What follows belongs to an exercise in optimizing a design on an open flow for small area, a short achievable clock period and few clock cycles per item; a production flow would make more cautious choices. RTL that was checked went through simulation tests only; none was proved equivalent to the original. Some runs may be left out. An edit can pass the tests and still lose a function that they never use. Function not checked in runs 13 and 14: the RTL went through the layout flow alone. Power figures rest on the tool's default switching activity, not on a simulated workload.

**flow/flow/run.sh**
```bash
#!/bin/bash
# The standard layout (standard.sh) with these ORFS variables changed:
#   BUFFER_PORTS_ARGS='-buffer_cell sky130_fd_sc_hd__buf_4'
# The whole make output goes to standard_flow.log; ORFS keeps each step's log under orfs/logs/.
set -euo pipefail
bash standard.sh BUFFER_PORTS_ARGS='-buffer_cell sky130_fd_sc_hd__buf_4' finish > standard_flow.log 2>&1
```
**flow/standard.sh**
```bash
#!/bin/bash
# synth_recipe.tcl (not shown) runs the flow's synth.tcl, then flattens the netlist and writes it again
# the make line also repeats each setting of config.mk as NAME=value (left out here)
make -C /OpenROAD-flow-scripts/flow DESIGN_CONFIG=/design/flow/config.mk WORK_HOME=/design/flow/orfs CLKGATE_MAP_FILE= SYNTH_SCRIPT=/design/flow/synth_recipe.tcl "${@:-finish}"
```
**flow/config.mk**
```make
export PLATFORM = sky130hd
export DESIGN_NAME = PolyMult
export DESIGN_NICKNAME = PolyMult
export VERILOG_FILES = /design/flow/design.v
export SDC_FILE = /design/flow/constraint.sdc
export NUM_CORES = 4
export LEC_CHECK = 0
export CAP_MARGIN = 20
export CORE_MARGIN = 2
export CORE_UTILIZATION = 65
export SLEW_MARGIN = 20
export SYNTH_HIERARCHICAL = 1
export SYNTH_MINIMUM_KEEP_SIZE = 0
```
**flow/constraint.sdc**
```tcl
create_clock -name core_clock -period 6.0 [get_ports {clk}]
set_input_delay 1.2000 -clock core_clock [delete_from_list [all_inputs] [get_ports {clk}]]
set_output_delay 1.2000 -clock core_clock [all_outputs]
set_load 0.01 [all_outputs]
```
**flow/design.v**
```verilog
`timescale 1ns / 1ps
module PolyMult(clk, rst, start, A3, A2, A1, A0, B3, B2, B1, B0, finish, C3, C2, C1, C0);
input clk, rst, start;
input [7:0] A3, A2, A1, A0, B3 , B2 , B1 , B0;
output reg finish ;
output reg [7:0] C3, C2, C1, C0;
wire [7:0] c0, c1, c2, c3;
wire p0_1, p0_2, p0_3, p0_4, p0_5, p0_6, p0_7, p0_8, p0_9, p0_10, p0_11, p0_12, p0_13, p0_14, p0_15, p0_16;
wire p0_17, p0_18, p0_19, p0_20, p0_21, p0_22, p0_23, p0_24, p0_25, p0_26, p0_27, p0_28, p0_29, p0_30, p0_31, p0_32;
wire p0_33, p0_34, p0_35, p0_36, p0_37, p0_38, p0_39, p0_40, p0_41, p0_42, p0_43, p0_44, p0_45, p0_46, p0_47, p0_48;
wire p0_49, p0_50, p0_51, p0_52, p0_53, p0_54, p0_55, p0_56, p0_57, p0_58, p0_59, p0_60, p0_61, p0_62, p0_63, p0_64;
wire p0_65, p0_66, p0_67, p0_68, p0_69, p0_70, p0_71, p0_72, p0_73, p0_74, p0_75, p0_76, p0_77, p0_78, p0_79, p0_80;
wire p0_81, p0_82, p0_83, p0_84, p0_85, p0_86, p0_87, p0_88, p0_89, p0_90, p0_91, p0_92, p0_93, p0_94, p0_95, p0_96;
wire p0_97, p0_98, p0_99, p0_100, p0_101, p0_102, p0_103, p0_104, p0_105, p0_106, p0_107, p0_108, p0_109, p0_110, p0_111, p0_112;
wire p0_113, p0_114, p0_115, p0_116, p0_117, p0_118, p0_119, p0_120, p0_121, p0_122, p0_123, p0_124, p0_125, p0_126, p0_127, p0_128;
wire p0_129, p0_130, p0_131, p0_132, p0_133, p0_134, p0_135, p0_136, p0_137, p0_138, p0_139, p0_140, p0_141, p0_142, p0_143, p0_144;
wire s0_145, c0_146, s0_147, c0_148, s0_149, c0_150, s0_151, c0_152, s0_153, c0_154, s0_155, c0_156, s0_157, c0_158, s0_159, c0_160;
wire s0_161, c0_162, s0_163, c0_164, s0_165, c0_166, s0_167, c0_168, s0_169, c0_170, s0_171, c0_172, s0_173, c0_174, s0_175, c0_176;
wire s0_177, c0_178, s0_179, c0_180, s0_181, c0_182, s0_183, c0_184, s0_185, c0_186, s0_187, c0_188, s0_189, c0_190, s0_191, c0_192;
wire s0_193, c0_194, s0_195, c0_196, s0_197, c0_198, s0_199, c0_200, s0_201, c0_202, s0_203, c0_204, s0_205, c0_206, s0_207, c0_208;
wire s0_209, c0_210, s0_211, c0_212, s0_213, c0_214, s0_215, c0_216, s0_217, c0_218, s0_219, c0_220, s0_221, c0_222, s0_223, c0_224;
wire s0_225, c0_226, s0_227, c0_228, s0_229, c0_230, s0_231, c0_232, s0_233, c0_234, s0_235, c0_236, s0_237, c0_238, s0_239, c0_240;
wire s0_241, c0_242, s0_243, c0_244, s0_245, c0_246, s0_247, c0_248, s0_249, c0_250, s0_251, c0_252, s0_253, c0_254, s0_255, c0_256;
wire s0_257, c0_258, s0_259, c0_260, s0_261, c0_262, s0_263, c0_264, s0_265, c0_266, s0_267, c0_268, s0_269, c0_270, s0_271, c0_272;
wire s0_273, c0_274, s0_275, c0_276, s0_277, c0_278, s0_279, c0_280, s0_281, c0_282, s0_283, c0_284, s0_285, c0_286, s0_287, c0_288;
wire s0_289, c0_290, s0_291, c0_292, s0_293, c0_294, s0_295, c0_296, s0_297, c0_298, s0_299, c0_300, s0_301, c0_302, s0_303, c0_304;
wire s0_305, c0_306, s0_307, c0_308, s0_309, c0_310, s0_311, c0_312, s0_313, c0_314, s0_315, c0_316, x0_317, x0_318, x0_319, x0_320;
wire x0_321, x0_322, x0_323, x0_324, x0_325, x0_326, x0_327, x0_328, x0_329, x0_330, x0_331, x0_332, x0_333, x0_334, x0_335, x0_336;
wire x0_337, x0_338, x0_339, x0_340, x0_341, x0_342, x0_343, x0_344, x0_345, x0_346, x0_347, x0_348, x0_349, x0_350, x0_351, x0_352;
wire x0_353, x0_354, x0_355, x0_356, x0_357, x0_358, x0_359, x0_360, x0_361, x0_362, x0_363, x0_364, x0_365, x0_366, x0_367, x0_368;
wire x0_369, x0_370, x0_371, x0_372, p1_373, p1_374, p1_375, p1_376, p1_377, p1_378, p1_379, p1_380, p1_381, p1_382, p1_383, p1_384;
wire p1_385, p1_386, p1_387, p1_388, p1_389, p1_390, p1_391, p1_392, p1_393, p1_394, p1_395, p1_396, p1_397, p1_398, p1_399, p1_400;
wire p1_401, p1_402, p1_403, p1_404, p1_405, p1_406, p1_407, p1_408, p1_409, p1_410, p1_411, p1_412, p1_413, p1_414, p1_415, p1_416;
wire p1_417, p1_418, p1_419, p1_420, p1_421, p1_422, p1_423, p1_424, p1_425, p1_426, p1_427, p1_428, p1_429, p1_430, p1_431, p1_432;
wire p1_433, p1_434, p1_435, p1_436, p1_437, p1_438, p1_439, p1_440, p1_441, p1_442, p1_443, p1_444, p1_445, p1_446, p1_447, p1_448;
wire p1_449, p1_450, p1_451, p1_452, p1_453, p1_454, p1_455, p1_456, p1_457, p1_458, p1_459, p1_460, p1_461, p1_462, p1_463, p1_464;
wire p1_465, p1_466, p1_467, p1_468, p1_469, p1_470, p1_471, p1_472, p1_473, p1_474, p1_475, p1_476, p1_477, p1_478, p1_479, p1_480;
wire p1_481, p1_482, p1_483, p1_484, p1_485, p1_486, p1_487, p1_488, p1_489, p1_490, p1_491, p1_492, p1_493, p1_494, p1_495, p1_496;
wire p1_497, p1_498, p1_499, p1_500, p1_501, p1_502, p1_503, p1_504, p1_505, p1_506, p1_507, p1_508, p1_509, p1_510, p1_511, p1_512;
wire p1_513, p1_514, p1_515, p1_516, s1_517, c1_518, s1_519, c1_520, s1_521, c1_522, s1_523, c1_524, s1_525, c1_526, s1_527, c1_528;
wire s1_529, c1_530, s1_531, c1_532, s1_533, c1_534, s1_535, c1_536, s1_537, c1_538, s1_539, c1_540, s1_541, c1_542, s1_543, c1_544;
wire s1_545, c1_546, s1_547, c1_548, s1_549, c1_550, s1_551, c1_552, s1_553, c1_554, s1_555, c1_556, s1_557, c1_558, s1_559, c1_560;
wire s1_561, c1_562, s1_563, c1_564, s1_565, c1_566, s1_567, c1_568, s1_569, c1_570, s1_571, c1_572, s1_573, c1_574, s1_575, c1_576;
wire s1_577, c1_578, s1_579, c1_580, s1_581, c1_582, s1_583, c1_584, s1_585, c1_586, s1_587, c1_588, s1_589, c1_590, s1_591, c1_592;
wire s1_593, c1_594, s1_595, c1_596, s1_597, c1_598, s1_599, c1_600, s1_601, c1_602, s1_603, c1_604, s1_605, c1_606, s1_607, c1_608;
wire s1_609, c1_610, s1_611, c1_612, s1_613, c1_614, s1_615, c1_616, s1_617, c1_618, s1_619, c1_620, s1_621, c1_622, s1_623, c1_624;
wire s1_625, c1_626, s1_627, c1_628, s1_629, c1_630, s1_631, c1_632, s1_633, c1_634, s1_635, c1_636, s1_637, c1_638, s1_639, c1_640;
wire s1_641, c1_642, s1_643, c1_644, s1_645, c1_646, s1_647, c1_648, s1_649, c1_650, s1_651, c1_652, s1_653, c1_654, s1_655, c1_656;
wire s1_657, c1_658, s1_659, c1_660, s1_661, c1_662, s1_663, c1_664, s1_665, c1_666, s1_667, c1_668, s1_669, c1_670, s1_671, c1_672;
wire s1_673, c1_674, s1_675, c1_676, s1_677, c1_678, s1_679, c1_680, s1_681, c1_682, s1_683, c1_684, s1_685, c1_686, x1_687, x1_688;
wire x1_689, x1_690, x1_691, x1_692, x1_693, x1_694, x1_695, x1_696, x1_697, x1_698, x1_699, x1_700, x1_701, x1_702, x1_703, x1_704;
wire x1_705, x1_706, x1_707, x1_708, x1_709, x1_710, x1_711, x1_712, x1_713, x1_714, x1_715, x1_716, x1_717, x1_718, x1_719, x1_720;
wire x1_721, x1_722, x1_723, x1_724, x1_725, x1_726, x1_727, x1_728, x1_729, x1_730, x1_731, x1_732, x1_733, x1_734, x1_735, x1_736;
wire x1_737, x1_738, x1_739, x1_740, x1_741, x1_742, p2_743, p2_744, p2_745, p2_746, p2_747, p2_748, p2_749, p2_750, p2_751, p2_752;
wire p2_753, p2_754, p2_755, p2_756, p2_757, p2_758, p2_759, p2_760, p2_761, p2_762, p2_763, p2_764, p2_765, p2_766, p2_767, p2_768;
wire p2_769, p2_770, p2_771, p2_772, p2_773, p2_774, p2_775, p2_776, p2_777, p2_778, p2_779, p2_780, p2_781, p2_782, p2_783, p2_784;
wire p2_785, p2_786, p2_787, p2_788, p2_789, p2_790, p2_791, p2_792, p2_793, p2_794, p2_795, p2_796, p2_797, p2_798, p2_799, p2_800;
wire p2_801, p2_802, p2_803, p2_804, p2_805, p2_806, p2_807, p2_808, p2_809, p2_810, p2_811, p2_812, p2_813, p2_814, p2_815, p2_816;
wire p2_817, p2_818, p2_819, p2_820, p2_821, p2_822, p2_823, p2_824, p2_825, p2_826, p2_827, p2_828, p2_829, p2_830, p2_831, p2_832;
wire p2_833, p2_834, p2_835, p2_836, p2_837, p2_838, p2_839, p2_840, p2_841, p2_842, p2_843, p2_844, p2_845, p2_846, p2_847, p2_848;
wire p2_849, p2_850, p2_851, p2_852, p2_853, p2_854, p2_855, p2_856, p2_857, p2_858, p2_859, p2_860, p2_861, p2_862, p2_863, p2_864;
wire p2_865, p2_866, p2_867, p2_868, p2_869, p2_870, p2_871, p2_872, p2_873, p2_874, p2_875, p2_876, p2_877, p2_878, p2_879, p2_880;
wire p2_881, p2_882, p2_883, p2_884, p2_885, p2_886, s2_887, c2_888, s2_889, c2_890, s2_891, c2_892, s2_893, c2_894, s2_895, c2_896;
wire s2_897, c2_898, s2_899, c2_900, s2_901, c2_902, s2_903, c2_904, s2_905, c2_906, s2_907, c2_908, s2_909, c2_910, s2_911, c2_912;
wire s2_913, c2_914, s2_915, c2_916, s2_917, c2_918, s2_919, c2_920, s2_921, c2_922, s2_923, c2_924, s2_925, c2_926, s2_927, c2_928;
wire s2_929, c2_930, s2_931, c2_932, s2_933, c2_934, s2_935, c2_936, s2_937, c2_938, s2_939, c2_940, s2_941, c2_942, s2_943, c2_944;
wire s2_945, c2_946, s2_947, c2_948, s2_949, c2_950, s2_951, c2_952, s2_953, c2_954, s2_955, c2_956, s2_957, c2_958, s2_959, c2_960;
wire s2_961, c2_962, s2_963, c2_964, s2_965, c2_966, s2_967, c2_968, s2_969, c2_970, s2_971, c2_972, s2_973, c2_974, s2_975, c2_976;
wire s2_977, c2_978, s2_979, c2_980, s2_981, c2_982, s2_983, c2_984, s2_985, c2_986, s2_987, c2_988, s2_989, c2_990, s2_991, c2_992;
wire s2_993, c2_994, s2_995, c2_996, s2_997, c2_998, s2_999, c2_1000, s2_1001, c2_1002, s2_1003, c2_1004, s2_1005, c2_1006, s2_1007, c2_1008;
wire s2_1009, c2_1010, s2_1011, c2_1012, s2_1013, c2_1014, s2_1015, c2_1016, s2_1017, c2_1018, s2_1019, c2_1020, s2_1021, c2_1022, s2_1023, c2_1024;
wire s2_1025, c2_1026, s2_1027, c2_1028, s2_1029, c2_1030, s2_1031, c2_1032, s2_1033, c2_1034, s2_1035, c2_1036, s2_1037, c2_1038, s2_1039, c2_1040;
wire s2_1041, c2_1042, s2_1043, c2_1044, s2_1045, c2_1046, s2_1047, c2_1048, s2_1049, c2_1050, s2_1051, c2_1052, s2_1053, c2_1054, s2_1055, c2_1056;
wire x2_1057, x2_1058, x2_1059, x2_1060, x2_1061, x2_1062, x2_1063, x2_1064, x2_1065, x2_1066, x2_1067, x2_1068, x2_1069, x2_1070, x2_1071, x2_1072;
wire x2_1073, x2_1074, x2_1075, x2_1076, x2_1077, x2_1078, x2_1079, x2_1080, x2_1081, x2_1082, x2_1083, x2_1084, x2_1085, x2_1086, x2_1087, x2_1088;
wire x2_1089, x2_1090, x2_1091, x2_1092, x2_1093, x2_1094, x2_1095, x2_1096, x2_1097, x2_1098, x2_1099, x2_1100, x2_1101, x2_1102, x2_1103, x2_1104;
wire x2_1105, x2_1106, x2_1107, x2_1108, x2_1109, x2_1110, x2_1111, x2_1112, p3_1113, p3_1114, p3_1115, p3_1116, p3_1117, p3_1118, p3_1119, p3_1120;
wire p3_1121, p3_1122, p3_1123, p3_1124, p3_1125, p3_1126, p3_1127, p3_1128, p3_1129, p3_1130, p3_1131, p3_1132, p3_1133, p3_1134, p3_1135, p3_1136;
wire p3_1137, p3_1138, p3_1139, p3_1140, p3_1141, p3_1142, p3_1143, p3_1144, p3_1145, p3_1146, p3_1147, p3_1148, p3_1149, p3_1150, p3_1151, p3_1152;
wire p3_1153, p3_1154, p3_1155, p3_1156, p3_1157, p3_1158, p3_1159, p3_1160, p3_1161, p3_1162, p3_1163, p3_1164, p3_1165, p3_1166, p3_1167, p3_1168;
wire p3_1169, p3_1170, p3_1171, p3_1172, p3_1173, p3_1174, p3_1175, p3_1176, p3_1177, p3_1178, p3_1179, p3_1180, p3_1181, p3_1182, p3_1183, p3_1184;
wire p3_1185, p3_1186, p3_1187, p3_1188, p3_1189, p3_1190, p3_1191, p3_1192, p3_1193, p3_1194, p3_1195, p3_1196, p3_1197, p3_1198, p3_1199, p3_1200;
wire p3_1201, p3_1202, p3_1203, p3_1204, p3_1205, p3_1206, p3_1207, p3_1208, p3_1209, p3_1210, p3_1211, p3_1212, p3_1213, p3_1214, p3_1215, p3_1216;
wire p3_1217, p3_1218, p3_1219, p3_1220, p3_1221, p3_1222, p3_1223, p3_1224, p3_1225, p3_1226, p3_1227, p3_1228, p3_1229, p3_1230, p3_1231, p3_1232;
wire p3_1233, p3_1234, p3_1235, p3_1236, p3_1237, p3_1238, p3_1239, p3_1240, p3_1241, p3_1242, p3_1243, p3_1244, p3_1245, p3_1246, p3_1247, p3_1248;
wire p3_1249, p3_1250, p3_1251, p3_1252, p3_1253, p3_1254, p3_1255, p3_1256, s3_1257, c3_1258, s3_1259, c3_1260, s3_1261, c3_1262, s3_1263, c3_1264;
wire s3_1265, c3_1266, s3_1267, c3_1268, s3_1269, c3_1270, s3_1271, c3_1272, s3_1273, c3_1274, s3_1275, c3_1276, s3_1277, c3_1278, s3_1279, c3_1280;
wire s3_1281, c3_1282, s3_1283, c3_1284, s3_1285, c3_1286, s3_1287, c3_1288, s3_1289, c3_1290, s3_1291, c3_1292, s3_1293, c3_1294, s3_1295, c3_1296;
wire s3_1297, c3_1298, s3_1299, c3_1300, s3_1301, c3_1302, s3_1303, c3_1304, s3_1305, c3_1306, s3_1307, c3_1308, s3_1309, c3_1310, s3_1311, c3_1312;
wire s3_1313, c3_1314, s3_1315, c3_1316, s3_1317, c3_1318, s3_1319, c3_1320, s3_1321, c3_1322, s3_1323, c3_1324, s3_1325, c3_1326, s3_1327, c3_1328;
wire s3_1329, c3_1330, s3_1331, c3_1332, s3_1333, c3_1334, s3_1335, c3_1336, s3_1337, c3_1338, s3_1339, c3_1340, s3_1341, c3_1342, s3_1343, c3_1344;
wire s3_1345, c3_1346, s3_1347, c3_1348, s3_1349, c3_1350, s3_1351, c3_1352, s3_1353, c3_1354, s3_1355, c3_1356, s3_1357, c3_1358, s3_1359, c3_1360;
wire s3_1361, c3_1362, s3_1363, c3_1364, s3_1365, c3_1366, s3_1367, c3_1368, s3_1369, c3_1370, s3_1371, c3_1372, s3_1373, c3_1374, s3_1375, c3_1376;
wire s3_1377, c3_1378, s3_1379, c3_1380, s3_1381, c3_1382, s3_1383, c3_1384, s3_1385, c3_1386, s3_1387, c3_1388, s3_1389, c3_1390, s3_1391, c3_1392;
wire s3_1393, c3_1394, s3_1395, c3_1396, s3_1397, c3_1398, s3_1399, c3_1400, s3_1401, c3_1402, s3_1403, c3_1404, s3_1405, c3_1406, s3_1407, c3_1408;
wire s3_1409, c3_1410, s3_1411, c3_1412, s3_1413, c3_1414, s3_1415, c3_1416, s3_1417, c3_1418, s3_1419, c3_1420, s3_1421, c3_1422, s3_1423, c3_1424;
wire s3_1425, c3_1426, s3_1427, c3_1428, s3_1429, c3_1430, x3_1431, x3_1432, x3_1433, x3_1434, x3_1435, x3_1436, x3_1437, x3_1438, x3_1439, x3_1440;
wire x3_1441, x3_1442, x3_1443, x3_1444, x3_1445, x3_1446, x3_1447, x3_1448, x3_1449, x3_1450, x3_1451, x3_1452, x3_1453, x3_1454, x3_1455, x3_1456;
wire x3_1457, x3_1458, x3_1459, x3_1460, x3_1461, x3_1462, x3_1463, x3_1464, x3_1465, x3_1466, x3_1467, x3_1468, x3_1469, x3_1470, x3_1471, x3_1472;
wire x3_1473, x3_1474, x3_1475, x3_1476, x3_1477, x3_1478, x3_1479, x3_1480, x3_1481, x3_1482, x3_1483, x3_1484, x3_1485, x3_1486;
assign p0_1 = A0[0] & B0[0];
assign p0_2 = A0[0] & B0[1];
assign p0_3 = A0[0] & B0[2];
assign p0_4 = A0[0] & B0[3];
assign p0_5 = A0[0] & B0[4];
assign p0_6 = A0[0] & B0[5];
assign p0_7 = A0[0] & B0[6];
assign p0_8 = A0[0] & B0[7];
assign p0_9 = A0[1] & B0[0];
assign p0_10 = A0[1] & B0[1];
assign p0_11 = A0[1] & B0[2];
assign p0_12 = A0[1] & B0[3];
assign p0_13 = A0[1] & B0[4];
assign p0_14 = A0[1] & B0[5];
assign p0_15 = A0[1] & B0[6];
assign p0_16 = A0[2] & B0[0];
assign p0_17 = A0[2] & B0[1];
assign p0_18 = A0[2] & B0[2];
assign p0_19 = A0[2] & B0[3];
assign p0_20 = A0[2] & B0[4];
assign p0_21 = A0[2] & B0[5];
assign p0_22 = A0[3] & B0[0];
assign p0_23 = A0[3] & B0[1];
assign p0_24 = A0[3] & B0[2];
assign p0_25 = A0[3] & B0[3];
assign p0_26 = A0[3] & B0[4];
assign p0_27 = A0[4] & B0[0];
assign p0_28 = A0[4] & B0[1];
assign p0_29 = A0[4] & B0[2];
assign p0_30 = A0[4] & B0[3];
assign p0_31 = A0[5] & B0[0];
assign p0_32 = A0[5] & B0[1];
assign p0_33 = A0[5] & B0[2];
assign p0_34 = A0[6] & B0[0];
assign p0_35 = A0[6] & B0[1];
assign p0_36 = A0[7] & B0[0];
assign p0_37 = ~A1[0] | ~B3[0];
assign p0_38 = ~A1[0] | ~B3[1];
assign p0_39 = ~A1[0] | ~B3[2];
assign p0_40 = ~A1[0] | ~B3[3];
assign p0_41 = ~A1[0] | ~B3[4];
assign p0_42 = ~A1[0] | ~B3[5];
assign p0_43 = ~A1[0] | ~B3[6];
assign p0_44 = ~A1[0] | ~B3[7];
assign p0_45 = ~A1[1] | ~B3[0];
assign p0_46 = ~A1[1] | ~B3[1];
assign p0_47 = ~A1[1] | ~B3[2];
assign p0_48 = ~A1[1] | ~B3[3];
assign p0_49 = ~A1[1] | ~B3[4];
assign p0_50 = ~A1[1] | ~B3[5];
assign p0_51 = ~A1[1] | ~B3[6];
assign p0_52 = ~A1[2] | ~B3[0];
assign p0_53 = ~A1[2] | ~B3[1];
assign p0_54 = ~A1[2] | ~B3[2];
assign p0_55 = ~A1[2] | ~B3[3];
assign p0_56 = ~A1[2] | ~B3[4];
assign p0_57 = ~A1[2] | ~B3[5];
assign p0_58 = ~A1[3] | ~B3[0];
assign p0_59 = ~A1[3] | ~B3[1];
assign p0_60 = ~A1[3] | ~B3[2];
assign p0_61 = ~A1[3] | ~B3[3];
assign p0_62 = ~A1[3] | ~B3[4];
assign p0_63 = ~A1[4] | ~B3[0];
assign p0_64 = ~A1[4] | ~B3[1];
assign p0_65 = ~A1[4] | ~B3[2];
assign p0_66 = ~A1[4] | ~B3[3];
assign p0_67 = ~A1[5] | ~B3[0];
assign p0_68 = ~A1[5] | ~B3[1];
assign p0_69 = ~A1[5] | ~B3[2];
assign p0_70 = ~A1[6] | ~B3[0];
assign p0_71 = ~A1[6] | ~B3[1];
assign p0_72 = ~A1[7] | ~B3[0];
assign p0_73 = ~A2[0] | ~B2[0];
assign p0_74 = ~A2[0] | ~B2[1];
assign p0_75 = ~A2[0] | ~B2[2];
assign p0_76 = ~A2[0] | ~B2[3];
assign p0_77 = ~A2[0] | ~B2[4];
assign p0_78 = ~A2[0] | ~B2[5];
assign p0_79 = ~A2[0] | ~B2[6];
assign p0_80 = ~A2[0] | ~B2[7];
assign p0_81 = ~A2[1] | ~B2[0];
assign p0_82 = ~A2[1] | ~B2[1];
assign p0_83 = ~A2[1] | ~B2[2];
assign p0_84 = ~A2[1] | ~B2[3];
assign p0_85 = ~A2[1] | ~B2[4];
assign p0_86 = ~A2[1] | ~B2[5];
assign p0_87 = ~A2[1] | ~B2[6];
assign p0_88 = ~A2[2] | ~B2[0];
assign p0_89 = ~A2[2] | ~B2[1];
assign p0_90 = ~A2[2] | ~B2[2];
assign p0_91 = ~A2[2] | ~B2[3];
assign p0_92 = ~A2[2] | ~B2[4];
assign p0_93 = ~A2[2] | ~B2[5];
assign p0_94 = ~A2[3] | ~B2[0];
assign p0_95 = ~A2[3] | ~B2[1];
assign p0_96 = ~A2[3] | ~B2[2];
assign p0_97 = ~A2[3] | ~B2[3];
assign p0_98 = ~A2[3] | ~B2[4];
assign p0_99 = ~A2[4] | ~B2[0];
assign p0_100 = ~A2[4] | ~B2[1];
assign p0_101 = ~A2[4] | ~B2[2];
assign p0_102 = ~A2[4] | ~B2[3];
assign p0_103 = ~A2[5] | ~B2[0];
assign p0_104 = ~A2[5] | ~B2[1];
assign p0_105 = ~A2[5] | ~B2[2];
assign p0_106 = ~A2[6] | ~B2[0];
assign p0_107 = ~A2[6] | ~B2[1];
assign p0_108 = ~A2[7] | ~B2[0];
assign p0_109 = ~A3[0] | ~B1[0];
assign p0_110 = ~A3[0] | ~B1[1];
assign p0_111 = ~A3[0] | ~B1[2];
assign p0_112 = ~A3[0] | ~B1[3];
assign p0_113 = ~A3[0] | ~B1[4];
assign p0_114 = ~A3[0] | ~B1[5];
assign p0_115 = ~A3[0] | ~B1[6];
assign p0_116 = ~A3[0] | ~B1[7];
assign p0_117 = ~A3[1] | ~B1[0];
assign p0_118 = ~A3[1] | ~B1[1];
assign p0_119 = ~A3[1] | ~B1[2];
assign p0_120 = ~A3[1] | ~B1[3];
assign p0_121 = ~A3[1] | ~B1[4];
assign p0_122 = ~A3[1] | ~B1[5];
assign p0_123 = ~A3[1] | ~B1[6];
assign p0_124 = ~A3[2] | ~B1[0];
assign p0_125 = ~A3[2] | ~B1[1];
assign p0_126 = ~A3[2] | ~B1[2];
assign p0_127 = ~A3[2] | ~B1[3];
assign p0_128 = ~A3[2] | ~B1[4];
assign p0_129 = ~A3[2] | ~B1[5];
assign p0_130 = ~A3[3] | ~B1[0];
assign p0_131 = ~A3[3] | ~B1[1];
assign p0_132 = ~A3[3] | ~B1[2];
assign p0_133 = ~A3[3] | ~B1[3];
assign p0_134 = ~A3[3] | ~B1[4];
assign p0_135 = ~A3[4] | ~B1[0];
assign p0_136 = ~A3[4] | ~B1[1];
assign p0_137 = ~A3[4] | ~B1[2];
assign p0_138 = ~A3[4] | ~B1[3];
assign p0_139 = ~A3[5] | ~B1[0];
assign p0_140 = ~A3[5] | ~B1[1];
assign p0_141 = ~A3[5] | ~B1[2];
assign p0_142 = ~A3[6] | ~B1[0];
assign p0_143 = ~A3[6] | ~B1[1];
assign p0_144 = ~A3[7] | ~B1[0];
PolyMult_fa u_s0_145 (.a(1'b1), .b(p0_1), .c(p0_109), .s(s0_145), .co(c0_146));
PolyMult_ha u_s0_147 (.a(p0_37), .b(p0_73), .s(s0_147), .co(c0_148));
PolyMult_fa u_s0_149 (.a(p0_110), .b(p0_117), .c(p0_2), .s(s0_149), .co(c0_150));
PolyMult_fa u_s0_151 (.a(p0_38), .b(p0_45), .c(p0_74), .s(s0_151), .co(c0_152));
PolyMult_fa u_s0_153 (.a(p0_81), .b(p0_9), .c(c0_148), .s(s0_153), .co(c0_154));
PolyMult_fa u_s0_155 (.a(c0_146), .b(s0_149), .c(s0_151), .s(s0_155), .co(c0_156));
PolyMult_fa u_s0_157 (.a(1'b1), .b(p0_10), .c(p0_111), .s(s0_157), .co(c0_158));
PolyMult_fa u_s0_159 (.a(p0_118), .b(p0_124), .c(p0_16), .s(s0_159), .co(c0_160));
PolyMult_fa u_s0_161 (.a(p0_3), .b(p0_39), .c(p0_46), .s(s0_161), .co(c0_162));
PolyMult_fa u_s0_163 (.a(p0_52), .b(p0_75), .c(p0_82), .s(s0_163), .co(c0_164));
PolyMult_fa u_s0_165 (.a(p0_88), .b(c0_150), .c(c0_152), .s(s0_165), .co(c0_166));
PolyMult_fa u_s0_167 (.a(s0_157), .b(s0_159), .c(s0_161), .s(s0_167), .co(c0_168));
PolyMult_fa u_s0_169 (.a(s0_163), .b(c0_154), .c(c0_156), .s(s0_169), .co(c0_170));
PolyMult_ha u_s0_171 (.a(s0_165), .b(s0_167), .s(s0_171), .co(c0_172));
PolyMult_fa u_s0_173 (.a(1'b1), .b(p0_11), .c(p0_112), .s(s0_173), .co(c0_174));
PolyMult_fa u_s0_175 (.a(p0_119), .b(p0_125), .c(p0_130), .s(s0_175), .co(c0_176));
PolyMult_fa u_s0_177 (.a(p0_17), .b(p0_22), .c(p0_4), .s(s0_177), .co(c0_178));
PolyMult_fa u_s0_179 (.a(p0_40), .b(p0_47), .c(p0_53), .s(s0_179), .co(c0_180));
PolyMult_fa u_s0_181 (.a(p0_58), .b(p0_76), .c(p0_83), .s(s0_181), .co(c0_182));
PolyMult_fa u_s0_183 (.a(p0_89), .b(p0_94), .c(c0_158), .s(s0_183), .co(c0_184));
PolyMult_fa u_s0_185 (.a(c0_160), .b(c0_162), .c(c0_164), .s(s0_185), .co(c0_186));
PolyMult_fa u_s0_187 (.a(s0_173), .b(s0_175), .c(s0_177), .s(s0_187), .co(c0_188));
PolyMult_fa u_s0_189 (.a(s0_179), .b(s0_181), .c(c0_166), .s(s0_189), .co(c0_190));
PolyMult_fa u_s0_191 (.a(c0_168), .b(s0_183), .c(s0_185), .s(s0_191), .co(c0_192));
PolyMult_fa u_s0_193 (.a(s0_187), .b(c0_172), .c(c0_170), .s(s0_193), .co(c0_194));
PolyMult_ha u_s0_195 (.a(s0_189), .b(s0_191), .s(s0_195), .co(c0_196));
PolyMult_fa u_s0_197 (.a(1'b1), .b(p0_113), .c(p0_12), .s(s0_197), .co(c0_198));
PolyMult_fa u_s0_199 (.a(p0_120), .b(p0_126), .c(p0_131), .s(s0_199), .co(c0_200));
PolyMult_fa u_s0_201 (.a(p0_135), .b(p0_18), .c(p0_23), .s(s0_201), .co(c0_202));
PolyMult_fa u_s0_203 (.a(p0_27), .b(p0_41), .c(p0_48), .s(s0_203), .co(c0_204));
PolyMult_fa u_s0_205 (.a(p0_5), .b(p0_54), .c(p0_59), .s(s0_205), .co(c0_206));
PolyMult_fa u_s0_207 (.a(p0_63), .b(p0_77), .c(p0_84), .s(s0_207), .co(c0_208));
PolyMult_fa u_s0_209 (.a(p0_90), .b(p0_95), .c(p0_99), .s(s0_209), .co(c0_210));
PolyMult_fa u_s0_211 (.a(c0_174), .b(c0_176), .c(c0_178), .s(s0_211), .co(c0_212));
PolyMult_fa u_s0_213 (.a(c0_180), .b(c0_182), .c(s0_197), .s(s0_213), .co(c0_214));
PolyMult_fa u_s0_215 (.a(s0_199), .b(s0_201), .c(s0_203), .s(s0_215), .co(c0_216));
PolyMult_fa u_s0_217 (.a(s0_205), .b(s0_207), .c(s0_209), .s(s0_217), .co(c0_218));
PolyMult_fa u_s0_219 (.a(c0_184), .b(c0_186), .c(c0_188), .s(s0_219), .co(c0_220));
PolyMult_fa u_s0_221 (.a(s0_211), .b(s0_213), .c(s0_215), .s(s0_221), .co(c0_222));
PolyMult_fa u_s0_223 (.a(s0_217), .b(c0_190), .c(c0_192), .s(s0_223), .co(c0_224));
PolyMult_fa u_s0_225 (.a(s0_219), .b(s0_221), .c(c0_196), .s(s0_225), .co(c0_226));
PolyMult_ha u_s0_227 (.a(c0_194), .b(s0_223), .s(s0_227), .co(c0_228));
PolyMult_fa u_s0_229 (.a(1'b1), .b(p0_100), .c(p0_103), .s(s0_229), .co(c0_230));
PolyMult_fa u_s0_231 (.a(p0_114), .b(p0_121), .c(p0_127), .s(s0_231), .co(c0_232));
PolyMult_fa u_s0_233 (.a(p0_13), .b(p0_132), .c(p0_136), .s(s0_233), .co(c0_234));
PolyMult_fa u_s0_235 (.a(p0_139), .b(p0_19), .c(p0_24), .s(s0_235), .co(c0_236));
PolyMult_fa u_s0_237 (.a(p0_28), .b(p0_31), .c(p0_42), .s(s0_237), .co(c0_238));
PolyMult_fa u_s0_239 (.a(p0_49), .b(p0_55), .c(p0_6), .s(s0_239), .co(c0_240));
PolyMult_fa u_s0_241 (.a(p0_60), .b(p0_64), .c(p0_67), .s(s0_241), .co(c0_242));
PolyMult_fa u_s0_243 (.a(p0_78), .b(p0_85), .c(p0_91), .s(s0_243), .co(c0_244));
PolyMult_fa u_s0_245 (.a(p0_96), .b(c0_198), .c(c0_200), .s(s0_245), .co(c0_246));
PolyMult_fa u_s0_247 (.a(c0_202), .b(c0_204), .c(c0_206), .s(s0_247), .co(c0_248));
PolyMult_fa u_s0_249 (.a(c0_208), .b(c0_210), .c(s0_229), .s(s0_249), .co(c0_250));
PolyMult_fa u_s0_251 (.a(s0_231), .b(s0_233), .c(s0_235), .s(s0_251), .co(c0_252));
PolyMult_fa u_s0_253 (.a(s0_237), .b(s0_239), .c(s0_241), .s(s0_253), .co(c0_254));
PolyMult_fa u_s0_255 (.a(s0_243), .b(c0_212), .c(c0_214), .s(s0_255), .co(c0_256));
PolyMult_fa u_s0_257 (.a(c0_216), .b(c0_218), .c(s0_245), .s(s0_257), .co(c0_258));
PolyMult_fa u_s0_259 (.a(s0_247), .b(s0_249), .c(s0_251), .s(s0_259), .co(c0_260));
PolyMult_fa u_s0_261 (.a(s0_253), .b(c0_220), .c(c0_222), .s(s0_261), .co(c0_262));
PolyMult_fa u_s0_263 (.a(s0_255), .b(s0_257), .c(s0_259), .s(s0_263), .co(c0_264));
PolyMult_fa u_s0_265 (.a(c0_224), .b(s0_261), .c(s0_263), .s(s0_265), .co(c0_266));
PolyMult_ha u_s0_267 (.a(c0_226), .b(c0_228), .s(s0_267), .co(c0_268));
PolyMult_fa u_s0_269 (.a(1'b1), .b(p0_101), .c(p0_104), .s(s0_269), .co(c0_270));
PolyMult_fa u_s0_271 (.a(p0_106), .b(p0_115), .c(p0_122), .s(s0_271), .co(c0_272));
PolyMult_fa u_s0_273 (.a(p0_128), .b(p0_133), .c(p0_137), .s(s0_273), .co(c0_274));
PolyMult_fa u_s0_275 (.a(p0_14), .b(p0_140), .c(p0_142), .s(s0_275), .co(c0_276));
PolyMult_fa u_s0_277 (.a(p0_20), .b(p0_25), .c(p0_29), .s(s0_277), .co(c0_278));
PolyMult_fa u_s0_279 (.a(p0_32), .b(p0_34), .c(p0_43), .s(s0_279), .co(c0_280));
PolyMult_fa u_s0_281 (.a(p0_50), .b(p0_56), .c(p0_61), .s(s0_281), .co(c0_282));
PolyMult_fa u_s0_283 (.a(p0_65), .b(p0_68), .c(p0_7), .s(s0_283), .co(c0_284));
PolyMult_fa u_s0_285 (.a(p0_70), .b(p0_79), .c(p0_86), .s(s0_285), .co(c0_286));
PolyMult_fa u_s0_287 (.a(p0_92), .b(p0_97), .c(c0_230), .s(s0_287), .co(c0_288));
PolyMult_fa u_s0_289 (.a(c0_232), .b(c0_234), .c(c0_236), .s(s0_289), .co(c0_290));
PolyMult_fa u_s0_291 (.a(c0_238), .b(c0_240), .c(c0_242), .s(s0_291), .co(c0_292));
PolyMult_fa u_s0_293 (.a(c0_244), .b(s0_269), .c(s0_271), .s(s0_293), .co(c0_294));
PolyMult_fa u_s0_295 (.a(s0_273), .b(s0_275), .c(s0_277), .s(s0_295), .co(c0_296));
PolyMult_fa u_s0_297 (.a(s0_279), .b(s0_281), .c(s0_283), .s(s0_297), .co(c0_298));
PolyMult_fa u_s0_299 (.a(s0_285), .b(c0_246), .c(c0_248), .s(s0_299), .co(c0_300));
PolyMult_fa u_s0_301 (.a(c0_250), .b(c0_252), .c(c0_254), .s(s0_301), .co(c0_302));
PolyMult_fa u_s0_303 (.a(s0_287), .b(s0_289), .c(s0_291), .s(s0_303), .co(c0_304));
PolyMult_fa u_s0_305 (.a(s0_293), .b(s0_295), .c(s0_297), .s(s0_305), .co(c0_306));
PolyMult_fa u_s0_307 (.a(c0_256), .b(c0_258), .c(s0_299), .s(s0_307), .co(c0_308));
PolyMult_fa u_s0_309 (.a(c0_260), .b(s0_301), .c(s0_303), .s(s0_309), .co(c0_310));
PolyMult_fa u_s0_311 (.a(s0_305), .b(c0_262), .c(s0_307), .s(s0_311), .co(c0_312));
PolyMult_fa u_s0_313 (.a(c0_264), .b(s0_309), .c(c0_268), .s(s0_313), .co(c0_314));
PolyMult_ha u_s0_315 (.a(s0_311), .b(c0_266), .s(s0_315), .co(c0_316));
PolyMult_x2 u_x0_317 (.a(1'b1), .b(p0_102), .y(x0_317));
PolyMult_x2 u_x0_318 (.a(p0_105), .b(p0_107), .y(x0_318));
PolyMult_x2 u_x0_319 (.a(p0_108), .b(p0_116), .y(x0_319));
PolyMult_x2 u_x0_320 (.a(p0_123), .b(p0_129), .y(x0_320));
PolyMult_x2 u_x0_321 (.a(p0_134), .b(p0_138), .y(x0_321));
PolyMult_x2 u_x0_322 (.a(p0_141), .b(p0_143), .y(x0_322));
PolyMult_x2 u_x0_323 (.a(p0_144), .b(p0_15), .y(x0_323));
PolyMult_x2 u_x0_324 (.a(p0_21), .b(p0_26), .y(x0_324));
PolyMult_x2 u_x0_325 (.a(p0_30), .b(p0_33), .y(x0_325));
PolyMult_x2 u_x0_326 (.a(p0_35), .b(p0_36), .y(x0_326));
PolyMult_x2 u_x0_327 (.a(p0_44), .b(p0_51), .y(x0_327));
PolyMult_x2 u_x0_328 (.a(p0_57), .b(p0_62), .y(x0_328));
PolyMult_x2 u_x0_329 (.a(p0_66), .b(p0_69), .y(x0_329));
PolyMult_x2 u_x0_330 (.a(p0_71), .b(p0_72), .y(x0_330));
PolyMult_x2 u_x0_331 (.a(p0_8), .b(p0_80), .y(x0_331));
PolyMult_x2 u_x0_332 (.a(p0_87), .b(p0_93), .y(x0_332));
PolyMult_x2 u_x0_333 (.a(p0_98), .b(x0_317), .y(x0_333));
PolyMult_x2 u_x0_334 (.a(x0_318), .b(x0_319), .y(x0_334));
PolyMult_x2 u_x0_335 (.a(x0_320), .b(x0_321), .y(x0_335));
PolyMult_x2 u_x0_336 (.a(x0_322), .b(x0_323), .y(x0_336));
PolyMult_x2 u_x0_337 (.a(x0_324), .b(x0_325), .y(x0_337));
PolyMult_x2 u_x0_338 (.a(x0_326), .b(x0_327), .y(x0_338));
PolyMult_x2 u_x0_339 (.a(x0_328), .b(x0_329), .y(x0_339));
PolyMult_x2 u_x0_340 (.a(x0_330), .b(x0_331), .y(x0_340));
PolyMult_x2 u_x0_341 (.a(x0_332), .b(x0_333), .y(x0_341));
PolyMult_x2 u_x0_342 (.a(x0_334), .b(x0_335), .y(x0_342));
PolyMult_x2 u_x0_343 (.a(x0_336), .b(x0_337), .y(x0_343));
PolyMult_x2 u_x0_344 (.a(x0_338), .b(x0_339), .y(x0_344));
PolyMult_x2 u_x0_345 (.a(x0_340), .b(c0_270), .y(x0_345));
PolyMult_x2 u_x0_346 (.a(c0_272), .b(c0_274), .y(x0_346));
PolyMult_x2 u_x0_347 (.a(c0_276), .b(c0_278), .y(x0_347));
PolyMult_x2 u_x0_348 (.a(c0_280), .b(c0_282), .y(x0_348));
PolyMult_x2 u_x0_349 (.a(c0_284), .b(c0_286), .y(x0_349));
PolyMult_x2 u_x0_350 (.a(x0_341), .b(x0_342), .y(x0_350));
PolyMult_x2 u_x0_351 (.a(x0_343), .b(x0_344), .y(x0_351));
PolyMult_x2 u_x0_352 (.a(x0_345), .b(x0_346), .y(x0_352));
PolyMult_x2 u_x0_353 (.a(x0_347), .b(x0_348), .y(x0_353));
PolyMult_x2 u_x0_354 (.a(x0_349), .b(x0_350), .y(x0_354));
PolyMult_x2 u_x0_355 (.a(x0_351), .b(x0_352), .y(x0_355));
PolyMult_x2 u_x0_356 (.a(x0_353), .b(c0_288), .y(x0_356));
PolyMult_x2 u_x0_357 (.a(c0_290), .b(c0_292), .y(x0_357));
PolyMult_x2 u_x0_358 (.a(x0_354), .b(c0_294), .y(x0_358));
PolyMult_x2 u_x0_359 (.a(c0_296), .b(c0_298), .y(x0_359));
PolyMult_x2 u_x0_360 (.a(x0_355), .b(x0_356), .y(x0_360));
PolyMult_x2 u_x0_361 (.a(x0_357), .b(x0_358), .y(x0_361));
PolyMult_x2 u_x0_362 (.a(x0_359), .b(x0_360), .y(x0_362));
PolyMult_x2 u_x0_363 (.a(x0_361), .b(c0_300), .y(x0_363));
PolyMult_x2 u_x0_364 (.a(c0_302), .b(c0_304), .y(x0_364));
PolyMult_x2 u_x0_365 (.a(x0_362), .b(c0_306), .y(x0_365));
PolyMult_x2 u_x0_366 (.a(x0_363), .b(x0_364), .y(x0_366));
PolyMult_x2 u_x0_367 (.a(x0_365), .b(x0_366), .y(x0_367));
PolyMult_x2 u_x0_368 (.a(c0_308), .b(c0_310), .y(x0_368));
PolyMult_x2 u_x0_369 (.a(x0_367), .b(x0_368), .y(x0_369));
PolyMult_x2 u_x0_370 (.a(x0_369), .b(c0_312), .y(x0_370));
PolyMult_x2 u_x0_371 (.a(x0_370), .b(c0_316), .y(x0_371));
PolyMult_x2 u_x0_372 (.a(c0_314), .b(x0_371), .y(x0_372));
assign c0 = ({x0_372, s0_315, s0_267, s0_225, s0_195, s0_171, s0_153, s0_147} + {1'b0, s0_313, s0_265, s0_227, s0_193, s0_169, s0_155, s0_145});
assign p1_373 = A0[0] & B1[0];
assign p1_374 = A0[0] & B1[1];
assign p1_375 = A0[0] & B1[2];
assign p1_376 = A0[0] & B1[3];
assign p1_377 = A0[0] & B1[4];
assign p1_378 = A0[0] & B1[5];
assign p1_379 = A0[0] & B1[6];
assign p1_380 = A0[0] & B1[7];
assign p1_381 = A0[1] & B1[0];
assign p1_382 = A0[1] & B1[1];
assign p1_383 = A0[1] & B1[2];
assign p1_384 = A0[1] & B1[3];
assign p1_385 = A0[1] & B1[4];
assign p1_386 = A0[1] & B1[5];
assign p1_387 = A0[1] & B1[6];
assign p1_388 = A0[2] & B1[0];
assign p1_389 = A0[2] & B1[1];
assign p1_390 = A0[2] & B1[2];
assign p1_391 = A0[2] & B1[3];
assign p1_392 = A0[2] & B1[4];
assign p1_393 = A0[2] & B1[5];
assign p1_394 = A0[3] & B1[0];
assign p1_395 = A0[3] & B1[1];
assign p1_396 = A0[3] & B1[2];
assign p1_397 = A0[3] & B1[3];
assign p1_398 = A0[3] & B1[4];
assign p1_399 = A0[4] & B1[0];
assign p1_400 = A0[4] & B1[1];
assign p1_401 = A0[4] & B1[2];
assign p1_402 = A0[4] & B1[3];
assign p1_403 = A0[5] & B1[0];
assign p1_404 = A0[5] & B1[1];
assign p1_405 = A0[5] & B1[2];
assign p1_406 = A0[6] & B1[0];
assign p1_407 = A0[6] & B1[1];
assign p1_408 = A0[7] & B1[0];
assign p1_409 = A1[0] & B0[0];
assign p1_410 = A1[0] & B0[1];
assign p1_411 = A1[0] & B0[2];
assign p1_412 = A1[0] & B0[3];
assign p1_413 = A1[0] & B0[4];
assign p1_414 = A1[0] & B0[5];
assign p1_415 = A1[0] & B0[6];
assign p1_416 = A1[0] & B0[7];
assign p1_417 = A1[1] & B0[0];
assign p1_418 = A1[1] & B0[1];
assign p1_419 = A1[1] & B0[2];
assign p1_420 = A1[1] & B0[3];
assign p1_421 = A1[1] & B0[4];
assign p1_422 = A1[1] & B0[5];
assign p1_423 = A1[1] & B0[6];
assign p1_424 = A1[2] & B0[0];
assign p1_425 = A1[2] & B0[1];
assign p1_426 = A1[2] & B0[2];
assign p1_427 = A1[2] & B0[3];
assign p1_428 = A1[2] & B0[4];
assign p1_429 = A1[2] & B0[5];
assign p1_430 = A1[3] & B0[0];
assign p1_431 = A1[3] & B0[1];
assign p1_432 = A1[3] & B0[2];
assign p1_433 = A1[3] & B0[3];
assign p1_434 = A1[3] & B0[4];
assign p1_435 = A1[4] & B0[0];
assign p1_436 = A1[4] & B0[1];
assign p1_437 = A1[4] & B0[2];
assign p1_438 = A1[4] & B0[3];
assign p1_439 = A1[5] & B0[0];
assign p1_440 = A1[5] & B0[1];
assign p1_441 = A1[5] & B0[2];
assign p1_442 = A1[6] & B0[0];
assign p1_443 = A1[6] & B0[1];
assign p1_444 = A1[7] & B0[0];
assign p1_445 = ~A2[0] | ~B3[0];
assign p1_446 = ~A2[0] | ~B3[1];
assign p1_447 = ~A2[0] | ~B3[2];
assign p1_448 = ~A2[0] | ~B3[3];
assign p1_449 = ~A2[0] | ~B3[4];
assign p1_450 = ~A2[0] | ~B3[5];
assign p1_451 = ~A2[0] | ~B3[6];
assign p1_452 = ~A2[0] | ~B3[7];
assign p1_453 = ~A2[1] | ~B3[0];
assign p1_454 = ~A2[1] | ~B3[1];
assign p1_455 = ~A2[1] | ~B3[2];
assign p1_456 = ~A2[1] | ~B3[3];
assign p1_457 = ~A2[1] | ~B3[4];
assign p1_458 = ~A2[1] | ~B3[5];
assign p1_459 = ~A2[1] | ~B3[6];
assign p1_460 = ~A2[2] | ~B3[0];
assign p1_461 = ~A2[2] | ~B3[1];
assign p1_462 = ~A2[2] | ~B3[2];
assign p1_463 = ~A2[2] | ~B3[3];
assign p1_464 = ~A2[2] | ~B3[4];
assign p1_465 = ~A2[2] | ~B3[5];
assign p1_466 = ~A2[3] | ~B3[0];
assign p1_467 = ~A2[3] | ~B3[1];
assign p1_468 = ~A2[3] | ~B3[2];
assign p1_469 = ~A2[3] | ~B3[3];
assign p1_470 = ~A2[3] | ~B3[4];
assign p1_471 = ~A2[4] | ~B3[0];
assign p1_472 = ~A2[4] | ~B3[1];
assign p1_473 = ~A2[4] | ~B3[2];
assign p1_474 = ~A2[4] | ~B3[3];
assign p1_475 = ~A2[5] | ~B3[0];
assign p1_476 = ~A2[5] | ~B3[1];
assign p1_477 = ~A2[5] | ~B3[2];
assign p1_478 = ~A2[6] | ~B3[0];
assign p1_479 = ~A2[6] | ~B3[1];
assign p1_480 = ~A2[7] | ~B3[0];
assign p1_481 = ~A3[0] | ~B2[0];
assign p1_482 = ~A3[0] | ~B2[1];
assign p1_483 = ~A3[0] | ~B2[2];
assign p1_484 = ~A3[0] | ~B2[3];
assign p1_485 = ~A3[0] | ~B2[4];
assign p1_486 = ~A3[0] | ~B2[5];
assign p1_487 = ~A3[0] | ~B2[6];
assign p1_488 = ~A3[0] | ~B2[7];
assign p1_489 = ~A3[1] | ~B2[0];
assign p1_490 = ~A3[1] | ~B2[1];
assign p1_491 = ~A3[1] | ~B2[2];
assign p1_492 = ~A3[1] | ~B2[3];
assign p1_493 = ~A3[1] | ~B2[4];
assign p1_494 = ~A3[1] | ~B2[5];
assign p1_495 = ~A3[1] | ~B2[6];
assign p1_496 = ~A3[2] | ~B2[0];
assign p1_497 = ~A3[2] | ~B2[1];
assign p1_498 = ~A3[2] | ~B2[2];
assign p1_499 = ~A3[2] | ~B2[3];
assign p1_500 = ~A3[2] | ~B2[4];
assign p1_501 = ~A3[2] | ~B2[5];
assign p1_502 = ~A3[3] | ~B2[0];
assign p1_503 = ~A3[3] | ~B2[1];
assign p1_504 = ~A3[3] | ~B2[2];
assign p1_505 = ~A3[3] | ~B2[3];
assign p1_506 = ~A3[3] | ~B2[4];
assign p1_507 = ~A3[4] | ~B2[0];
assign p1_508 = ~A3[4] | ~B2[1];
assign p1_509 = ~A3[4] | ~B2[2];
assign p1_510 = ~A3[4] | ~B2[3];
assign p1_511 = ~A3[5] | ~B2[0];
assign p1_512 = ~A3[5] | ~B2[1];
assign p1_513 = ~A3[5] | ~B2[2];
assign p1_514 = ~A3[6] | ~B2[0];
assign p1_515 = ~A3[6] | ~B2[1];
assign p1_516 = ~A3[7] | ~B2[0];
PolyMult_fa u_s1_517 (.a(p1_373), .b(p1_409), .c(p1_445), .s(s1_517), .co(c1_518));
PolyMult_fa u_s1_519 (.a(1'b1), .b(p1_374), .c(p1_381), .s(s1_519), .co(c1_520));
PolyMult_fa u_s1_521 (.a(p1_410), .b(p1_417), .c(p1_446), .s(s1_521), .co(c1_522));
PolyMult_fa u_s1_523 (.a(p1_453), .b(p1_482), .c(p1_489), .s(s1_523), .co(c1_524));
PolyMult_fa u_s1_525 (.a(c1_518), .b(s1_519), .c(s1_521), .s(s1_525), .co(c1_526));
PolyMult_fa u_s1_527 (.a(1'b1), .b(p1_375), .c(p1_382), .s(s1_527), .co(c1_528));
PolyMult_fa u_s1_529 (.a(p1_388), .b(p1_411), .c(p1_418), .s(s1_529), .co(c1_530));
PolyMult_fa u_s1_531 (.a(p1_424), .b(p1_447), .c(p1_454), .s(s1_531), .co(c1_532));
PolyMult_fa u_s1_533 (.a(p1_460), .b(p1_483), .c(p1_490), .s(s1_533), .co(c1_534));
PolyMult_fa u_s1_535 (.a(p1_496), .b(c1_520), .c(c1_522), .s(s1_535), .co(c1_536));
PolyMult_fa u_s1_537 (.a(c1_524), .b(s1_527), .c(s1_529), .s(s1_537), .co(c1_538));
PolyMult_fa u_s1_539 (.a(s1_531), .b(s1_533), .c(c1_526), .s(s1_539), .co(c1_540));
PolyMult_ha u_s1_541 (.a(s1_535), .b(s1_537), .s(s1_541), .co(c1_542));
PolyMult_fa u_s1_543 (.a(1'b1), .b(p1_376), .c(p1_383), .s(s1_543), .co(c1_544));
PolyMult_fa u_s1_545 (.a(p1_389), .b(p1_394), .c(p1_412), .s(s1_545), .co(c1_546));
PolyMult_fa u_s1_547 (.a(p1_419), .b(p1_425), .c(p1_430), .s(s1_547), .co(c1_548));
PolyMult_fa u_s1_549 (.a(p1_448), .b(p1_455), .c(p1_461), .s(s1_549), .co(c1_550));
PolyMult_fa u_s1_551 (.a(p1_466), .b(p1_484), .c(p1_491), .s(s1_551), .co(c1_552));
PolyMult_fa u_s1_553 (.a(p1_497), .b(p1_502), .c(c1_528), .s(s1_553), .co(c1_554));
PolyMult_fa u_s1_555 (.a(c1_530), .b(c1_532), .c(c1_534), .s(s1_555), .co(c1_556));
PolyMult_fa u_s1_557 (.a(s1_543), .b(s1_545), .c(s1_547), .s(s1_557), .co(c1_558));
PolyMult_fa u_s1_559 (.a(s1_549), .b(s1_551), .c(c1_536), .s(s1_559), .co(c1_560));
PolyMult_fa u_s1_561 (.a(c1_538), .b(s1_553), .c(s1_555), .s(s1_561), .co(c1_562));
PolyMult_fa u_s1_563 (.a(s1_557), .b(c1_542), .c(c1_540), .s(s1_563), .co(c1_564));
PolyMult_ha u_s1_565 (.a(s1_559), .b(s1_561), .s(s1_565), .co(c1_566));
PolyMult_fa u_s1_567 (.a(1'b1), .b(p1_377), .c(p1_384), .s(s1_567), .co(c1_568));
PolyMult_fa u_s1_569 (.a(p1_390), .b(p1_395), .c(p1_399), .s(s1_569), .co(c1_570));
PolyMult_fa u_s1_571 (.a(p1_413), .b(p1_420), .c(p1_426), .s(s1_571), .co(c1_572));
PolyMult_fa u_s1_573 (.a(p1_431), .b(p1_435), .c(p1_449), .s(s1_573), .co(c1_574));
PolyMult_fa u_s1_575 (.a(p1_456), .b(p1_462), .c(p1_467), .s(s1_575), .co(c1_576));
PolyMult_fa u_s1_577 (.a(p1_471), .b(p1_485), .c(p1_492), .s(s1_577), .co(c1_578));
PolyMult_fa u_s1_579 (.a(p1_498), .b(p1_503), .c(p1_507), .s(s1_579), .co(c1_580));
PolyMult_fa u_s1_581 (.a(c1_544), .b(c1_546), .c(c1_548), .s(s1_581), .co(c1_582));
PolyMult_fa u_s1_583 (.a(c1_550), .b(c1_552), .c(s1_567), .s(s1_583), .co(c1_584));
PolyMult_fa u_s1_585 (.a(s1_569), .b(s1_571), .c(s1_573), .s(s1_585), .co(c1_586));
PolyMult_fa u_s1_587 (.a(s1_575), .b(s1_577), .c(s1_579), .s(s1_587), .co(c1_588));
PolyMult_fa u_s1_589 (.a(c1_554), .b(c1_556), .c(c1_558), .s(s1_589), .co(c1_590));
PolyMult_fa u_s1_591 (.a(s1_581), .b(s1_583), .c(s1_585), .s(s1_591), .co(c1_592));
PolyMult_fa u_s1_593 (.a(s1_587), .b(c1_560), .c(c1_562), .s(s1_593), .co(c1_594));
PolyMult_fa u_s1_595 (.a(s1_589), .b(s1_591), .c(c1_566), .s(s1_595), .co(c1_596));
PolyMult_ha u_s1_597 (.a(c1_564), .b(s1_593), .s(s1_597), .co(c1_598));
PolyMult_fa u_s1_599 (.a(1'b1), .b(p1_378), .c(p1_385), .s(s1_599), .co(c1_600));
PolyMult_fa u_s1_601 (.a(p1_391), .b(p1_396), .c(p1_400), .s(s1_601), .co(c1_602));
PolyMult_fa u_s1_603 (.a(p1_403), .b(p1_414), .c(p1_421), .s(s1_603), .co(c1_604));
PolyMult_fa u_s1_605 (.a(p1_427), .b(p1_432), .c(p1_436), .s(s1_605), .co(c1_606));
PolyMult_fa u_s1_607 (.a(p1_439), .b(p1_450), .c(p1_457), .s(s1_607), .co(c1_608));
PolyMult_fa u_s1_609 (.a(p1_463), .b(p1_468), .c(p1_472), .s(s1_609), .co(c1_610));
PolyMult_fa u_s1_611 (.a(p1_475), .b(p1_486), .c(p1_493), .s(s1_611), .co(c1_612));
PolyMult_fa u_s1_613 (.a(p1_499), .b(p1_504), .c(p1_508), .s(s1_613), .co(c1_614));
PolyMult_fa u_s1_615 (.a(p1_511), .b(c1_568), .c(c1_570), .s(s1_615), .co(c1_616));
PolyMult_fa u_s1_617 (.a(c1_572), .b(c1_574), .c(c1_576), .s(s1_617), .co(c1_618));
PolyMult_fa u_s1_619 (.a(c1_578), .b(c1_580), .c(s1_599), .s(s1_619), .co(c1_620));
PolyMult_fa u_s1_621 (.a(s1_601), .b(s1_603), .c(s1_605), .s(s1_621), .co(c1_622));
PolyMult_fa u_s1_623 (.a(s1_607), .b(s1_609), .c(s1_611), .s(s1_623), .co(c1_624));
PolyMult_fa u_s1_625 (.a(s1_613), .b(c1_582), .c(c1_584), .s(s1_625), .co(c1_626));
PolyMult_fa u_s1_627 (.a(c1_586), .b(c1_588), .c(s1_615), .s(s1_627), .co(c1_628));
PolyMult_fa u_s1_629 (.a(s1_617), .b(s1_619), .c(s1_621), .s(s1_629), .co(c1_630));
PolyMult_fa u_s1_631 (.a(s1_623), .b(c1_590), .c(c1_592), .s(s1_631), .co(c1_632));
PolyMult_fa u_s1_633 (.a(s1_625), .b(s1_627), .c(s1_629), .s(s1_633), .co(c1_634));
PolyMult_fa u_s1_635 (.a(c1_594), .b(s1_631), .c(s1_633), .s(s1_635), .co(c1_636));
PolyMult_ha u_s1_637 (.a(c1_596), .b(c1_598), .s(s1_637), .co(c1_638));
PolyMult_fa u_s1_639 (.a(1'b1), .b(p1_379), .c(p1_386), .s(s1_639), .co(c1_640));
PolyMult_fa u_s1_641 (.a(p1_392), .b(p1_397), .c(p1_401), .s(s1_641), .co(c1_642));
PolyMult_fa u_s1_643 (.a(p1_404), .b(p1_406), .c(p1_415), .s(s1_643), .co(c1_644));
PolyMult_fa u_s1_645 (.a(p1_422), .b(p1_428), .c(p1_433), .s(s1_645), .co(c1_646));
PolyMult_fa u_s1_647 (.a(p1_437), .b(p1_440), .c(p1_442), .s(s1_647), .co(c1_648));
PolyMult_fa u_s1_649 (.a(p1_451), .b(p1_458), .c(p1_464), .s(s1_649), .co(c1_650));
PolyMult_fa u_s1_651 (.a(p1_469), .b(p1_473), .c(p1_476), .s(s1_651), .co(c1_652));
PolyMult_fa u_s1_653 (.a(p1_478), .b(p1_487), .c(p1_494), .s(s1_653), .co(c1_654));
PolyMult_fa u_s1_655 (.a(p1_500), .b(p1_505), .c(p1_509), .s(s1_655), .co(c1_656));
PolyMult_fa u_s1_657 (.a(p1_512), .b(p1_514), .c(c1_600), .s(s1_657), .co(c1_658));
PolyMult_fa u_s1_659 (.a(c1_602), .b(c1_604), .c(c1_606), .s(s1_659), .co(c1_660));
PolyMult_fa u_s1_661 (.a(c1_608), .b(c1_610), .c(c1_612), .s(s1_661), .co(c1_662));
PolyMult_fa u_s1_663 (.a(c1_614), .b(s1_639), .c(s1_641), .s(s1_663), .co(c1_664));
PolyMult_fa u_s1_665 (.a(s1_643), .b(s1_645), .c(s1_647), .s(s1_665), .co(c1_666));
PolyMult_fa u_s1_667 (.a(s1_649), .b(s1_651), .c(s1_653), .s(s1_667), .co(c1_668));
PolyMult_fa u_s1_669 (.a(s1_655), .b(c1_616), .c(c1_618), .s(s1_669), .co(c1_670));
PolyMult_fa u_s1_671 (.a(c1_620), .b(c1_622), .c(c1_624), .s(s1_671), .co(c1_672));
PolyMult_fa u_s1_673 (.a(s1_657), .b(s1_659), .c(s1_661), .s(s1_673), .co(c1_674));
PolyMult_fa u_s1_675 (.a(s1_663), .b(s1_665), .c(s1_667), .s(s1_675), .co(c1_676));
PolyMult_fa u_s1_677 (.a(c1_626), .b(c1_628), .c(s1_669), .s(s1_677), .co(c1_678));
PolyMult_fa u_s1_679 (.a(c1_630), .b(s1_671), .c(s1_673), .s(s1_679), .co(c1_680));
PolyMult_fa u_s1_681 (.a(s1_675), .b(c1_632), .c(s1_677), .s(s1_681), .co(c1_682));
PolyMult_fa u_s1_683 (.a(c1_634), .b(s1_679), .c(c1_638), .s(s1_683), .co(c1_684));
PolyMult_ha u_s1_685 (.a(s1_681), .b(c1_636), .s(s1_685), .co(c1_686));
PolyMult_x2 u_x1_687 (.a(1'b1), .b(p1_380), .y(x1_687));
PolyMult_x2 u_x1_688 (.a(p1_387), .b(p1_393), .y(x1_688));
PolyMult_x2 u_x1_689 (.a(p1_398), .b(p1_402), .y(x1_689));
PolyMult_x2 u_x1_690 (.a(p1_405), .b(p1_407), .y(x1_690));
PolyMult_x2 u_x1_691 (.a(p1_408), .b(p1_416), .y(x1_691));
PolyMult_x2 u_x1_692 (.a(p1_423), .b(p1_429), .y(x1_692));
PolyMult_x2 u_x1_693 (.a(p1_434), .b(p1_438), .y(x1_693));
PolyMult_x2 u_x1_694 (.a(p1_441), .b(p1_443), .y(x1_694));
PolyMult_x2 u_x1_695 (.a(p1_444), .b(p1_452), .y(x1_695));
PolyMult_x2 u_x1_696 (.a(p1_459), .b(p1_465), .y(x1_696));
PolyMult_x2 u_x1_697 (.a(p1_470), .b(p1_474), .y(x1_697));
PolyMult_x2 u_x1_698 (.a(p1_477), .b(p1_479), .y(x1_698));
PolyMult_x2 u_x1_699 (.a(p1_480), .b(p1_488), .y(x1_699));
PolyMult_x2 u_x1_700 (.a(p1_495), .b(p1_501), .y(x1_700));
PolyMult_x2 u_x1_701 (.a(p1_506), .b(p1_510), .y(x1_701));
PolyMult_x2 u_x1_702 (.a(p1_513), .b(p1_515), .y(x1_702));
PolyMult_x2 u_x1_703 (.a(p1_516), .b(x1_687), .y(x1_703));
PolyMult_x2 u_x1_704 (.a(x1_688), .b(x1_689), .y(x1_704));
PolyMult_x2 u_x1_705 (.a(x1_690), .b(x1_691), .y(x1_705));
PolyMult_x2 u_x1_706 (.a(x1_692), .b(x1_693), .y(x1_706));
PolyMult_x2 u_x1_707 (.a(x1_694), .b(x1_695), .y(x1_707));
PolyMult_x2 u_x1_708 (.a(x1_696), .b(x1_697), .y(x1_708));
PolyMult_x2 u_x1_709 (.a(x1_698), .b(x1_699), .y(x1_709));
PolyMult_x2 u_x1_710 (.a(x1_700), .b(x1_701), .y(x1_710));
PolyMult_x2 u_x1_711 (.a(x1_702), .b(x1_703), .y(x1_711));
PolyMult_x2 u_x1_712 (.a(x1_704), .b(x1_705), .y(x1_712));
PolyMult_x2 u_x1_713 (.a(x1_706), .b(x1_707), .y(x1_713));
PolyMult_x2 u_x1_714 (.a(x1_708), .b(x1_709), .y(x1_714));
PolyMult_x2 u_x1_715 (.a(x1_710), .b(c1_640), .y(x1_715));
PolyMult_x2 u_x1_716 (.a(c1_642), .b(c1_644), .y(x1_716));
PolyMult_x2 u_x1_717 (.a(c1_646), .b(c1_648), .y(x1_717));
PolyMult_x2 u_x1_718 (.a(c1_650), .b(c1_652), .y(x1_718));
PolyMult_x2 u_x1_719 (.a(c1_654), .b(c1_656), .y(x1_719));
PolyMult_x2 u_x1_720 (.a(x1_711), .b(x1_712), .y(x1_720));
PolyMult_x2 u_x1_721 (.a(x1_713), .b(x1_714), .y(x1_721));
PolyMult_x2 u_x1_722 (.a(x1_715), .b(x1_716), .y(x1_722));
PolyMult_x2 u_x1_723 (.a(x1_717), .b(x1_718), .y(x1_723));
PolyMult_x2 u_x1_724 (.a(x1_719), .b(x1_720), .y(x1_724));
PolyMult_x2 u_x1_725 (.a(x1_721), .b(x1_722), .y(x1_725));
PolyMult_x2 u_x1_726 (.a(x1_723), .b(c1_658), .y(x1_726));
PolyMult_x2 u_x1_727 (.a(c1_660), .b(c1_662), .y(x1_727));
PolyMult_x2 u_x1_728 (.a(x1_724), .b(c1_664), .y(x1_728));
PolyMult_x2 u_x1_729 (.a(c1_666), .b(c1_668), .y(x1_729));
PolyMult_x2 u_x1_730 (.a(x1_725), .b(x1_726), .y(x1_730));
PolyMult_x2 u_x1_731 (.a(x1_727), .b(x1_728), .y(x1_731));
PolyMult_x2 u_x1_732 (.a(x1_729), .b(x1_730), .y(x1_732));
PolyMult_x2 u_x1_733 (.a(x1_731), .b(c1_670), .y(x1_733));
PolyMult_x2 u_x1_734 (.a(c1_672), .b(c1_674), .y(x1_734));
PolyMult_x2 u_x1_735 (.a(x1_732), .b(c1_676), .y(x1_735));
PolyMult_x2 u_x1_736 (.a(x1_733), .b(x1_734), .y(x1_736));
PolyMult_x2 u_x1_737 (.a(x1_735), .b(x1_736), .y(x1_737));
PolyMult_x2 u_x1_738 (.a(c1_678), .b(c1_680), .y(x1_738));
PolyMult_x2 u_x1_739 (.a(x1_737), .b(x1_738), .y(x1_739));
PolyMult_x2 u_x1_740 (.a(x1_739), .b(c1_682), .y(x1_740));
PolyMult_x2 u_x1_741 (.a(x1_740), .b(c1_686), .y(x1_741));
PolyMult_x2 u_x1_742 (.a(c1_684), .b(x1_741), .y(x1_742));
assign c1 = ({x1_742, s1_685, s1_637, s1_595, s1_565, s1_541, s1_523, p1_481} + {1'b0, s1_683, s1_635, s1_597, s1_563, s1_539, s1_525, s1_517});
assign p2_743 = ~A0[0] | ~B2[0];
assign p2_744 = ~A0[0] | ~B2[1];
assign p2_745 = ~A0[0] | ~B2[2];
assign p2_746 = ~A0[0] | ~B2[3];
assign p2_747 = ~A0[0] | ~B2[4];
assign p2_748 = ~A0[0] | ~B2[5];
assign p2_749 = ~A0[0] | ~B2[6];
assign p2_750 = ~A0[0] | ~B2[7];
assign p2_751 = ~A0[1] | ~B2[0];
assign p2_752 = ~A0[1] | ~B2[1];
assign p2_753 = ~A0[1] | ~B2[2];
assign p2_754 = ~A0[1] | ~B2[3];
assign p2_755 = ~A0[1] | ~B2[4];
assign p2_756 = ~A0[1] | ~B2[5];
assign p2_757 = ~A0[1] | ~B2[6];
assign p2_758 = ~A0[2] | ~B2[0];
assign p2_759 = ~A0[2] | ~B2[1];
assign p2_760 = ~A0[2] | ~B2[2];
assign p2_761 = ~A0[2] | ~B2[3];
assign p2_762 = ~A0[2] | ~B2[4];
assign p2_763 = ~A0[2] | ~B2[5];
assign p2_764 = ~A0[3] | ~B2[0];
assign p2_765 = ~A0[3] | ~B2[1];
assign p2_766 = ~A0[3] | ~B2[2];
assign p2_767 = ~A0[3] | ~B2[3];
assign p2_768 = ~A0[3] | ~B2[4];
assign p2_769 = ~A0[4] | ~B2[0];
assign p2_770 = ~A0[4] | ~B2[1];
assign p2_771 = ~A0[4] | ~B2[2];
assign p2_772 = ~A0[4] | ~B2[3];
assign p2_773 = ~A0[5] | ~B2[0];
assign p2_774 = ~A0[5] | ~B2[1];
assign p2_775 = ~A0[5] | ~B2[2];
assign p2_776 = ~A0[6] | ~B2[0];
assign p2_777 = ~A0[6] | ~B2[1];
assign p2_778 = ~A0[7] | ~B2[0];
assign p2_779 = ~A1[0] | ~B1[0];
assign p2_780 = ~A1[0] | ~B1[1];
assign p2_781 = ~A1[0] | ~B1[2];
assign p2_782 = ~A1[0] | ~B1[3];
assign p2_783 = ~A1[0] | ~B1[4];
assign p2_784 = ~A1[0] | ~B1[5];
assign p2_785 = ~A1[0] | ~B1[6];
assign p2_786 = ~A1[0] | ~B1[7];
assign p2_787 = ~A1[1] | ~B1[0];
assign p2_788 = ~A1[1] | ~B1[1];
assign p2_789 = ~A1[1] | ~B1[2];
assign p2_790 = ~A1[1] | ~B1[3];
assign p2_791 = ~A1[1] | ~B1[4];
assign p2_792 = ~A1[1] | ~B1[5];
assign p2_793 = ~A1[1] | ~B1[6];
assign p2_794 = ~A1[2] | ~B1[0];
assign p2_795 = ~A1[2] | ~B1[1];
assign p2_796 = ~A1[2] | ~B1[2];
assign p2_797 = ~A1[2] | ~B1[3];
assign p2_798 = ~A1[2] | ~B1[4];
assign p2_799 = ~A1[2] | ~B1[5];
assign p2_800 = ~A1[3] | ~B1[0];
assign p2_801 = ~A1[3] | ~B1[1];
assign p2_802 = ~A1[3] | ~B1[2];
assign p2_803 = ~A1[3] | ~B1[3];
assign p2_804 = ~A1[3] | ~B1[4];
assign p2_805 = ~A1[4] | ~B1[0];
assign p2_806 = ~A1[4] | ~B1[1];
assign p2_807 = ~A1[4] | ~B1[2];
assign p2_808 = ~A1[4] | ~B1[3];
assign p2_809 = ~A1[5] | ~B1[0];
assign p2_810 = ~A1[5] | ~B1[1];
assign p2_811 = ~A1[5] | ~B1[2];
assign p2_812 = ~A1[6] | ~B1[0];
assign p2_813 = ~A1[6] | ~B1[1];
assign p2_814 = ~A1[7] | ~B1[0];
assign p2_815 = ~A2[0] | ~B0[0];
assign p2_816 = ~A2[0] | ~B0[1];
assign p2_817 = ~A2[0] | ~B0[2];
assign p2_818 = ~A2[0] | ~B0[3];
assign p2_819 = ~A2[0] | ~B0[4];
assign p2_820 = ~A2[0] | ~B0[5];
assign p2_821 = ~A2[0] | ~B0[6];
assign p2_822 = ~A2[0] | ~B0[7];
assign p2_823 = ~A2[1] | ~B0[0];
assign p2_824 = ~A2[1] | ~B0[1];
assign p2_825 = ~A2[1] | ~B0[2];
assign p2_826 = ~A2[1] | ~B0[3];
assign p2_827 = ~A2[1] | ~B0[4];
assign p2_828 = ~A2[1] | ~B0[5];
assign p2_829 = ~A2[1] | ~B0[6];
assign p2_830 = ~A2[2] | ~B0[0];
assign p2_831 = ~A2[2] | ~B0[1];
assign p2_832 = ~A2[2] | ~B0[2];
assign p2_833 = ~A2[2] | ~B0[3];
assign p2_834 = ~A2[2] | ~B0[4];
assign p2_835 = ~A2[2] | ~B0[5];
assign p2_836 = ~A2[3] | ~B0[0];
assign p2_837 = ~A2[3] | ~B0[1];
assign p2_838 = ~A2[3] | ~B0[2];
assign p2_839 = ~A2[3] | ~B0[3];
assign p2_840 = ~A2[3] | ~B0[4];
assign p2_841 = ~A2[4] | ~B0[0];
assign p2_842 = ~A2[4] | ~B0[1];
assign p2_843 = ~A2[4] | ~B0[2];
assign p2_844 = ~A2[4] | ~B0[3];
assign p2_845 = ~A2[5] | ~B0[0];
assign p2_846 = ~A2[5] | ~B0[1];
assign p2_847 = ~A2[5] | ~B0[2];
assign p2_848 = ~A2[6] | ~B0[0];
assign p2_849 = ~A2[6] | ~B0[1];
assign p2_850 = ~A2[7] | ~B0[0];
assign p2_851 = A3[0] & B3[0];
assign p2_852 = A3[0] & B3[1];
assign p2_853 = A3[0] & B3[2];
assign p2_854 = A3[0] & B3[3];
assign p2_855 = A3[0] & B3[4];
assign p2_856 = A3[0] & B3[5];
assign p2_857 = A3[0] & B3[6];
assign p2_858 = A3[0] & B3[7];
assign p2_859 = A3[1] & B3[0];
assign p2_860 = A3[1] & B3[1];
assign p2_861 = A3[1] & B3[2];
assign p2_862 = A3[1] & B3[3];
assign p2_863 = A3[1] & B3[4];
assign p2_864 = A3[1] & B3[5];
assign p2_865 = A3[1] & B3[6];
assign p2_866 = A3[2] & B3[0];
assign p2_867 = A3[2] & B3[1];
assign p2_868 = A3[2] & B3[2];
assign p2_869 = A3[2] & B3[3];
assign p2_870 = A3[2] & B3[4];
assign p2_871 = A3[2] & B3[5];
assign p2_872 = A3[3] & B3[0];
assign p2_873 = A3[3] & B3[1];
assign p2_874 = A3[3] & B3[2];
assign p2_875 = A3[3] & B3[3];
assign p2_876 = A3[3] & B3[4];
assign p2_877 = A3[4] & B3[0];
assign p2_878 = A3[4] & B3[1];
assign p2_879 = A3[4] & B3[2];
assign p2_880 = A3[4] & B3[3];
assign p2_881 = A3[5] & B3[0];
assign p2_882 = A3[5] & B3[1];
assign p2_883 = A3[5] & B3[2];
assign p2_884 = A3[6] & B3[0];
assign p2_885 = A3[6] & B3[1];
assign p2_886 = A3[7] & B3[0];
PolyMult_fa u_s2_887 (.a(p2_743), .b(p2_779), .c(p2_815), .s(s2_887), .co(c2_888));
PolyMult_fa u_s2_889 (.a(p2_744), .b(p2_751), .c(p2_780), .s(s2_889), .co(c2_890));
PolyMult_fa u_s2_891 (.a(p2_787), .b(p2_816), .c(p2_823), .s(s2_891), .co(c2_892));
PolyMult_fa u_s2_893 (.a(p2_852), .b(p2_859), .c(c2_888), .s(s2_893), .co(c2_894));
PolyMult_ha u_s2_895 (.a(s2_889), .b(s2_891), .s(s2_895), .co(c2_896));
PolyMult_fa u_s2_897 (.a(1'b1), .b(p2_745), .c(p2_752), .s(s2_897), .co(c2_898));
PolyMult_fa u_s2_899 (.a(p2_758), .b(p2_781), .c(p2_788), .s(s2_899), .co(c2_900));
PolyMult_fa u_s2_901 (.a(p2_794), .b(p2_817), .c(p2_824), .s(s2_901), .co(c2_902));
PolyMult_fa u_s2_903 (.a(p2_830), .b(p2_853), .c(p2_860), .s(s2_903), .co(c2_904));
PolyMult_fa u_s2_905 (.a(p2_866), .b(c2_890), .c(c2_892), .s(s2_905), .co(c2_906));
PolyMult_fa u_s2_907 (.a(s2_897), .b(s2_899), .c(s2_901), .s(s2_907), .co(c2_908));
PolyMult_fa u_s2_909 (.a(s2_903), .b(c2_896), .c(c2_894), .s(s2_909), .co(c2_910));
PolyMult_ha u_s2_911 (.a(s2_905), .b(s2_907), .s(s2_911), .co(c2_912));
PolyMult_fa u_s2_913 (.a(1'b1), .b(p2_746), .c(p2_753), .s(s2_913), .co(c2_914));
PolyMult_fa u_s2_915 (.a(p2_759), .b(p2_764), .c(p2_782), .s(s2_915), .co(c2_916));
PolyMult_fa u_s2_917 (.a(p2_789), .b(p2_795), .c(p2_800), .s(s2_917), .co(c2_918));
PolyMult_fa u_s2_919 (.a(p2_818), .b(p2_825), .c(p2_831), .s(s2_919), .co(c2_920));
PolyMult_fa u_s2_921 (.a(p2_836), .b(p2_854), .c(p2_861), .s(s2_921), .co(c2_922));
PolyMult_fa u_s2_923 (.a(p2_867), .b(p2_872), .c(c2_898), .s(s2_923), .co(c2_924));
PolyMult_fa u_s2_925 (.a(c2_900), .b(c2_902), .c(c2_904), .s(s2_925), .co(c2_926));
PolyMult_fa u_s2_927 (.a(s2_913), .b(s2_915), .c(s2_917), .s(s2_927), .co(c2_928));
PolyMult_fa u_s2_929 (.a(s2_919), .b(s2_921), .c(c2_906), .s(s2_929), .co(c2_930));
PolyMult_fa u_s2_931 (.a(c2_908), .b(s2_923), .c(s2_925), .s(s2_931), .co(c2_932));
PolyMult_fa u_s2_933 (.a(s2_927), .b(c2_912), .c(c2_910), .s(s2_933), .co(c2_934));
PolyMult_ha u_s2_935 (.a(s2_929), .b(s2_931), .s(s2_935), .co(c2_936));
PolyMult_fa u_s2_937 (.a(1'b1), .b(p2_747), .c(p2_754), .s(s2_937), .co(c2_938));
PolyMult_fa u_s2_939 (.a(p2_760), .b(p2_765), .c(p2_769), .s(s2_939), .co(c2_940));
PolyMult_fa u_s2_941 (.a(p2_783), .b(p2_790), .c(p2_796), .s(s2_941), .co(c2_942));
PolyMult_fa u_s2_943 (.a(p2_801), .b(p2_805), .c(p2_819), .s(s2_943), .co(c2_944));
PolyMult_fa u_s2_945 (.a(p2_826), .b(p2_832), .c(p2_837), .s(s2_945), .co(c2_946));
PolyMult_fa u_s2_947 (.a(p2_841), .b(p2_855), .c(p2_862), .s(s2_947), .co(c2_948));
PolyMult_fa u_s2_949 (.a(p2_868), .b(p2_873), .c(p2_877), .s(s2_949), .co(c2_950));
PolyMult_fa u_s2_951 (.a(c2_914), .b(c2_916), .c(c2_918), .s(s2_951), .co(c2_952));
PolyMult_fa u_s2_953 (.a(c2_920), .b(c2_922), .c(s2_937), .s(s2_953), .co(c2_954));
PolyMult_fa u_s2_955 (.a(s2_939), .b(s2_941), .c(s2_943), .s(s2_955), .co(c2_956));
PolyMult_fa u_s2_957 (.a(s2_945), .b(s2_947), .c(s2_949), .s(s2_957), .co(c2_958));
PolyMult_fa u_s2_959 (.a(c2_924), .b(c2_926), .c(c2_928), .s(s2_959), .co(c2_960));
PolyMult_fa u_s2_961 (.a(s2_951), .b(s2_953), .c(s2_955), .s(s2_961), .co(c2_962));
PolyMult_fa u_s2_963 (.a(s2_957), .b(c2_930), .c(c2_932), .s(s2_963), .co(c2_964));
PolyMult_fa u_s2_965 (.a(s2_959), .b(s2_961), .c(c2_936), .s(s2_965), .co(c2_966));
PolyMult_ha u_s2_967 (.a(c2_934), .b(s2_963), .s(s2_967), .co(c2_968));
PolyMult_fa u_s2_969 (.a(1'b1), .b(p2_748), .c(p2_755), .s(s2_969), .co(c2_970));
PolyMult_fa u_s2_971 (.a(p2_761), .b(p2_766), .c(p2_770), .s(s2_971), .co(c2_972));
PolyMult_fa u_s2_973 (.a(p2_773), .b(p2_784), .c(p2_791), .s(s2_973), .co(c2_974));
PolyMult_fa u_s2_975 (.a(p2_797), .b(p2_802), .c(p2_806), .s(s2_975), .co(c2_976));
PolyMult_fa u_s2_977 (.a(p2_809), .b(p2_820), .c(p2_827), .s(s2_977), .co(c2_978));
PolyMult_fa u_s2_979 (.a(p2_833), .b(p2_838), .c(p2_842), .s(s2_979), .co(c2_980));
PolyMult_fa u_s2_981 (.a(p2_845), .b(p2_856), .c(p2_863), .s(s2_981), .co(c2_982));
PolyMult_fa u_s2_983 (.a(p2_869), .b(p2_874), .c(p2_878), .s(s2_983), .co(c2_984));
PolyMult_fa u_s2_985 (.a(p2_881), .b(c2_938), .c(c2_940), .s(s2_985), .co(c2_986));
PolyMult_fa u_s2_987 (.a(c2_942), .b(c2_944), .c(c2_946), .s(s2_987), .co(c2_988));
PolyMult_fa u_s2_989 (.a(c2_948), .b(c2_950), .c(s2_969), .s(s2_989), .co(c2_990));
PolyMult_fa u_s2_991 (.a(s2_971), .b(s2_973), .c(s2_975), .s(s2_991), .co(c2_992));
PolyMult_fa u_s2_993 (.a(s2_977), .b(s2_979), .c(s2_981), .s(s2_993), .co(c2_994));
PolyMult_fa u_s2_995 (.a(s2_983), .b(c2_952), .c(c2_954), .s(s2_995), .co(c2_996));
PolyMult_fa u_s2_997 (.a(c2_956), .b(c2_958), .c(s2_985), .s(s2_997), .co(c2_998));
PolyMult_fa u_s2_999 (.a(s2_987), .b(s2_989), .c(s2_991), .s(s2_999), .co(c2_1000));
PolyMult_fa u_s2_1001 (.a(s2_993), .b(c2_960), .c(c2_962), .s(s2_1001), .co(c2_1002));
PolyMult_fa u_s2_1003 (.a(s2_995), .b(s2_997), .c(s2_999), .s(s2_1003), .co(c2_1004));
PolyMult_fa u_s2_1005 (.a(c2_964), .b(s2_1001), .c(s2_1003), .s(s2_1005), .co(c2_1006));
PolyMult_ha u_s2_1007 (.a(c2_966), .b(c2_968), .s(s2_1007), .co(c2_1008));
PolyMult_fa u_s2_1009 (.a(1'b1), .b(p2_749), .c(p2_756), .s(s2_1009), .co(c2_1010));
PolyMult_fa u_s2_1011 (.a(p2_762), .b(p2_767), .c(p2_771), .s(s2_1011), .co(c2_1012));
PolyMult_fa u_s2_1013 (.a(p2_774), .b(p2_776), .c(p2_785), .s(s2_1013), .co(c2_1014));
PolyMult_fa u_s2_1015 (.a(p2_792), .b(p2_798), .c(p2_803), .s(s2_1015), .co(c2_1016));
PolyMult_fa u_s2_1017 (.a(p2_807), .b(p2_810), .c(p2_812), .s(s2_1017), .co(c2_1018));
PolyMult_fa u_s2_1019 (.a(p2_821), .b(p2_828), .c(p2_834), .s(s2_1019), .co(c2_1020));
PolyMult_fa u_s2_1021 (.a(p2_839), .b(p2_843), .c(p2_846), .s(s2_1021), .co(c2_1022));
PolyMult_fa u_s2_1023 (.a(p2_848), .b(p2_857), .c(p2_864), .s(s2_1023), .co(c2_1024));
PolyMult_fa u_s2_1025 (.a(p2_870), .b(p2_875), .c(p2_879), .s(s2_1025), .co(c2_1026));
PolyMult_fa u_s2_1027 (.a(p2_882), .b(p2_884), .c(c2_970), .s(s2_1027), .co(c2_1028));
PolyMult_fa u_s2_1029 (.a(c2_972), .b(c2_974), .c(c2_976), .s(s2_1029), .co(c2_1030));
PolyMult_fa u_s2_1031 (.a(c2_978), .b(c2_980), .c(c2_982), .s(s2_1031), .co(c2_1032));
PolyMult_fa u_s2_1033 (.a(c2_984), .b(s2_1009), .c(s2_1011), .s(s2_1033), .co(c2_1034));
PolyMult_fa u_s2_1035 (.a(s2_1013), .b(s2_1015), .c(s2_1017), .s(s2_1035), .co(c2_1036));
PolyMult_fa u_s2_1037 (.a(s2_1019), .b(s2_1021), .c(s2_1023), .s(s2_1037), .co(c2_1038));
PolyMult_fa u_s2_1039 (.a(s2_1025), .b(c2_986), .c(c2_988), .s(s2_1039), .co(c2_1040));
PolyMult_fa u_s2_1041 (.a(c2_990), .b(c2_992), .c(c2_994), .s(s2_1041), .co(c2_1042));
PolyMult_fa u_s2_1043 (.a(s2_1027), .b(s2_1029), .c(s2_1031), .s(s2_1043), .co(c2_1044));
PolyMult_fa u_s2_1045 (.a(s2_1033), .b(s2_1035), .c(s2_1037), .s(s2_1045), .co(c2_1046));
PolyMult_fa u_s2_1047 (.a(c2_996), .b(c2_998), .c(s2_1039), .s(s2_1047), .co(c2_1048));
PolyMult_fa u_s2_1049 (.a(c2_1000), .b(s2_1041), .c(s2_1043), .s(s2_1049), .co(c2_1050));
PolyMult_fa u_s2_1051 (.a(s2_1045), .b(c2_1002), .c(s2_1047), .s(s2_1051), .co(c2_1052));
PolyMult_fa u_s2_1053 (.a(c2_1004), .b(s2_1049), .c(c2_1008), .s(s2_1053), .co(c2_1054));
PolyMult_ha u_s2_1055 (.a(s2_1051), .b(c2_1006), .s(s2_1055), .co(c2_1056));
PolyMult_x2 u_x2_1057 (.a(1'b1), .b(p2_750), .y(x2_1057));
PolyMult_x2 u_x2_1058 (.a(p2_757), .b(p2_763), .y(x2_1058));
PolyMult_x2 u_x2_1059 (.a(p2_768), .b(p2_772), .y(x2_1059));
PolyMult_x2 u_x2_1060 (.a(p2_775), .b(p2_777), .y(x2_1060));
PolyMult_x2 u_x2_1061 (.a(p2_778), .b(p2_786), .y(x2_1061));
PolyMult_x2 u_x2_1062 (.a(p2_793), .b(p2_799), .y(x2_1062));
PolyMult_x2 u_x2_1063 (.a(p2_804), .b(p2_808), .y(x2_1063));
PolyMult_x2 u_x2_1064 (.a(p2_811), .b(p2_813), .y(x2_1064));
PolyMult_x2 u_x2_1065 (.a(p2_814), .b(p2_822), .y(x2_1065));
PolyMult_x2 u_x2_1066 (.a(p2_829), .b(p2_835), .y(x2_1066));
PolyMult_x2 u_x2_1067 (.a(p2_840), .b(p2_844), .y(x2_1067));
PolyMult_x2 u_x2_1068 (.a(p2_847), .b(p2_849), .y(x2_1068));
PolyMult_x2 u_x2_1069 (.a(p2_850), .b(p2_858), .y(x2_1069));
PolyMult_x2 u_x2_1070 (.a(p2_865), .b(p2_871), .y(x2_1070));
PolyMult_x2 u_x2_1071 (.a(p2_876), .b(p2_880), .y(x2_1071));
PolyMult_x2 u_x2_1072 (.a(p2_883), .b(p2_885), .y(x2_1072));
PolyMult_x2 u_x2_1073 (.a(p2_886), .b(x2_1057), .y(x2_1073));
PolyMult_x2 u_x2_1074 (.a(x2_1058), .b(x2_1059), .y(x2_1074));
PolyMult_x2 u_x2_1075 (.a(x2_1060), .b(x2_1061), .y(x2_1075));
PolyMult_x2 u_x2_1076 (.a(x2_1062), .b(x2_1063), .y(x2_1076));
PolyMult_x2 u_x2_1077 (.a(x2_1064), .b(x2_1065), .y(x2_1077));
PolyMult_x2 u_x2_1078 (.a(x2_1066), .b(x2_1067), .y(x2_1078));
PolyMult_x2 u_x2_1079 (.a(x2_1068), .b(x2_1069), .y(x2_1079));
PolyMult_x2 u_x2_1080 (.a(x2_1070), .b(x2_1071), .y(x2_1080));
PolyMult_x2 u_x2_1081 (.a(x2_1072), .b(x2_1073), .y(x2_1081));
PolyMult_x2 u_x2_1082 (.a(x2_1074), .b(x2_1075), .y(x2_1082));
PolyMult_x2 u_x2_1083 (.a(x2_1076), .b(x2_1077), .y(x2_1083));
PolyMult_x2 u_x2_1084 (.a(x2_1078), .b(x2_1079), .y(x2_1084));
PolyMult_x2 u_x2_1085 (.a(x2_1080), .b(c2_1010), .y(x2_1085));
PolyMult_x2 u_x2_1086 (.a(c2_1012), .b(c2_1014), .y(x2_1086));
PolyMult_x2 u_x2_1087 (.a(c2_1016), .b(c2_1018), .y(x2_1087));
PolyMult_x2 u_x2_1088 (.a(c2_1020), .b(c2_1022), .y(x2_1088));
PolyMult_x2 u_x2_1089 (.a(c2_1024), .b(c2_1026), .y(x2_1089));
PolyMult_x2 u_x2_1090 (.a(x2_1081), .b(x2_1082), .y(x2_1090));
PolyMult_x2 u_x2_1091 (.a(x2_1083), .b(x2_1084), .y(x2_1091));
PolyMult_x2 u_x2_1092 (.a(x2_1085), .b(x2_1086), .y(x2_1092));
PolyMult_x2 u_x2_1093 (.a(x2_1087), .b(x2_1088), .y(x2_1093));
PolyMult_x2 u_x2_1094 (.a(x2_1089), .b(x2_1090), .y(x2_1094));
PolyMult_x2 u_x2_1095 (.a(x2_1091), .b(x2_1092), .y(x2_1095));
PolyMult_x2 u_x2_1096 (.a(x2_1093), .b(c2_1028), .y(x2_1096));
PolyMult_x2 u_x2_1097 (.a(c2_1030), .b(c2_1032), .y(x2_1097));
PolyMult_x2 u_x2_1098 (.a(x2_1094), .b(c2_1034), .y(x2_1098));
PolyMult_x2 u_x2_1099 (.a(c2_1036), .b(c2_1038), .y(x2_1099));
PolyMult_x2 u_x2_1100 (.a(x2_1095), .b(x2_1096), .y(x2_1100));
PolyMult_x2 u_x2_1101 (.a(x2_1097), .b(x2_1098), .y(x2_1101));
PolyMult_x2 u_x2_1102 (.a(x2_1099), .b(x2_1100), .y(x2_1102));
PolyMult_x2 u_x2_1103 (.a(x2_1101), .b(c2_1040), .y(x2_1103));
PolyMult_x2 u_x2_1104 (.a(c2_1042), .b(c2_1044), .y(x2_1104));
PolyMult_x2 u_x2_1105 (.a(x2_1102), .b(c2_1046), .y(x2_1105));
PolyMult_x2 u_x2_1106 (.a(x2_1103), .b(x2_1104), .y(x2_1106));
PolyMult_x2 u_x2_1107 (.a(x2_1105), .b(x2_1106), .y(x2_1107));
PolyMult_x2 u_x2_1108 (.a(c2_1048), .b(c2_1050), .y(x2_1108));
PolyMult_x2 u_x2_1109 (.a(x2_1107), .b(x2_1108), .y(x2_1109));
PolyMult_x2 u_x2_1110 (.a(x2_1109), .b(c2_1052), .y(x2_1110));
PolyMult_x2 u_x2_1111 (.a(x2_1110), .b(c2_1056), .y(x2_1111));
PolyMult_x2 u_x2_1112 (.a(c2_1054), .b(x2_1111), .y(x2_1112));
assign c2 = ~({x2_1112, s2_1055, s2_1007, s2_965, s2_935, s2_911, s2_895, p2_851} + {1'b0, s2_1053, s2_1005, s2_967, s2_933, s2_909, s2_893, s2_887});
assign p3_1113 = ~A0[0] | ~B3[0];
assign p3_1114 = ~A0[0] | ~B3[1];
assign p3_1115 = ~A0[0] | ~B3[2];
assign p3_1116 = ~A0[0] | ~B3[3];
assign p3_1117 = ~A0[0] | ~B3[4];
assign p3_1118 = ~A0[0] | ~B3[5];
assign p3_1119 = ~A0[0] | ~B3[6];
assign p3_1120 = ~A0[0] | ~B3[7];
assign p3_1121 = ~A0[1] | ~B3[0];
assign p3_1122 = ~A0[1] | ~B3[1];
assign p3_1123 = ~A0[1] | ~B3[2];
assign p3_1124 = ~A0[1] | ~B3[3];
assign p3_1125 = ~A0[1] | ~B3[4];
assign p3_1126 = ~A0[1] | ~B3[5];
assign p3_1127 = ~A0[1] | ~B3[6];
assign p3_1128 = ~A0[2] | ~B3[0];
assign p3_1129 = ~A0[2] | ~B3[1];
assign p3_1130 = ~A0[2] | ~B3[2];
assign p3_1131 = ~A0[2] | ~B3[3];
assign p3_1132 = ~A0[2] | ~B3[4];
assign p3_1133 = ~A0[2] | ~B3[5];
assign p3_1134 = ~A0[3] | ~B3[0];
assign p3_1135 = ~A0[3] | ~B3[1];
assign p3_1136 = ~A0[3] | ~B3[2];
assign p3_1137 = ~A0[3] | ~B3[3];
assign p3_1138 = ~A0[3] | ~B3[4];
assign p3_1139 = ~A0[4] | ~B3[0];
assign p3_1140 = ~A0[4] | ~B3[1];
assign p3_1141 = ~A0[4] | ~B3[2];
assign p3_1142 = ~A0[4] | ~B3[3];
assign p3_1143 = ~A0[5] | ~B3[0];
assign p3_1144 = ~A0[5] | ~B3[1];
assign p3_1145 = ~A0[5] | ~B3[2];
assign p3_1146 = ~A0[6] | ~B3[0];
assign p3_1147 = ~A0[6] | ~B3[1];
assign p3_1148 = ~A0[7] | ~B3[0];
assign p3_1149 = ~A1[0] | ~B2[0];
assign p3_1150 = ~A1[0] | ~B2[1];
assign p3_1151 = ~A1[0] | ~B2[2];
assign p3_1152 = ~A1[0] | ~B2[3];
assign p3_1153 = ~A1[0] | ~B2[4];
assign p3_1154 = ~A1[0] | ~B2[5];
assign p3_1155 = ~A1[0] | ~B2[6];
assign p3_1156 = ~A1[0] | ~B2[7];
assign p3_1157 = ~A1[1] | ~B2[0];
assign p3_1158 = ~A1[1] | ~B2[1];
assign p3_1159 = ~A1[1] | ~B2[2];
assign p3_1160 = ~A1[1] | ~B2[3];
assign p3_1161 = ~A1[1] | ~B2[4];
assign p3_1162 = ~A1[1] | ~B2[5];
assign p3_1163 = ~A1[1] | ~B2[6];
assign p3_1164 = ~A1[2] | ~B2[0];
assign p3_1165 = ~A1[2] | ~B2[1];
assign p3_1166 = ~A1[2] | ~B2[2];
assign p3_1167 = ~A1[2] | ~B2[3];
assign p3_1168 = ~A1[2] | ~B2[4];
assign p3_1169 = ~A1[2] | ~B2[5];
assign p3_1170 = ~A1[3] | ~B2[0];
assign p3_1171 = ~A1[3] | ~B2[1];
assign p3_1172 = ~A1[3] | ~B2[2];
assign p3_1173 = ~A1[3] | ~B2[3];
assign p3_1174 = ~A1[3] | ~B2[4];
assign p3_1175 = ~A1[4] | ~B2[0];
assign p3_1176 = ~A1[4] | ~B2[1];
assign p3_1177 = ~A1[4] | ~B2[2];
assign p3_1178 = ~A1[4] | ~B2[3];
assign p3_1179 = ~A1[5] | ~B2[0];
assign p3_1180 = ~A1[5] | ~B2[1];
assign p3_1181 = ~A1[5] | ~B2[2];
assign p3_1182 = ~A1[6] | ~B2[0];
assign p3_1183 = ~A1[6] | ~B2[1];
assign p3_1184 = ~A1[7] | ~B2[0];
assign p3_1185 = ~A2[0] | ~B1[0];
assign p3_1186 = ~A2[0] | ~B1[1];
assign p3_1187 = ~A2[0] | ~B1[2];
assign p3_1188 = ~A2[0] | ~B1[3];
assign p3_1189 = ~A2[0] | ~B1[4];
assign p3_1190 = ~A2[0] | ~B1[5];
assign p3_1191 = ~A2[0] | ~B1[6];
assign p3_1192 = ~A2[0] | ~B1[7];
assign p3_1193 = ~A2[1] | ~B1[0];
assign p3_1194 = ~A2[1] | ~B1[1];
assign p3_1195 = ~A2[1] | ~B1[2];
assign p3_1196 = ~A2[1] | ~B1[3];
assign p3_1197 = ~A2[1] | ~B1[4];
assign p3_1198 = ~A2[1] | ~B1[5];
assign p3_1199 = ~A2[1] | ~B1[6];
assign p3_1200 = ~A2[2] | ~B1[0];
assign p3_1201 = ~A2[2] | ~B1[1];
assign p3_1202 = ~A2[2] | ~B1[2];
assign p3_1203 = ~A2[2] | ~B1[3];
assign p3_1204 = ~A2[2] | ~B1[4];
assign p3_1205 = ~A2[2] | ~B1[5];
assign p3_1206 = ~A2[3] | ~B1[0];
assign p3_1207 = ~A2[3] | ~B1[1];
assign p3_1208 = ~A2[3] | ~B1[2];
assign p3_1209 = ~A2[3] | ~B1[3];
assign p3_1210 = ~A2[3] | ~B1[4];
assign p3_1211 = ~A2[4] | ~B1[0];
assign p3_1212 = ~A2[4] | ~B1[1];
assign p3_1213 = ~A2[4] | ~B1[2];
assign p3_1214 = ~A2[4] | ~B1[3];
assign p3_1215 = ~A2[5] | ~B1[0];
assign p3_1216 = ~A2[5] | ~B1[1];
assign p3_1217 = ~A2[5] | ~B1[2];
assign p3_1218 = ~A2[6] | ~B1[0];
assign p3_1219 = ~A2[6] | ~B1[1];
assign p3_1220 = ~A2[7] | ~B1[0];
assign p3_1221 = ~A3[0] | ~B0[0];
assign p3_1222 = ~A3[0] | ~B0[1];
assign p3_1223 = ~A3[0] | ~B0[2];
assign p3_1224 = ~A3[0] | ~B0[3];
assign p3_1225 = ~A3[0] | ~B0[4];
assign p3_1226 = ~A3[0] | ~B0[5];
assign p3_1227 = ~A3[0] | ~B0[6];
assign p3_1228 = ~A3[0] | ~B0[7];
assign p3_1229 = ~A3[1] | ~B0[0];
assign p3_1230 = ~A3[1] | ~B0[1];
assign p3_1231 = ~A3[1] | ~B0[2];
assign p3_1232 = ~A3[1] | ~B0[3];
assign p3_1233 = ~A3[1] | ~B0[4];
assign p3_1234 = ~A3[1] | ~B0[5];
assign p3_1235 = ~A3[1] | ~B0[6];
assign p3_1236 = ~A3[2] | ~B0[0];
assign p3_1237 = ~A3[2] | ~B0[1];
assign p3_1238 = ~A3[2] | ~B0[2];
assign p3_1239 = ~A3[2] | ~B0[3];
assign p3_1240 = ~A3[2] | ~B0[4];
assign p3_1241 = ~A3[2] | ~B0[5];
assign p3_1242 = ~A3[3] | ~B0[0];
assign p3_1243 = ~A3[3] | ~B0[1];
assign p3_1244 = ~A3[3] | ~B0[2];
assign p3_1245 = ~A3[3] | ~B0[3];
assign p3_1246 = ~A3[3] | ~B0[4];
assign p3_1247 = ~A3[4] | ~B0[0];
assign p3_1248 = ~A3[4] | ~B0[1];
assign p3_1249 = ~A3[4] | ~B0[2];
assign p3_1250 = ~A3[4] | ~B0[3];
assign p3_1251 = ~A3[5] | ~B0[0];
assign p3_1252 = ~A3[5] | ~B0[1];
assign p3_1253 = ~A3[5] | ~B0[2];
assign p3_1254 = ~A3[6] | ~B0[0];
assign p3_1255 = ~A3[6] | ~B0[1];
assign p3_1256 = ~A3[7] | ~B0[0];
PolyMult_fa u_s3_1257 (.a(1'b1), .b(p3_1113), .c(p3_1149), .s(s3_1257), .co(c3_1258));
PolyMult_ha u_s3_1259 (.a(p3_1185), .b(p3_1221), .s(s3_1259), .co(c3_1260));
PolyMult_fa u_s3_1261 (.a(1'b1), .b(p3_1114), .c(p3_1121), .s(s3_1261), .co(c3_1262));
PolyMult_fa u_s3_1263 (.a(p3_1150), .b(p3_1157), .c(p3_1186), .s(s3_1263), .co(c3_1264));
PolyMult_fa u_s3_1265 (.a(p3_1193), .b(p3_1222), .c(p3_1229), .s(s3_1265), .co(c3_1266));
PolyMult_fa u_s3_1267 (.a(c3_1260), .b(c3_1258), .c(s3_1261), .s(s3_1267), .co(c3_1268));
PolyMult_ha u_s3_1269 (.a(s3_1263), .b(s3_1265), .s(s3_1269), .co(c3_1270));
PolyMult_fa u_s3_1271 (.a(p3_1115), .b(p3_1122), .c(p3_1128), .s(s3_1271), .co(c3_1272));
PolyMult_fa u_s3_1273 (.a(p3_1151), .b(p3_1158), .c(p3_1164), .s(s3_1273), .co(c3_1274));
PolyMult_fa u_s3_1275 (.a(p3_1187), .b(p3_1194), .c(p3_1200), .s(s3_1275), .co(c3_1276));
PolyMult_fa u_s3_1277 (.a(p3_1223), .b(p3_1230), .c(p3_1236), .s(s3_1277), .co(c3_1278));
PolyMult_fa u_s3_1279 (.a(c3_1262), .b(c3_1264), .c(c3_1266), .s(s3_1279), .co(c3_1280));
PolyMult_fa u_s3_1281 (.a(s3_1271), .b(s3_1273), .c(s3_1275), .s(s3_1281), .co(c3_1282));
PolyMult_fa u_s3_1283 (.a(s3_1277), .b(c3_1270), .c(c3_1268), .s(s3_1283), .co(c3_1284));
PolyMult_ha u_s3_1285 (.a(s3_1279), .b(s3_1281), .s(s3_1285), .co(c3_1286));
PolyMult_fa u_s3_1287 (.a(1'b1), .b(p3_1116), .c(p3_1123), .s(s3_1287), .co(c3_1288));
PolyMult_fa u_s3_1289 (.a(p3_1129), .b(p3_1134), .c(p3_1152), .s(s3_1289), .co(c3_1290));
PolyMult_fa u_s3_1291 (.a(p3_1159), .b(p3_1165), .c(p3_1170), .s(s3_1291), .co(c3_1292));
PolyMult_fa u_s3_1293 (.a(p3_1188), .b(p3_1195), .c(p3_1201), .s(s3_1293), .co(c3_1294));
PolyMult_fa u_s3_1295 (.a(p3_1206), .b(p3_1224), .c(p3_1231), .s(s3_1295), .co(c3_1296));
PolyMult_fa u_s3_1297 (.a(p3_1237), .b(p3_1242), .c(c3_1272), .s(s3_1297), .co(c3_1298));
PolyMult_fa u_s3_1299 (.a(c3_1274), .b(c3_1276), .c(c3_1278), .s(s3_1299), .co(c3_1300));
PolyMult_fa u_s3_1301 (.a(s3_1287), .b(s3_1289), .c(s3_1291), .s(s3_1301), .co(c3_1302));
PolyMult_fa u_s3_1303 (.a(s3_1293), .b(s3_1295), .c(c3_1280), .s(s3_1303), .co(c3_1304));
PolyMult_fa u_s3_1305 (.a(c3_1282), .b(s3_1297), .c(s3_1299), .s(s3_1305), .co(c3_1306));
PolyMult_fa u_s3_1307 (.a(s3_1301), .b(c3_1286), .c(c3_1284), .s(s3_1307), .co(c3_1308));
PolyMult_ha u_s3_1309 (.a(s3_1303), .b(s3_1305), .s(s3_1309), .co(c3_1310));
PolyMult_fa u_s3_1311 (.a(1'b1), .b(p3_1117), .c(p3_1124), .s(s3_1311), .co(c3_1312));
PolyMult_fa u_s3_1313 (.a(p3_1130), .b(p3_1135), .c(p3_1139), .s(s3_1313), .co(c3_1314));
PolyMult_fa u_s3_1315 (.a(p3_1153), .b(p3_1160), .c(p3_1166), .s(s3_1315), .co(c3_1316));
PolyMult_fa u_s3_1317 (.a(p3_1171), .b(p3_1175), .c(p3_1189), .s(s3_1317), .co(c3_1318));
PolyMult_fa u_s3_1319 (.a(p3_1196), .b(p3_1202), .c(p3_1207), .s(s3_1319), .co(c3_1320));
PolyMult_fa u_s3_1321 (.a(p3_1211), .b(p3_1225), .c(p3_1232), .s(s3_1321), .co(c3_1322));
PolyMult_fa u_s3_1323 (.a(p3_1238), .b(p3_1243), .c(p3_1247), .s(s3_1323), .co(c3_1324));
PolyMult_fa u_s3_1325 (.a(c3_1288), .b(c3_1290), .c(c3_1292), .s(s3_1325), .co(c3_1326));
PolyMult_fa u_s3_1327 (.a(c3_1294), .b(c3_1296), .c(s3_1311), .s(s3_1327), .co(c3_1328));
PolyMult_fa u_s3_1329 (.a(s3_1313), .b(s3_1315), .c(s3_1317), .s(s3_1329), .co(c3_1330));
PolyMult_fa u_s3_1331 (.a(s3_1319), .b(s3_1321), .c(s3_1323), .s(s3_1331), .co(c3_1332));
PolyMult_fa u_s3_1333 (.a(c3_1298), .b(c3_1300), .c(c3_1302), .s(s3_1333), .co(c3_1334));
PolyMult_fa u_s3_1335 (.a(s3_1325), .b(s3_1327), .c(s3_1329), .s(s3_1335), .co(c3_1336));
PolyMult_fa u_s3_1337 (.a(s3_1331), .b(c3_1304), .c(c3_1306), .s(s3_1337), .co(c3_1338));
PolyMult_fa u_s3_1339 (.a(s3_1333), .b(s3_1335), .c(c3_1310), .s(s3_1339), .co(c3_1340));
PolyMult_ha u_s3_1341 (.a(c3_1308), .b(s3_1337), .s(s3_1341), .co(c3_1342));
PolyMult_fa u_s3_1343 (.a(1'b1), .b(p3_1118), .c(p3_1125), .s(s3_1343), .co(c3_1344));
PolyMult_fa u_s3_1345 (.a(p3_1131), .b(p3_1136), .c(p3_1140), .s(s3_1345), .co(c3_1346));
PolyMult_fa u_s3_1347 (.a(p3_1143), .b(p3_1154), .c(p3_1161), .s(s3_1347), .co(c3_1348));
PolyMult_fa u_s3_1349 (.a(p3_1167), .b(p3_1172), .c(p3_1176), .s(s3_1349), .co(c3_1350));
PolyMult_fa u_s3_1351 (.a(p3_1179), .b(p3_1190), .c(p3_1197), .s(s3_1351), .co(c3_1352));
PolyMult_fa u_s3_1353 (.a(p3_1203), .b(p3_1208), .c(p3_1212), .s(s3_1353), .co(c3_1354));
PolyMult_fa u_s3_1355 (.a(p3_1215), .b(p3_1226), .c(p3_1233), .s(s3_1355), .co(c3_1356));
PolyMult_fa u_s3_1357 (.a(p3_1239), .b(p3_1244), .c(p3_1248), .s(s3_1357), .co(c3_1358));
PolyMult_fa u_s3_1359 (.a(p3_1251), .b(c3_1312), .c(c3_1314), .s(s3_1359), .co(c3_1360));
PolyMult_fa u_s3_1361 (.a(c3_1316), .b(c3_1318), .c(c3_1320), .s(s3_1361), .co(c3_1362));
PolyMult_fa u_s3_1363 (.a(c3_1322), .b(c3_1324), .c(s3_1343), .s(s3_1363), .co(c3_1364));
PolyMult_fa u_s3_1365 (.a(s3_1345), .b(s3_1347), .c(s3_1349), .s(s3_1365), .co(c3_1366));
PolyMult_fa u_s3_1367 (.a(s3_1351), .b(s3_1353), .c(s3_1355), .s(s3_1367), .co(c3_1368));
PolyMult_fa u_s3_1369 (.a(s3_1357), .b(c3_1326), .c(c3_1328), .s(s3_1369), .co(c3_1370));
PolyMult_fa u_s3_1371 (.a(c3_1330), .b(c3_1332), .c(s3_1359), .s(s3_1371), .co(c3_1372));
PolyMult_fa u_s3_1373 (.a(s3_1361), .b(s3_1363), .c(s3_1365), .s(s3_1373), .co(c3_1374));
PolyMult_fa u_s3_1375 (.a(s3_1367), .b(c3_1334), .c(c3_1336), .s(s3_1375), .co(c3_1376));
PolyMult_fa u_s3_1377 (.a(s3_1369), .b(s3_1371), .c(s3_1373), .s(s3_1377), .co(c3_1378));
PolyMult_fa u_s3_1379 (.a(c3_1338), .b(s3_1375), .c(s3_1377), .s(s3_1379), .co(c3_1380));
PolyMult_ha u_s3_1381 (.a(c3_1340), .b(c3_1342), .s(s3_1381), .co(c3_1382));
PolyMult_fa u_s3_1383 (.a(1'b1), .b(p3_1119), .c(p3_1126), .s(s3_1383), .co(c3_1384));
PolyMult_fa u_s3_1385 (.a(p3_1132), .b(p3_1137), .c(p3_1141), .s(s3_1385), .co(c3_1386));
PolyMult_fa u_s3_1387 (.a(p3_1144), .b(p3_1146), .c(p3_1155), .s(s3_1387), .co(c3_1388));
PolyMult_fa u_s3_1389 (.a(p3_1162), .b(p3_1168), .c(p3_1173), .s(s3_1389), .co(c3_1390));
PolyMult_fa u_s3_1391 (.a(p3_1177), .b(p3_1180), .c(p3_1182), .s(s3_1391), .co(c3_1392));
PolyMult_fa u_s3_1393 (.a(p3_1191), .b(p3_1198), .c(p3_1204), .s(s3_1393), .co(c3_1394));
PolyMult_fa u_s3_1395 (.a(p3_1209), .b(p3_1213), .c(p3_1216), .s(s3_1395), .co(c3_1396));
PolyMult_fa u_s3_1397 (.a(p3_1218), .b(p3_1227), .c(p3_1234), .s(s3_1397), .co(c3_1398));
PolyMult_fa u_s3_1399 (.a(p3_1240), .b(p3_1245), .c(p3_1249), .s(s3_1399), .co(c3_1400));
PolyMult_fa u_s3_1401 (.a(p3_1252), .b(p3_1254), .c(c3_1344), .s(s3_1401), .co(c3_1402));
PolyMult_fa u_s3_1403 (.a(c3_1346), .b(c3_1348), .c(c3_1350), .s(s3_1403), .co(c3_1404));
PolyMult_fa u_s3_1405 (.a(c3_1352), .b(c3_1354), .c(c3_1356), .s(s3_1405), .co(c3_1406));
PolyMult_fa u_s3_1407 (.a(c3_1358), .b(s3_1383), .c(s3_1385), .s(s3_1407), .co(c3_1408));
PolyMult_fa u_s3_1409 (.a(s3_1387), .b(s3_1389), .c(s3_1391), .s(s3_1409), .co(c3_1410));
PolyMult_fa u_s3_1411 (.a(s3_1393), .b(s3_1395), .c(s3_1397), .s(s3_1411), .co(c3_1412));
PolyMult_fa u_s3_1413 (.a(s3_1399), .b(c3_1360), .c(c3_1362), .s(s3_1413), .co(c3_1414));
PolyMult_fa u_s3_1415 (.a(c3_1364), .b(c3_1366), .c(c3_1368), .s(s3_1415), .co(c3_1416));
PolyMult_fa u_s3_1417 (.a(s3_1401), .b(s3_1403), .c(s3_1405), .s(s3_1417), .co(c3_1418));
PolyMult_fa u_s3_1419 (.a(s3_1407), .b(s3_1409), .c(s3_1411), .s(s3_1419), .co(c3_1420));
PolyMult_fa u_s3_1421 (.a(c3_1370), .b(c3_1372), .c(s3_1413), .s(s3_1421), .co(c3_1422));
PolyMult_fa u_s3_1423 (.a(c3_1374), .b(s3_1415), .c(s3_1417), .s(s3_1423), .co(c3_1424));
PolyMult_fa u_s3_1425 (.a(s3_1419), .b(c3_1376), .c(s3_1421), .s(s3_1425), .co(c3_1426));
PolyMult_fa u_s3_1427 (.a(c3_1378), .b(s3_1423), .c(c3_1382), .s(s3_1427), .co(c3_1428));
PolyMult_ha u_s3_1429 (.a(s3_1425), .b(c3_1380), .s(s3_1429), .co(c3_1430));
PolyMult_x2 u_x3_1431 (.a(1'b1), .b(p3_1120), .y(x3_1431));
PolyMult_x2 u_x3_1432 (.a(p3_1127), .b(p3_1133), .y(x3_1432));
PolyMult_x2 u_x3_1433 (.a(p3_1138), .b(p3_1142), .y(x3_1433));
PolyMult_x2 u_x3_1434 (.a(p3_1145), .b(p3_1147), .y(x3_1434));
PolyMult_x2 u_x3_1435 (.a(p3_1148), .b(p3_1156), .y(x3_1435));
PolyMult_x2 u_x3_1436 (.a(p3_1163), .b(p3_1169), .y(x3_1436));
PolyMult_x2 u_x3_1437 (.a(p3_1174), .b(p3_1178), .y(x3_1437));
PolyMult_x2 u_x3_1438 (.a(p3_1181), .b(p3_1183), .y(x3_1438));
PolyMult_x2 u_x3_1439 (.a(p3_1184), .b(p3_1192), .y(x3_1439));
PolyMult_x2 u_x3_1440 (.a(p3_1199), .b(p3_1205), .y(x3_1440));
PolyMult_x2 u_x3_1441 (.a(p3_1210), .b(p3_1214), .y(x3_1441));
PolyMult_x2 u_x3_1442 (.a(p3_1217), .b(p3_1219), .y(x3_1442));
PolyMult_x2 u_x3_1443 (.a(p3_1220), .b(p3_1228), .y(x3_1443));
PolyMult_x2 u_x3_1444 (.a(p3_1235), .b(p3_1241), .y(x3_1444));
PolyMult_x2 u_x3_1445 (.a(p3_1246), .b(p3_1250), .y(x3_1445));
PolyMult_x2 u_x3_1446 (.a(p3_1253), .b(p3_1255), .y(x3_1446));
PolyMult_x2 u_x3_1447 (.a(p3_1256), .b(x3_1431), .y(x3_1447));
PolyMult_x2 u_x3_1448 (.a(x3_1432), .b(x3_1433), .y(x3_1448));
PolyMult_x2 u_x3_1449 (.a(x3_1434), .b(x3_1435), .y(x3_1449));
PolyMult_x2 u_x3_1450 (.a(x3_1436), .b(x3_1437), .y(x3_1450));
PolyMult_x2 u_x3_1451 (.a(x3_1438), .b(x3_1439), .y(x3_1451));
PolyMult_x2 u_x3_1452 (.a(x3_1440), .b(x3_1441), .y(x3_1452));
PolyMult_x2 u_x3_1453 (.a(x3_1442), .b(x3_1443), .y(x3_1453));
PolyMult_x2 u_x3_1454 (.a(x3_1444), .b(x3_1445), .y(x3_1454));
PolyMult_x2 u_x3_1455 (.a(x3_1446), .b(x3_1447), .y(x3_1455));
PolyMult_x2 u_x3_1456 (.a(x3_1448), .b(x3_1449), .y(x3_1456));
PolyMult_x2 u_x3_1457 (.a(x3_1450), .b(x3_1451), .y(x3_1457));
PolyMult_x2 u_x3_1458 (.a(x3_1452), .b(x3_1453), .y(x3_1458));
PolyMult_x2 u_x3_1459 (.a(x3_1454), .b(c3_1384), .y(x3_1459));
PolyMult_x2 u_x3_1460 (.a(c3_1386), .b(c3_1388), .y(x3_1460));
PolyMult_x2 u_x3_1461 (.a(c3_1390), .b(c3_1392), .y(x3_1461));
PolyMult_x2 u_x3_1462 (.a(c3_1394), .b(c3_1396), .y(x3_1462));
PolyMult_x2 u_x3_1463 (.a(c3_1398), .b(c3_1400), .y(x3_1463));
PolyMult_x2 u_x3_1464 (.a(x3_1455), .b(x3_1456), .y(x3_1464));
PolyMult_x2 u_x3_1465 (.a(x3_1457), .b(x3_1458), .y(x3_1465));
PolyMult_x2 u_x3_1466 (.a(x3_1459), .b(x3_1460), .y(x3_1466));
PolyMult_x2 u_x3_1467 (.a(x3_1461), .b(x3_1462), .y(x3_1467));
PolyMult_x2 u_x3_1468 (.a(x3_1463), .b(x3_1464), .y(x3_1468));
PolyMult_x2 u_x3_1469 (.a(x3_1465), .b(x3_1466), .y(x3_1469));
PolyMult_x2 u_x3_1470 (.a(x3_1467), .b(c3_1402), .y(x3_1470));
PolyMult_x2 u_x3_1471 (.a(c3_1404), .b(c3_1406), .y(x3_1471));
PolyMult_x2 u_x3_1472 (.a(x3_1468), .b(c3_1408), .y(x3_1472));
PolyMult_x2 u_x3_1473 (.a(c3_1410), .b(c3_1412), .y(x3_1473));
PolyMult_x2 u_x3_1474 (.a(x3_1469), .b(x3_1470), .y(x3_1474));
PolyMult_x2 u_x3_1475 (.a(x3_1471), .b(x3_1472), .y(x3_1475));
PolyMult_x2 u_x3_1476 (.a(x3_1473), .b(x3_1474), .y(x3_1476));
PolyMult_x2 u_x3_1477 (.a(x3_1475), .b(c3_1414), .y(x3_1477));
PolyMult_x2 u_x3_1478 (.a(c3_1416), .b(c3_1418), .y(x3_1478));
PolyMult_x2 u_x3_1479 (.a(x3_1476), .b(c3_1420), .y(x3_1479));
PolyMult_x2 u_x3_1480 (.a(x3_1477), .b(x3_1478), .y(x3_1480));
PolyMult_x2 u_x3_1481 (.a(x3_1479), .b(x3_1480), .y(x3_1481));
PolyMult_x2 u_x3_1482 (.a(c3_1422), .b(c3_1424), .y(x3_1482));
PolyMult_x2 u_x3_1483 (.a(x3_1481), .b(x3_1482), .y(x3_1483));
PolyMult_x2 u_x3_1484 (.a(x3_1483), .b(c3_1426), .y(x3_1484));
PolyMult_x2 u_x3_1485 (.a(x3_1484), .b(c3_1430), .y(x3_1485));
PolyMult_x2 u_x3_1486 (.a(c3_1428), .b(x3_1485), .y(x3_1486));
assign c3 = ~({x3_1486, s3_1429, s3_1381, s3_1339, s3_1309, s3_1285, s3_1269, s3_1259} + {1'b0, s3_1427, s3_1379, s3_1341, s3_1307, s3_1283, s3_1267, s3_1257});
always @(posedge clk or posedge rst)
	if (rst) finish <= 1'b0;
	else     finish <= start;
always @(posedge clk) begin
	C0 <= c0;
	C1 <= c1;
	C2 <= c2;
	C3 <= c3;
end
endmodule
module PolyMult_x2(input a, input b, output y);
assign y = a ^ b;
endmodule
module PolyMult_fa(input a, input b, input c, output s, output co);
assign {co, s} = a + b + c;
endmodule
module PolyMult_ha(input a, input b, output s, output co);
assign {co, s} = a + b;
endmodule
```
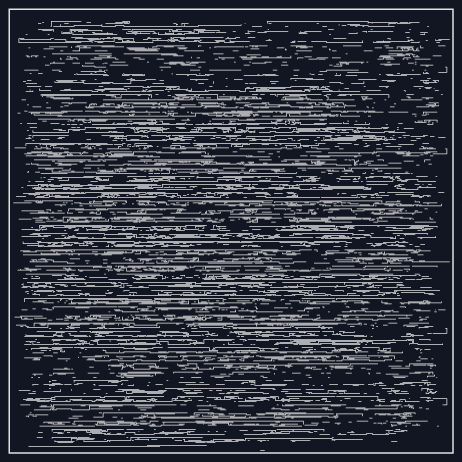
Run 1: the metal 1 layer
Drawn at 3 px/um.
main direction	horizontal
wire length on this layer	14,900 um
share of all routed wire	36%
nets with wire on the layer	1,660
met1 usage: 52.8%
Via Count: 10,626
drt total wl: 41.4 mm

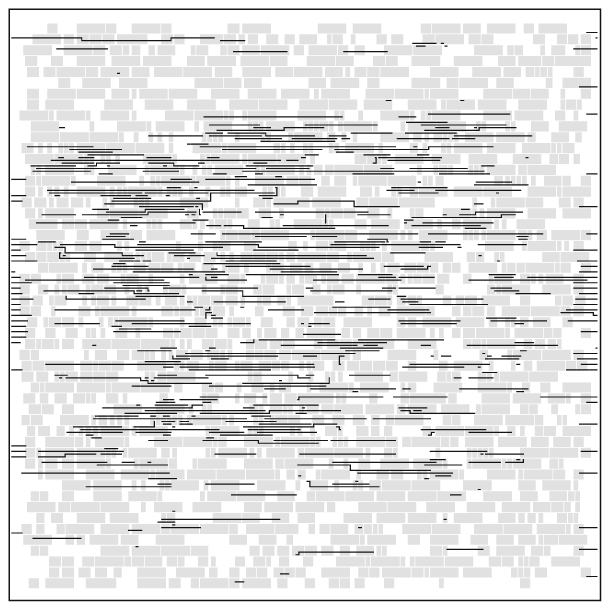
Run 1: met3 routing
Drawn at 4 px/um.
wire length on this layer	5,100 um
main direction	horizontal
nets with wire on the layer	215
share of all routed wire	12%
met3 Use GR: 9.69%

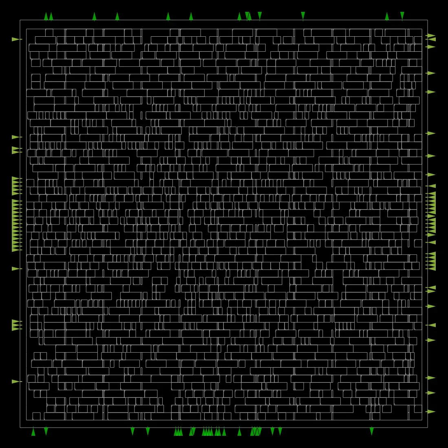
Run 1: cell placement
Core Util, Final: 70.8%
Fillers: 1,649
CORE AREA: 20,200 um2
std cell rows: 52

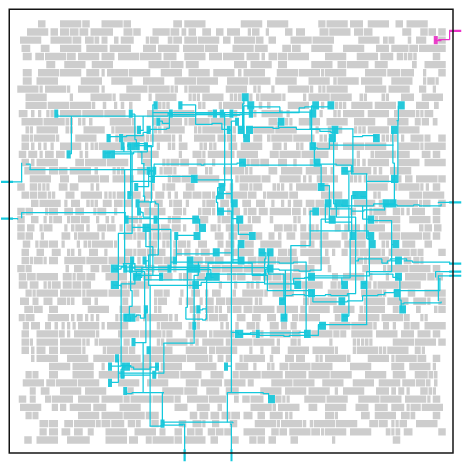
Run 1: port wiring
Drawn at 3 px/um.
port	color	bits	direction	edge	end cells	buffers	wire
rst	magenta	1	input	east	1	1	9.10 um
B0	cyan	8	input	4 east, 2 south, 2 west	144	8	2,790 um
Buffers on Ports: 99
I/O pin count: 100

-- run 1: per-module statistics from Yosys, one instance, submodules excluded --
module,copies in the design,cells inside,flip-flops and latches,cell area [um2]
PolyMult_x2,224,1,0,8.76
PolyMult_ha,24,1,0,12.5
PolyMult_fa,319,1,0,20.0
PolyMult,1,851,33,4720
-- run 1: cells by family after synthesis --
group,after synthesis,synth area share (%)
mux,2,0.150
other cells,1,0.0281
xor+xnor,244,16.0
flops,33,4.98
simple gates,609,20.1
buf+inv,118,3.31
fa+ha+maj,375,53.2
compound gates,36,2.20
-- run 1: per-layer routing --
layer | vias to the layer above | track usage, % | routed length [um] | part of all wire, %
met5 | - | 0 | 0 | 0
met2 | 853 | 64.1 | 19300 | 47
met1 | 5310 | 52.8 | 14900 | 36
li1 | 4289 | - | - | -
met4 | 0 | 18.4 | 2090 | 5.1
met3 | 174 | 9.69 | 5100 | 12
-- run 1: path summary, 6_finish.rpt --
check	startpoint	end	slack [ps]	cells past startpoint
worst max-delay path	B3[0]	C0[6]$_DFF_P_	860	13
worst min-delay path	rst	finish$_DFF_PP0_	730	2
max in group asynchronous	rst	finish$_DFF_PP0_	5180	2
min in group core_clock	start	finish$_DFF_PP0_	1010	1
-- run 1: state kept, by name, indices dropped and copies added (netlist names) --
| signal | cells |
|---|---|
| C1 | 8 |
| C3 | 8 |
| finish | 1 |
| C0 | 8 |
| C2 | 8 |
-- run 1: through the flow --
step           instance area, um2  hold slack (ps)  setup slack (ps)  utilization (%)
2_1_floorplan               13500              929               722                -
5_1_grt                     14300              726               692             70.8
4_1_cts                     14300              726               954             70.8
3_5_place_dp                14200             1050               649             70.1
3_3_place_gp                14200             1040               716             70.1
6_report                    14300              731               857             70.8
-- run 1: power by group through the flow --
stage               combinational [W]  clock, W  sequential (W)
floorplan                     0.00570         0        0.000545
global placement              0.00696         0        0.000488
detailed placement            0.00720         0        0.000491
CTS                           0.00725  0.000282        0.000488
global route                  0.00814  0.000289        0.000496
finish                        0.00723  0.000278        0.000486
-- run 1: critical path, stage by stage --
cell and delay (ps):
buf_4 430, nand2_1 200, fa_1 550, fa_1 440
fa_1 430, fa_1 540, fa_1 420, ha_1 330
ha_1 310, inv_1 100, nor3_1 60, a221oi_1 220
nand2_1 100
==> results.toml, run 1 <==
[status]
outcome = "no timing/DRC/antenna violations"

[global_routing]
grt_pass1_vias = 11523
antenna_found_initial = 0
grt_max_degree = 33
overflow = 0
grt_usage_pct = 40.2
grt_pass1_wl_mm = 65.0

[synth]
synth.area.top_cells = "fa_1, xor2_1, nand2_1"
yosys_warnings = 7
synth_area_um2 = 13400
seq_area_frac_synth_pct = 4.98
ys_types = 33
synth-async-reset-ratio_pct = 3.03
synth_top_cell_area_share_pct = 48.4
synth_edf_count = 0
syn_inst = 1418
ys_seq_elements = 33
synthTopCellsByCount = "nand2_1, fa_1, xor2_1"
synth_area_per_cell_um2 = 9.43
synth_most_common_cell = "nand2_1"
ys.flop_type = "dfxtp_1"
yosys.area.top_type = "fa_1"

[cells_and_area]
multi_input_area_um2 = 12400
syn_to_final_growth_pct = 7.13
final_common_cell = "nand2_1"
inverters_excl_clock = 19
largest_class = "multi-input gates"
fin_nets = 1894
num-nonclk-buffers = 100
seq_share_pct = 4.65
layout.nonclk_buf_share_pct = 5.24
layout_common_cells = "nand2_1, fa_1, xor2_1"
multi_input_gates = 1293
clockBufferCount = 6
seq_cell_count = 33
clk_share_pct = 0.970
diodes = 0
seq_area_um2 = 666
stdcell_count = 1723
multi_input_area_share_pct = 86.3

[power]
p_sw_w = 0.00402
power.density_nw_per_um2 = 558
vdd_drop_max_uv = 915
switching_share_pct = 50.2
p_int_w = 0.00398
comb_power_share_pct = 90.4
p_leak_nw = 6.00
p_seq_share_pct = 6.1
clkPwrFrac_pct = 3.5
power_w = 0.00800

[route]
ant_nets = 0
vias_per_cell = 6.17
remaining_drc_errors = 0
drt-initial-drc-count = 1067
wire_per_inst_um = 24.0
drt-pass1-iter-count = 6

[clock_network]
clkTransAtPathRegs_ps = 70
cts_tree = "yes"
clock_sinks = 33
htreeDepth = 2
cts_setup_buffers = 0
cts_hold_buf = 0
root_buffer = "clkbuf_16"
cts_buffer_depth = 2
cts_resized = 0

[min_path]
hp-class = "in2async"

[critical_path]
critPathKind = "in2reg"
end_kind = "flip-flop"
crit_path_max_fanout = 32
worstPathRequired_ps = 6180
cp.arrival_ps = 5320
critPathLaunchType = "input pin"

[die]
dieWidth_um = 147
start_util_pct = 66.1
die_area_um2 = 21700
die_h_um = 147

[placement]
hpwl_mm = 26.8
gp_congestion = 0.865
place_inst = 1715

[sta]
fin_crit_sh_pct = 85.7
fmax_mhz = 194
drv_slew = 0
rsz0062_at_grt = "false"
maxSlewHeadroom_pct = 64.9
post-route-min-period_ps = 5140
hold_viol = 0
setup_viol = 0
tns_ps = 0

[job]
maxCapViolations = 0
Testbench counts for the RTL of run 1, summed over its fixed seeds: cycles 804, items 800.
==> run 2: changes to the inputs <==
--- a/flow/config.mk
+++ b/flow/config.mk
@@ -8,6 +8,7 @@
 export CAP_MARGIN = 20
 export CORE_MARGIN = 2
 export CORE_UTILIZATION = 65
+export SETUP_SLACK_MARGIN = 0.3
 export SLEW_MARGIN = 20
 export SYNTH_HIERARCHICAL = 1
 export SYNTH_MINIMUM_KEEP_SIZE = 0
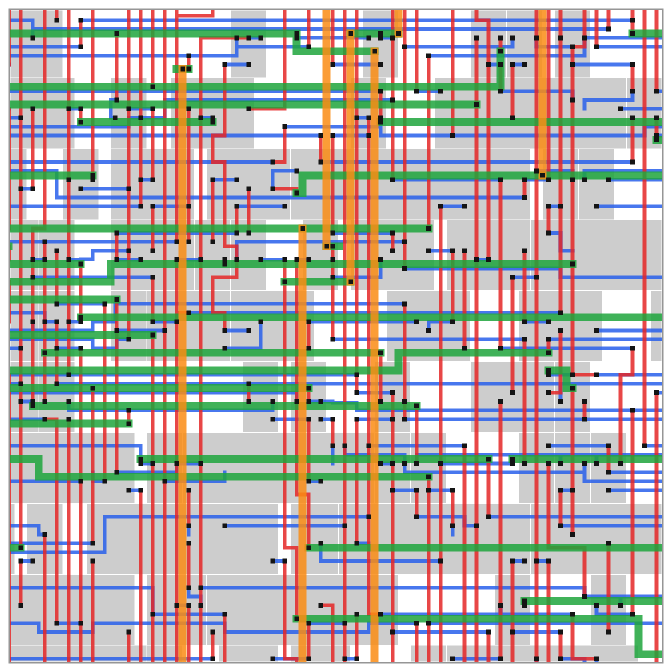
Run 2: a small window of the routed layout
Region (61, 32) to (86, 57) um. Cells in gray, sequential cells in the stronger gray; small squares are vias.
layer	color
M2	red
M3	green
M4	orange
M1	blue
cells with their middle in the window	58
sequential cells in the window	0
most frequent	nand2_1 (31), xor2_1 (12), fa_1 (9)

==> results.toml, run 2 <==
[synth]
synth_edf_count = 0
syn_inst = 1418
synthTopCellsByCount = "nand2_1, fa_1, xor2_1"
synth_compound_area_share_pct = 2.20
ys_seq_elements = 33
synth_adder_area_share_pct = 53.2
synthXorXnorAreaFrac_pct = 16.0
synth_most_common_cell = "nand2_1"
synth.area.top_cells = "fa_1, xor2_1, nand2_1"
synth_area_um2 = 13400
synth.mux.area_fraction_pct = 0.150
yosys.area.top_type = "fa_1"
synth-simple-area-share_pct = 20.1
synth_top_cell_area_share_pct = 48.4

[placement]
gp_congestion = 0.865
io_buffers = 99
placed_area_um2 = 14200
post-place-ws_ps = 649

[sta]
fin_crit_sh_pct = 85.7
setup_viol = 0
maxSlewHeadroom_pct = 64.9
timing.final.ws_setup_ps = 857
rsz0062_at_grt = "false"
drv_slew = 0
post-route-min-period_ps = 5140
fmax_mhz = 194
tns_ps = 0

[die]
coreArea_um2 = 20200
start_util_pct = 66.1
dieWidth_um = 147
ios = 100
die_h_um = 147
num_rows = 52

[clock_network]
cts_setup_buffers = 0
root_buffer = "clkbuf_16"
htreeDepth = 2
cts_tree = "yes"
clkTransAtPathRegs_ps = 70
cts_hold_buf = 0
cts_buffer_depth = 2

[cells_and_area]
fin_nets = 1894
fillers = 1649
syn_to_final_growth_pct = 7.13
fin_area_um2 = 14300
diodes = 0
layout_common_cells = "nand2_1, fa_1, xor2_1"

[global_routing]
grt_pass1_wl_mm = 65.0
overflow = 0
antenna_found_initial = 0
grt_pass1_vias = 11523
grt_usage_pct = 40.2

[power]
vdd_drop_max_uv = 915
power.density_nw_per_um2 = 558

[critical_path]
worstPathRequired_ps = 6180
critPathKind = "in2reg"
cp.arrival_ps = 5320
critical_path.startpoint = "B3[0]"
critPathLaunchType = "input pin"
crit_path_max_fanout = 32

[route]
drt-initial-drc-count = 1067
ant_nets = 0

[job]
maxCapViolations = 0

[status]
outcome = "no timing/DRC/antenna violations"

[min_path]
hp-class = "in2async"
-- run 2: per-layer routing --
metal / up-vias / global-route usage (%) / wire [um]
met1: 5310 / 52.8 / 14900
li1: 4289 / - / -
met5: - / 0 / 0
met2: 853 / 64.1 / 19300
met3: 174 / 9.69 / 5100
met4: 0 / 18.4 / 2090
-- run 2: worst max-delay path: stages --
cell	delay, ps
buf_4	430
nand2_1	200
fa_1	550
fa_1	440
fa_1	430
fa_1	540
fa_1	420
ha_1	330
ha_1	310
inv_1	100
nor3_1	60
a221oi_1	220
nand2_1	100
-- run 2: worst max path at each step --
| stage | to | depth (start not counted) | slack (ps) |
|---|---|---|---|
| floorplan | C1[6]$_DFF_P_ | 14 | 720 |
| finish | C0[6]$_DFF_P_ | 13 | 860 |
| global placement | C0[6]$_DFF_P_ | 14 | 720 |
| global route | C1[6]$_DFF_P_ | 14 | 690 |
| detailed placement | C3[7]$_DFF_P_ | 14 | 650 |
| CTS | C0[6]$_DFF_P_ | 13 | 950 |
-- run 2: logic make-up (layout without fill, tap and decap cells) --
logic type | count (synthesis) | count (layout)
AOI/OAI and AO/OA | 36 | 36
xor gates and xnor gates | 244 | 244
adders and majority gates | 375 | 375
buffers and inverters | 118 | 127
DFF | 33 | 33
muxes | 2 | 2
other | 1 | 27
and+or+nand+nor | 609 | 609
-- run 2: report_power, final --
part | leakage (nW) | total (W) | internal [W] | switching (W)
logic | 5.65 | 0.00723 | 0.00337 | 0.00386
registers | 0.282 | 0.000486 | 0.000457 | 0.0000294
clock network | 0.0706 | 0.000278 | 0.000153 | 0.000124
-- run 2: stage by stage --
| step | utilization [%] | hold slack (ps) | instances | total power [W] |
|---|---|---|---|---|
| after floorplan | - | 929 | 1444 | 0.00624 |
| after global placement | 70.1 | 1040 | 1715 | 0.00745 |
| after detailed placement | 70.1 | 1050 | 1715 | 0.00769 |
| after CTS | 70.8 | 726 | 1723 | 0.00802 |
| after global routing | 70.8 | 726 | 1723 | 0.00893 |
| final | 70.8 | 731 | 1723 | 0.00800 |
-- run 2: final cells by class --
type                       count  area, um2  area share (%)
clock inverter                 2       10.0          0.0699
multi-input combinational   1293      12400            86.3
tap                          270        338            2.36
timing repair buffer         100        751            5.24
clock buffer                   6        129           0.900
sequential                    33        666            4.65
inverter                      19       71.3           0.498
==> run 3: changes to the inputs <==
--- a/flow/config.mk
+++ b/flow/config.mk
@@ -7,8 +7,7 @@
 export LEC_CHECK = 0
 export CAP_MARGIN = 20
 export CORE_MARGIN = 2
-export CORE_UTILIZATION = 65
-export SETUP_SLACK_MARGIN = 0.3
+export CORE_UTILIZATION = 80
 export SLEW_MARGIN = 20
 export SYNTH_HIERARCHICAL = 1
 export SYNTH_MINIMUM_KEEP_SIZE = 0
==> results.toml, run 3 <==
[clock_network]
htreeDepth = 2
cts_tree = "yes"
clock_sinks = 33
cts_resized = 0
cts_made_buffers = 5
cts_setup_buffers = 0
root_buffer = "clkbuf_16"
cts_buffer_depth = 2
clkTransAtPathRegs_ps = 60
cts_hold_buf = 0

[critical_path]
critical_path.startpoint = "B3[1]"
critPathKind = "in2reg"
crit_path_max_fanout = 28
cp-endpoint = "C3[7]$_DFF_P_"
cp.arrival_ps = 5340
worstPathRequired_ps = 6180
end_kind = "flip-flop"
critPathLaunchType = "input pin"

[cells_and_area]
stdcell_count = 1672
fin_nets = 1893
diodes = 0
seq_area_um2 = 666
final_common_cell = "nand2_1"
multi_input_area_um2 = 12400
drive_above_1_share_pct = 7.92
syn_to_final_growth_pct = 6.59
layout_common_cells = "nand2_1, fa_1, xor2_1"

[die]
dieWidth_um = 133
ios = 100
start_util_pct = 81.2
die_area_um2 = 17800
die_h_um = 133
num_rows = 47

[sta]
tns_ps = 0
worst_slew_pin_slew_ps = 506
hold_viol = 0
fmax_mhz = 194
fin_crit_sh_pct = 86.1
post-route-min-period_ps = 5160
rsz0062_at_grt = "false"
maxSlewHeadroom_pct = 66.3
drv_slew = 0
setup_viol = 0

[synth]
synth_area_um2 = 13400
synth_edf_count = 0
synth_most_common_cell = "nand2_1"
ys_seq_elements = 33
synth.area.top_cells = "fa_1, xor2_1, nand2_1"
synthTopCellsByCount = "nand2_1, fa_1, xor2_1"
yosys.area.top_type = "fa_1"
synth_area_per_cell_um2 = 9.43
yosys_warnings = 7
synth_top_cell_area_share_pct = 48.4
synth-async-reset-ratio_pct = 3.03
seq_area_frac_synth_pct = 4.98
syn_inst = 1418
ys_types = 33
ys.flop_type = "dfxtp_1"

[placement]
place_inst = 1664
gp_congestion = 0.923
hpwl_mm = 27.2
io_buffers = 99

[power]
power.density_nw_per_um2 = 569
vdd_drop_max_uv = 1180
p_leak_nw = 5.99
power_w = 0.00811

[global_routing]
grt_usage_pct = 48.8
grt_pass1_wl_mm = 64.7
overflow = 0
grt_max_degree = 33
antenna_found_initial = 0
grt_pass1_vias = 12557

[route]
wl_met2_mm = 18.5
wire_per_inst_um = 24.9
drt-initial-drc-count = 1798
wl_met3_mm = 6.76
top_layer_used = "met4"
ant_nets = 0
vias_per_cell = 6.80
drt-pass1-iter-count = 8
wl_met1_mm = 12.7
remaining_drc_errors = 0

[job]
maxCapViolations = 0

[min_path]
hp-class = "in2async"

[status]
outcome = "no timing/DRC/antenna violations"
[run 3: cell counts after synthesis]
No cell type changed its count.
[run 3: worst min-delay path by stage]
stage,cells past startpoint,slack (ps),from,end
global placement,2,1040,rst,finish$_DFF_PP0_
finish,2,740,rst,finish$_DFF_PP0_
global route,2,730,rst,finish$_DFF_PP0_
detailed placement,2,1050,rst,finish$_DFF_PP0_
CTS,2,740,rst,finish$_DFF_PP0_
floorplan,1,930,rst,finish$_DFF_PP0_
[run 3: cell families (layout without fill, tap and decap cells)]
logic type	count (synthesis)	in the layout	share of synthesized area, %
compound gates	36	36	2.20
flops	33	33	4.98
fa+ha+maj	375	375	53.2
other cells	1	27	0.0281
mux	2	2	0.150
simple gates	609	609	20.1
buf+inv	118	126	3.31
xor+xnor	244	244	16.0
[run 3: final cells by class]
cell class	instances	area share, %
inverters	19	0.501
flip-flops and latches	33	4.67
well taps	220	1.93
clock buffers	8	0.957
multi-input cells	1293	86.7
repair buffers	99	5.22
[run 3: routing by layer]
| layer | vias up | track usage [%] |
|---|---|---|
| met5 | - | 0 |
| met1 | 5360 | 57.4 |
| met2 | 1244 | 76.7 |
| met4 | 0 | 31.7 |
| li1 | 4289 | - |
| met3 | 473 | 17.1 |
[run 3: power breakdown]
| group | switching (W) | total, W | internal (W) |
|---|---|---|---|
| Combinational | 0.00397 | 0.00735 | 0.00339 |
| Clock | 0.000110 | 0.000265 | 0.000155 |
| Sequential | 0.0000305 | 0.000488 | 0.000457 |
[run 3: per-module statistics from Yosys (local to each module, per instance)]
| module | times used | flip-flops and latches | area [um2] |
|---|---|---|---|
| PolyMult | 1 | 33 | 4720 |
| PolyMult_x2 | 224 | 0 | 8.76 |
| PolyMult_ha | 24 | 0 | 12.5 |
| PolyMult_fa | 319 | 0 | 20.0 |
[run 3: critical path: stages]
cell,delay [ps]
buf_4,390
nand2_1,190
fa_1,540
fa_1,470
fa_1,500
ha_1,220
fa_1,370
ha_1,230
fa_1,440
ha_1,310
o21ai_0,100
nand2b_1,130
o31ai_4,90
xor2_1,140
[run 3: metrics by stage]
step / setup WS (ps) / util (%) / instance area [um2] / hold WS, ps
detailed placement: 625 / 85.7 / 14100 / 1050
finish: 835 / 86.5 / 14200 / 741
floorplan: 722 / - / 13500 / 929
global placement: 734 / 85.7 / 14100 / 1040
CTS: 920 / 86.5 / 14200 / 738
global route: 656 / 86.5 / 14200 / 731
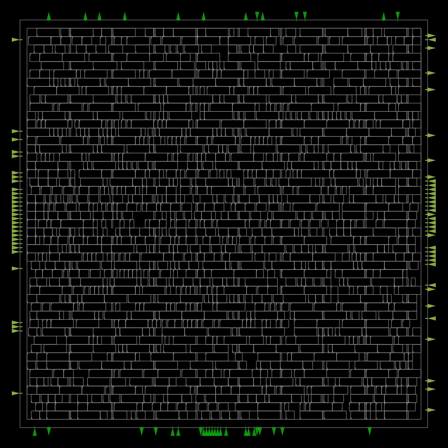
Run 3: cell placement
Well Taps: 220
CORE AREA: 16,500 um2
Core Util, Final: 86.5%
Fillers: 928
sequential cells: 33

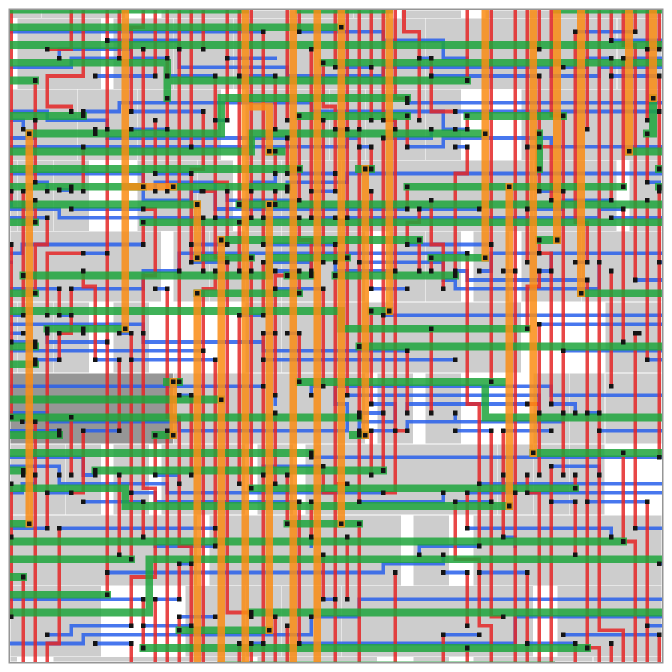
Run 3: a small window of the routed layout
Region (54, 27) to (79, 52) um. Cells in gray, sequential cells in the stronger gray; small squares are vias.
layer	color
M1	blue
M3	green
M4	orange
M2	red
sequential cells in the window	1
netlist names of flops here include	C2 (1)
most frequent	nand2_1 (28), fa_1 (11), and2_1 (10)
cells with their middle in the window	63

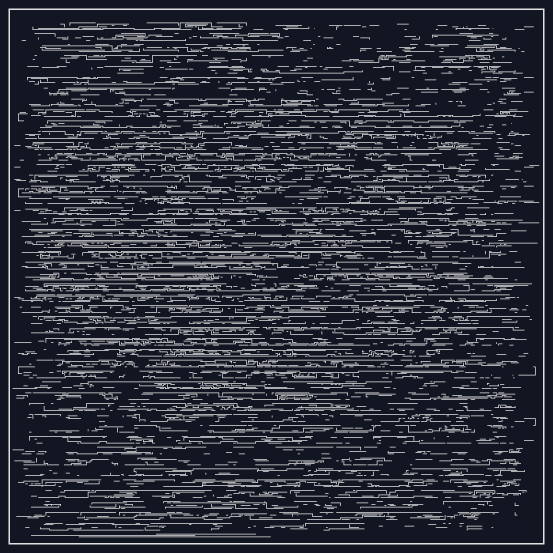
Run 3: the metal 1 layer
Drawn at 4 px/um.
main direction	horizontal
share of all routed wire	30%
drt total wl: 41.6 mm
Via Count: 11,366
met1 usage: 57.4%

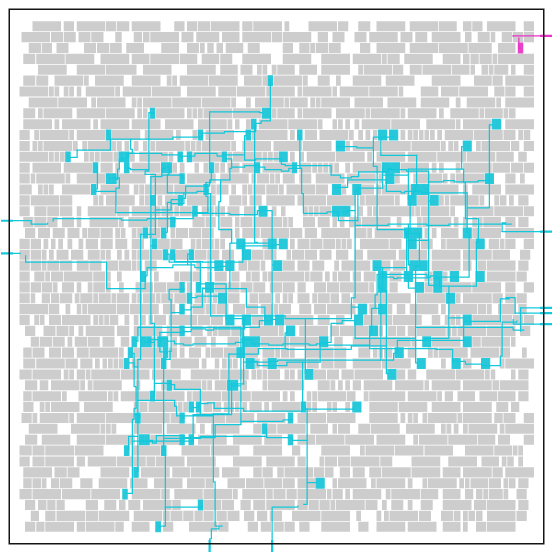
Run 3: port wiring
Drawn at 4 px/um.
port	color	bits	direction	edge	end cells	buffers	wire
B0	cyan	8	input	4 east, 2 south, 2 west	144	8	2,580 um
rst	magenta	1	input	east	1	1	10.2 um

==> run 4: changes to the inputs <==
==> flow/flow/run.sh (replaced) <==
#!/bin/bash
# The standard layout (standard.sh) with these ORFS variables changed:
#   port buffers: sky130_fd_sc_hd__buf_4, then output ones resized after global placement
#   
# The whole make output goes to standard_flow.log; ORFS keeps each step's log under orfs/logs/.
set -euo pipefail
bash standard.sh BUFFER_PORTS_ARGS='-buffer_cell sky130_fd_sc_hd__buf_4' POST_GLOBAL_PLACE_TCL=$(pwd)/flow/post_gpl.tcl  finish > standard_flow.log 2>&1
==> flow/flow/post_gpl.tcl (new file) <==
# After global placement: the output ports drive only a 10 fF load and have
# ample slack, so their port buffers are made the smallest buffer.
foreach inst [get_cells output*] {
  if {[get_property $inst ref_name] eq "sky130_fd_sc_hd__buf_4"} {
    replace_cell $inst sky130_fd_sc_hd__buf_1
  }
}
--- a/flow/config.mk
+++ b/flow/config.mk
@@ -7,7 +7,7 @@
 export LEC_CHECK = 0
 export CAP_MARGIN = 20
 export CORE_MARGIN = 2
-export CORE_UTILIZATION = 80
+export CORE_UTILIZATION = 65
 export SLEW_MARGIN = 20
 export SYNTH_HIERARCHICAL = 1
 export SYNTH_MINIMUM_KEEP_SIZE = 0
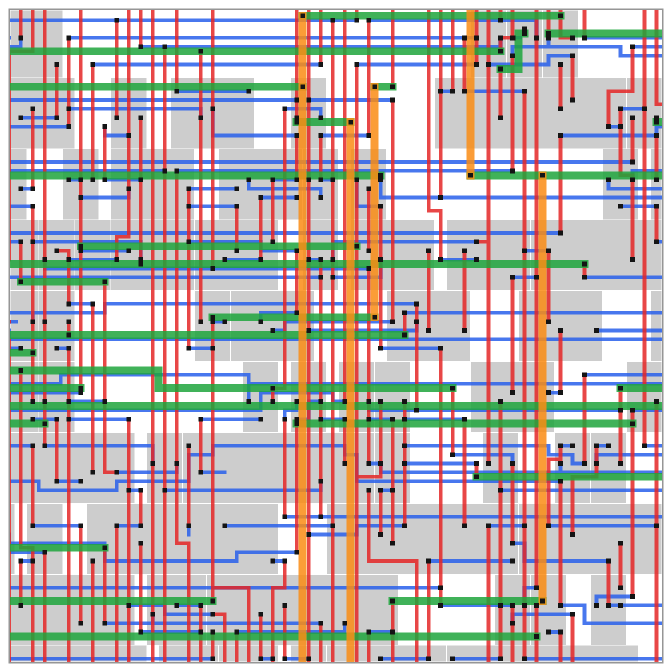
Run 4: a small window of the routed layout
Region (61, 32) to (86, 57) um. Cells in gray, sequential cells in the stronger gray; small squares are vias.
layer	color
M2	red
M1	blue
M4	orange
M3	green
most frequent	nand2_1 (29), xor2_1 (13), fa_1 (9)
sequential cells in the window	0
cells with their middle in the window	54

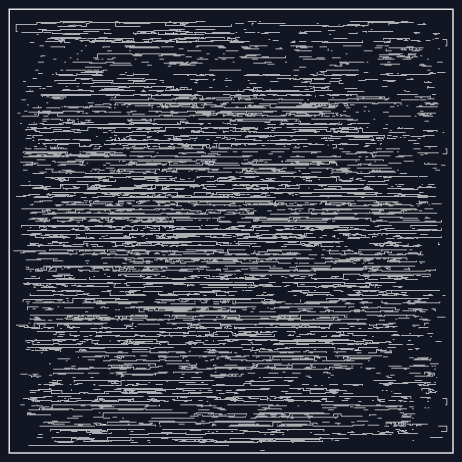
Run 4: the metal 1 layer
Drawn at 3 px/um.
share of all routed wire	37%
longest straight run	66.7 um
nets with wire on the layer	1,650
wire length on this layer	15,300 um
met1 usage: 52.8%
drt total wl: 41.1 mm
Via Count: 10,546

==> results.toml, run 4 <==
[clock_network]
cts_resized = 0
cts_setup_buffers = 0
clkTransAtPathRegs_ps = 70
cts_tree = "yes"
cts_buffer_depth = 2

[sta]
fmax_mhz = 196
maxSlewHeadroom_pct = 65.1
post-route-min-period_ps = 5090
fin_crit_sh_pct = 84.8
worst_slew_pin_slew_ps = 524
rsz0062_at_grt = "false"
setup_viol = 0
hold_viol = 0

[critical_path]
crit_path_max_fanout = 32
end_kind = "flip-flop"
worst_path_dominant_cell_family = "adder cells"
cp_num_cells = 13
cp.arrival_ps = 5280
critPathLaunchType = "input pin"

[cells_and_area]
final_common_cell = "nand2_1"
syn_to_final_growth_pct = 6.21
fin_area_um2 = 14200
diodes = 0
drive_above_1_share_pct = 5.85
stdcell_count = 1723
fin_nets = 1894

[synth]
ys_types = 33
synth_top_cell_area_share_pct = 48.4
synthTopCellsByCount = "nand2_1, fa_1, xor2_1"
synth.area.top_cells = "fa_1, xor2_1, nand2_1"
synth_most_common_cell = "nand2_1"
synth.mux.area_fraction_pct = 0.150
synth_compound_area_share_pct = 2.20
syn_inst = 1418
synth_edf_count = 0
synth_adder_area_share_pct = 53.2
synth-simple-area-share_pct = 20.1
yosys.area.top_type = "fa_1"
yosys_warnings = 7

[route]
ant_nets = 0
drt-pass1-iter-count = 5
remaining_drc_errors = 0
drt-initial-drc-count = 1056
vias_per_cell = 6.12

[global_routing]
grt_usage_pct = 39.6
grt_pass1_vias = 11369
grt_use_met2_pct = 64.2
grt_max_degree = 33
grt_pass1_wl_mm = 63.9

[placement]
post-place-ws_ps = 667
place_inst = 1715
io_buffers = 99
hpwl_mm = 26.6

[status]
outcome = "no timing/DRC/antenna violations"

[power]
power.density_nw_per_um2 = 558

[die]
die_area_um2 = 21700
dieWidth_um = 147
num_rows = 52

[job]
maxCapViolations = 0

[min_path]
hp-class = "in2async"
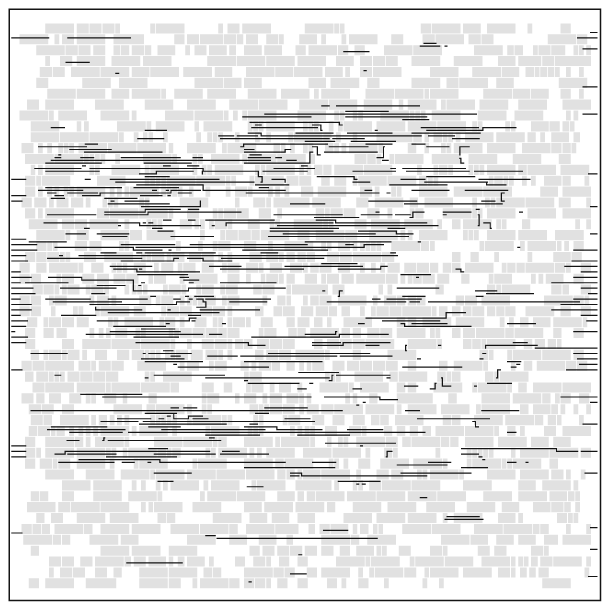
Run 4: met3 routing
Drawn at 4 px/um.
share of all routed wire	11%
nets with wire on the layer	204
met3 Use GR: 8.12%

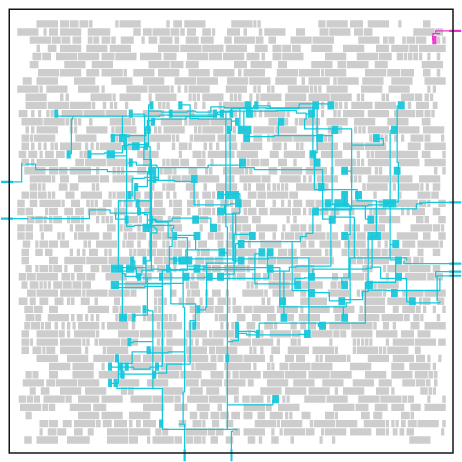
Run 4: port wiring
Drawn at 3 px/um.
port	color	bits	direction	edge	end cells	buffers	wire
B0	cyan	8	input	4 east, 2 south, 2 west	144	8	2,810 um
rst	magenta	1	input	east	1	1	9.90 um

run 4: cell counts after synthesis:
Identical to the previous run, type by type.
run 4: path summary, 6_finish.rpt:
check | startpoint | to | slack, ps
max | B3[0] | C0[6]$_DFF_P_ | 910
min in group core_clock | start | finish$_DFF_PP0_ | 1010
min | rst | finish$_DFF_PP0_ | 730
max in group asynchronous | rst | finish$_DFF_PP0_ | 5180
run 4: logic make-up after synthesis:
kind of cell / count (synthesis)
xor+xnor: 244
simple gates: 609
fa+ha+maj: 375
compound gates: 36
mux: 2
other cells: 1
flops: 33
buf+inv: 118
run 4: layout make-up:
type                       count  area [um2]
clock buffer                   6         129
clock inverter                 2        10.0
fill                        1642        6040
inverter                      19        71.3
multi-input combinational   1293       12400
sequential                    33         666
tap                          270         338
timing repair buffer         100         627
run 4: per-module statistics from Yosys (local to each module, per instance):
| module | copies in the design | flip-flops and latches | cell area (um2) | cells inside |
|---|---|---|---|---|
| PolyMult | 1 | 33 | 4720 | 851 |
| PolyMult_fa | 319 | 0 | 20.0 | 1 |
| PolyMult_ha | 24 | 0 | 12.5 | 1 |
| PolyMult_x2 | 224 | 0 | 8.76 | 1 |
run 4: routing by layer:
layer	share of wire, %	vias to the layer above
li1	-	4292
met1	37	5312
met2	47	783
met3	11	159
met4	4.6	0
met5	0	-
run 4: power breakdown:
part	switching (W)	internal, W	total [W]
Combinational	0.00386	0.00329	0.00715
Clock	0.000125	0.000153	0.000278
Sequential	0.0000276	0.000457	0.000484
Total	0.00401	0.00390	0.00792
run 4: metrics by stage:
step | utilization [%] | hold slack [ps]
floorplan | - | 929
global placement | 70.1 | 1040
detailed placement | 69.5 | 1050
CTS | 70.2 | 721
global route | 70.2 | 724
finish | 70.2 | 728
==> run 5: changes to the inputs <==
==> flow/flow/run.sh (replaced) <==
#!/bin/bash
# The standard layout (standard.sh) with these ORFS variables changed:
#   port buffers: sky130_fd_sc_hd__buf_4, then resized after global placement by their load
#   
# The whole make output goes to standard_flow.log; ORFS keeps each step's log under orfs/logs/.
set -euo pipefail
bash standard.sh BUFFER_PORTS_ARGS='-buffer_cell sky130_fd_sc_hd__buf_4' POST_GLOBAL_PLACE_TCL=$(pwd)/flow/post_gpl.tcl  finish > standard_flow.log 2>&1
--- a/flow/flow/post_gpl.tcl
+++ b/flow/flow/post_gpl.tcl
@@ -5,3 +5,14 @@
     replace_cell $inst sky130_fd_sc_hd__buf_1
   }
 }
+# Input port buffers sized by the number of gates they drive.
+foreach inst [get_cells input*] {
+  if {[get_property $inst ref_name] ne "sky130_fd_sc_hd__buf_4"} continue
+  set loads [get_pins -quiet -of_objects [get_nets -of_objects [get_pins $inst/X]] -filter "direction == input"]
+  set fo [llength $loads]
+  if {$fo >= 24} {
+    replace_cell $inst sky130_fd_sc_hd__buf_6
+  } elseif {$fo <= 8} {
+    replace_cell $inst sky130_fd_sc_hd__buf_2
+  }
+}
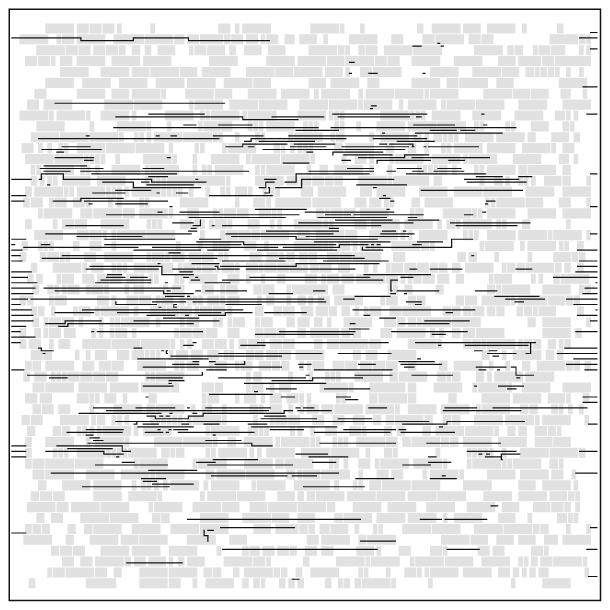
Run 5: met3 routing
Drawn at 4 px/um.
wire length on this layer	5,000 um
nets with wire on the layer	194
longest straight run	78.2 um
share of all routed wire	12%
Via Count: 10,550
drt total wl: 41.0 mm
met3 Use GR: 10.4%

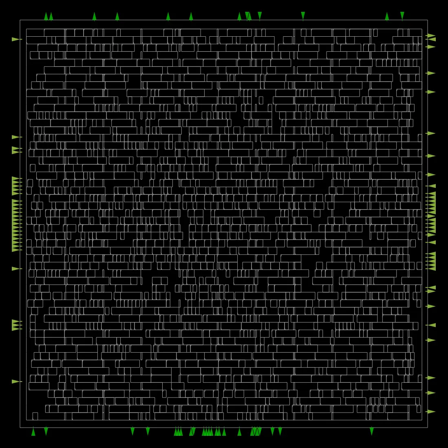
Run 5: cell placement
sequential share of cell area: 4.74%
Core Util, Final: 69.3%
CORE AREA: 20,200 um2
final std cells w/o fill: 1,723

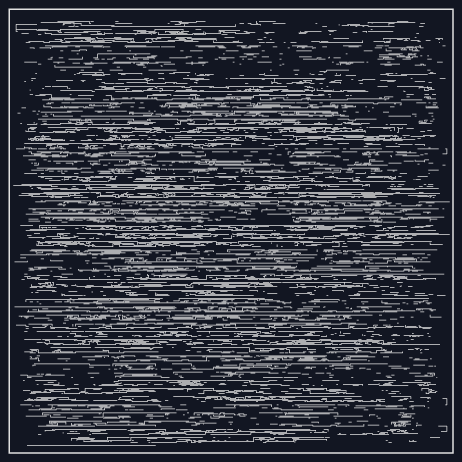
Run 5: the metal 1 layer
Drawn at 3 px/um.
share of all routed wire	36%
longest straight run	61.6 um
nets with wire on the layer	1,656
met1 usage: 51.2%

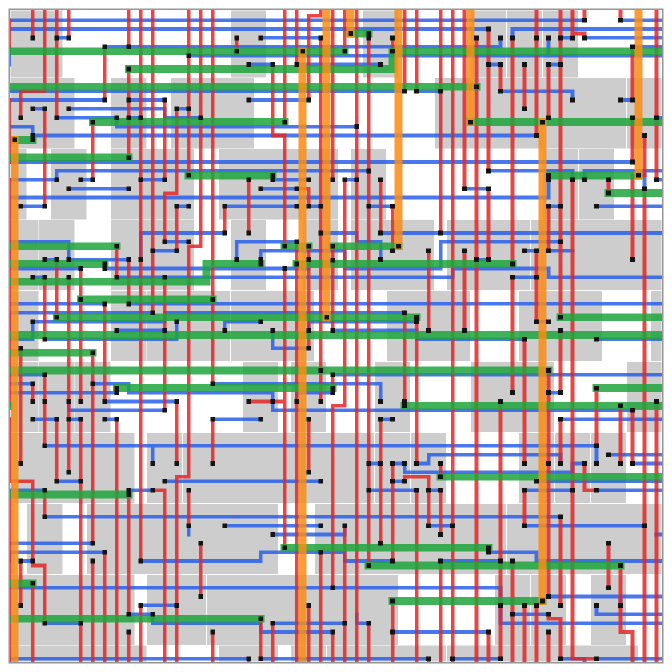
Run 5: a small window of the routed layout
Region (61, 32) to (86, 57) um. Cells in gray, sequential cells in the stronger gray; small squares are vias.
layer	color
M1	blue
M4	orange
M2	red
M3	green
sequential cells in the window	0
most frequent	nand2_1 (31), xor2_1 (12), fa_1 (9)
cells with their middle in the window	56

==> results.toml, run 5 <==
[sta]
timing.hold.ws_ps = 715
rsz0062_at_grt = "false"
post-route-min-period_ps = 5390
maxSlewHeadroom_pct = 40.1
hold_viol = 0
fmax_mhz = 186
fin_crit_sh_pct = 89.8
drv_slew = 0
worst_slew_pin_slew_ps = 899
setup_viol = 0

[global_routing]
grt_pass1_vias = 11321
antenna_found_initial = 0
grt_max_degree = 33
grt_pass1_wl_mm = 63.6
grt_use_met2_pct = 64.0
grt_usage_pct = 39.5

[clock_network]
root_buffer = "clkbuf_16"
clock_sinks = 33
cts_tree = "yes"
cts_resized = 0
cts_made_buffers = 5
clkTransAtPathRegs_ps = 70
cts_hold_buf = 0
cts_buffer_depth = 2
htreeDepth = 2
cts_setup_buffers = 0

[die]
ios = 100
num_rows = 52
die_h_um = 147
dieWidth_um = 147
die_area_um2 = 21700

[synth]
yosys_warnings = 7
synthTopCellsByCount = "nand2_1, fa_1, xor2_1"
ys.flop_type = "dfxtp_1"
ys_types = 33
synth_edf_count = 0
synth_top_cell_area_share_pct = 48.4
synth-async-reset-ratio_pct = 3.03
syn_inst = 1418
ys_seq_elements = 33
yosys.area.top_type = "fa_1"
synth_most_common_cell = "nand2_1"
synth.area.top_cells = "fa_1, xor2_1, nand2_1"

[power]
vdd_drop_max_uv = 849
switching_share_pct = 50.7
p_int_w = 0.00389
power.density_nw_per_um2 = 562
p_seq_share_pct = 6.1
clkPwrFrac_pct = 3.5
p_sw_w = 0.00400
comb_power_share_pct = 90.4

[placement]
io_buffers = 99
place_inst = 1715
hpwl_mm = 26.7

[status]
outcome = "no timing/DRC/antenna violations"

[critical_path]
cp_num_cells = 13
crit_path_max_fanout = 32
path_buf_inv = 2
crit_top_cell = "fa_1"
worstPathRequired_ps = 6190
cp_slowest_cell = "buf_2"
critPathLaunchType = "input pin"
path_cells = "buf_2 -> nand2_1 -> fa_1 -> fa_1 -> fa_1 -> fa_1 -> fa_1 -> ha_1 -> ha_1 -> inv_1 -> nor3_1 -> a221oi_1 -> nand2_1"
worst_path_dominant_cell_family = "adder cells"
cp.arrival_ps = 5580
critPathKind = "in2reg"
end_kind = "flip-flop"
critical_path.startpoint = "B3[0]"
slowest_delay_ps = 660

[route]
ant_nets = 0
drt-initial-drc-count = 1064
drt-pass1-iter-count = 6
remaining_drc_errors = 0
vias_per_cell = 6.12

[cells_and_area]
fin_nets = 1894
syn_to_final_growth_pct = 4.97
drive_above_1_share_pct = 5.85
diodes = 0
final_common_cell = "nand2_1"

[min_path]
hp-class = "in2async"

[job]
maxCapViolations = 0
## run 5: power groups by stage
stage	Combinational (W)	Clock [W]	Sequential (W)
after global routing	0.00810	0.000288	0.000492
final	0.00712	0.000277	0.000482
after detailed placement	0.00709	0	0.000487
after CTS	0.00715	0.000280	0.000484
after floorplan	0.00570	0	0.000545
after global placement	0.00696	0	0.000488
## run 5: final cells by class
cell class                 instances  area [um2]
tap                              270         338
multi-input combinational       1293       12400
clock buffer                       6         129
timing repair buffer             100         462
fill                            1661        6200
inverter                          19        71.3
clock inverter                     2        10.0
sequential                        33         666
## run 5: kinds of logic (layout without fill, tap and decap cells)
group                    count (synthesis)  count (layout)  synth area share, %
adder cells (fa/ha/maj)                375             375                 53.2
multiplexers                             2               2                0.150
other                                    1              27               0.0281
buffers and inverters                  118             127                 3.31
AO/OA/AOI/OAI                           36              36                 2.20
flip-flops                              33              33                 4.98
AND/OR/NAND/NOR                        609             609                 20.1
XOR/XNOR                               244             244                 16.0
## run 5: routing by layer
metal	part of all wire, %	wire (um)
met5	0	0
met4	4.8	1970
met3	12	5000
met2	47	19300
met1	36	14800
## run 5: worst max path at each step
| stage | slack, ps | end |
|---|---|---|
| floorplan | 720 | C1[6]$_DFF_P_ |
| global placement | 720 | C0[6]$_DFF_P_ |
| detailed placement | 350 | C2[7]$_DFF_P_ |
| CTS | 660 | C2[7]$_DFF_P_ |
| global route | 430 | C0[6]$_DFF_P_ |
| finish | 610 | C0[6]$_DFF_P_ |
## run 5: Yosys stat by module (local to each module, per instance)
module / area (um2) / flip-flops and latches / copies in the design
PolyMult: 4720 / 33 / 1
PolyMult_fa: 20.0 / 0 / 319
PolyMult_x2: 8.76 / 0 / 224
PolyMult_ha: 12.5 / 0 / 24
## run 5: metrics by stage
| stage | instance area (um2) | setup slack [ps] |
|---|---|---|
| final | 14000 | 610 |
| after global routing | 14000 | 433 |
| after CTS | 14000 | 662 |
| after detailed placement | 13900 | 353 |
| after global placement | 14200 | 716 |
| after floorplan | 13500 | 722 |
Run 5, port wiring:
Drawn at 3 px/um.
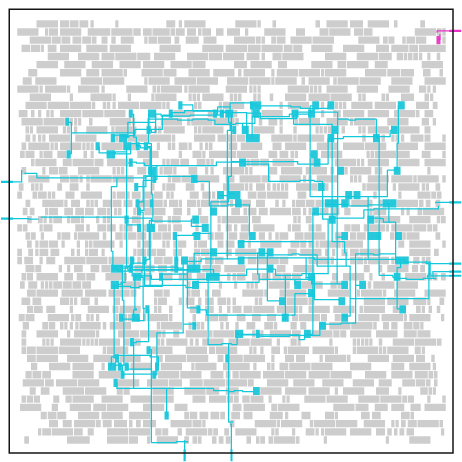

==> run 6: changes to the inputs <==
--- a/flow/design.v
+++ b/flow/design.v
@@ -242,13 +242,15 @@
 assign p0_142 = ~A3[6] | ~B1[0];
 assign p0_143 = ~A3[6] | ~B1[1];
 assign p0_144 = ~A3[7] | ~B1[0];
-PolyMult_fa u_s0_145 (.a(1'b1), .b(p0_1), .c(p0_109), .s(s0_145), .co(c0_146));
+assign s0_145 = ~(p0_1 ^ p0_109);
+assign c0_146 = p0_1 | p0_109;
 PolyMult_ha u_s0_147 (.a(p0_37), .b(p0_73), .s(s0_147), .co(c0_148));
 PolyMult_fa u_s0_149 (.a(p0_110), .b(p0_117), .c(p0_2), .s(s0_149), .co(c0_150));
 PolyMult_fa u_s0_151 (.a(p0_38), .b(p0_45), .c(p0_74), .s(s0_151), .co(c0_152));
 PolyMult_fa u_s0_153 (.a(p0_81), .b(p0_9), .c(c0_148), .s(s0_153), .co(c0_154));
 PolyMult_fa u_s0_155 (.a(c0_146), .b(s0_149), .c(s0_151), .s(s0_155), .co(c0_156));
-PolyMult_fa u_s0_157 (.a(1'b1), .b(p0_10), .c(p0_111), .s(s0_157), .co(c0_158));
+assign s0_157 = ~(p0_10 ^ p0_111);
+assign c0_158 = p0_10 | p0_111;
 PolyMult_fa u_s0_159 (.a(p0_118), .b(p0_124), .c(p0_16), .s(s0_159), .co(c0_160));
 PolyMult_fa u_s0_161 (.a(p0_3), .b(p0_39), .c(p0_46), .s(s0_161), .co(c0_162));
 PolyMult_fa u_s0_163 (.a(p0_52), .b(p0_75), .c(p0_82), .s(s0_163), .co(c0_164));
@@ -256,7 +258,8 @@
 PolyMult_fa u_s0_167 (.a(s0_157), .b(s0_159), .c(s0_161), .s(s0_167), .co(c0_168));
 PolyMult_fa u_s0_169 (.a(s0_163), .b(c0_154), .c(c0_156), .s(s0_169), .co(c0_170));
 PolyMult_ha u_s0_171 (.a(s0_165), .b(s0_167), .s(s0_171), .co(c0_172));
-PolyMult_fa u_s0_173 (.a(1'b1), .b(p0_11), .c(p0_112), .s(s0_173), .co(c0_174));
+assign s0_173 = ~(p0_11 ^ p0_112);
+assign c0_174 = p0_11 | p0_112;
 PolyMult_fa u_s0_175 (.a(p0_119), .b(p0_125), .c(p0_130), .s(s0_175), .co(c0_176));
 PolyMult_fa u_s0_177 (.a(p0_17), .b(p0_22), .c(p0_4), .s(s0_177), .co(c0_178));
 PolyMult_fa u_s0_179 (.a(p0_40), .b(p0_47), .c(p0_53), .s(s0_179), .co(c0_180));
@@ -268,7 +271,8 @@
 PolyMult_fa u_s0_191 (.a(c0_168), .b(s0_183), .c(s0_185), .s(s0_191), .co(c0_192));
 PolyMult_fa u_s0_193 (.a(s0_187), .b(c0_172), .c(c0_170), .s(s0_193), .co(c0_194));
 PolyMult_ha u_s0_195 (.a(s0_189), .b(s0_191), .s(s0_195), .co(c0_196));
-PolyMult_fa u_s0_197 (.a(1'b1), .b(p0_113), .c(p0_12), .s(s0_197), .co(c0_198));
+assign s0_197 = ~(p0_113 ^ p0_12);
+assign c0_198 = p0_113 | p0_12;
 PolyMult_fa u_s0_199 (.a(p0_120), .b(p0_126), .c(p0_131), .s(s0_199), .co(c0_200));
 PolyMult_fa u_s0_201 (.a(p0_135), .b(p0_18), .c(p0_23), .s(s0_201), .co(c0_202));
 PolyMult_fa u_s0_203 (.a(p0_27), .b(p0_41), .c(p0_48), .s(s0_203), .co(c0_204));
@@ -284,7 +288,8 @@
 PolyMult_fa u_s0_223 (.a(s0_217), .b(c0_190), .c(c0_192), .s(s0_223), .co(c0_224));
 PolyMult_fa u_s0_225 (.a(s0_219), .b(s0_221), .c(c0_196), .s(s0_225), .co(c0_226));
 PolyMult_ha u_s0_227 (.a(c0_194), .b(s0_223), .s(s0_227), .co(c0_228));
-PolyMult_fa u_s0_229 (.a(1'b1), .b(p0_100), .c(p0_103), .s(s0_229), .co(c0_230));
+assign s0_229 = ~(p0_100 ^ p0_103);
+assign c0_230 = p0_100 | p0_103;
 PolyMult_fa u_s0_231 (.a(p0_114), .b(p0_121), .c(p0_127), .s(s0_231), .co(c0_232));
 PolyMult_fa u_s0_233 (.a(p0_13), .b(p0_132), .c(p0_136), .s(s0_233), .co(c0_234));
 PolyMult_fa u_s0_235 (.a(p0_139), .b(p0_19), .c(p0_24), .s(s0_235), .co(c0_236));
@@ -304,7 +309,8 @@
 PolyMult_fa u_s0_263 (.a(s0_255), .b(s0_257), .c(s0_259), .s(s0_263), .co(c0_264));
 PolyMult_fa u_s0_265 (.a(c0_224), .b(s0_261), .c(s0_263), .s(s0_265), .co(c0_266));
 PolyMult_ha u_s0_267 (.a(c0_226), .b(c0_228), .s(s0_267), .co(c0_268));
-PolyMult_fa u_s0_269 (.a(1'b1), .b(p0_101), .c(p0_104), .s(s0_269), .co(c0_270));
+assign s0_269 = ~(p0_101 ^ p0_104);
+assign c0_270 = p0_101 | p0_104;
 PolyMult_fa u_s0_271 (.a(p0_106), .b(p0_115), .c(p0_122), .s(s0_271), .co(c0_272));
 PolyMult_fa u_s0_273 (.a(p0_128), .b(p0_133), .c(p0_137), .s(s0_273), .co(c0_274));
 PolyMult_fa u_s0_275 (.a(p0_14), .b(p0_140), .c(p0_142), .s(s0_275), .co(c0_276));
@@ -328,7 +334,7 @@
 PolyMult_fa u_s0_311 (.a(s0_305), .b(c0_262), .c(s0_307), .s(s0_311), .co(c0_312));
 PolyMult_fa u_s0_313 (.a(c0_264), .b(s0_309), .c(c0_268), .s(s0_313), .co(c0_314));
 PolyMult_ha u_s0_315 (.a(s0_311), .b(c0_266), .s(s0_315), .co(c0_316));
-PolyMult_x2 u_x0_317 (.a(1'b1), .b(p0_102), .y(x0_317));
+assign x0_317 = ~p0_102;
 PolyMult_x2 u_x0_318 (.a(p0_105), .b(p0_107), .y(x0_318));
 PolyMult_x2 u_x0_319 (.a(p0_108), .b(p0_116), .y(x0_319));
 PolyMult_x2 u_x0_320 (.a(p0_123), .b(p0_129), .y(x0_320));
@@ -530,11 +536,13 @@
 assign p1_515 = ~A3[6] | ~B2[1];
 assign p1_516 = ~A3[7] | ~B2[0];
 PolyMult_fa u_s1_517 (.a(p1_373), .b(p1_409), .c(p1_445), .s(s1_517), .co(c1_518));
-PolyMult_fa u_s1_519 (.a(1'b1), .b(p1_374), .c(p1_381), .s(s1_519), .co(c1_520));
+assign s1_519 = ~(p1_374 ^ p1_381);
+assign c1_520 = p1_374 | p1_381;
 PolyMult_fa u_s1_521 (.a(p1_410), .b(p1_417), .c(p1_446), .s(s1_521), .co(c1_522));
 PolyMult_fa u_s1_523 (.a(p1_453), .b(p1_482), .c(p1_489), .s(s1_523), .co(c1_524));
 PolyMult_fa u_s1_525 (.a(c1_518), .b(s1_519), .c(s1_521), .s(s1_525), .co(c1_526));
-PolyMult_fa u_s1_527 (.a(1'b1), .b(p1_375), .c(p1_382), .s(s1_527), .co(c1_528));
+assign s1_527 = ~(p1_375 ^ p1_382);
+assign c1_528 = p1_375 | p1_382;
 PolyMult_fa u_s1_529 (.a(p1_388), .b(p1_411), .c(p1_418), .s(s1_529), .co(c1_530));
 PolyMult_fa u_s1_531 (.a(p1_424), .b(p1_447), .c(p1_454), .s(s1_531), .co(c1_532));
 PolyMult_fa u_s1_533 (.a(p1_460), .b(p1_483), .c(p1_490), .s(s1_533), .co(c1_534));
@@ -542,7 +550,8 @@
 PolyMult_fa u_s1_537 (.a(c1_524), .b(s1_527), .c(s1_529), .s(s1_537), .co(c1_538));
 PolyMult_fa u_s1_539 (.a(s1_531), .b(s1_533), .c(c1_526), .s(s1_539), .co(c1_540));
 PolyMult_ha u_s1_541 (.a(s1_535), .b(s1_537), .s(s1_541), .co(c1_542));
-PolyMult_fa u_s1_543 (.a(1'b1), .b(p1_376), .c(p1_383), .s(s1_543), .co(c1_544));
+assign s1_543 = ~(p1_376 ^ p1_383);
+assign c1_544 = p1_376 | p1_383;
 PolyMult_fa u_s1_545 (.a(p1_389), .b(p1_394), .c(p1_412), .s(s1_545), .co(c1_546));
 PolyMult_fa u_s1_547 (.a(p1_419), .b(p1_425), .c(p1_430), .s(s1_547), .co(c1_548));
 PolyMult_fa u_s1_549 (.a(p1_448), .b(p1_455), .c(p1_461), .s(s1_549), .co(c1_550));
@@ -554,7 +563,8 @@
 PolyMult_fa u_s1_561 (.a(c1_538), .b(s1_553), .c(s1_555), .s(s1_561), .co(c1_562));
 PolyMult_fa u_s1_563 (.a(s1_557), .b(c1_542), .c(c1_540), .s(s1_563), .co(c1_564));
 PolyMult_ha u_s1_565 (.a(s1_559), .b(s1_561), .s(s1_565), .co(c1_566));
-PolyMult_fa u_s1_567 (.a(1'b1), .b(p1_377), .c(p1_384), .s(s1_567), .co(c1_568));
+assign s1_567 = ~(p1_377 ^ p1_384);
+assign c1_568 = p1_377 | p1_384;
 PolyMult_fa u_s1_569 (.a(p1_390), .b(p1_395), .c(p1_399), .s(s1_569), .co(c1_570));
 PolyMult_fa u_s1_571 (.a(p1_413), .b(p1_420), .c(p1_426), .s(s1_571), .co(c1_572));
 PolyMult_fa u_s1_573 (.a(p1_431), .b(p1_435), .c(p1_449), .s(s1_573), .co(c1_574));
@@ -570,7 +580,8 @@
 PolyMult_fa u_s1_593 (.a(s1_587), .b(c1_560), .c(c1_562), .s(s1_593), .co(c1_594));
 PolyMult_fa u_s1_595 (.a(s1_589), .b(s1_591), .c(c1_566), .s(s1_595), .co(c1_596));
 PolyMult_ha u_s1_597 (.a(c1_564), .b(s1_593), .s(s1_597), .co(c1_598));
-PolyMult_fa u_s1_599 (.a(1'b1), .b(p1_378), .c(p1_385), .s(s1_599), .co(c1_600));
+assign s1_599 = ~(p1_378 ^ p1_385);
+assign c1_600 = p1_378 | p1_385;
 PolyMult_fa u_s1_601 (.a(p1_391), .b(p1_396), .c(p1_400), .s(s1_601), .co(c1_602));
 PolyMult_fa u_s1_603 (.a(p1_403), .b(p1_414), .c(p1_421), .s(s1_603), .co(c1_604));
 PolyMult_fa u_s1_605 (.a(p1_427), .b(p1_432), .c(p1_436), .s(s1_605), .co(c1_606));
@@ -590,7 +601,8 @@
 PolyMult_fa u_s1_633 (.a(s1_625), .b(s1_627), .c(s1_629), .s(s1_633), .co(c1_634));
 PolyMult_fa u_s1_635 (.a(c1_594), .b(s1_631), .c(s1_633), .s(s1_635), .co(c1_636));
 PolyMult_ha u_s1_637 (.a(c1_596), .b(c1_598), .s(s1_637), .co(c1_638));
-PolyMult_fa u_s1_639 (.a(1'b1), .b(p1_379), .c(p1_386), .s(s1_639), .co(c1_640));
+assign s1_639 = ~(p1_379 ^ p1_386);
+assign c1_640 = p1_379 | p1_386;
 PolyMult_fa u_s1_641 (.a(p1_392), .b(p1_397), .c(p1_401), .s(s1_641), .co(c1_642));
 PolyMult_fa u_s1_643 (.a(p1_404), .b(p1_406), .c(p1_415), .s(s1_643), .co(c1_644));
 PolyMult_fa u_s1_645 (.a(p1_422), .b(p1_428), .c(p1_433), .s(s1_645), .co(c1_646));
@@ -614,7 +626,7 @@
 PolyMult_fa u_s1_681 (.a(s1_675), .b(c1_632), .c(s1_677), .s(s1_681), .co(c1_682));
 PolyMult_fa u_s1_683 (.a(c1_634), .b(s1_679), .c(c1_638), .s(s1_683), .co(c1_684));
 PolyMult_ha u_s1_685 (.a(s1_681), .b(c1_636), .s(s1_685), .co(c1_686));
-PolyMult_x2 u_x1_687 (.a(1'b1), .b(p1_380), .y(x1_687));
+assign x1_687 = ~p1_380;
 PolyMult_x2 u_x1_688 (.a(p1_387), .b(p1_393), .y(x1_688));
 PolyMult_x2 u_x1_689 (.a(p1_398), .b(p1_402), .y(x1_689));
 PolyMult_x2 u_x1_690 (.a(p1_405), .b(p1_407), .y(x1_690));
@@ -820,7 +832,8 @@
 PolyMult_fa u_s2_891 (.a(p2_787), .b(p2_816), .c(p2_823), .s(s2_891), .co(c2_892));
 PolyMult_fa u_s2_893 (.a(p2_852), .b(p2_859), .c(c2_888), .s(s2_893), .co(c2_894));
 PolyMult_ha u_s2_895 (.a(s2_889), .b(s2_891), .s(s2_895), .co(c2_896));
-PolyMult_fa u_s2_897 (.a(1'b1), .b(p2_745), .c(p2_752), .s(s2_897), .co(c2_898));
+assign s2_897 = ~(p2_745 ^ p2_752);
+assign c2_898 = p2_745 | p2_752;
 PolyMult_fa u_s2_899 (.a(p2_758), .b(p2_781), .c(p2_788), .s(s2_899), .co(c2_900));
 PolyMult_fa u_s2_901 (.a(p2_794), .b(p2_817), .c(p2_824), .s(s2_901), .co(c2_902));
 PolyMult_fa u_s2_903 (.a(p2_830), .b(p2_853), .c(p2_860), .s(s2_903), .co(c2_904));
@@ -828,7 +841,8 @@
 PolyMult_fa u_s2_907 (.a(s2_897), .b(s2_899), .c(s2_901), .s(s2_907), .co(c2_908));
 PolyMult_fa u_s2_909 (.a(s2_903), .b(c2_896), .c(c2_894), .s(s2_909), .co(c2_910));
 PolyMult_ha u_s2_911 (.a(s2_905), .b(s2_907), .s(s2_911), .co(c2_912));
-PolyMult_fa u_s2_913 (.a(1'b1), .b(p2_746), .c(p2_753), .s(s2_913), .co(c2_914));
+assign s2_913 = ~(p2_746 ^ p2_753);
+assign c2_914 = p2_746 | p2_753;
 PolyMult_fa u_s2_915 (.a(p2_759), .b(p2_764), .c(p2_782), .s(s2_915), .co(c2_916));
 PolyMult_fa u_s2_917 (.a(p2_789), .b(p2_795), .c(p2_800), .s(s2_917), .co(c2_918));
 PolyMult_fa u_s2_919 (.a(p2_818), .b(p2_825), .c(p2_831), .s(s2_919), .co(c2_920));
@@ -840,7 +854,8 @@
 PolyMult_fa u_s2_931 (.a(c2_908), .b(s2_923), .c(s2_925), .s(s2_931), .co(c2_932));
 PolyMult_fa u_s2_933 (.a(s2_927), .b(c2_912), .c(c2_910), .s(s2_933), .co(c2_934));
 PolyMult_ha u_s2_935 (.a(s2_929), .b(s2_931), .s(s2_935), .co(c2_936));
-PolyMult_fa u_s2_937 (.a(1'b1), .b(p2_747), .c(p2_754), .s(s2_937), .co(c2_938));
+assign s2_937 = ~(p2_747 ^ p2_754);
+assign c2_938 = p2_747 | p2_754;
 PolyMult_fa u_s2_939 (.a(p2_760), .b(p2_765), .c(p2_769), .s(s2_939), .co(c2_940));
 PolyMult_fa u_s2_941 (.a(p2_783), .b(p2_790), .c(p2_796), .s(s2_941), .co(c2_942));
 PolyMult_fa u_s2_943 (.a(p2_801), .b(p2_805), .c(p2_819), .s(s2_943), .co(c2_944));
@@ -856,7 +871,8 @@
 PolyMult_fa u_s2_963 (.a(s2_957), .b(c2_930), .c(c2_932), .s(s2_963), .co(c2_964));
 PolyMult_fa u_s2_965 (.a(s2_959), .b(s2_961), .c(c2_936), .s(s2_965), .co(c2_966));
 PolyMult_ha u_s2_967 (.a(c2_934), .b(s2_963), .s(s2_967), .co(c2_968));
-PolyMult_fa u_s2_969 (.a(1'b1), .b(p2_748), .c(p2_755), .s(s2_969), .co(c2_970));
+assign s2_969 = ~(p2_748 ^ p2_755);
+assign c2_970 = p2_748 | p2_755;
 PolyMult_fa u_s2_971 (.a(p2_761), .b(p2_766), .c(p2_770), .s(s2_971), .co(c2_972));
 PolyMult_fa u_s2_973 (.a(p2_773), .b(p2_784), .c(p2_791), .s(s2_973), .co(c2_974));
 PolyMult_fa u_s2_975 (.a(p2_797), .b(p2_802), .c(p2_806), .s(s2_975), .co(c2_976));
@@ -876,7 +892,8 @@
 PolyMult_fa u_s2_1003 (.a(s2_995), .b(s2_997), .c(s2_999), .s(s2_1003), .co(c2_1004));
 PolyMult_fa u_s2_1005 (.a(c2_964), .b(s2_1001), .c(s2_1003), .s(s2_1005), .co(c2_1006));
 PolyMult_ha u_s2_1007 (.a(c2_966), .b(c2_968), .s(s2_1007), .co(c2_1008));
-PolyMult_fa u_s2_1009 (.a(1'b1), .b(p2_749), .c(p2_756), .s(s2_1009), .co(c2_1010));
+assign s2_1009 = ~(p2_749 ^ p2_756);
+assign c2_1010 = p2_749 | p2_756;
 PolyMult_fa u_s2_1011 (.a(p2_762), .b(p2_767), .c(p2_771), .s(s2_1011), .co(c2_1012));
 PolyMult_fa u_s2_1013 (.a(p2_774), .b(p2_776), .c(p2_785), .s(s2_1013), .co(c2_1014));
 PolyMult_fa u_s2_1015 (.a(p2_792), .b(p2_798), .c(p2_803), .s(s2_1015), .co(c2_1016));
@@ -900,7 +917,7 @@
 PolyMult_fa u_s2_1051 (.a(s2_1045), .b(c2_1002), .c(s2_1047), .s(s2_1051), .co(c2_1052));
 PolyMult_fa u_s2_1053 (.a(c2_1004), .b(s2_1049), .c(c2_1008), .s(s2_1053), .co(c2_1054));
 PolyMult_ha u_s2_1055 (.a(s2_1051), .b(c2_1006), .s(s2_1055), .co(c2_1056));
-PolyMult_x2 u_x2_1057 (.a(1'b1), .b(p2_750), .y(x2_1057));
+assign x2_1057 = ~p2_750;
 PolyMult_x2 u_x2_1058 (.a(p2_757), .b(p2_763), .y(x2_1058));
 PolyMult_x2 u_x2_1059 (.a(p2_768), .b(p2_772), .y(x2_1059));
 PolyMult_x2 u_x2_1060 (.a(p2_775), .b(p2_777), .y(x2_1060));
@@ -1101,9 +1118,11 @@
 assign p3_1254 = ~A3[6] | ~B0[0];
 assign p3_1255 = ~A3[6] | ~B0[1];
 assign p3_1256 = ~A3[7] | ~B0[0];
-PolyMult_fa u_s3_1257 (.a(1'b1), .b(p3_1113), .c(p3_1149), .s(s3_1257), .co(c3_1258));
+assign s3_1257 = ~(p3_1113 ^ p3_1149);
+assign c3_1258 = p3_1113 | p3_1149;
 PolyMult_ha u_s3_1259 (.a(p3_1185), .b(p3_1221), .s(s3_1259), .co(c3_1260));
-PolyMult_fa u_s3_1261 (.a(1'b1), .b(p3_1114), .c(p3_1121), .s(s3_1261), .co(c3_1262));
+assign s3_1261 = ~(p3_1114 ^ p3_1121);
+assign c3_1262 = p3_1114 | p3_1121;
 PolyMult_fa u_s3_1263 (.a(p3_1150), .b(p3_1157), .c(p3_1186), .s(s3_1263), .co(c3_1264));
 PolyMult_fa u_s3_1265 (.a(p3_1193), .b(p3_1222), .c(p3_1229), .s(s3_1265), .co(c3_1266));
 PolyMult_fa u_s3_1267 (.a(c3_1260), .b(c3_1258), .c(s3_1261), .s(s3_1267), .co(c3_1268));
@@ -1116,7 +1135,8 @@
 PolyMult_fa u_s3_1281 (.a(s3_1271), .b(s3_1273), .c(s3_1275), .s(s3_1281), .co(c3_1282));
 PolyMult_fa u_s3_1283 (.a(s3_1277), .b(c3_1270), .c(c3_1268), .s(s3_1283), .co(c3_1284));
 PolyMult_ha u_s3_1285 (.a(s3_1279), .b(s3_1281), .s(s3_1285), .co(c3_1286));
-PolyMult_fa u_s3_1287 (.a(1'b1), .b(p3_1116), .c(p3_1123), .s(s3_1287), .co(c3_1288));
+assign s3_1287 = ~(p3_1116 ^ p3_1123);
+assign c3_1288 = p3_1116 | p3_1123;
 PolyMult_fa u_s3_1289 (.a(p3_1129), .b(p3_1134), .c(p3_1152), .s(s3_1289), .co(c3_1290));
 PolyMult_fa u_s3_1291 (.a(p3_1159), .b(p3_1165), .c(p3_1170), .s(s3_1291), .co(c3_1292));
 PolyMult_fa u_s3_1293 (.a(p3_1188), .b(p3_1195), .c(p3_1201), .s(s3_1293), .co(c3_1294));
@@ -1128,7 +1148,8 @@
 PolyMult_fa u_s3_1305 (.a(c3_1282), .b(s3_1297), .c(s3_1299), .s(s3_1305), .co(c3_1306));
 PolyMult_fa u_s3_1307 (.a(s3_1301), .b(c3_1286), .c(c3_1284), .s(s3_1307), .co(c3_1308));
 PolyMult_ha u_s3_1309 (.a(s3_1303), .b(s3_1305), .s(s3_1309), .co(c3_1310));
-PolyMult_fa u_s3_1311 (.a(1'b1), .b(p3_1117), .c(p3_1124), .s(s3_1311), .co(c3_1312));
+assign s3_1311 = ~(p3_1117 ^ p3_1124);
+assign c3_1312 = p3_1117 | p3_1124;
 PolyMult_fa u_s3_1313 (.a(p3_1130), .b(p3_1135), .c(p3_1139), .s(s3_1313), .co(c3_1314));
 PolyMult_fa u_s3_1315 (.a(p3_1153), .b(p3_1160), .c(p3_1166), .s(s3_1315), .co(c3_1316));
 PolyMult_fa u_s3_1317 (.a(p3_1171), .b(p3_1175), .c(p3_1189), .s(s3_1317), .co(c3_1318));
@@ -1144,7 +1165,8 @@
 PolyMult_fa u_s3_1337 (.a(s3_1331), .b(c3_1304), .c(c3_1306), .s(s3_1337), .co(c3_1338));
 PolyMult_fa u_s3_1339 (.a(s3_1333), .b(s3_1335), .c(c3_1310), .s(s3_1339), .co(c3_1340));
 PolyMult_ha u_s3_1341 (.a(c3_1308), .b(s3_1337), .s(s3_1341), .co(c3_1342));
-PolyMult_fa u_s3_1343 (.a(1'b1), .b(p3_1118), .c(p3_1125), .s(s3_1343), .co(c3_1344));
+assign s3_1343 = ~(p3_1118 ^ p3_1125);
+assign c3_1344 = p3_1118 | p3_1125;
 PolyMult_fa u_s3_1345 (.a(p3_1131), .b(p3_1136), .c(p3_1140), .s(s3_1345), .co(c3_1346));
 PolyMult_fa u_s3_1347 (.a(p3_1143), .b(p3_1154), .c(p3_1161), .s(s3_1347), .co(c3_1348));
 PolyMult_fa u_s3_1349 (.a(p3_1167), .b(p3_1172), .c(p3_1176), .s(s3_1349), .co(c3_1350));
@@ -1164,7 +1186,8 @@
 PolyMult_fa u_s3_1377 (.a(s3_1369), .b(s3_1371), .c(s3_1373), .s(s3_1377), .co(c3_1378));
 PolyMult_fa u_s3_1379 (.a(c3_1338), .b(s3_1375), .c(s3_1377), .s(s3_1379), .co(c3_1380));
 PolyMult_ha u_s3_1381 (.a(c3_1340), .b(c3_1342), .s(s3_1381), .co(c3_1382));
-PolyMult_fa u_s3_1383 (.a(1'b1), .b(p3_1119), .c(p3_1126), .s(s3_1383), .co(c3_1384));
+assign s3_1383 = ~(p3_1119 ^ p3_1126);
+assign c3_1384 = p3_1119 | p3_1126;
 PolyMult_fa u_s3_1385 (.a(p3_1132), .b(p3_1137), .c(p3_1141), .s(s3_1385), .co(c3_1386));
 PolyMult_fa u_s3_1387 (.a(p3_1144), .b(p3_1146), .c(p3_1155), .s(s3_1387), .co(c3_1388));
 PolyMult_fa u_s3_1389 (.a(p3_1162), .b(p3_1168), .c(p3_1173), .s(s3_1389), .co(c3_1390));
@@ -1188,7 +1211,7 @@
 PolyMult_fa u_s3_1425 (.a(s3_1419), .b(c3_1376), .c(s3_1421), .s(s3_1425), .co(c3_1426));
 PolyMult_fa u_s3_1427 (.a(c3_1378), .b(s3_1423), .c(c3_1382), .s(s3_1427), .co(c3_1428));
 PolyMult_ha u_s3_1429 (.a(s3_1425), .b(c3_1380), .s(s3_1429), .co(c3_1430));
-PolyMult_x2 u_x3_1431 (.a(1'b1), .b(p3_1120), .y(x3_1431));
+assign x3_1431 = ~p3_1120;
 PolyMult_x2 u_x3_1432 (.a(p3_1127), .b(p3_1133), .y(x3_1432));
 PolyMult_x2 u_x3_1433 (.a(p3_1138), .b(p3_1142), .y(x3_1433));
 PolyMult_x2 u_x3_1434 (.a(p3_1145), .b(p3_1147), .y(x3_1434));
==> flow/flow/run.sh (replaced) <==
#!/bin/bash
# The standard layout (standard.sh) with these ORFS variables changed:
#   port buffers: sky130_fd_sc_hd__buf_4, then output ones resized after global placement
#   
# The whole make output goes to standard_flow.log; ORFS keeps each step's log under orfs/logs/.
set -euo pipefail
bash standard.sh BUFFER_PORTS_ARGS='-buffer_cell sky130_fd_sc_hd__buf_4' POST_GLOBAL_PLACE_TCL=$(pwd)/flow/post_gpl.tcl  finish > standard_flow.log 2>&1
==> flow/flow/post_gpl.tcl (replaced) <==
# After global placement: the output ports drive only a 10 fF load and have
# ample slack, so their port buffers are made the smallest buffer.
foreach inst [get_cells output*] {
  if {[get_property $inst ref_name] eq "sky130_fd_sc_hd__buf_4"} {
    replace_cell $inst sky130_fd_sc_hd__buf_1
  }
}
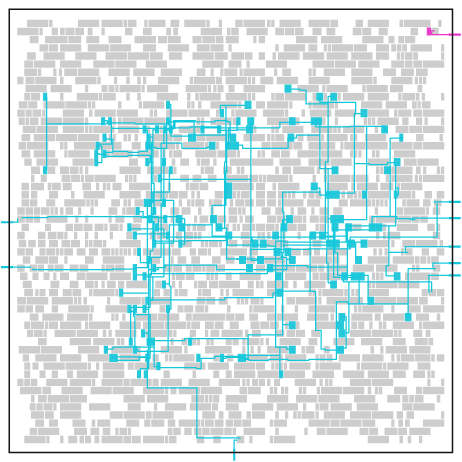
Run 6: port wiring
Drawn at 3 px/um.
port	color	bits	direction	edge	end cells	buffers	wire
B0	cyan	8	input	5 east, 2 west, 1 south	144	8	2,770 um
rst	magenta	1	input	east	1	1	9.40 um

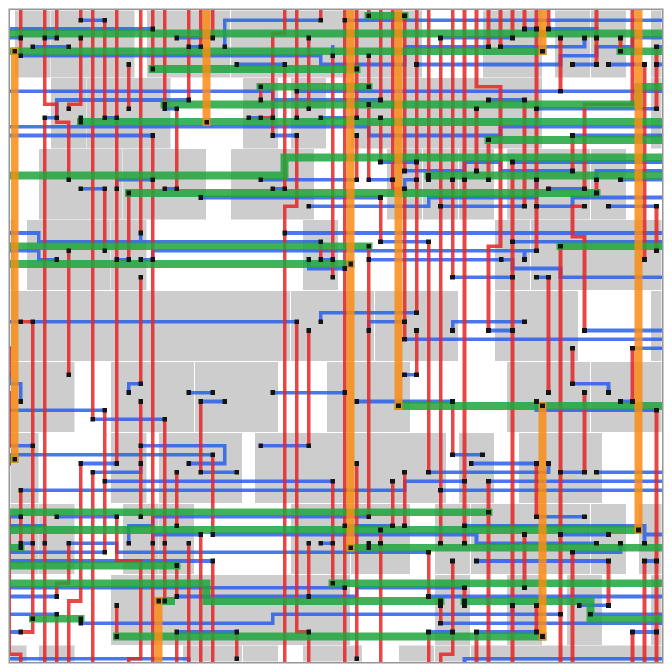
Run 6: a small window of the routed layout
Region (61, 32) to (86, 57) um. Cells in gray, sequential cells in the stronger gray; small squares are vias.
layer	color
M1	blue
M2	red
M4	orange
M3	green
most frequent	nand2_1 (23), xor2_1 (19), fa_1 (4)
sequential cells in the window	0
cells with their middle in the window	54

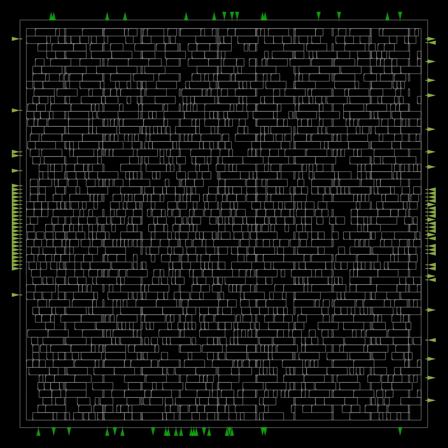
Run 6: cell placement
sequential share of cell area: 4.72%
Fillers: 1,640
final std cells w/o fill: 1,736

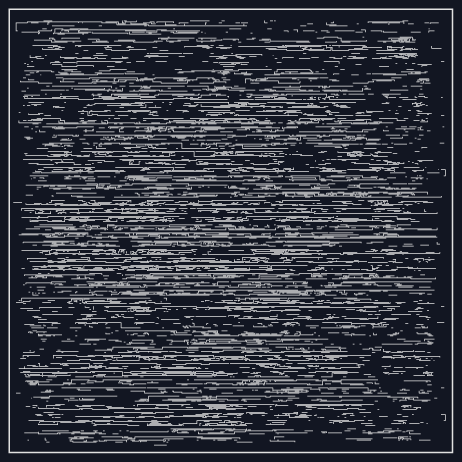
Run 6: the metal 1 layer
Drawn at 3 px/um.
main direction	horizontal
wire length on this layer	14,500 um
share of all routed wire	36%
nets with wire on the layer	1,643
Via Count: 10,558
met1 usage: 51.0%
drt total wl: 40.6 mm

==> results.toml, run 6 <==
[clock_network]
cts_setup_buffers = 0
cts_tree = "yes"
clock_sinks = 33
cts_made_buffers = 5

[cells_and_area]
drive_above_1_share_pct = 5.80
fin_nets = 1907
final_common_cell = "nand2_1"

[min_path]
hp-class = "in2async"

[power]
switching_share_pct = 50.0
clkPwrFrac_pct = 4.5
power.density_nw_per_um2 = 518
comb_power_share_pct = 89.1

[synth]
synth-async-reset-ratio_pct = 3.03
synth_edf_count = 0
synth-simple-area-share_pct = 20.4
synth_top_family_by_area = "adder cells"
ys_seq_elements = 33
synthXorXnorAreaFrac_pct = 15.8
ys.flop_type = "dfxtp_1"

[status]
outcome = "no timing/DRC/antenna violations"

[critical_path]
end_kind = "flip-flop"
cp.arrival_ps = 5270
slowest_delay_ps = 600
path_cells = "buf_4 -> nand2_1 -> fa_1 -> fa_1 -> fa_1 -> fa_1 -> fa_1 -> ha_1 -> or2_2 -> a21oi_1 -> a21oi_1 -> xor2_1"
crit_path_max_fanout = 32
critical_path.startpoint = "A3[0]"
worstPathRequired_ps = 6190
worst_path_dominant_cell_family = "adder cells"

[sta]
post-route-min-period_ps = 5080
worst_slew_pin_slew_ps = 492
drv_slew = 0

[global_routing]
grt_pass1_vias = 11490
grt_usage_pct = 39.6

[die]
num_rows = 52
die_area_um2 = 21700

[route]
ant_nets = 0
drt-initial-drc-count = 986
remaining_drc_errors = 0

[placement]
io_buffers = 99

[job]
maxCapViolations = 0
Testbench counts for the RTL of run 6, summed over its fixed seeds: cycles 804, items 800.
-- run 6: worst paths after layout --
| check | end | slack, ps | cells after the start |
|---|---|---|---|
| setup / recovery | C0[7]$_DFF_P_ | 920 | 12 |
| max in group asynchronous | finish$_DFF_PP0_ | 5190 | 2 |
| min in group core_clock | finish$_DFF_PP0_ | 1000 | 1 |
| hold / removal | finish$_DFF_PP0_ | 730 | 2 |
-- run 6: cell families after synthesis --
kind of cell | after synthesis
DFF | 33
adders and majority gates | 375
and+or+nand+nor | 607
AOI/OAI and AO/OA | 38
xor gates and xnor gates | 240
buffers and inverters | 162
-- run 6: power groups by stage --
stage,combinational (W),clock [W],sequential (W)
CTS,0.00656,0.000334,0.000471
global route,0.00740,0.000339,0.000479
finish,0.00651,0.000331,0.000469
floorplan,0.00522,0,0.000536
detailed placement,0.00649,0,0.000476
global placement,0.00641,0,0.000477
-- run 6: modules after synthesis, one instance, submodules excluded --
module       cells inside  flops+latches  copies in the design  cell area, um2
PolyMult              915             33                     1            5180
PolyMult_fa             1              0                   296            20.0
PolyMult_ha             1              0                    24            12.5
PolyMult_x2             1              0                   220            8.76
-- run 6: metrics by stage --
stage / worst slack [ps] / hold WS [ps] / util (%) / instance area (um2)
after global routing: 764 / 736 / 69.9 / 14100
after floorplan: 657 / 929 / - / 13300
final: 923 / 726 / 69.9 / 14100
after global placement: 675 / 1040 / 69.7 / 14100
after detailed placement: 617 / 1050 / 69.1 / 13900
after CTS: 938 / 728 / 69.9 / 14100
-- run 6: metal layers --
layer  vias up  global-route usage [%]  part of all wire, %
met5         -                       0                    0
met4         0                    19.7                  5.4
met3       191                    9.97                   13
met2       805                    63.1                   46
met1      5191                    51.0                   36
li1       4371                       -                    -
-- run 6: cell type report --
cell class / instances / area, um2
repair buffers: 99 / 619
multi-input cells: 1260 / 12100
clock buffers: 7 / 143
inverters: 66 / 248
well taps: 270 / 338
flip-flops and latches: 33 / 666
fillers: 1640 / 6060
clock inverters: 1 / 30.0
==> run 7: changes to the inputs <==
--- a/flow/config.mk
+++ b/flow/config.mk
@@ -8,6 +8,7 @@
 export CAP_MARGIN = 20
 export CORE_MARGIN = 2
 export CORE_UTILIZATION = 65
+export PLACE_DENSITY = 0.75
 export SLEW_MARGIN = 20
 export SYNTH_HIERARCHICAL = 1
 export SYNTH_MINIMUM_KEEP_SIZE = 0
==> results.toml, run 7 <==
[die]
num_rows = 52
die_area_um2 = 21700
dieWidth_um = 147
coreArea_um2 = 20200
die_h_um = 147
start_util_pct = 66.1
ios = 100

[placement]
hpwl_mm = 26.0
place_inst = 1728
placed_area_um2 = 13900
post-place-ws_ps = 630
io_buffers = 99

[synth]
synthTopCellsByCount = "nand2_1, fa_1, xor2_1"
yosys_warnings = 7
seq_area_frac_synth_pct = 4.99
synth.area.top_cells = "fa_1, xor2_1, nand2_1"
ys.flop_type = "dfxtp_1"
synth_area_um2 = 13300
syn_inst = 1455
yosys.area.top_type = "fa_1"
synth_most_common_cell = "nand2_1"
synth-async-reset-ratio_pct = 3.03
synth_edf_count = 0
synth_area_per_cell_um2 = 9.17
ys_seq_elements = 33
ys_types = 36
synth_top_cell_area_share_pct = 45.0

[sta]
timing.hold.ws_ps = 732
tns_ps = 0
setup_viol = 0
drv_slew = 0
fin_crit_sh_pct = 85.5
post-route-min-period_ps = 5130
maxSlewHeadroom_pct = 65.7
fmax_mhz = 195
worst_slew_pin_slew_ps = 514
rsz0062_at_grt = "false"
timing.final.ws_setup_ps = 872
hold_viol = 0

[status]
outcome = "no timing/DRC/antenna violations"

[route]
wire_per_inst_um = 22.8
ant_nets = 0
drt-pass1-iter-count = 6
drt-initial-drc-count = 1139
remaining_drc_errors = 0
vias_per_cell = 6.13

[global_routing]
grt_pass1_vias = 11516
grt_max_degree = 33
overflow = 0
grt_usage_pct = 38.2
antenna_found_initial = 0
grt_pass1_wl_mm = 62.6

[cells_and_area]
drive_above_1_share_pct = 5.87
fin_area_um2 = 14100
layout_common_cells = "nand2_1, fa_1, xor2_1"
fin_nets = 1907
final_common_cell = "nand2_1"
stdcell_count = 1736
diodes = 0
syn_to_final_growth_pct = 5.66

[clock_network]
cts_tree = "yes"
root_buffer = "clkbuf_16"
clock_sinks = 33
cts_setup_buffers = 0
cts_buffer_depth = 2
cts_resized = 0
cts_made_buffers = 5
htreeDepth = 2
cts_hold_buf = 0
clkTransAtPathRegs_ps = 60

[critical_path]
crit_path_max_fanout = 32
critPathLaunchType = "input pin"
cp.arrival_ps = 5310
critPathKind = "in2reg"
end_kind = "flip-flop"
worstPathRequired_ps = 6180

[power]
p_leak_nw = 5.94
vdd_drop_max_uv = 661
power.density_nw_per_um2 = 513

[job]
maxCapViolations = 0

[min_path]
hp-class = "in2async"
-- run 7: cell counts after synthesis --
No cell type changed its count.
-- run 7: cell families (layout without fill, tap and decap cells) --
| logic type | count (synthesis) | count (layout) | synth area share (%) |
|---|---|---|---|
| xor+xnor | 240 | 240 | 15.8 |
| compound gates | 38 | 38 | 2.20 |
| simple gates | 607 | 607 | 20.4 |
| buf+inv | 162 | 173 | 4.56 |
| fa+ha+maj | 375 | 375 | 52.1 |
| flops | 33 | 33 | 4.99 |
-- run 7: cell type report --
type	count	area, um2	share of cell area [%]
clock buffers	7	153	1.08
clock inverters	1	5.00	0.0355
inverters	66	248	1.76
multi-input cells	1260	12100	85.6
flip-flops and latches	33	666	4.72
well taps	270	338	2.40
repair buffers	99	619	4.39
-- run 7: metal layers --
layer	vias up	wire length, um	GRT usage, %	share of wire (%)
met1	5237	14200	49.4	36
met4	0	1940	18.1	4.9
li1	4368	-	-	-
met2	849	18400	61.7	46
met5	-	0	0	0
met3	186	5140	8.51	13
-- run 7: path summary, 6_finish.rpt --
path	start	to	slack [ps]	cells after the start
max	B3[0]	C0[6]$_DFF_P_	870	13
min	rst	finish$_DFF_PP0_	730	2
max in group asynchronous	rst	finish$_DFF_PP0_	5180	2
min in group core_clock	start	finish$_DFF_PP0_	1000	1
-- run 7: stage by stage --
step	total power, W	util (%)
2_1_floorplan	0.00575	-
3_3_place_gp	0.00682	69.7
3_5_place_dp	0.00692	69.1
4_1_cts	0.00727	69.9
5_1_grt	0.00808	69.9
6_report	0.00723	69.9
-- run 7: where the power goes --
part           internal, W  leakage (nW)  total, W  switching [W]
Sequential        0.000447         0.282  0.000469      0.0000218
Combinational      0.00301          5.58   0.00647        0.00346
Clock             0.000176        0.0799  0.000288       0.000112
-- run 7: critical path: stages --
cell and delay, ps:
buf_4 420, nand2_1 190, fa_1 550, fa_1 430, fa_1 430, fa_1 530
fa_1 420, ha_1 310, ha_1 290, inv_1 80, nand3_1 90, o211ai_1 80
a311o_1 280
-- run 7: Yosys stat by module (local to each module, per instance) --
module       cells  flip-flops and latches  cell area, um2
PolyMult_fa      1                       0            20.0
PolyMult       915                      33            5180
PolyMult_x2      1                       0            8.76
PolyMult_ha      1                       0            12.5
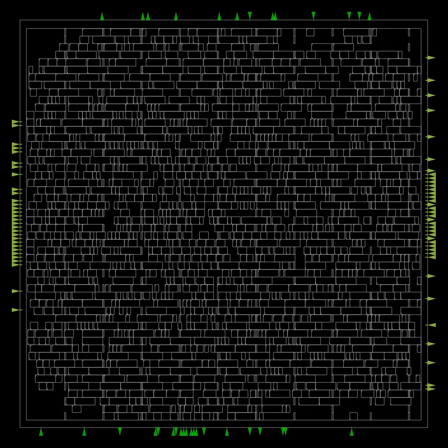
Run 7: cell placement
Fillers: 1,597
Well Taps: 270
sequential share of cell area: 4.72%

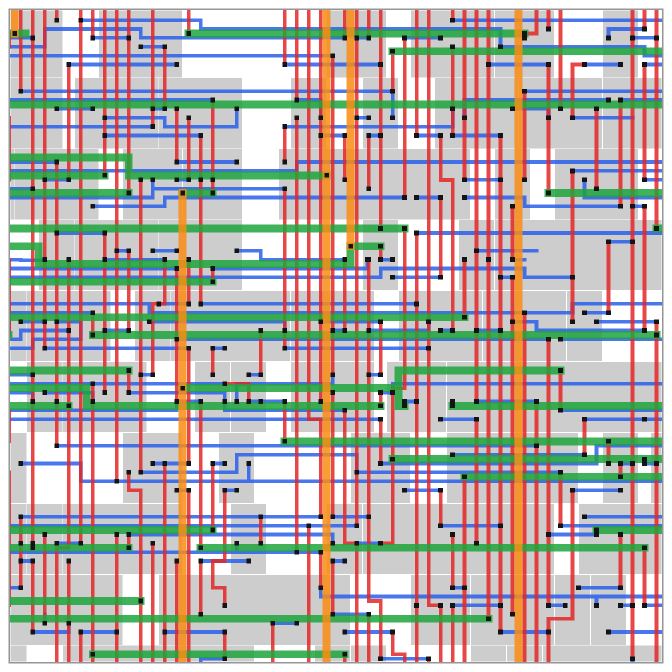
Run 7: a small window of the routed layout
Region (61, 32) to (86, 57) um. Cells in gray, sequential cells in the stronger gray; small squares are vias.
layer	color
M2	red
M3	green
M1	blue
M4	orange
sequential cells in the window	0
most frequent	xor2_1 (18), nand2_1 (17), and2_1 (9)
cells with their middle in the window	55

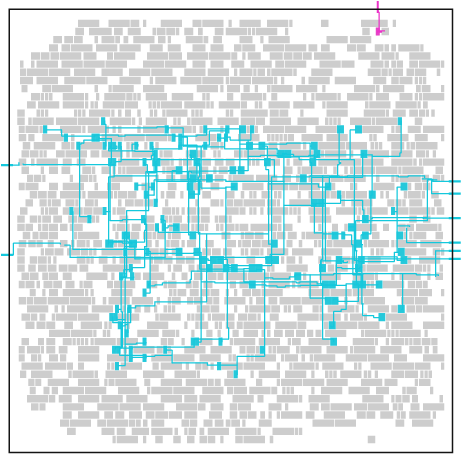
Run 7: port wiring
Drawn at 3 px/um.
port	color	bits	direction	edge	end cells	buffers	wire
B0	cyan	8	input	6 east, 2 west	144	8	2,760 um
rst	magenta	1	input	north	1	1	11.2 um

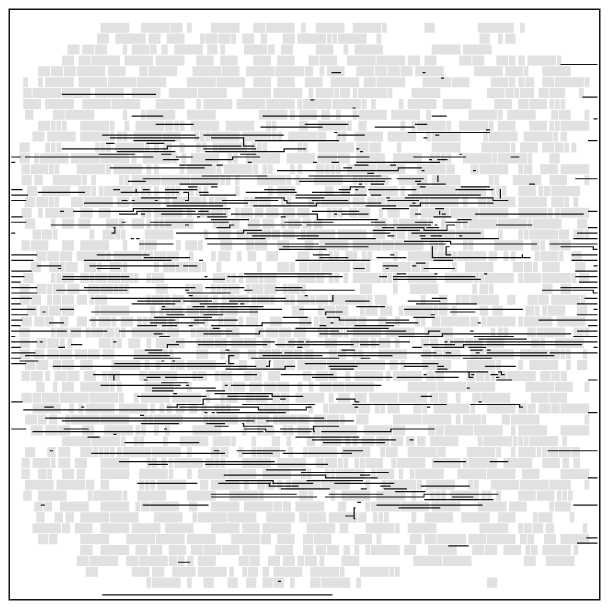
Run 7: met3 routing
Drawn at 4 px/um.
nets with wire on the layer	216
main direction	horizontal
wire length on this layer	5,140 um
longest straight run	69.5 um
met3 Use GR: 8.51%
Via Count: 10,640
drt total wl: 39.7 mm

==> run 8: changes to the inputs <==
==> flow/flow/run.sh (replaced) <==
#!/bin/bash
# The standard layout (standard.sh) with these ORFS variables changed:
#   port buffers: sky130_fd_sc_hd__buf_4, then resized after global placement by their load
#   
# The whole make output goes to standard_flow.log; ORFS keeps each step's log under orfs/logs/.
set -euo pipefail
bash standard.sh BUFFER_PORTS_ARGS='-buffer_cell sky130_fd_sc_hd__buf_4' POST_GLOBAL_PLACE_TCL=$(pwd)/flow/post_gpl.tcl  finish > standard_flow.log 2>&1
--- a/flow/flow/post_gpl.tcl
+++ b/flow/flow/post_gpl.tcl
@@ -5,3 +5,15 @@
     replace_cell $inst sky130_fd_sc_hd__buf_1
   }
 }
+foreach inst [get_cells input*] {
+  if {[get_property $inst ref_name] ne "sky130_fd_sc_hd__buf_4"} continue
+  set port [get_full_name [get_nets -of_objects [get_pins [get_full_name $inst]/A]]]
+  if {![regexp {^[AB][0-3]\[([0-7])\]$} $port -> bit]} continue
+  if {$bit <= 1} {
+    replace_cell $inst sky130_fd_sc_hd__buf_12
+  } elseif {$bit <= 3} {
+    replace_cell $inst sky130_fd_sc_hd__buf_8
+  } elseif {$bit <= 5} {
+    replace_cell $inst sky130_fd_sc_hd__buf_6
+  }
+}
--- a/flow/config.mk
+++ b/flow/config.mk
@@ -8,7 +8,6 @@
 export CAP_MARGIN = 20
 export CORE_MARGIN = 2
 export CORE_UTILIZATION = 65
-export PLACE_DENSITY = 0.75
 export SLEW_MARGIN = 20
 export SYNTH_HIERARCHICAL = 1
 export SYNTH_MINIMUM_KEEP_SIZE = 0
==> results.toml, run 8 <==
[power]
p_seq_share_pct = 6.4
p_int_w = 0.00369
switching_share_pct = 49.8
vdd_drop_max_uv = 923
p_sw_w = 0.00366
power_w = 0.00734

[synth]
yosys_warnings = 7
synth_top_family_by_area = "adder cells"
synth-async-reset-ratio_pct = 3.03
synth_area_um2 = 13300
synth_most_common_cell = "nand2_1"
ys_seq_elements = 33
synth.mux.area_fraction_pct = 0
synth_edf_count = 0
ys.flop_type = "dfxtp_1"
ys_types = 36
synth-simple-area-share_pct = 20.4
synth_compound_area_share_pct = 2.20
synth_top_cell_area_share_pct = 45.0

[min_path]
hp-class = "in2async"

[placement]
post-place-ws_ps = 761
io_buffers = 99

[clock_network]
cts_setup_buffers = 0
clock_sinks = 33
cts_made_buffers = 5
cts_tree = "yes"
clkTransAtPathRegs_ps = 70

[cells_and_area]
fin_nets = 1907
final_common_cell = "nand2_1"
syn_to_final_growth_pct = 8.62

[route]
drt-pass1-iter-count = 7
remaining_drc_errors = 0

[sta]
rsz0062_at_grt = "false"
post-route-min-period_ps = 4910
worst_slew_pin_slew_ps = 328
timing.final.ws_setup_ps = 1090
fmax_mhz = 204
tns_ps = 0
maxSlewHeadroom_pct = 78.1

[job]
maxCapViolations = 0

[critical_path]
critical_path.startpoint = "A0[2]"
worstPathRequired_ps = 6190
critPathKind = "in2reg"
cp-endpoint = "C1[6]$_DFF_P_"

[status]
outcome = "no timing/DRC/antenna violations"

[global_routing]
grt_max_degree = 33
grt_usage_pct = 39.7
antenna_found_initial = 1

[die]
start_util_pct = 66.1
==> run 8: per-module statistics from Yosys (local to each module, per instance) <==
module / flip-flops and latches / cell area, um2
PolyMult_x2: 0 / 8.76
PolyMult_ha: 0 / 12.5
PolyMult: 33 / 5180
PolyMult_fa: 0 / 20.0
==> run 8: critical path, stage by stage <==
cell     delay, ps
buf_8          150
and2_1         210
fa_1           450
fa_1           580
fa_1           420
ha_1           200
fa_1           380
ha_1           230
fa_1           440
ha_1           320
inv_1          130
nor4_1          70
a311o_1        310
==> run 8: worst min-delay path by stage <==
stage / depth (start not counted) / slack (ps) / endpoint / startpoint
CTS: 2 / 740 / finish$_DFF_PP0_ / rst
global placement: 2 / 1040 / finish$_DFF_PP0_ / rst
detailed placement: 2 / 1050 / finish$_DFF_PP0_ / rst
global route: 2 / 740 / finish$_DFF_PP0_ / rst
finish: 2 / 740 / finish$_DFF_PP0_ / rst
floorplan: 1 / 930 / finish$_DFF_PP0_ / rst
==> run 8: metal layers <==
metal | vias to the layer above | global-route usage (%) | routed length, um
met2 | 799 | 63.6 | 19000
met3 | 189 | 10.2 | 5220
li1 | 4372 | - | -
met4 | 2 | 17.2 | 1960
met5 | - | 0 | 13
met1 | 5198 | 51.7 | 14600
==> run 8: metrics by stage <==
stage	std cells	utilization, %	area, um2
after floorplan	1455	-	13300
after global placement	1728	69.7	14100
after detailed placement	1728	71.0	14300
after CTS	1736	71.8	14500
after global routing	1736	71.8	14500
final	1736	71.8	14500
==> run 8: layout make-up <==
type / instances / area [um2] / share of cell area [%]
Sequential cell: 33 / 666 / 4.59
Tap cell: 270 / 338 / 2.33
Clock inverter: 1 / 30.0 / 0.207
Clock buffer: 7 / 143 / 0.985
Multi-Input combinational cell: 1260 / 12100 / 83.3
Timing Repair Buffer: 99 / 1000 / 6.90
Inverter: 66 / 248 / 1.71
==> run 8: power groups by stage <==
stage                     combinational (W)  sequential, W  clock (W)
after floorplan                     0.00522       0.000536          0
after global placement              0.00641       0.000477          0
final                               0.00655       0.000470   0.000325
after global routing                0.00749       0.000480   0.000335
after CTS                           0.00658       0.000471   0.000329
after detailed placement            0.00651       0.000477          0
==> run 8: logic make-up (layout without fill, tap and decap cells) <==
group,Yosys count,in the layout
fa+ha+maj,375,375
buf+inv,162,173
xor+xnor,240,240
flops,33,33
compound gates,38,38
simple gates,607,607
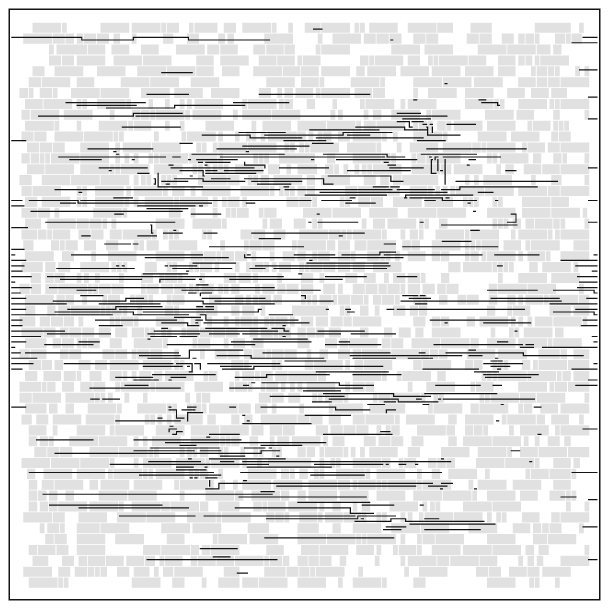
Run 8: met3 routing
Drawn at 4 px/um.
wire length on this layer	5,220 um
nets with wire on the layer	203
longest straight run	77.7 um
main direction	horizontal
met3 Use GR: 10.2%
Via Count: 10,560

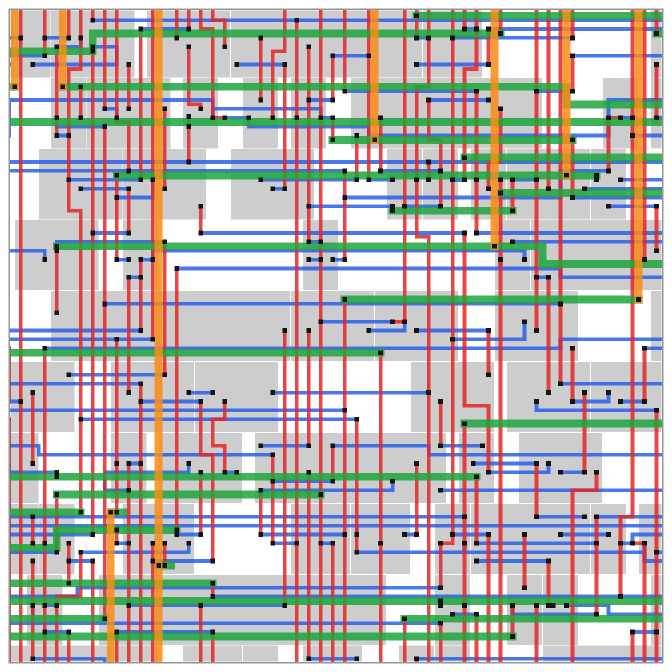
Run 8: a small window of the routed layout
Region (61, 32) to (86, 57) um. Cells in gray, sequential cells in the stronger gray; small squares are vias.
layer	color
M3	green
M1	blue
M4	orange
M2	red
cells with their middle in the window	55
sequential cells in the window	0
most frequent	nand2_1 (24), xor2_1 (19), fa_1 (4)

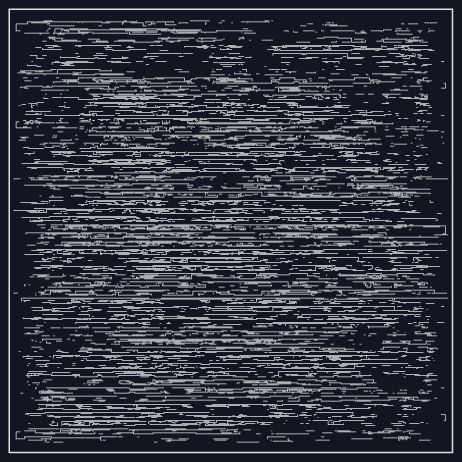
Run 8: the metal 1 layer
Drawn at 3 px/um.
nets with wire on the layer	1,690
longest straight run	54.3 um
met1 usage: 51.7%
drt total wl: 40.9 mm

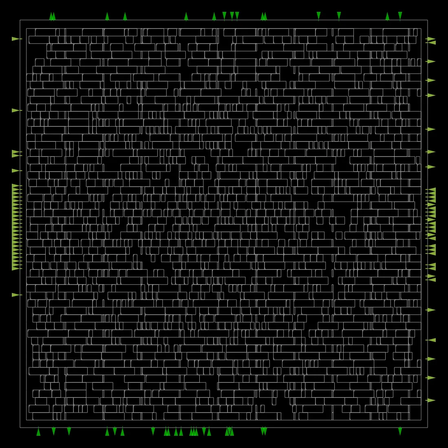
Run 8: cell placement
Core Util, Final: 71.8%
sequential share of cell area: 4.59%

==> run 9: changes to the inputs <==
--- a/flow/flow/post_gpl.tcl
+++ b/flow/flow/post_gpl.tcl
@@ -9,11 +9,9 @@
   if {[get_property $inst ref_name] ne "sky130_fd_sc_hd__buf_4"} continue
   set port [get_full_name [get_nets -of_objects [get_pins [get_full_name $inst]/A]]]
   if {![regexp {^[AB][0-3]\[([0-7])\]$} $port -> bit]} continue
-  if {$bit <= 1} {
-    replace_cell $inst sky130_fd_sc_hd__buf_12
-  } elseif {$bit <= 3} {
-    replace_cell $inst sky130_fd_sc_hd__buf_8
-  } elseif {$bit <= 5} {
+  if {$bit <= 3} {
     replace_cell $inst sky130_fd_sc_hd__buf_6
+  } elseif {$bit >= 6} {
+    replace_cell $inst sky130_fd_sc_hd__buf_2
   }
 }
==> results.toml, run 9 <==
[placement]
io_buffers = 99
place_inst = 1728
hpwl_mm = 26.4

[critical_path]
cp-endpoint = "C1[6]$_DFF_P_"
critPathKind = "in2reg"
path_cells = "buf_6 -> nand2_1 -> fa_1 -> fa_1 -> fa_1 -> ha_1 -> fa_1 -> ha_1 -> fa_1 -> ha_1 -> inv_1 -> nor4_1 -> a311o_1"
path_buf_inv = 2
crit_top_cell = "fa_1"
worst_path_dominant_cell_family = "adder cells"
critical_path.startpoint = "B3[0]"
cp_slowest_cell = "fa_1"
cp_num_cells = 13
slowest_delay_ps = 530
worstPathRequired_ps = 6190
end_kind = "flip-flop"
crit_path_max_fanout = 32

[synth]
synth.area.top_cells = "fa_1, xor2_1, nand2_1"
yosys_warnings = 7
synth_most_common_cell = "nand2_1"
synth_area_um2 = 13300
synth-async-reset-ratio_pct = 3.03
synth_top_cell_area_share_pct = 45.0
yosys.area.top_type = "fa_1"
synthTopCellsByCount = "nand2_1, fa_1, xor2_1"
ys_types = 36
ys.flop_type = "dfxtp_1"
synth_edf_count = 0
ys_seq_elements = 33

[global_routing]
grt_max_degree = 33
overflow = 0
grt_usage_pct = 39.5
antenna_found_initial = 0
grt_pass1_vias = 11455

[cells_and_area]
syn_to_final_growth_pct = 6.17
stdcell_count = 1736
fin_nets = 1907
layout_common_cells = "nand2_1, fa_1, xor2_1"
final_common_cell = "nand2_1"
drive_above_1_share_pct = 5.73

[power]
p_int_w = 0.00361
p_seq_share_pct = 6.5
vdd_drop_max_uv = 1160
comb_power_share_pct = 89.6
switching_share_pct = 50.2
p_sw_w = 0.00364
power_w = 0.00725

[sta]
maxSlewHeadroom_pct = 75.1
rsz0062_at_grt = "false"
fmax_mhz = 202
fin_crit_sh_pct = 82.7
post-route-min-period_ps = 4960
setup_viol = 0
tns_ps = 0
worst_slew_pin_slew_ps = 373

[route]
ant_nets = 0
wire_per_inst_um = 23.5
vias_per_cell = 6.09
remaining_drc_errors = 0
drt-pass1-iter-count = 5

[die]
coreArea_um2 = 20200
ios = 100
start_util_pct = 66.1
die_h_um = 147

[clock_network]
root_buffer = "clkbuf_16"
cts_setup_buffers = 0
clock_sinks = 33
cts_made_buffers = 5
cts_tree = "yes"
clkTransAtPathRegs_ps = 60
htreeDepth = 2
cts_buffer_depth = 2

[min_path]
hp-class = "in2async"

[job]
maxCapViolations = 0

[status]
outcome = "no timing/DRC/antenna violations"
## run 9: cell counts after synthesis
Identical to the previous run, type by type.
## run 9: logic make-up (layout without fill, tap and decap cells)
kind of cell	after synthesis	count (layout)	share of synthesized area, %
xor gates and xnor gates	240	240	15.8
and+or+nand+nor	607	607	20.4
buffers and inverters	162	173	4.56
DFF	33	33	4.99
AOI/OAI and AO/OA	38	38	2.20
adders and majority gates	375	375	52.1
## run 9: per-stage QoR
stage / hold WS, ps / cell area (um2) / setup WS, ps
after detailed placement: 1050 / 14000 / 734
after global routing: 736 / 14200 / 894
after global placement: 1040 / 14100 / 675
final: 731 / 14200 / 1040
after CTS: 729 / 14200 / 1050
after floorplan: 929 / 13300 / 657
## run 9: area by class of cell
cell class	count	area (um2)	share of cell area [%]
Timing Repair Buffer	99	699	4.94
Tap cell	270	338	2.39
Multi-Input combinational cell	1260	12100	85.2
Sequential cell	33	666	4.70
Clock buffer	8	146	1.03
Inverter	66	248	1.75
## run 9: worst min path at each step
| stage | end |
|---|---|
| floorplan | finish$_DFF_PP0_ |
| global placement | finish$_DFF_PP0_ |
| detailed placement | finish$_DFF_PP0_ |
| CTS | finish$_DFF_PP0_ |
| global route | finish$_DFF_PP0_ |
| finish | finish$_DFF_PP0_ |
## run 9: modules after synthesis, one instance, submodules excluded
module       cells inside  copies in the design  flip-flops and latches  area, um2
PolyMult              915                     1                      33       5180
PolyMult_fa             1                   296                       0       20.0
PolyMult_ha             1                    24                       0       12.5
PolyMult_x2             1                   220                       0       8.76
## run 9: layer usage
layer / GRT usage (%) / up-vias / share of wire [%]
met5: 0 / - / 0
met4: 16.4 / 0 / 4.4
met3: 10.8 / 156 / 13
met2: 62.8 / 784 / 46
met1: 51.6 / 5253 / 36
li1: - / 4374 / -
## run 9: power by group through the flow
| stage | clock [W] | sequential (W) | combinational [W] |
|---|---|---|---|
| after floorplan | 0 | 0.000536 | 0.00522 |
| after global placement | 0 | 0.000477 | 0.00641 |
| after detailed placement | 0 | 0.000476 | 0.00649 |
| after CTS | 0.000291 | 0.000471 | 0.00655 |
| after global routing | 0.000297 | 0.000479 | 0.00745 |
| final | 0.000286 | 0.000469 | 0.00650 |
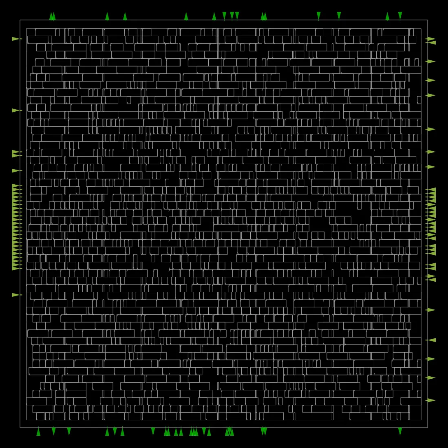
Run 9: cell placement
Core Util, Final: 70.2%
Fillers: 1,652

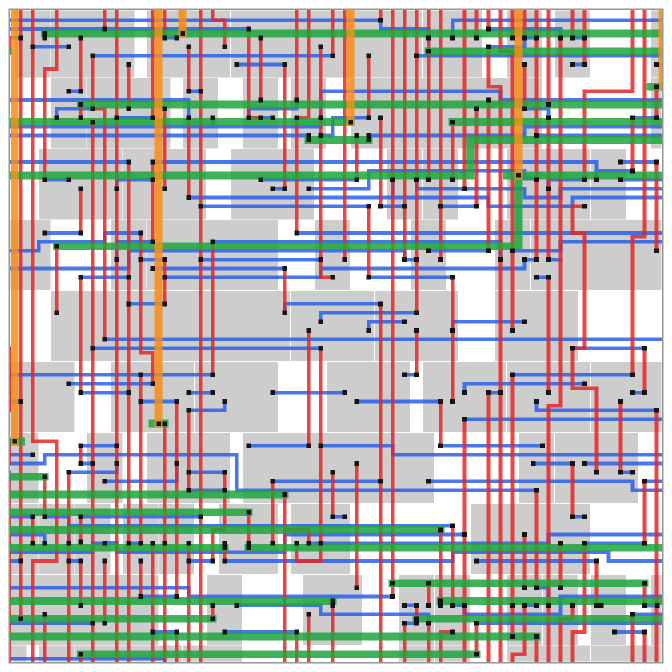
Run 9: a small window of the routed layout
Region (61, 32) to (86, 57) um. Cells in gray, sequential cells in the stronger gray; small squares are vias.
layer	color
M3	green
M4	orange
M2	red
M1	blue
sequential cells in the window	0
most frequent	nand2_1 (25), xor2_1 (19), fa_1 (5)
cells with their middle in the window	58

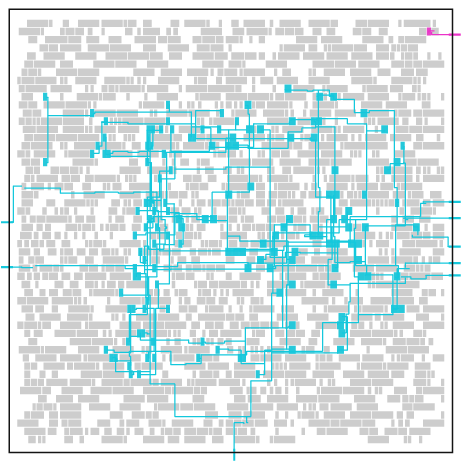
Run 9: port wiring
Drawn at 3 px/um.
port	color	bits	direction	edge	end cells	buffers	wire
B0	cyan	8	input	5 east, 2 west, 1 south	144	8	2,810 um
rst	magenta	1	input	east	1	1	9.40 um

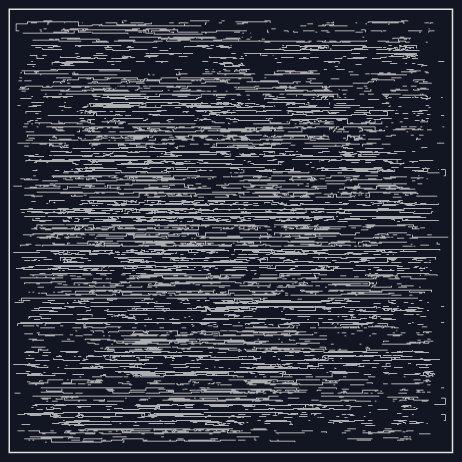
Run 9: the metal 1 layer
Drawn at 3 px/um.
main direction	horizontal
nets with wire on the layer	1,662
wire length on this layer	14,800 um
met1 usage: 51.6%
Via Count: 10,567
drt total wl: 40.7 mm

==> run 10: changes to the inputs <==
--- a/flow/flow/post_gpl.tcl
+++ b/flow/flow/post_gpl.tcl
@@ -9,7 +9,9 @@
   if {[get_property $inst ref_name] ne "sky130_fd_sc_hd__buf_4"} continue
   set port [get_full_name [get_nets -of_objects [get_pins [get_full_name $inst]/A]]]
   if {![regexp {^[AB][0-3]\[([0-7])\]$} $port -> bit]} continue
-  if {$bit <= 3} {
+  if {$bit <= 2} {
+    replace_cell $inst sky130_fd_sc_hd__buf_8
+  } elseif {$bit <= 4} {
     replace_cell $inst sky130_fd_sc_hd__buf_6
   } elseif {$bit >= 6} {
     replace_cell $inst sky130_fd_sc_hd__buf_2
==> results.toml, run 10 <==
[synth]
synth_edf_count = 0
synth.area.top_cells = "fa_1, xor2_1, nand2_1"
yosys.area.top_type = "fa_1"
synthTopCellsByCount = "nand2_1, fa_1, xor2_1"
synth-async-reset-ratio_pct = 3.03
ys_seq_elements = 33
seq_area_frac_synth_pct = 4.99
syn_inst = 1455
synth_area_per_cell_um2 = 9.17
synth_top_cell_area_share_pct = 45.0
yosys_warnings = 7
synth_most_common_cell = "nand2_1"
ys_types = 36
ys.flop_type = "dfxtp_1"
synth_area_um2 = 13300

[min_path]
hp-class = "in2async"

[cells_and_area]
syn_to_final_growth_pct = 7.07
final_common_cell = "nand2_1"
seq_area_um2 = 666
layout_common_cells = "nand2_1, fa_1, xor2_1"
drive_above_1_share_pct = 5.73
fin_nets = 1907
post-route-util_pct = 70.8
multi_input_area_um2 = 12100
fin_area_um2 = 14300
fillers = 1624
diodes = 0

[die]
coreArea_um2 = 20200
die_area_um2 = 21700
dieWidth_um = 147
num_rows = 52
start_util_pct = 66.1
ios = 100
die_h_um = 147

[placement]
hpwl_mm = 26.5
placed_area_um2 = 14100
io_buffers = 99

[sta]
worst_slew_pin_slew_ps = 358
setup_viol = 0
tns_ps = 0
drv_slew = 0
timing.hold.ws_ps = 727
fin_crit_sh_pct = 81.9
hold_viol = 0
fmax_mhz = 203
post-route-min-period_ps = 4910
rsz0062_at_grt = "false"
maxSlewHeadroom_pct = 76.1

[critical_path]
end_kind = "flip-flop"
critPathKind = "in2reg"
crit_path_max_fanout = 20
worstPathRequired_ps = 6190
critPathLaunchType = "input pin"
cp.arrival_ps = 5110

[clock_network]
root_buffer = "clkbuf_16"
cts_resized = 0
cts_made_buffers = 5
cts_hold_buf = 0
htreeDepth = 2
cts_tree = "yes"
clkTransAtPathRegs_ps = 60
clock_sinks = 33
cts_buffer_depth = 2
cts_setup_buffers = 0

[global_routing]
grt_usage_pct = 39.8
antenna_found_initial = 0
grt_pass1_wl_mm = 64.4
grt_max_degree = 33
grt_pass1_vias = 11657
overflow = 0

[power]
power.density_nw_per_um2 = 511
vdd_drop_max_uv = 1010
p_leak_nw = 6.00

[route]
ant_nets = 0
vias_per_cell = 6.13
drt-initial-drc-count = 1117
remaining_drc_errors = 0
drt-pass1-iter-count = 5
wire_per_inst_um = 23.6

[status]
outcome = "no timing/DRC/antenna violations"

[job]
maxCapViolations = 0
run 10: worst max path at each step:
| stage | start | to | cells past startpoint |
|---|---|---|---|
| CTS | A0[2] | C1[6]$_DFF_P_ | 14 |
| global placement | B3[0] | C1[6]$_DFF_P_ | 13 |
| global route | B3[0] | C1[6]$_DFF_P_ | 14 |
| floorplan | A2[1] | C1[6]$_DFF_P_ | 14 |
| finish | B1[3] | C0[6]$_DFF_P_ | 13 |
| detailed placement | A0[2] | C1[6]$_DFF_P_ | 14 |
run 10: logic make-up (layout without fill, tap and decap cells):
family / count (synthesis) / in the layout / share of synthesized area [%]
AND/OR/NAND/NOR: 607 / 607 / 20.4
AO/OA/AOI/OAI: 38 / 38 / 2.20
adder cells (fa/ha/maj): 375 / 375 / 52.1
buffers and inverters: 162 / 173 / 4.56
flip-flops: 33 / 33 / 4.99
XOR/XNOR: 240 / 240 / 15.8
run 10: area by class of cell:
class                           count  share of cell area, %
Clock buffer                        8                   1.03
Inverter                           66                   1.73
Multi-Input combinational cell   1260                   84.5
Sequential cell                    33                   4.66
Tap cell                          270                   2.37
Timing Repair Buffer               99                   5.74
run 10: Yosys stat by module (local to each module, per instance):
module | flip-flops and latches | copies in the design | cell area [um2] | cells inside
PolyMult | 33 | 1 | 5180 | 915
PolyMult_fa | 0 | 296 | 20.0 | 1
PolyMult_ha | 0 | 24 | 12.5 | 1
PolyMult_x2 | 0 | 220 | 8.76 | 1
run 10: critical path, cell delays in order:
cell and delay [ps]:
buf_6 220, nand2_1 120, fa_1 530, fa_1 470, fa_1 450, fa_1 530, fa_1 420, ha_1 310
ha_1 290, inv_1 90, nand3_1 90, o211ai_1 80, a311o_1 270
run 10: per-layer routing:
metal	track usage, %	wire length (um)	up-vias
met5	0	0	-
met4	17.0	1810	0
met3	10.8	5080	169
met2	63.5	18900	810
met1	51.8	15100	5295
li1	-	-	4373
run 10: per-stage QoR:
step	total power, W	setup slack (ps)	cells
after CTS	0.00734	1080	1736
after detailed placement	0.00699	760	1728
after global placement	0.00688	675	1728
after global routing	0.00827	939	1736
after floorplan	0.00575	657	1455
final	0.00729	1090	1736
run 10: power breakdown:
part           total (W)  internal [W]  switching [W]
Sequential      0.000470      0.000447      0.0000225
Combinational    0.00654       0.00302        0.00352
Clock           0.000286      0.000166       0.000120
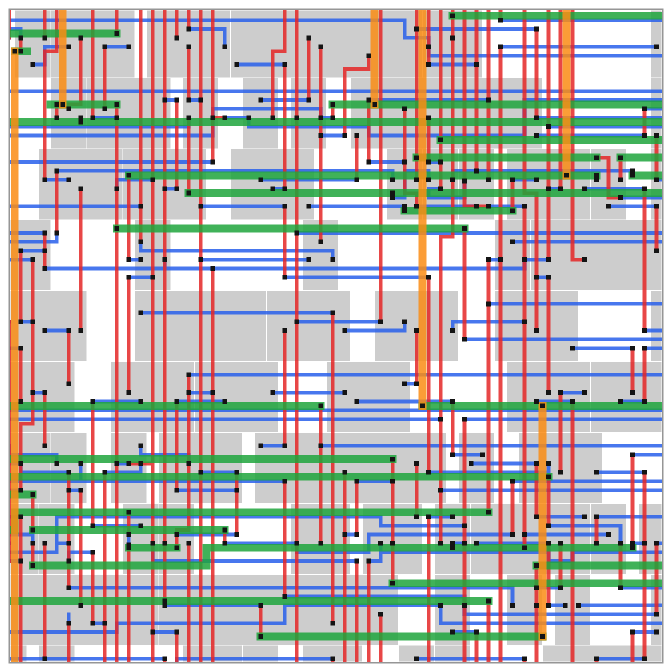
Run 10: a small window of the routed layout
Region (61, 32) to (86, 57) um. Cells in gray, sequential cells in the stronger gray; small squares are vias.
layer	color
M2	red
M4	orange
M3	green
M1	blue
most frequent	nand2_1 (23), xor2_1 (19), fa_1 (5)
sequential cells in the window	0
cells with their middle in the window	56

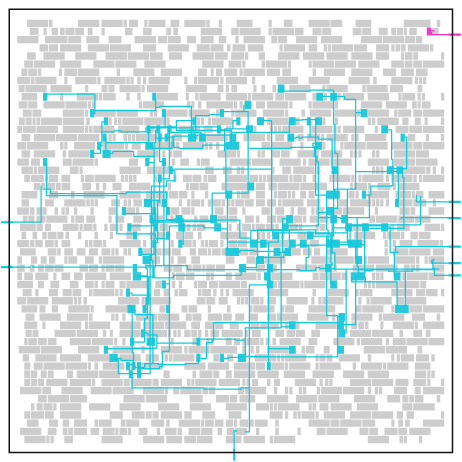
Run 10: port wiring
Drawn at 3 px/um.
port	color	bits	direction	edge	end cells	buffers	wire
rst	magenta	1	input	east	1	1	9.40 um
B0	cyan	8	input	5 east, 2 west, 1 south	144	8	2,860 um

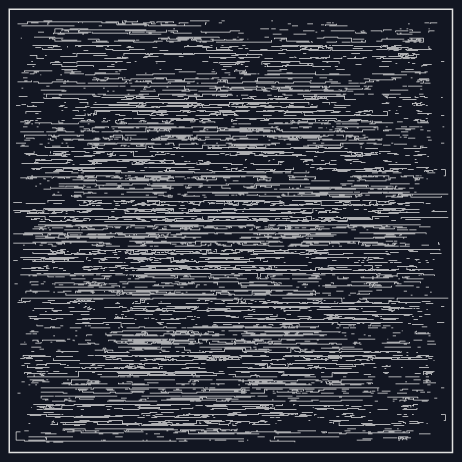
Run 10: the metal 1 layer
Drawn at 3 px/um.
nets with wire on the layer	1,691
share of all routed wire	37%
longest straight run	57.0 um
main direction	horizontal
wire length on this layer	15,100 um
Via Count: 10,647
drt total wl: 40.9 mm
met1 usage: 51.8%

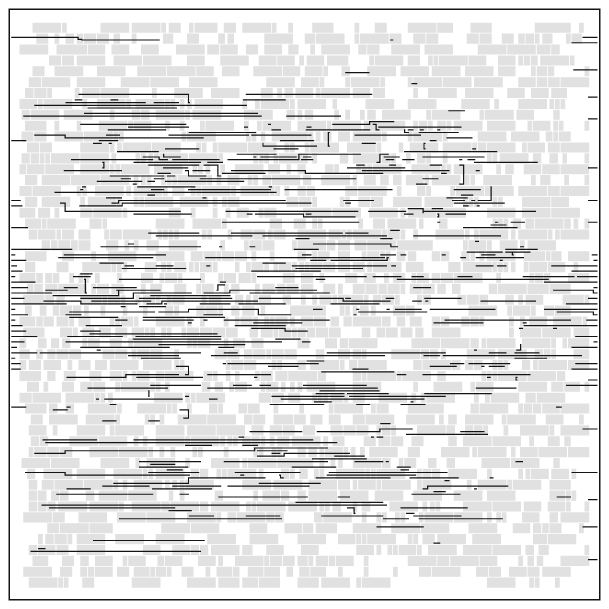
Run 10: met3 routing
Drawn at 4 px/um.
longest straight run	86.0 um
wire length on this layer	5,080 um
nets with wire on the layer	209
main direction	horizontal
met3 Use GR: 10.8%

==> run 11: changes to the inputs <==
--- a/flow/config.mk
+++ b/flow/config.mk
@@ -7,7 +7,7 @@
 export LEC_CHECK = 0
 export CAP_MARGIN = 20
 export CORE_MARGIN = 2
-export CORE_UTILIZATION = 65
+export CORE_UTILIZATION = 55
 export SLEW_MARGIN = 20
 export SYNTH_HIERARCHICAL = 1
 export SYNTH_MINIMUM_KEEP_SIZE = 0
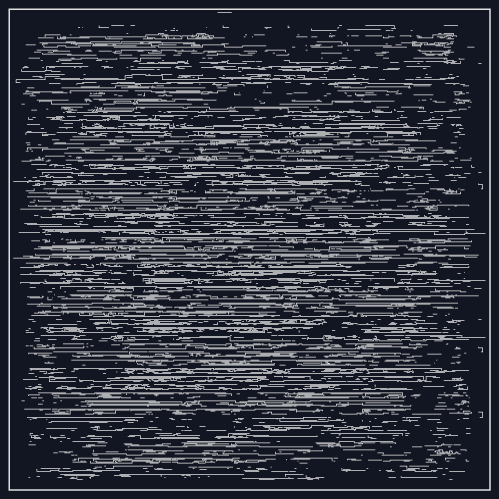
Run 11: the metal 1 layer
Drawn at 3 px/um.
share of all routed wire	40%
longest straight run	86.9 um
main direction	horizontal
met1 usage: 47.0%
drt total wl: 42.6 mm
Via Count: 10,319

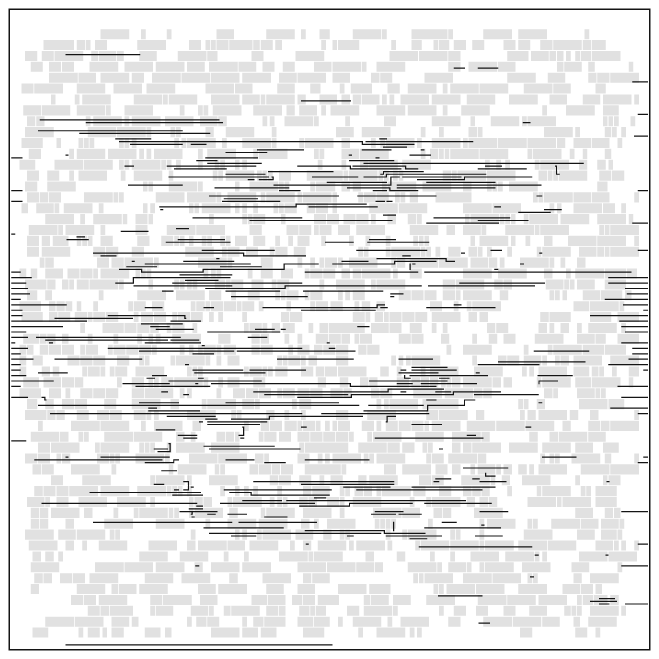
Run 11: met3 routing
Drawn at 4 px/um.
main direction	horizontal
share of all routed wire	10%
wire length on this layer	4,380 um
longest straight run	80.0 um
nets with wire on the layer	187
met3 Use GR: 7.61%

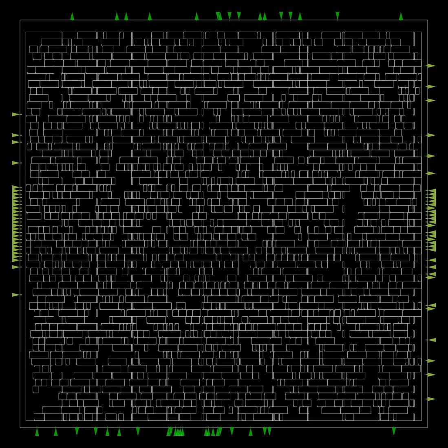
Run 11: cell placement
CORE AREA: 23,600 um2
Fillers: 2,101
final std cells w/o fill: 1,786

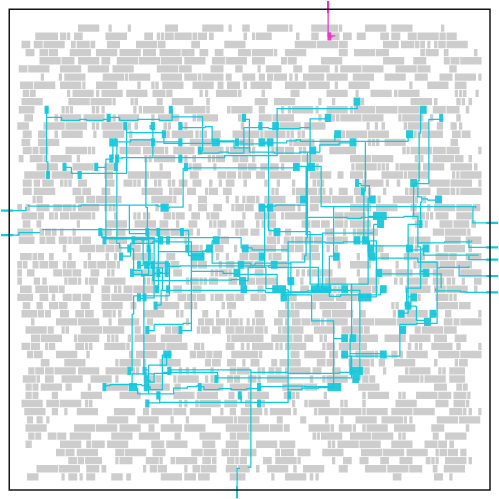
Run 11: port wiring
Drawn at 3 px/um.
port	color	bits	direction	edge	end cells	buffers	wire
rst	magenta	1	input	north	1	1	12.4 um
B0	cyan	8	input	5 east, 2 west, 1 south	144	8	3,080 um

==> results.toml, run 11 <==
[clock_network]
cts_setup_buffers = 0
cts_tree = "yes"
root_buffer = "clkbuf_16"
cts_hold_buf = 0
cts_buffer_depth = 2
cts_made_buffers = 5
htreeDepth = 2
clock_sinks = 33
cts_resized = 0
clkTransAtPathRegs_ps = 70

[job]
maxCapViolations = 0

[synth]
synth_top_cell_area_share_pct = 45.0
synthTopCellsByCount = "nand2_1, fa_1, xor2_1"
synth_area_per_cell_um2 = 9.17
synth_most_common_cell = "nand2_1"
yosys.area.top_type = "fa_1"
synth-async-reset-ratio_pct = 3.03
synth_area_um2 = 13300
ys_types = 36
ys.flop_type = "dfxtp_1"
synth_edf_count = 0
seq_area_frac_synth_pct = 4.99
yosys_warnings = 7
synth.area.top_cells = "fa_1, xor2_1, nand2_1"
syn_inst = 1455
ys_seq_elements = 33

[global_routing]
overflow = 0
grt_pass1_wl_mm = 66.9
grt_max_degree = 33
grt_usage_pct = 34.9
antenna_found_initial = 0
grt_pass1_vias = 11548

[critical_path]
path_cells = "buf_8 -> nand2_1 -> fa_1 -> fa_1 -> fa_1 -> fa_1 -> fa_1 -> ha_1 -> ha_1 -> inv_1 -> nand3_1 -> o211ai_1 -> a311o_1"
worstPathRequired_ps = 6190
slowest_delay_ps = 530
crit_top_cell = "fa_1"
crit_path_max_fanout = 28
end_kind = "flip-flop"
critPathKind = "in2reg"
cp.arrival_ps = 5120
path_buf_inv = 2
cp_slowest_cell = "fa_1"
worst_path_dominant_cell_family = "adder cells"
critPathLaunchType = "input pin"

[die]
ios = 100
die_h_um = 160
start_util_pct = 56.5
die_area_um2 = 25500
dieWidth_um = 160
num_rows = 56

[sta]
worst_slew_pin_slew_ps = 326
timing.final.ws_setup_ps = 1070
setup_viol = 0
rsz0062_at_grt = "false"
maxSlewHeadroom_pct = 78.3
post-route-min-period_ps = 4930
drv_slew = 0
hold_viol = 0
fin_crit_sh_pct = 82.1
tns_ps = 0
fmax_mhz = 203

[cells_and_area]
final_common_cell = "nand2_1"
post-route-util_pct = 60.9
layout_common_cells = "nand2_1, fa_1, xor2_1"
syn_to_final_growth_pct = 7.79
fin_nets = 1908
fin_area_um2 = 14400
drive_above_1_share_pct = 5.86
diodes = 0

[min_path]
hp-class = "in2async"

[status]
outcome = "no timing/DRC/antenna violations"

[route]
ant_nets = 0
drt-initial-drc-count = 913
drt-pass1-iter-count = 5
vias_per_cell = 5.78
wire_per_inst_um = 23.9
remaining_drc_errors = 0

[placement]
hpwl_mm = 27.8
placed_area_um2 = 14200
io_buffers = 99
post-place-ws_ps = 768
place_inst = 1778

[power]
p_leak_nw = 6.02
vdd_drop_max_uv = 1280
power.density_nw_per_um2 = 511
## run 11: changes by cell type in the layout (fill, tap and decap cells not counted), sizes merged
cell | before | now
buf | 99 | 100
bufinv | 0 | 1
clkbuf | 8 | 7
## run 11: stage by stage
| step | total power (W) | hold WS (ps) |
|---|---|---|
| 6_report | 0.00735 | 728 |
| 5_1_grt | 0.00827 | 729 |
| 4_1_cts | 0.00741 | 722 |
| 3_5_place_dp | 0.00701 | 1050 |
| 3_3_place_gp | 0.00697 | 1040 |
| 2_1_floorplan | 0.00575 | 929 |
## run 11: cell type report
| cell class | count | area (um2) | area share, % |
|---|---|---|---|
| Clock inverter | 1 | 30.0 | 0.209 |
| Tap cell | 319 | 399 | 2.78 |
| Multi-Input combinational cell | 1260 | 12100 | 83.9 |
| Sequential cell | 33 | 666 | 4.63 |
| Inverter | 66 | 248 | 1.72 |
| Clock buffer | 7 | 143 | 0.992 |
| Timing Repair Buffer | 100 | 827 | 5.75 |
## run 11: routing by layer
metal / share of wire, % / GRT usage [%] / vias up
li1: - / - / 4372
met1: 40 / 47.0 / 5201
met2: 47 / 56.8 / 643
met3: 10 / 7.61 / 103
met4: 3.2 / 11.2 / 0
met5: 0 / 0 / -
## run 11: kinds of logic (layout without fill, tap and decap cells)
family                   Yosys count  in the layout  share of synthesized area, %
AND/OR/NAND/NOR                  607            607                          20.4
adder cells (fa/ha/maj)          375            375                          52.1
XOR/XNOR                         240            240                          15.8
buffers and inverters            162            174                          4.56
AO/OA/AOI/OAI                     38             38                          2.20
flip-flops                        33             33                          4.99
## run 11: per-module statistics from Yosys (local to each module, per instance)
module / flip-flops and latches / area (um2)
PolyMult_fa: 0 / 20.0
PolyMult: 33 / 5180
PolyMult_x2: 0 / 8.76
PolyMult_ha: 0 / 12.5
## run 11: path summary, 6_finish.rpt
check | startpoint | end | slack (ps) | depth (start not counted)
max in group asynchronous | rst | finish$_DFF_PP0_ | 5190 | 2
min | rst | finish$_DFF_PP0_ | 730 | 2
max | A3[1] | C0[6]$_DFF_P_ | 1070 | 13
min in group core_clock | start | finish$_DFF_PP0_ | 1000 | 1
## run 11: power breakdown
part	leakage, nW	internal [W]	switching [W]
logic	5.65	0.00302	0.00352
registers	0.282	0.000447	0.0000227
clock network	0.0841	0.000209	0.000128
==> run 12: changes to the inputs <==
--- a/flow/config.mk
+++ b/flow/config.mk
@@ -7,7 +7,8 @@
 export LEC_CHECK = 0
 export CAP_MARGIN = 20
 export CORE_MARGIN = 2
-export CORE_UTILIZATION = 55
+export CORE_UTILIZATION = 65
+export GPL_ROUTABILITY_DRIVEN = 0
 export SLEW_MARGIN = 20
 export SYNTH_HIERARCHICAL = 1
 export SYNTH_MINIMUM_KEEP_SIZE = 0
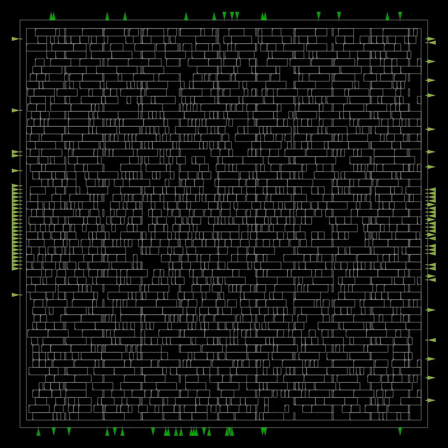
Run 12: cell placement
Core Util, Final: 70.8%
CORE AREA: 20,200 um2

==> results.toml, run 12 <==
[status]
outcome = "no timing/DRC/antenna violations"

[die]
ios = 100
die_h_um = 147
dieWidth_um = 147
die_area_um2 = 21700
start_util_pct = 66.1
num_rows = 52

[route]
wire_per_inst_um = 23.6
vias_per_cell = 6.13
drt-pass1-iter-count = 5
remaining_drc_errors = 0
routed_wl_mm = 40.9
ant_nets = 0
drt-initial-drc-count = 1117
detailroute.via_count = 10647

[global_routing]
overflow = 0
grt_pass1_wl_mm = 64.4
grt_usage_pct = 39.8
grt_pass1_vias = 11657
antenna_found_initial = 0
grt_max_degree = 33

[sta]
fin_crit_sh_pct = 81.9
drv_slew = 0
setup_viol = 0
timing.final.ws_setup_ps = 1090
post-route-min-period_ps = 4910
rsz0062_at_grt = "false"
fmax_mhz = 203
maxSlewHeadroom_pct = 76.1
worst_slew_pin_slew_ps = 358
tns_ps = 0
hold_viol = 0

[synth]
ys.flop_type = "dfxtp_1"
ys_types = 36
synth_most_common_cell = "nand2_1"
yosys_warnings = 7
synth.area.top_cells = "fa_1, xor2_1, nand2_1"
syn_inst = 1455
synthTopCellsByCount = "nand2_1, fa_1, xor2_1"
synth_top_cell_area_share_pct = 45.0
synth_area_um2 = 13300
synth_area_per_cell_um2 = 9.17
synth_edf_count = 0
ys_seq_elements = 33
yosys.area.top_type = "fa_1"
synth-async-reset-ratio_pct = 3.03
seq_area_frac_synth_pct = 4.99

[min_path]
hp-class = "in2async"

[clock_network]
clock_sinks = 33
cts_tree = "yes"
cts_setup_buffers = 0
clkTransAtPathRegs_ps = 60
cts_resized = 0
cts_hold_buf = 0
cts_buffer_depth = 2
htreeDepth = 2
cts_made_buffers = 5
root_buffer = "clkbuf_16"

[critical_path]
end_kind = "flip-flop"
critPathKind = "in2reg"
critPathLaunchType = "input pin"
worstPathRequired_ps = 6190
crit_path_max_fanout = 20
cp.arrival_ps = 5110

[power]
power_w = 0.00729
p_leak_nw = 6.00
vdd_drop_max_uv = 1010
power.density_nw_per_um2 = 511

[cells_and_area]
final_common_cell = "nand2_1"
drive_above_1_share_pct = 5.73
diodes = 0
layout_common_cells = "nand2_1, fa_1, xor2_1"
fin_nets = 1907
syn_to_final_growth_pct = 7.07

[job]
maxCapViolations = 0

[placement]
post-place-ws_ps = 760
io_buffers = 99
hpwl_mm = 26.5
==> run 12: cell types whose count changed in the layout (fill, tap and decap cells not counted) <==
cell,before,now
buf_4,11,10
bufinv_16,1,0
clkbuf_1,1,2
==> run 12: power breakdown <==
group	internal (W)	switching [W]
Combinational	0.00302	0.00352
Sequential	0.000447	0.0000225
Clock	0.000166	0.000120
Total	0.00363	0.00366
==> run 12: worst paths after layout <==
path / start / cells after the start / to / slack (ps)
worst max-delay path: B1[3] / 13 / C0[6]$_DFF_P_ / 1090
min in group core_clock: start / 1 / finish$_DFF_PP0_ / 1000
worst min-delay path: rst / 2 / finish$_DFF_PP0_ / 730
max in group asynchronous: rst / 2 / finish$_DFF_PP0_ / 5190
==> run 12: per-layer routing <==
metal	routed length, um	track usage, %
met1	15100	51.8
met2	18900	63.5
met3	5080	10.8
met4	1810	17.0
met5	0	0
==> run 12: area by class of cell <==
| class | count | area, um2 |
|---|---|---|
| Inverter | 66 | 248 |
| Sequential cell | 33 | 666 |
| Multi-Input combinational cell | 1260 | 12100 |
| Tap cell | 270 | 338 |
| Clock buffer | 8 | 146 |
| Fill cell | 1624 | 5890 |
| Timing Repair Buffer | 99 | 820 |
==> run 12: metrics by stage <==
stage | std cells | hold WS, ps | instance area, um2
2_1_floorplan | 1455 | 929 | 13300
3_3_place_gp | 1728 | 1040 | 14100
3_5_place_dp | 1728 | 1050 | 14100
4_1_cts | 1736 | 730 | 14300
5_1_grt | 1736 | 735 | 14300
6_report | 1736 | 727 | 14300
==> run 12: logic make-up (layout without fill, tap and decap cells) <==
kind of cell	count (synthesis)	after routing	synth area share, %
simple gates	607	607	20.4
buf+inv	162	173	4.56
compound gates	38	38	2.20
flops	33	33	4.99
fa+ha+maj	375	375	52.1
xor+xnor	240	240	15.8
==> run 12: worst max-delay path, cell delays in order <==
cell and delay (ps):
buf_6 220, nand2_1 120, fa_1 530, fa_1 470, fa_1 450, fa_1 530, fa_1 420, ha_1 310
ha_1 290, inv_1 90, nand3_1 90, o211ai_1 80, a311o_1 270
==> run 12: modules after synthesis, one instance, submodules excluded <==
module	copies in the design	flops+latches	cells inside	area [um2]
PolyMult_ha	24	0	1	12.5
PolyMult_fa	296	0	1	20.0
PolyMult_x2	220	0	1	8.76
PolyMult	1	33	915	5180
--- run 13: outline of the changes from run 12 ---
flow/design.v: 1289 -> 1304 lines; modules unchanged: 3
  PolyMult: edited, 1279 -> 1291 lines
  PolyMult_inv: new, 3 lines
==> module PolyMult_inv as of run 13 <==
module PolyMult_inv(input [7:0] a, output [7:0] y);
assign y = ~a;
endmodule
--- a/flow/flow/run.sh
+++ b/flow/flow/run.sh
@@ -1,5 +1,5 @@
 #!/bin/bash
 # The standard layout (standard.sh) with these ORFS variables changed:
-#   port buffers: sky130_fd_sc_hd__buf_4, then resized after global placement by their load
+#   port buffers: sky130_fd_sc_hd__buf_4, then output ones resized after global placement
 #   
 # The whole make output goes to standard_flow.log; ORFS keeps each step's log under orfs/logs/.
==> flow/flow/post_gpl.tcl (replaced) <==
# After global placement: the output ports drive only a 10 fF load and have
# ample slack, so their port buffers are made the smallest buffer.
foreach inst [get_cells output*] {
  if {[get_property $inst ref_name] eq "sky130_fd_sc_hd__buf_4"} {
    replace_cell $inst sky130_fd_sc_hd__buf_1
  }
}
--- a/flow/config.mk
+++ b/flow/config.mk
@@ -9,5 +9,4 @@
 export CORE_MARGIN = 2
 export CORE_UTILIZATION = 65
-export GPL_ROUTABILITY_DRIVEN = 0
 export SLEW_MARGIN = 20
 export SYNTH_HIERARCHICAL = 1
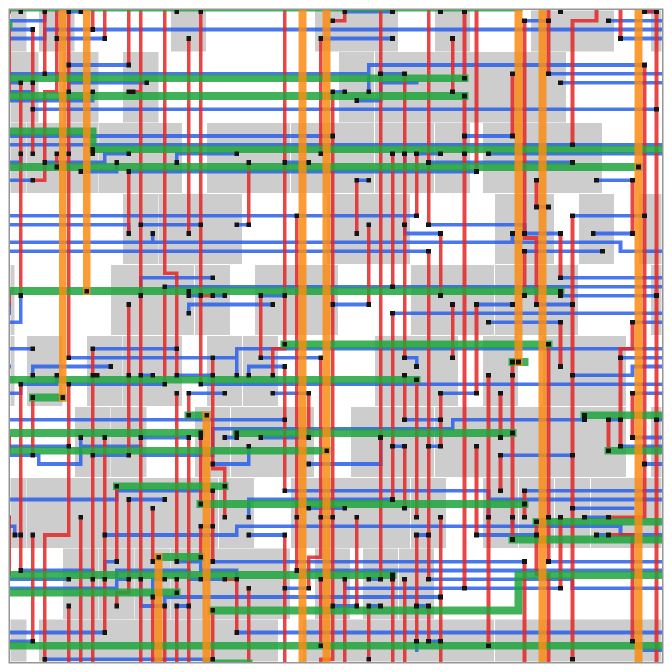
Run 13: a small window of the routed layout
Region (61, 31) to (86, 56) um. Cells in gray, sequential cells in the stronger gray; small squares are vias.
layer	color
M2	red
M1	blue
M3	green
M4	orange
most frequent	nand2_1 (26), xor2_1 (17), fa_1 (5)
sequential cells in the window	0
cells with their middle in the window	60

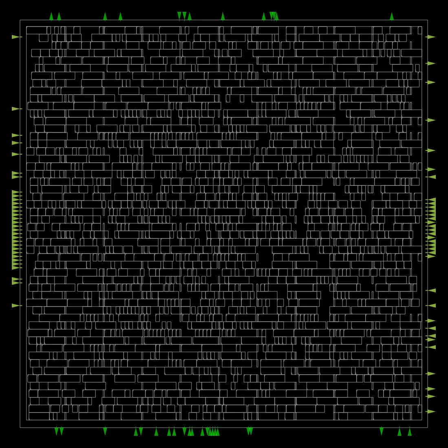
Run 13: cell placement
sequential share of cell area: 4.72%
final std cells w/o fill: 1,799
Fillers: 1,644
Core Util, Final: 70.1%
CORE AREA: 20,100 um2

==> results.toml, run 13 <==
[placement]
hpwl_mm = 29.0
placed_area_um2 = 13900

[die]
start_util_pct = 65.7
ios = 100
num_rows = 52
dieWidth_um = 147

[critical_path]
worstPathRequired_ps = 6180
slowest_delay_ps = 530
crit_path_max_fanout = 16
path_cells = "buf_4 -> inv_1 -> nor2_1 -> fa_1 -> fa_1 -> fa_1 -> ha_1 -> fa_1 -> ha_1 -> fa_1 -> ha_1 -> inv_1 -> o211ai_1 -> a311o_1"
cp_slowest_cell = "fa_1"
end_kind = "flip-flop"
crit_top_cell = "fa_1"

[power]
vdd_drop_max_uv = 1460
power.density_nw_per_um2 = 521
p_leak_nw = 6.18

[synth]
synth.area.top_cells = "fa_1, xor2_1, nand2_1"
ys_types = 36
synth_most_common_cell = "nand2_1"
synth_top_cell_area_share_pct = 45.5
ys.flop_type = "dfxtp_1"
syn_inst = 1493
yosys.area.top_type = "fa_1"
ys_seq_elements = 33
yosys_warnings = 7
synth-async-reset-ratio_pct = 3.03
synth_area_per_cell_um2 = 8.84
synthTopCellsByCount = "nand2_1, fa_1, xor2_1"

[cells_and_area]
syn_to_final_growth_pct = 6.77
fin_nets = 1970
layout_common_cells = "nand2_1, fa_1, xor2_1"
fin_area_um2 = 14100
final_common_cell = "nand2_1"
diodes = 0
drive_above_1_share_pct = 7.52

[sta]
post-route-min-period_ps = 5330
fin_crit_sh_pct = 88.9
drv_slew = 0
hold_viol = 0
fmax_mhz = 187
worst_slew_pin_slew_ps = 695

[global_routing]
grt_usage_pct = 40.2
grt_pass1_wl_mm = 64.3
antenna_found_initial = 0
grt_pass1_vias = 11417
overflow = 0
grt_max_degree = 33

[status]
outcome = "no timing/DRC/antenna violations"

[job]
maxCapViolations = 0

[clock_network]
cts_hold_buf = 0
cts_buffer_depth = 2
clkTransAtPathRegs_ps = 60
clock_sinks = 33
root_buffer = "clkbuf_16"
cts_made_buffers = 5
htreeDepth = 2
cts_tree = "yes"

[route]
drt-initial-drc-count = 1205
remaining_drc_errors = 0
wire_per_inst_um = 23.0
wl_met2_mm = 18.1
vias_per_cell = 6.06
top_layer_used = "met4"
wl_met3_mm = 5.69
ant_nets = 0
wl_met1_mm = 15.7
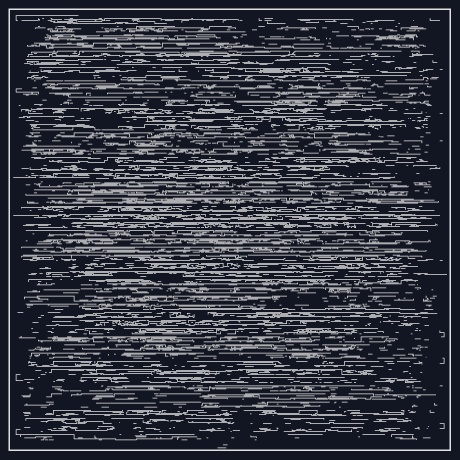
Run 13: the metal 1 layer
Drawn at 3 px/um.
wire length on this layer	15,700 um
main direction	horizontal
drt total wl: 41.4 mm
Via Count: 10,904
met1 usage: 55.9%

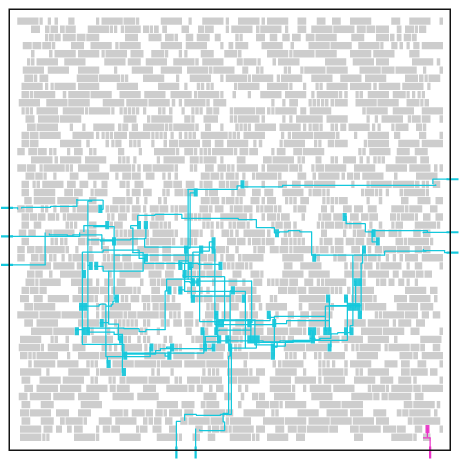
Run 13: port wiring
Drawn at 3 px/um.
port	color	bits	direction	edge	end cells	buffers	wire
rst	magenta	1	input	south	1	1	8.70 um
B0	cyan	8	input	3 west, 3 east, 2 south	80	11	1,710 um

==> run 13: changes by cell type after synthesis, moves of 10 or more <==
cell      delta
and2_1     -127
nor2_1     +127
inv_1       +48
nand2_1     -17
clkbuf_1    -10
or2_2       +17
==> run 13: cell families (layout without fill, tap and decap cells) <==
family / count (synthesis) / after routing / share of synthesized area (%)
XOR/XNOR: 240 / 240 / 15.9
flip-flops: 33 / 33 / 5.04
AND/OR/NAND/NOR: 607 / 607 / 18.5
adder cells (fa/ha/maj): 375 / 375 / 52.6
AO/OA/AOI/OAI: 38 / 38 / 2.20
buffers and inverters: 200 / 236 / 5.69
==> run 13: layout make-up <==
class                           instances  area (um2)  area share [%]
Clock buffer                            8         146            1.04
Timing Repair Buffer                  114         732            5.19
Tap cell                              270         338            2.40
Sequential cell                        33         666            4.72
Inverter                              114         428            3.04
Multi-Input combinational cell       1260       11800            83.6
==> run 13: per-layer routing <==
metal  vias to the layer above  global-route usage, %
li1                       4488                      -
met1                      5380                   55.9
met2                       869                   60.4
met3                       167                   10.6
met4                         0                   16.7
met5                         -                      0
==> run 13: critical path: cells and delay by family <==
family | cells | cell delay (ps)
buffers and inverters | 3 | 750
AO/OA/AOI/OAI | 2 | 410
adder cells (fa/ha/maj) | 8 | 2980
AND/OR/NAND/NOR | 1 | 160
==> run 13: metrics by stage <==
step                total power, W  hold WS [ps]  setup WS (ps)  std cells
floorplan                  0.00575           929            669       1493
global placement           0.00690          1040            434       1791
detailed placement         0.00703          1050            398       1791
CTS                        0.00738           728            701       1799
global route               0.00816           737            535       1799
finish                     0.00734           732            666       1799
==> run 13: path summary, 6_finish.rpt <==
path / to / slack, ps / from
max: C1[6]$_DFF_P_ / 670 / B0[0]
min: finish$_DFF_PP0_ / 730 / rst
max in group asynchronous: finish$_DFF_PP0_ / 5180 / rst
min in group core_clock: finish$_DFF_PP0_ / 1010 / start
==> run 13: report_power, final <==
group / switching [W] / internal, W
clock network: 0.000119 / 0.000166
registers: 0.0000225 / 0.000447
logic: 0.00357 / 0.00301
==> run 14: too many edits to list; what changed since run 13 <==
flow/design.v: 1304 -> 1266 lines; modules unchanged: 3
  PolyMult: edited, 1291 -> 1256 lines
  removed: PolyMult_inv
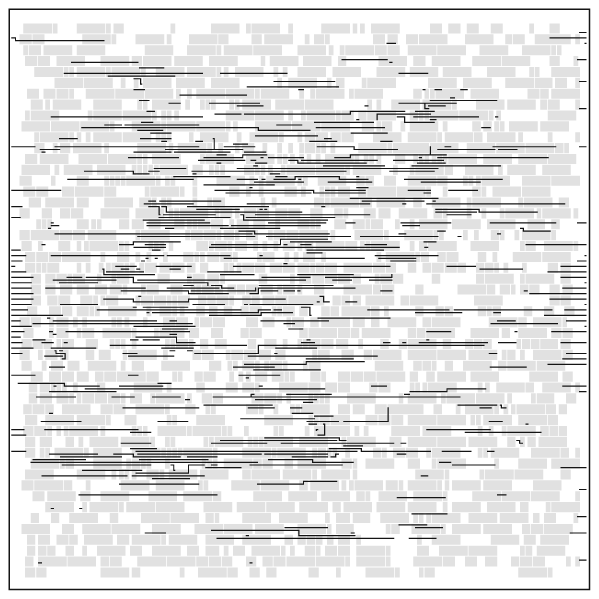
Run 14: met3 routing
Drawn at 4 px/um.
share of all routed wire	12%
nets with wire on the layer	234
wire length on this layer	4,980 um
longest straight run	61.6 um
main direction	horizontal
drt total wl: 40.3 mm
met3 Use GR: 9.41%
Via Count: 10,039

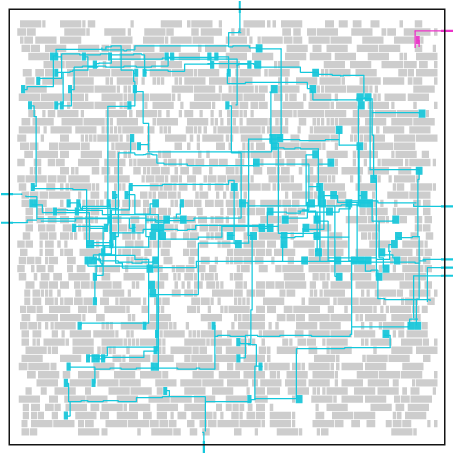
Run 14: port wiring
Drawn at 3 px/um.
port	color	bits	direction	edge	end cells	buffers	wire
B0	cyan	8	input	4 east, 2 west, 1 south, 1 north	144	11	3,240 um
rst	magenta	1	input	east	1	1	17.2 um

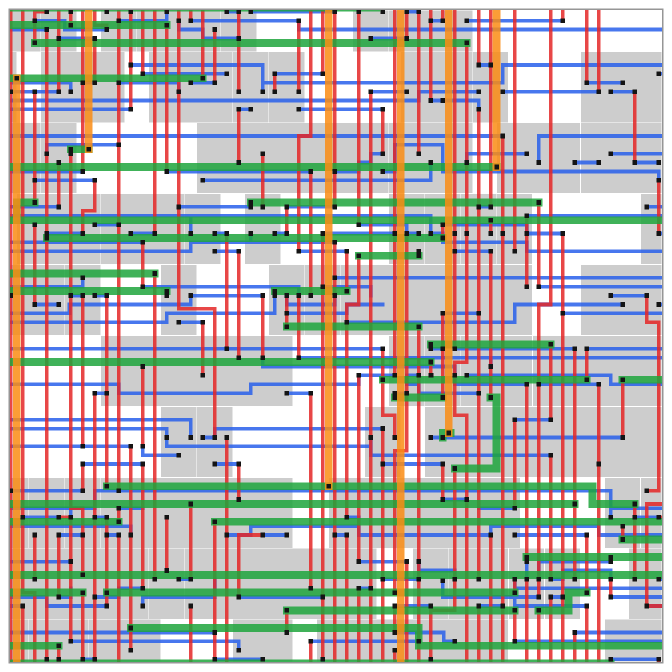
Run 14: a small window of the routed layout
Region (60, 31) to (85, 56) um. Cells in gray, sequential cells in the stronger gray; small squares are vias.
layer	color
M4	orange
M1	blue
M3	green
M2	red
cells with their middle in the window	61
most frequent	nand2_1 (31), xor2_1 (12), fa_1 (8)
sequential cells in the window	0

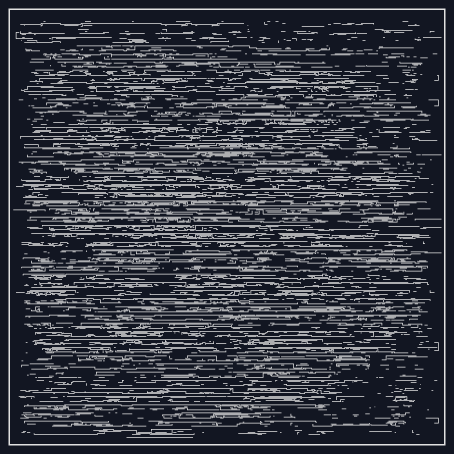
Run 14: the metal 1 layer
Drawn at 3 px/um.
longest straight run	50.6 um
nets with wire on the layer	1,582
main direction	horizontal
met1 usage: 55.4%

==> results.toml, run 14 <==
[synth]
synth_most_common_cell = "nand2_1"
syn_inst = 1331
synth_adder_area_share_pct = 54.1
synthXorXnorAreaFrac_pct = 16.4
synth.mux.area_fraction_pct = 0
synth_area_per_cell_um2 = 9.67
synth.area.top_cells = "fa_1, xor2_1, nand2_1"
synthTopCellsByCount = "nand2_1, fa_1, xor2_1"
ys_types = 20

[die]
ios = 100
start_util_pct = 66.1
coreArea_um2 = 19500
num_rows = 51

[power]
p_sw_w = 0.00315
vdd_drop_max_uv = 1040
switching_share_pct = 48.8
power_w = 0.00645
comb_power_share_pct = 88.5
power.density_nw_per_um2 = 466
p_leak_nw = 5.61

[sta]
timing.hold.ws_ps = 736
fmax_mhz = 184
drv_slew = 0
fin_crit_sh_pct = 90.4
hold_viol = 0

[global_routing]
overflow = 0
grt_pass1_wl_mm = 62.1
grt_pass1_vias = 10867

[critical_path]
path_buf_inv = 1
end_kind = "flip-flop"
worst_path_dominant_cell_family = "adder cells"
cp_slowest_cell = "fa_1"

[cells_and_area]
layout_common_cells = "nand2_1, fa_1, xor2_1"
diodes = 0
drive_above_1_share_pct = 7.52

[route]
ant_nets = 0
drt-initial-drc-count = 1007

[clock_network]
cts_buffer_depth = 2

[placement]
hpwl_mm = 27.9

[status]
outcome = "no timing/DRC/antenna violations"
==> run 14: cell count changes after synthesis, moves of 44 or more <==
cell      change
buf_2        +59
clkbuf_1     -47
nor2_1      -133
and2_1      +111
ha_1         -69
fa_1         +44
inv_1       -103
==> run 14: cell families after synthesis <==
group / after synthesis
other: 1
AND/OR/NAND/NOR: 595
adder cells (fa/ha/maj): 350
flip-flops: 33
XOR/XNOR: 241
buffers and inverters: 110
AO/OA/AOI/OAI: 1
==> run 14: metal layers <==
| metal | track usage (%) | wire length [um] | vias to the layer above |
|---|---|---|---|
| met1 | 55.4 | 14600 | 5064 |
| met4 | 20.0 | 2310 | 0 |
| li1 | - | - | 4011 |
| met2 | 64.6 | 18400 | 786 |
| met5 | 0 | 0 | - |
| met3 | 9.41 | 4980 | 178 |
==> run 14: worst paths after layout <==
check,to,startpoint,cells past startpoint,slack (ps)
worst max-delay path,C2[7]$_DFF_P_,B1[0],13,580
worst min-delay path,finish$_DFF_PP0_,rst,2,740
max in group asynchronous,finish$_DFF_PP0_,rst,2,5180
min in group core_clock,finish$_DFF_PP0_,start,1,1010
==> run 14: layout make-up <==
type	instances	area share, %
multi-input cells	1214	85.3
clock buffers	8	1.06
flip-flops and latches	33	4.81
repair buffers	130	6.15
inverters	11	0.298
well taps	265	2.39
==> run 14: power groups by stage <==
stage	clock [W]	sequential [W]	combinational [W]
2_1_floorplan	0	0.000531	0.00460
3_3_place_gp	0	0.000472	0.00563
3_5_place_dp	0	0.000471	0.00576
4_1_cts	0.000284	0.000466	0.00578
5_1_grt	0.000290	0.000480	0.00651
6_report	0.000275	0.000465	0.00571
==> run 14: metrics by stage <==
step | setup slack, ps | cell area [um2]
global route | 437 | 13800
floorplan | 563 | 13000
detailed placement | 318 | 13700
CTS | 614 | 13800
global placement | 354 | 13800
finish | 579 | 13800
==> run 14: per-module statistics from Yosys, one instance, submodules excluded <==
module	flops+latches	cell area, um2
PolyMult_fa	0	20.0
PolyMult	33	4040
PolyMult_x2	0	8.76

-- afterwards: timing with drivers on the ports --
Ports are ideal in the flow. The routed layouts listed here were re-timed in OpenROAD.
Step 1: set_driving_cell puts a clkbuf_16 on clk and a buf_2 on each other input, an assumption about the parent block.
Step 2 adds t to the input delays and takes it off the output delays; t is the mean of the earliest and latest rising clock arrival at the registers after step 1. Input paths then give back, and output paths get back, about the clock's delay inside the block.
a / b / c = no drivers / after step 1 / after step 2; a / b = the first two.
run	t, ns	setup WS [ns]	hold slack, ns	worst setup path at the end	latest minus earliest clock arrival (ns)
run 1	0.344	0.857 / 0.881 / 0.538	0.731 / 0.705 / 1.048	input to register	0.011 / 0.011
run 2	0.344	0.857 / 0.881 / 0.538	0.731 / 0.705 / 1.048	input to register	0.011 / 0.011
run 3	0.341	0.835 / 0.862 / 0.521	0.741 / 0.713 / 1.054	input to register	0.006 / 0.006
run 4	0.347	0.909 / 0.932 / 0.585	0.728 / 0.701 / 1.047	input to register	0.012 / 0.013
run 5	0.345	0.610 / 0.634 / 0.289	0.715 / 0.684 / 1.029	input to register	0.011 / 0.010
run 6	0.354	0.923 / 0.945 / 0.591	0.726 / 0.699 / 1.053	input to register	0.006 / 0.006
run 7	0.336	0.872 / 0.883 / 0.547	0.732 / 0.713 / 1.049	input to register	0.006 / 0.006
run 8	0.342	1.092 / 1.100 / 0.758	0.740 / 0.713 / 1.055	input to register	0.007 / 0.008
run 9	0.347	1.041 / 1.045 / 0.698	0.731 / 0.704 / 1.051	input to register	0.007 / 0.008
run 10	0.349	1.086 / 1.086 / 0.737	0.727 / 0.700 / 1.049	input to register	0.006 / 0.007
run 11	0.344	1.073 / 1.063 / 0.720	0.728 / 0.706 / 1.050	input to register	0.007 / 0.007
run 12	0.349	1.086 / 1.086 / 0.737	0.727 / 0.700 / 1.049	input to register	0.006 / 0.007
run 13	0.346	0.666 / 0.675 / 0.329	0.732 / 0.705 / 1.051	input to register	0.008 / 0.008
run 14	0.341	0.579 / 0.598 / 0.257	0.736 / 0.714 / 1.055	input to register	0.008 / 0.008
After both steps every run listed still meets setup and hold. For run 11, which loses most, drivers alone change the setup slack by -0.010 ns; drivers and shift together by -0.353 ns.
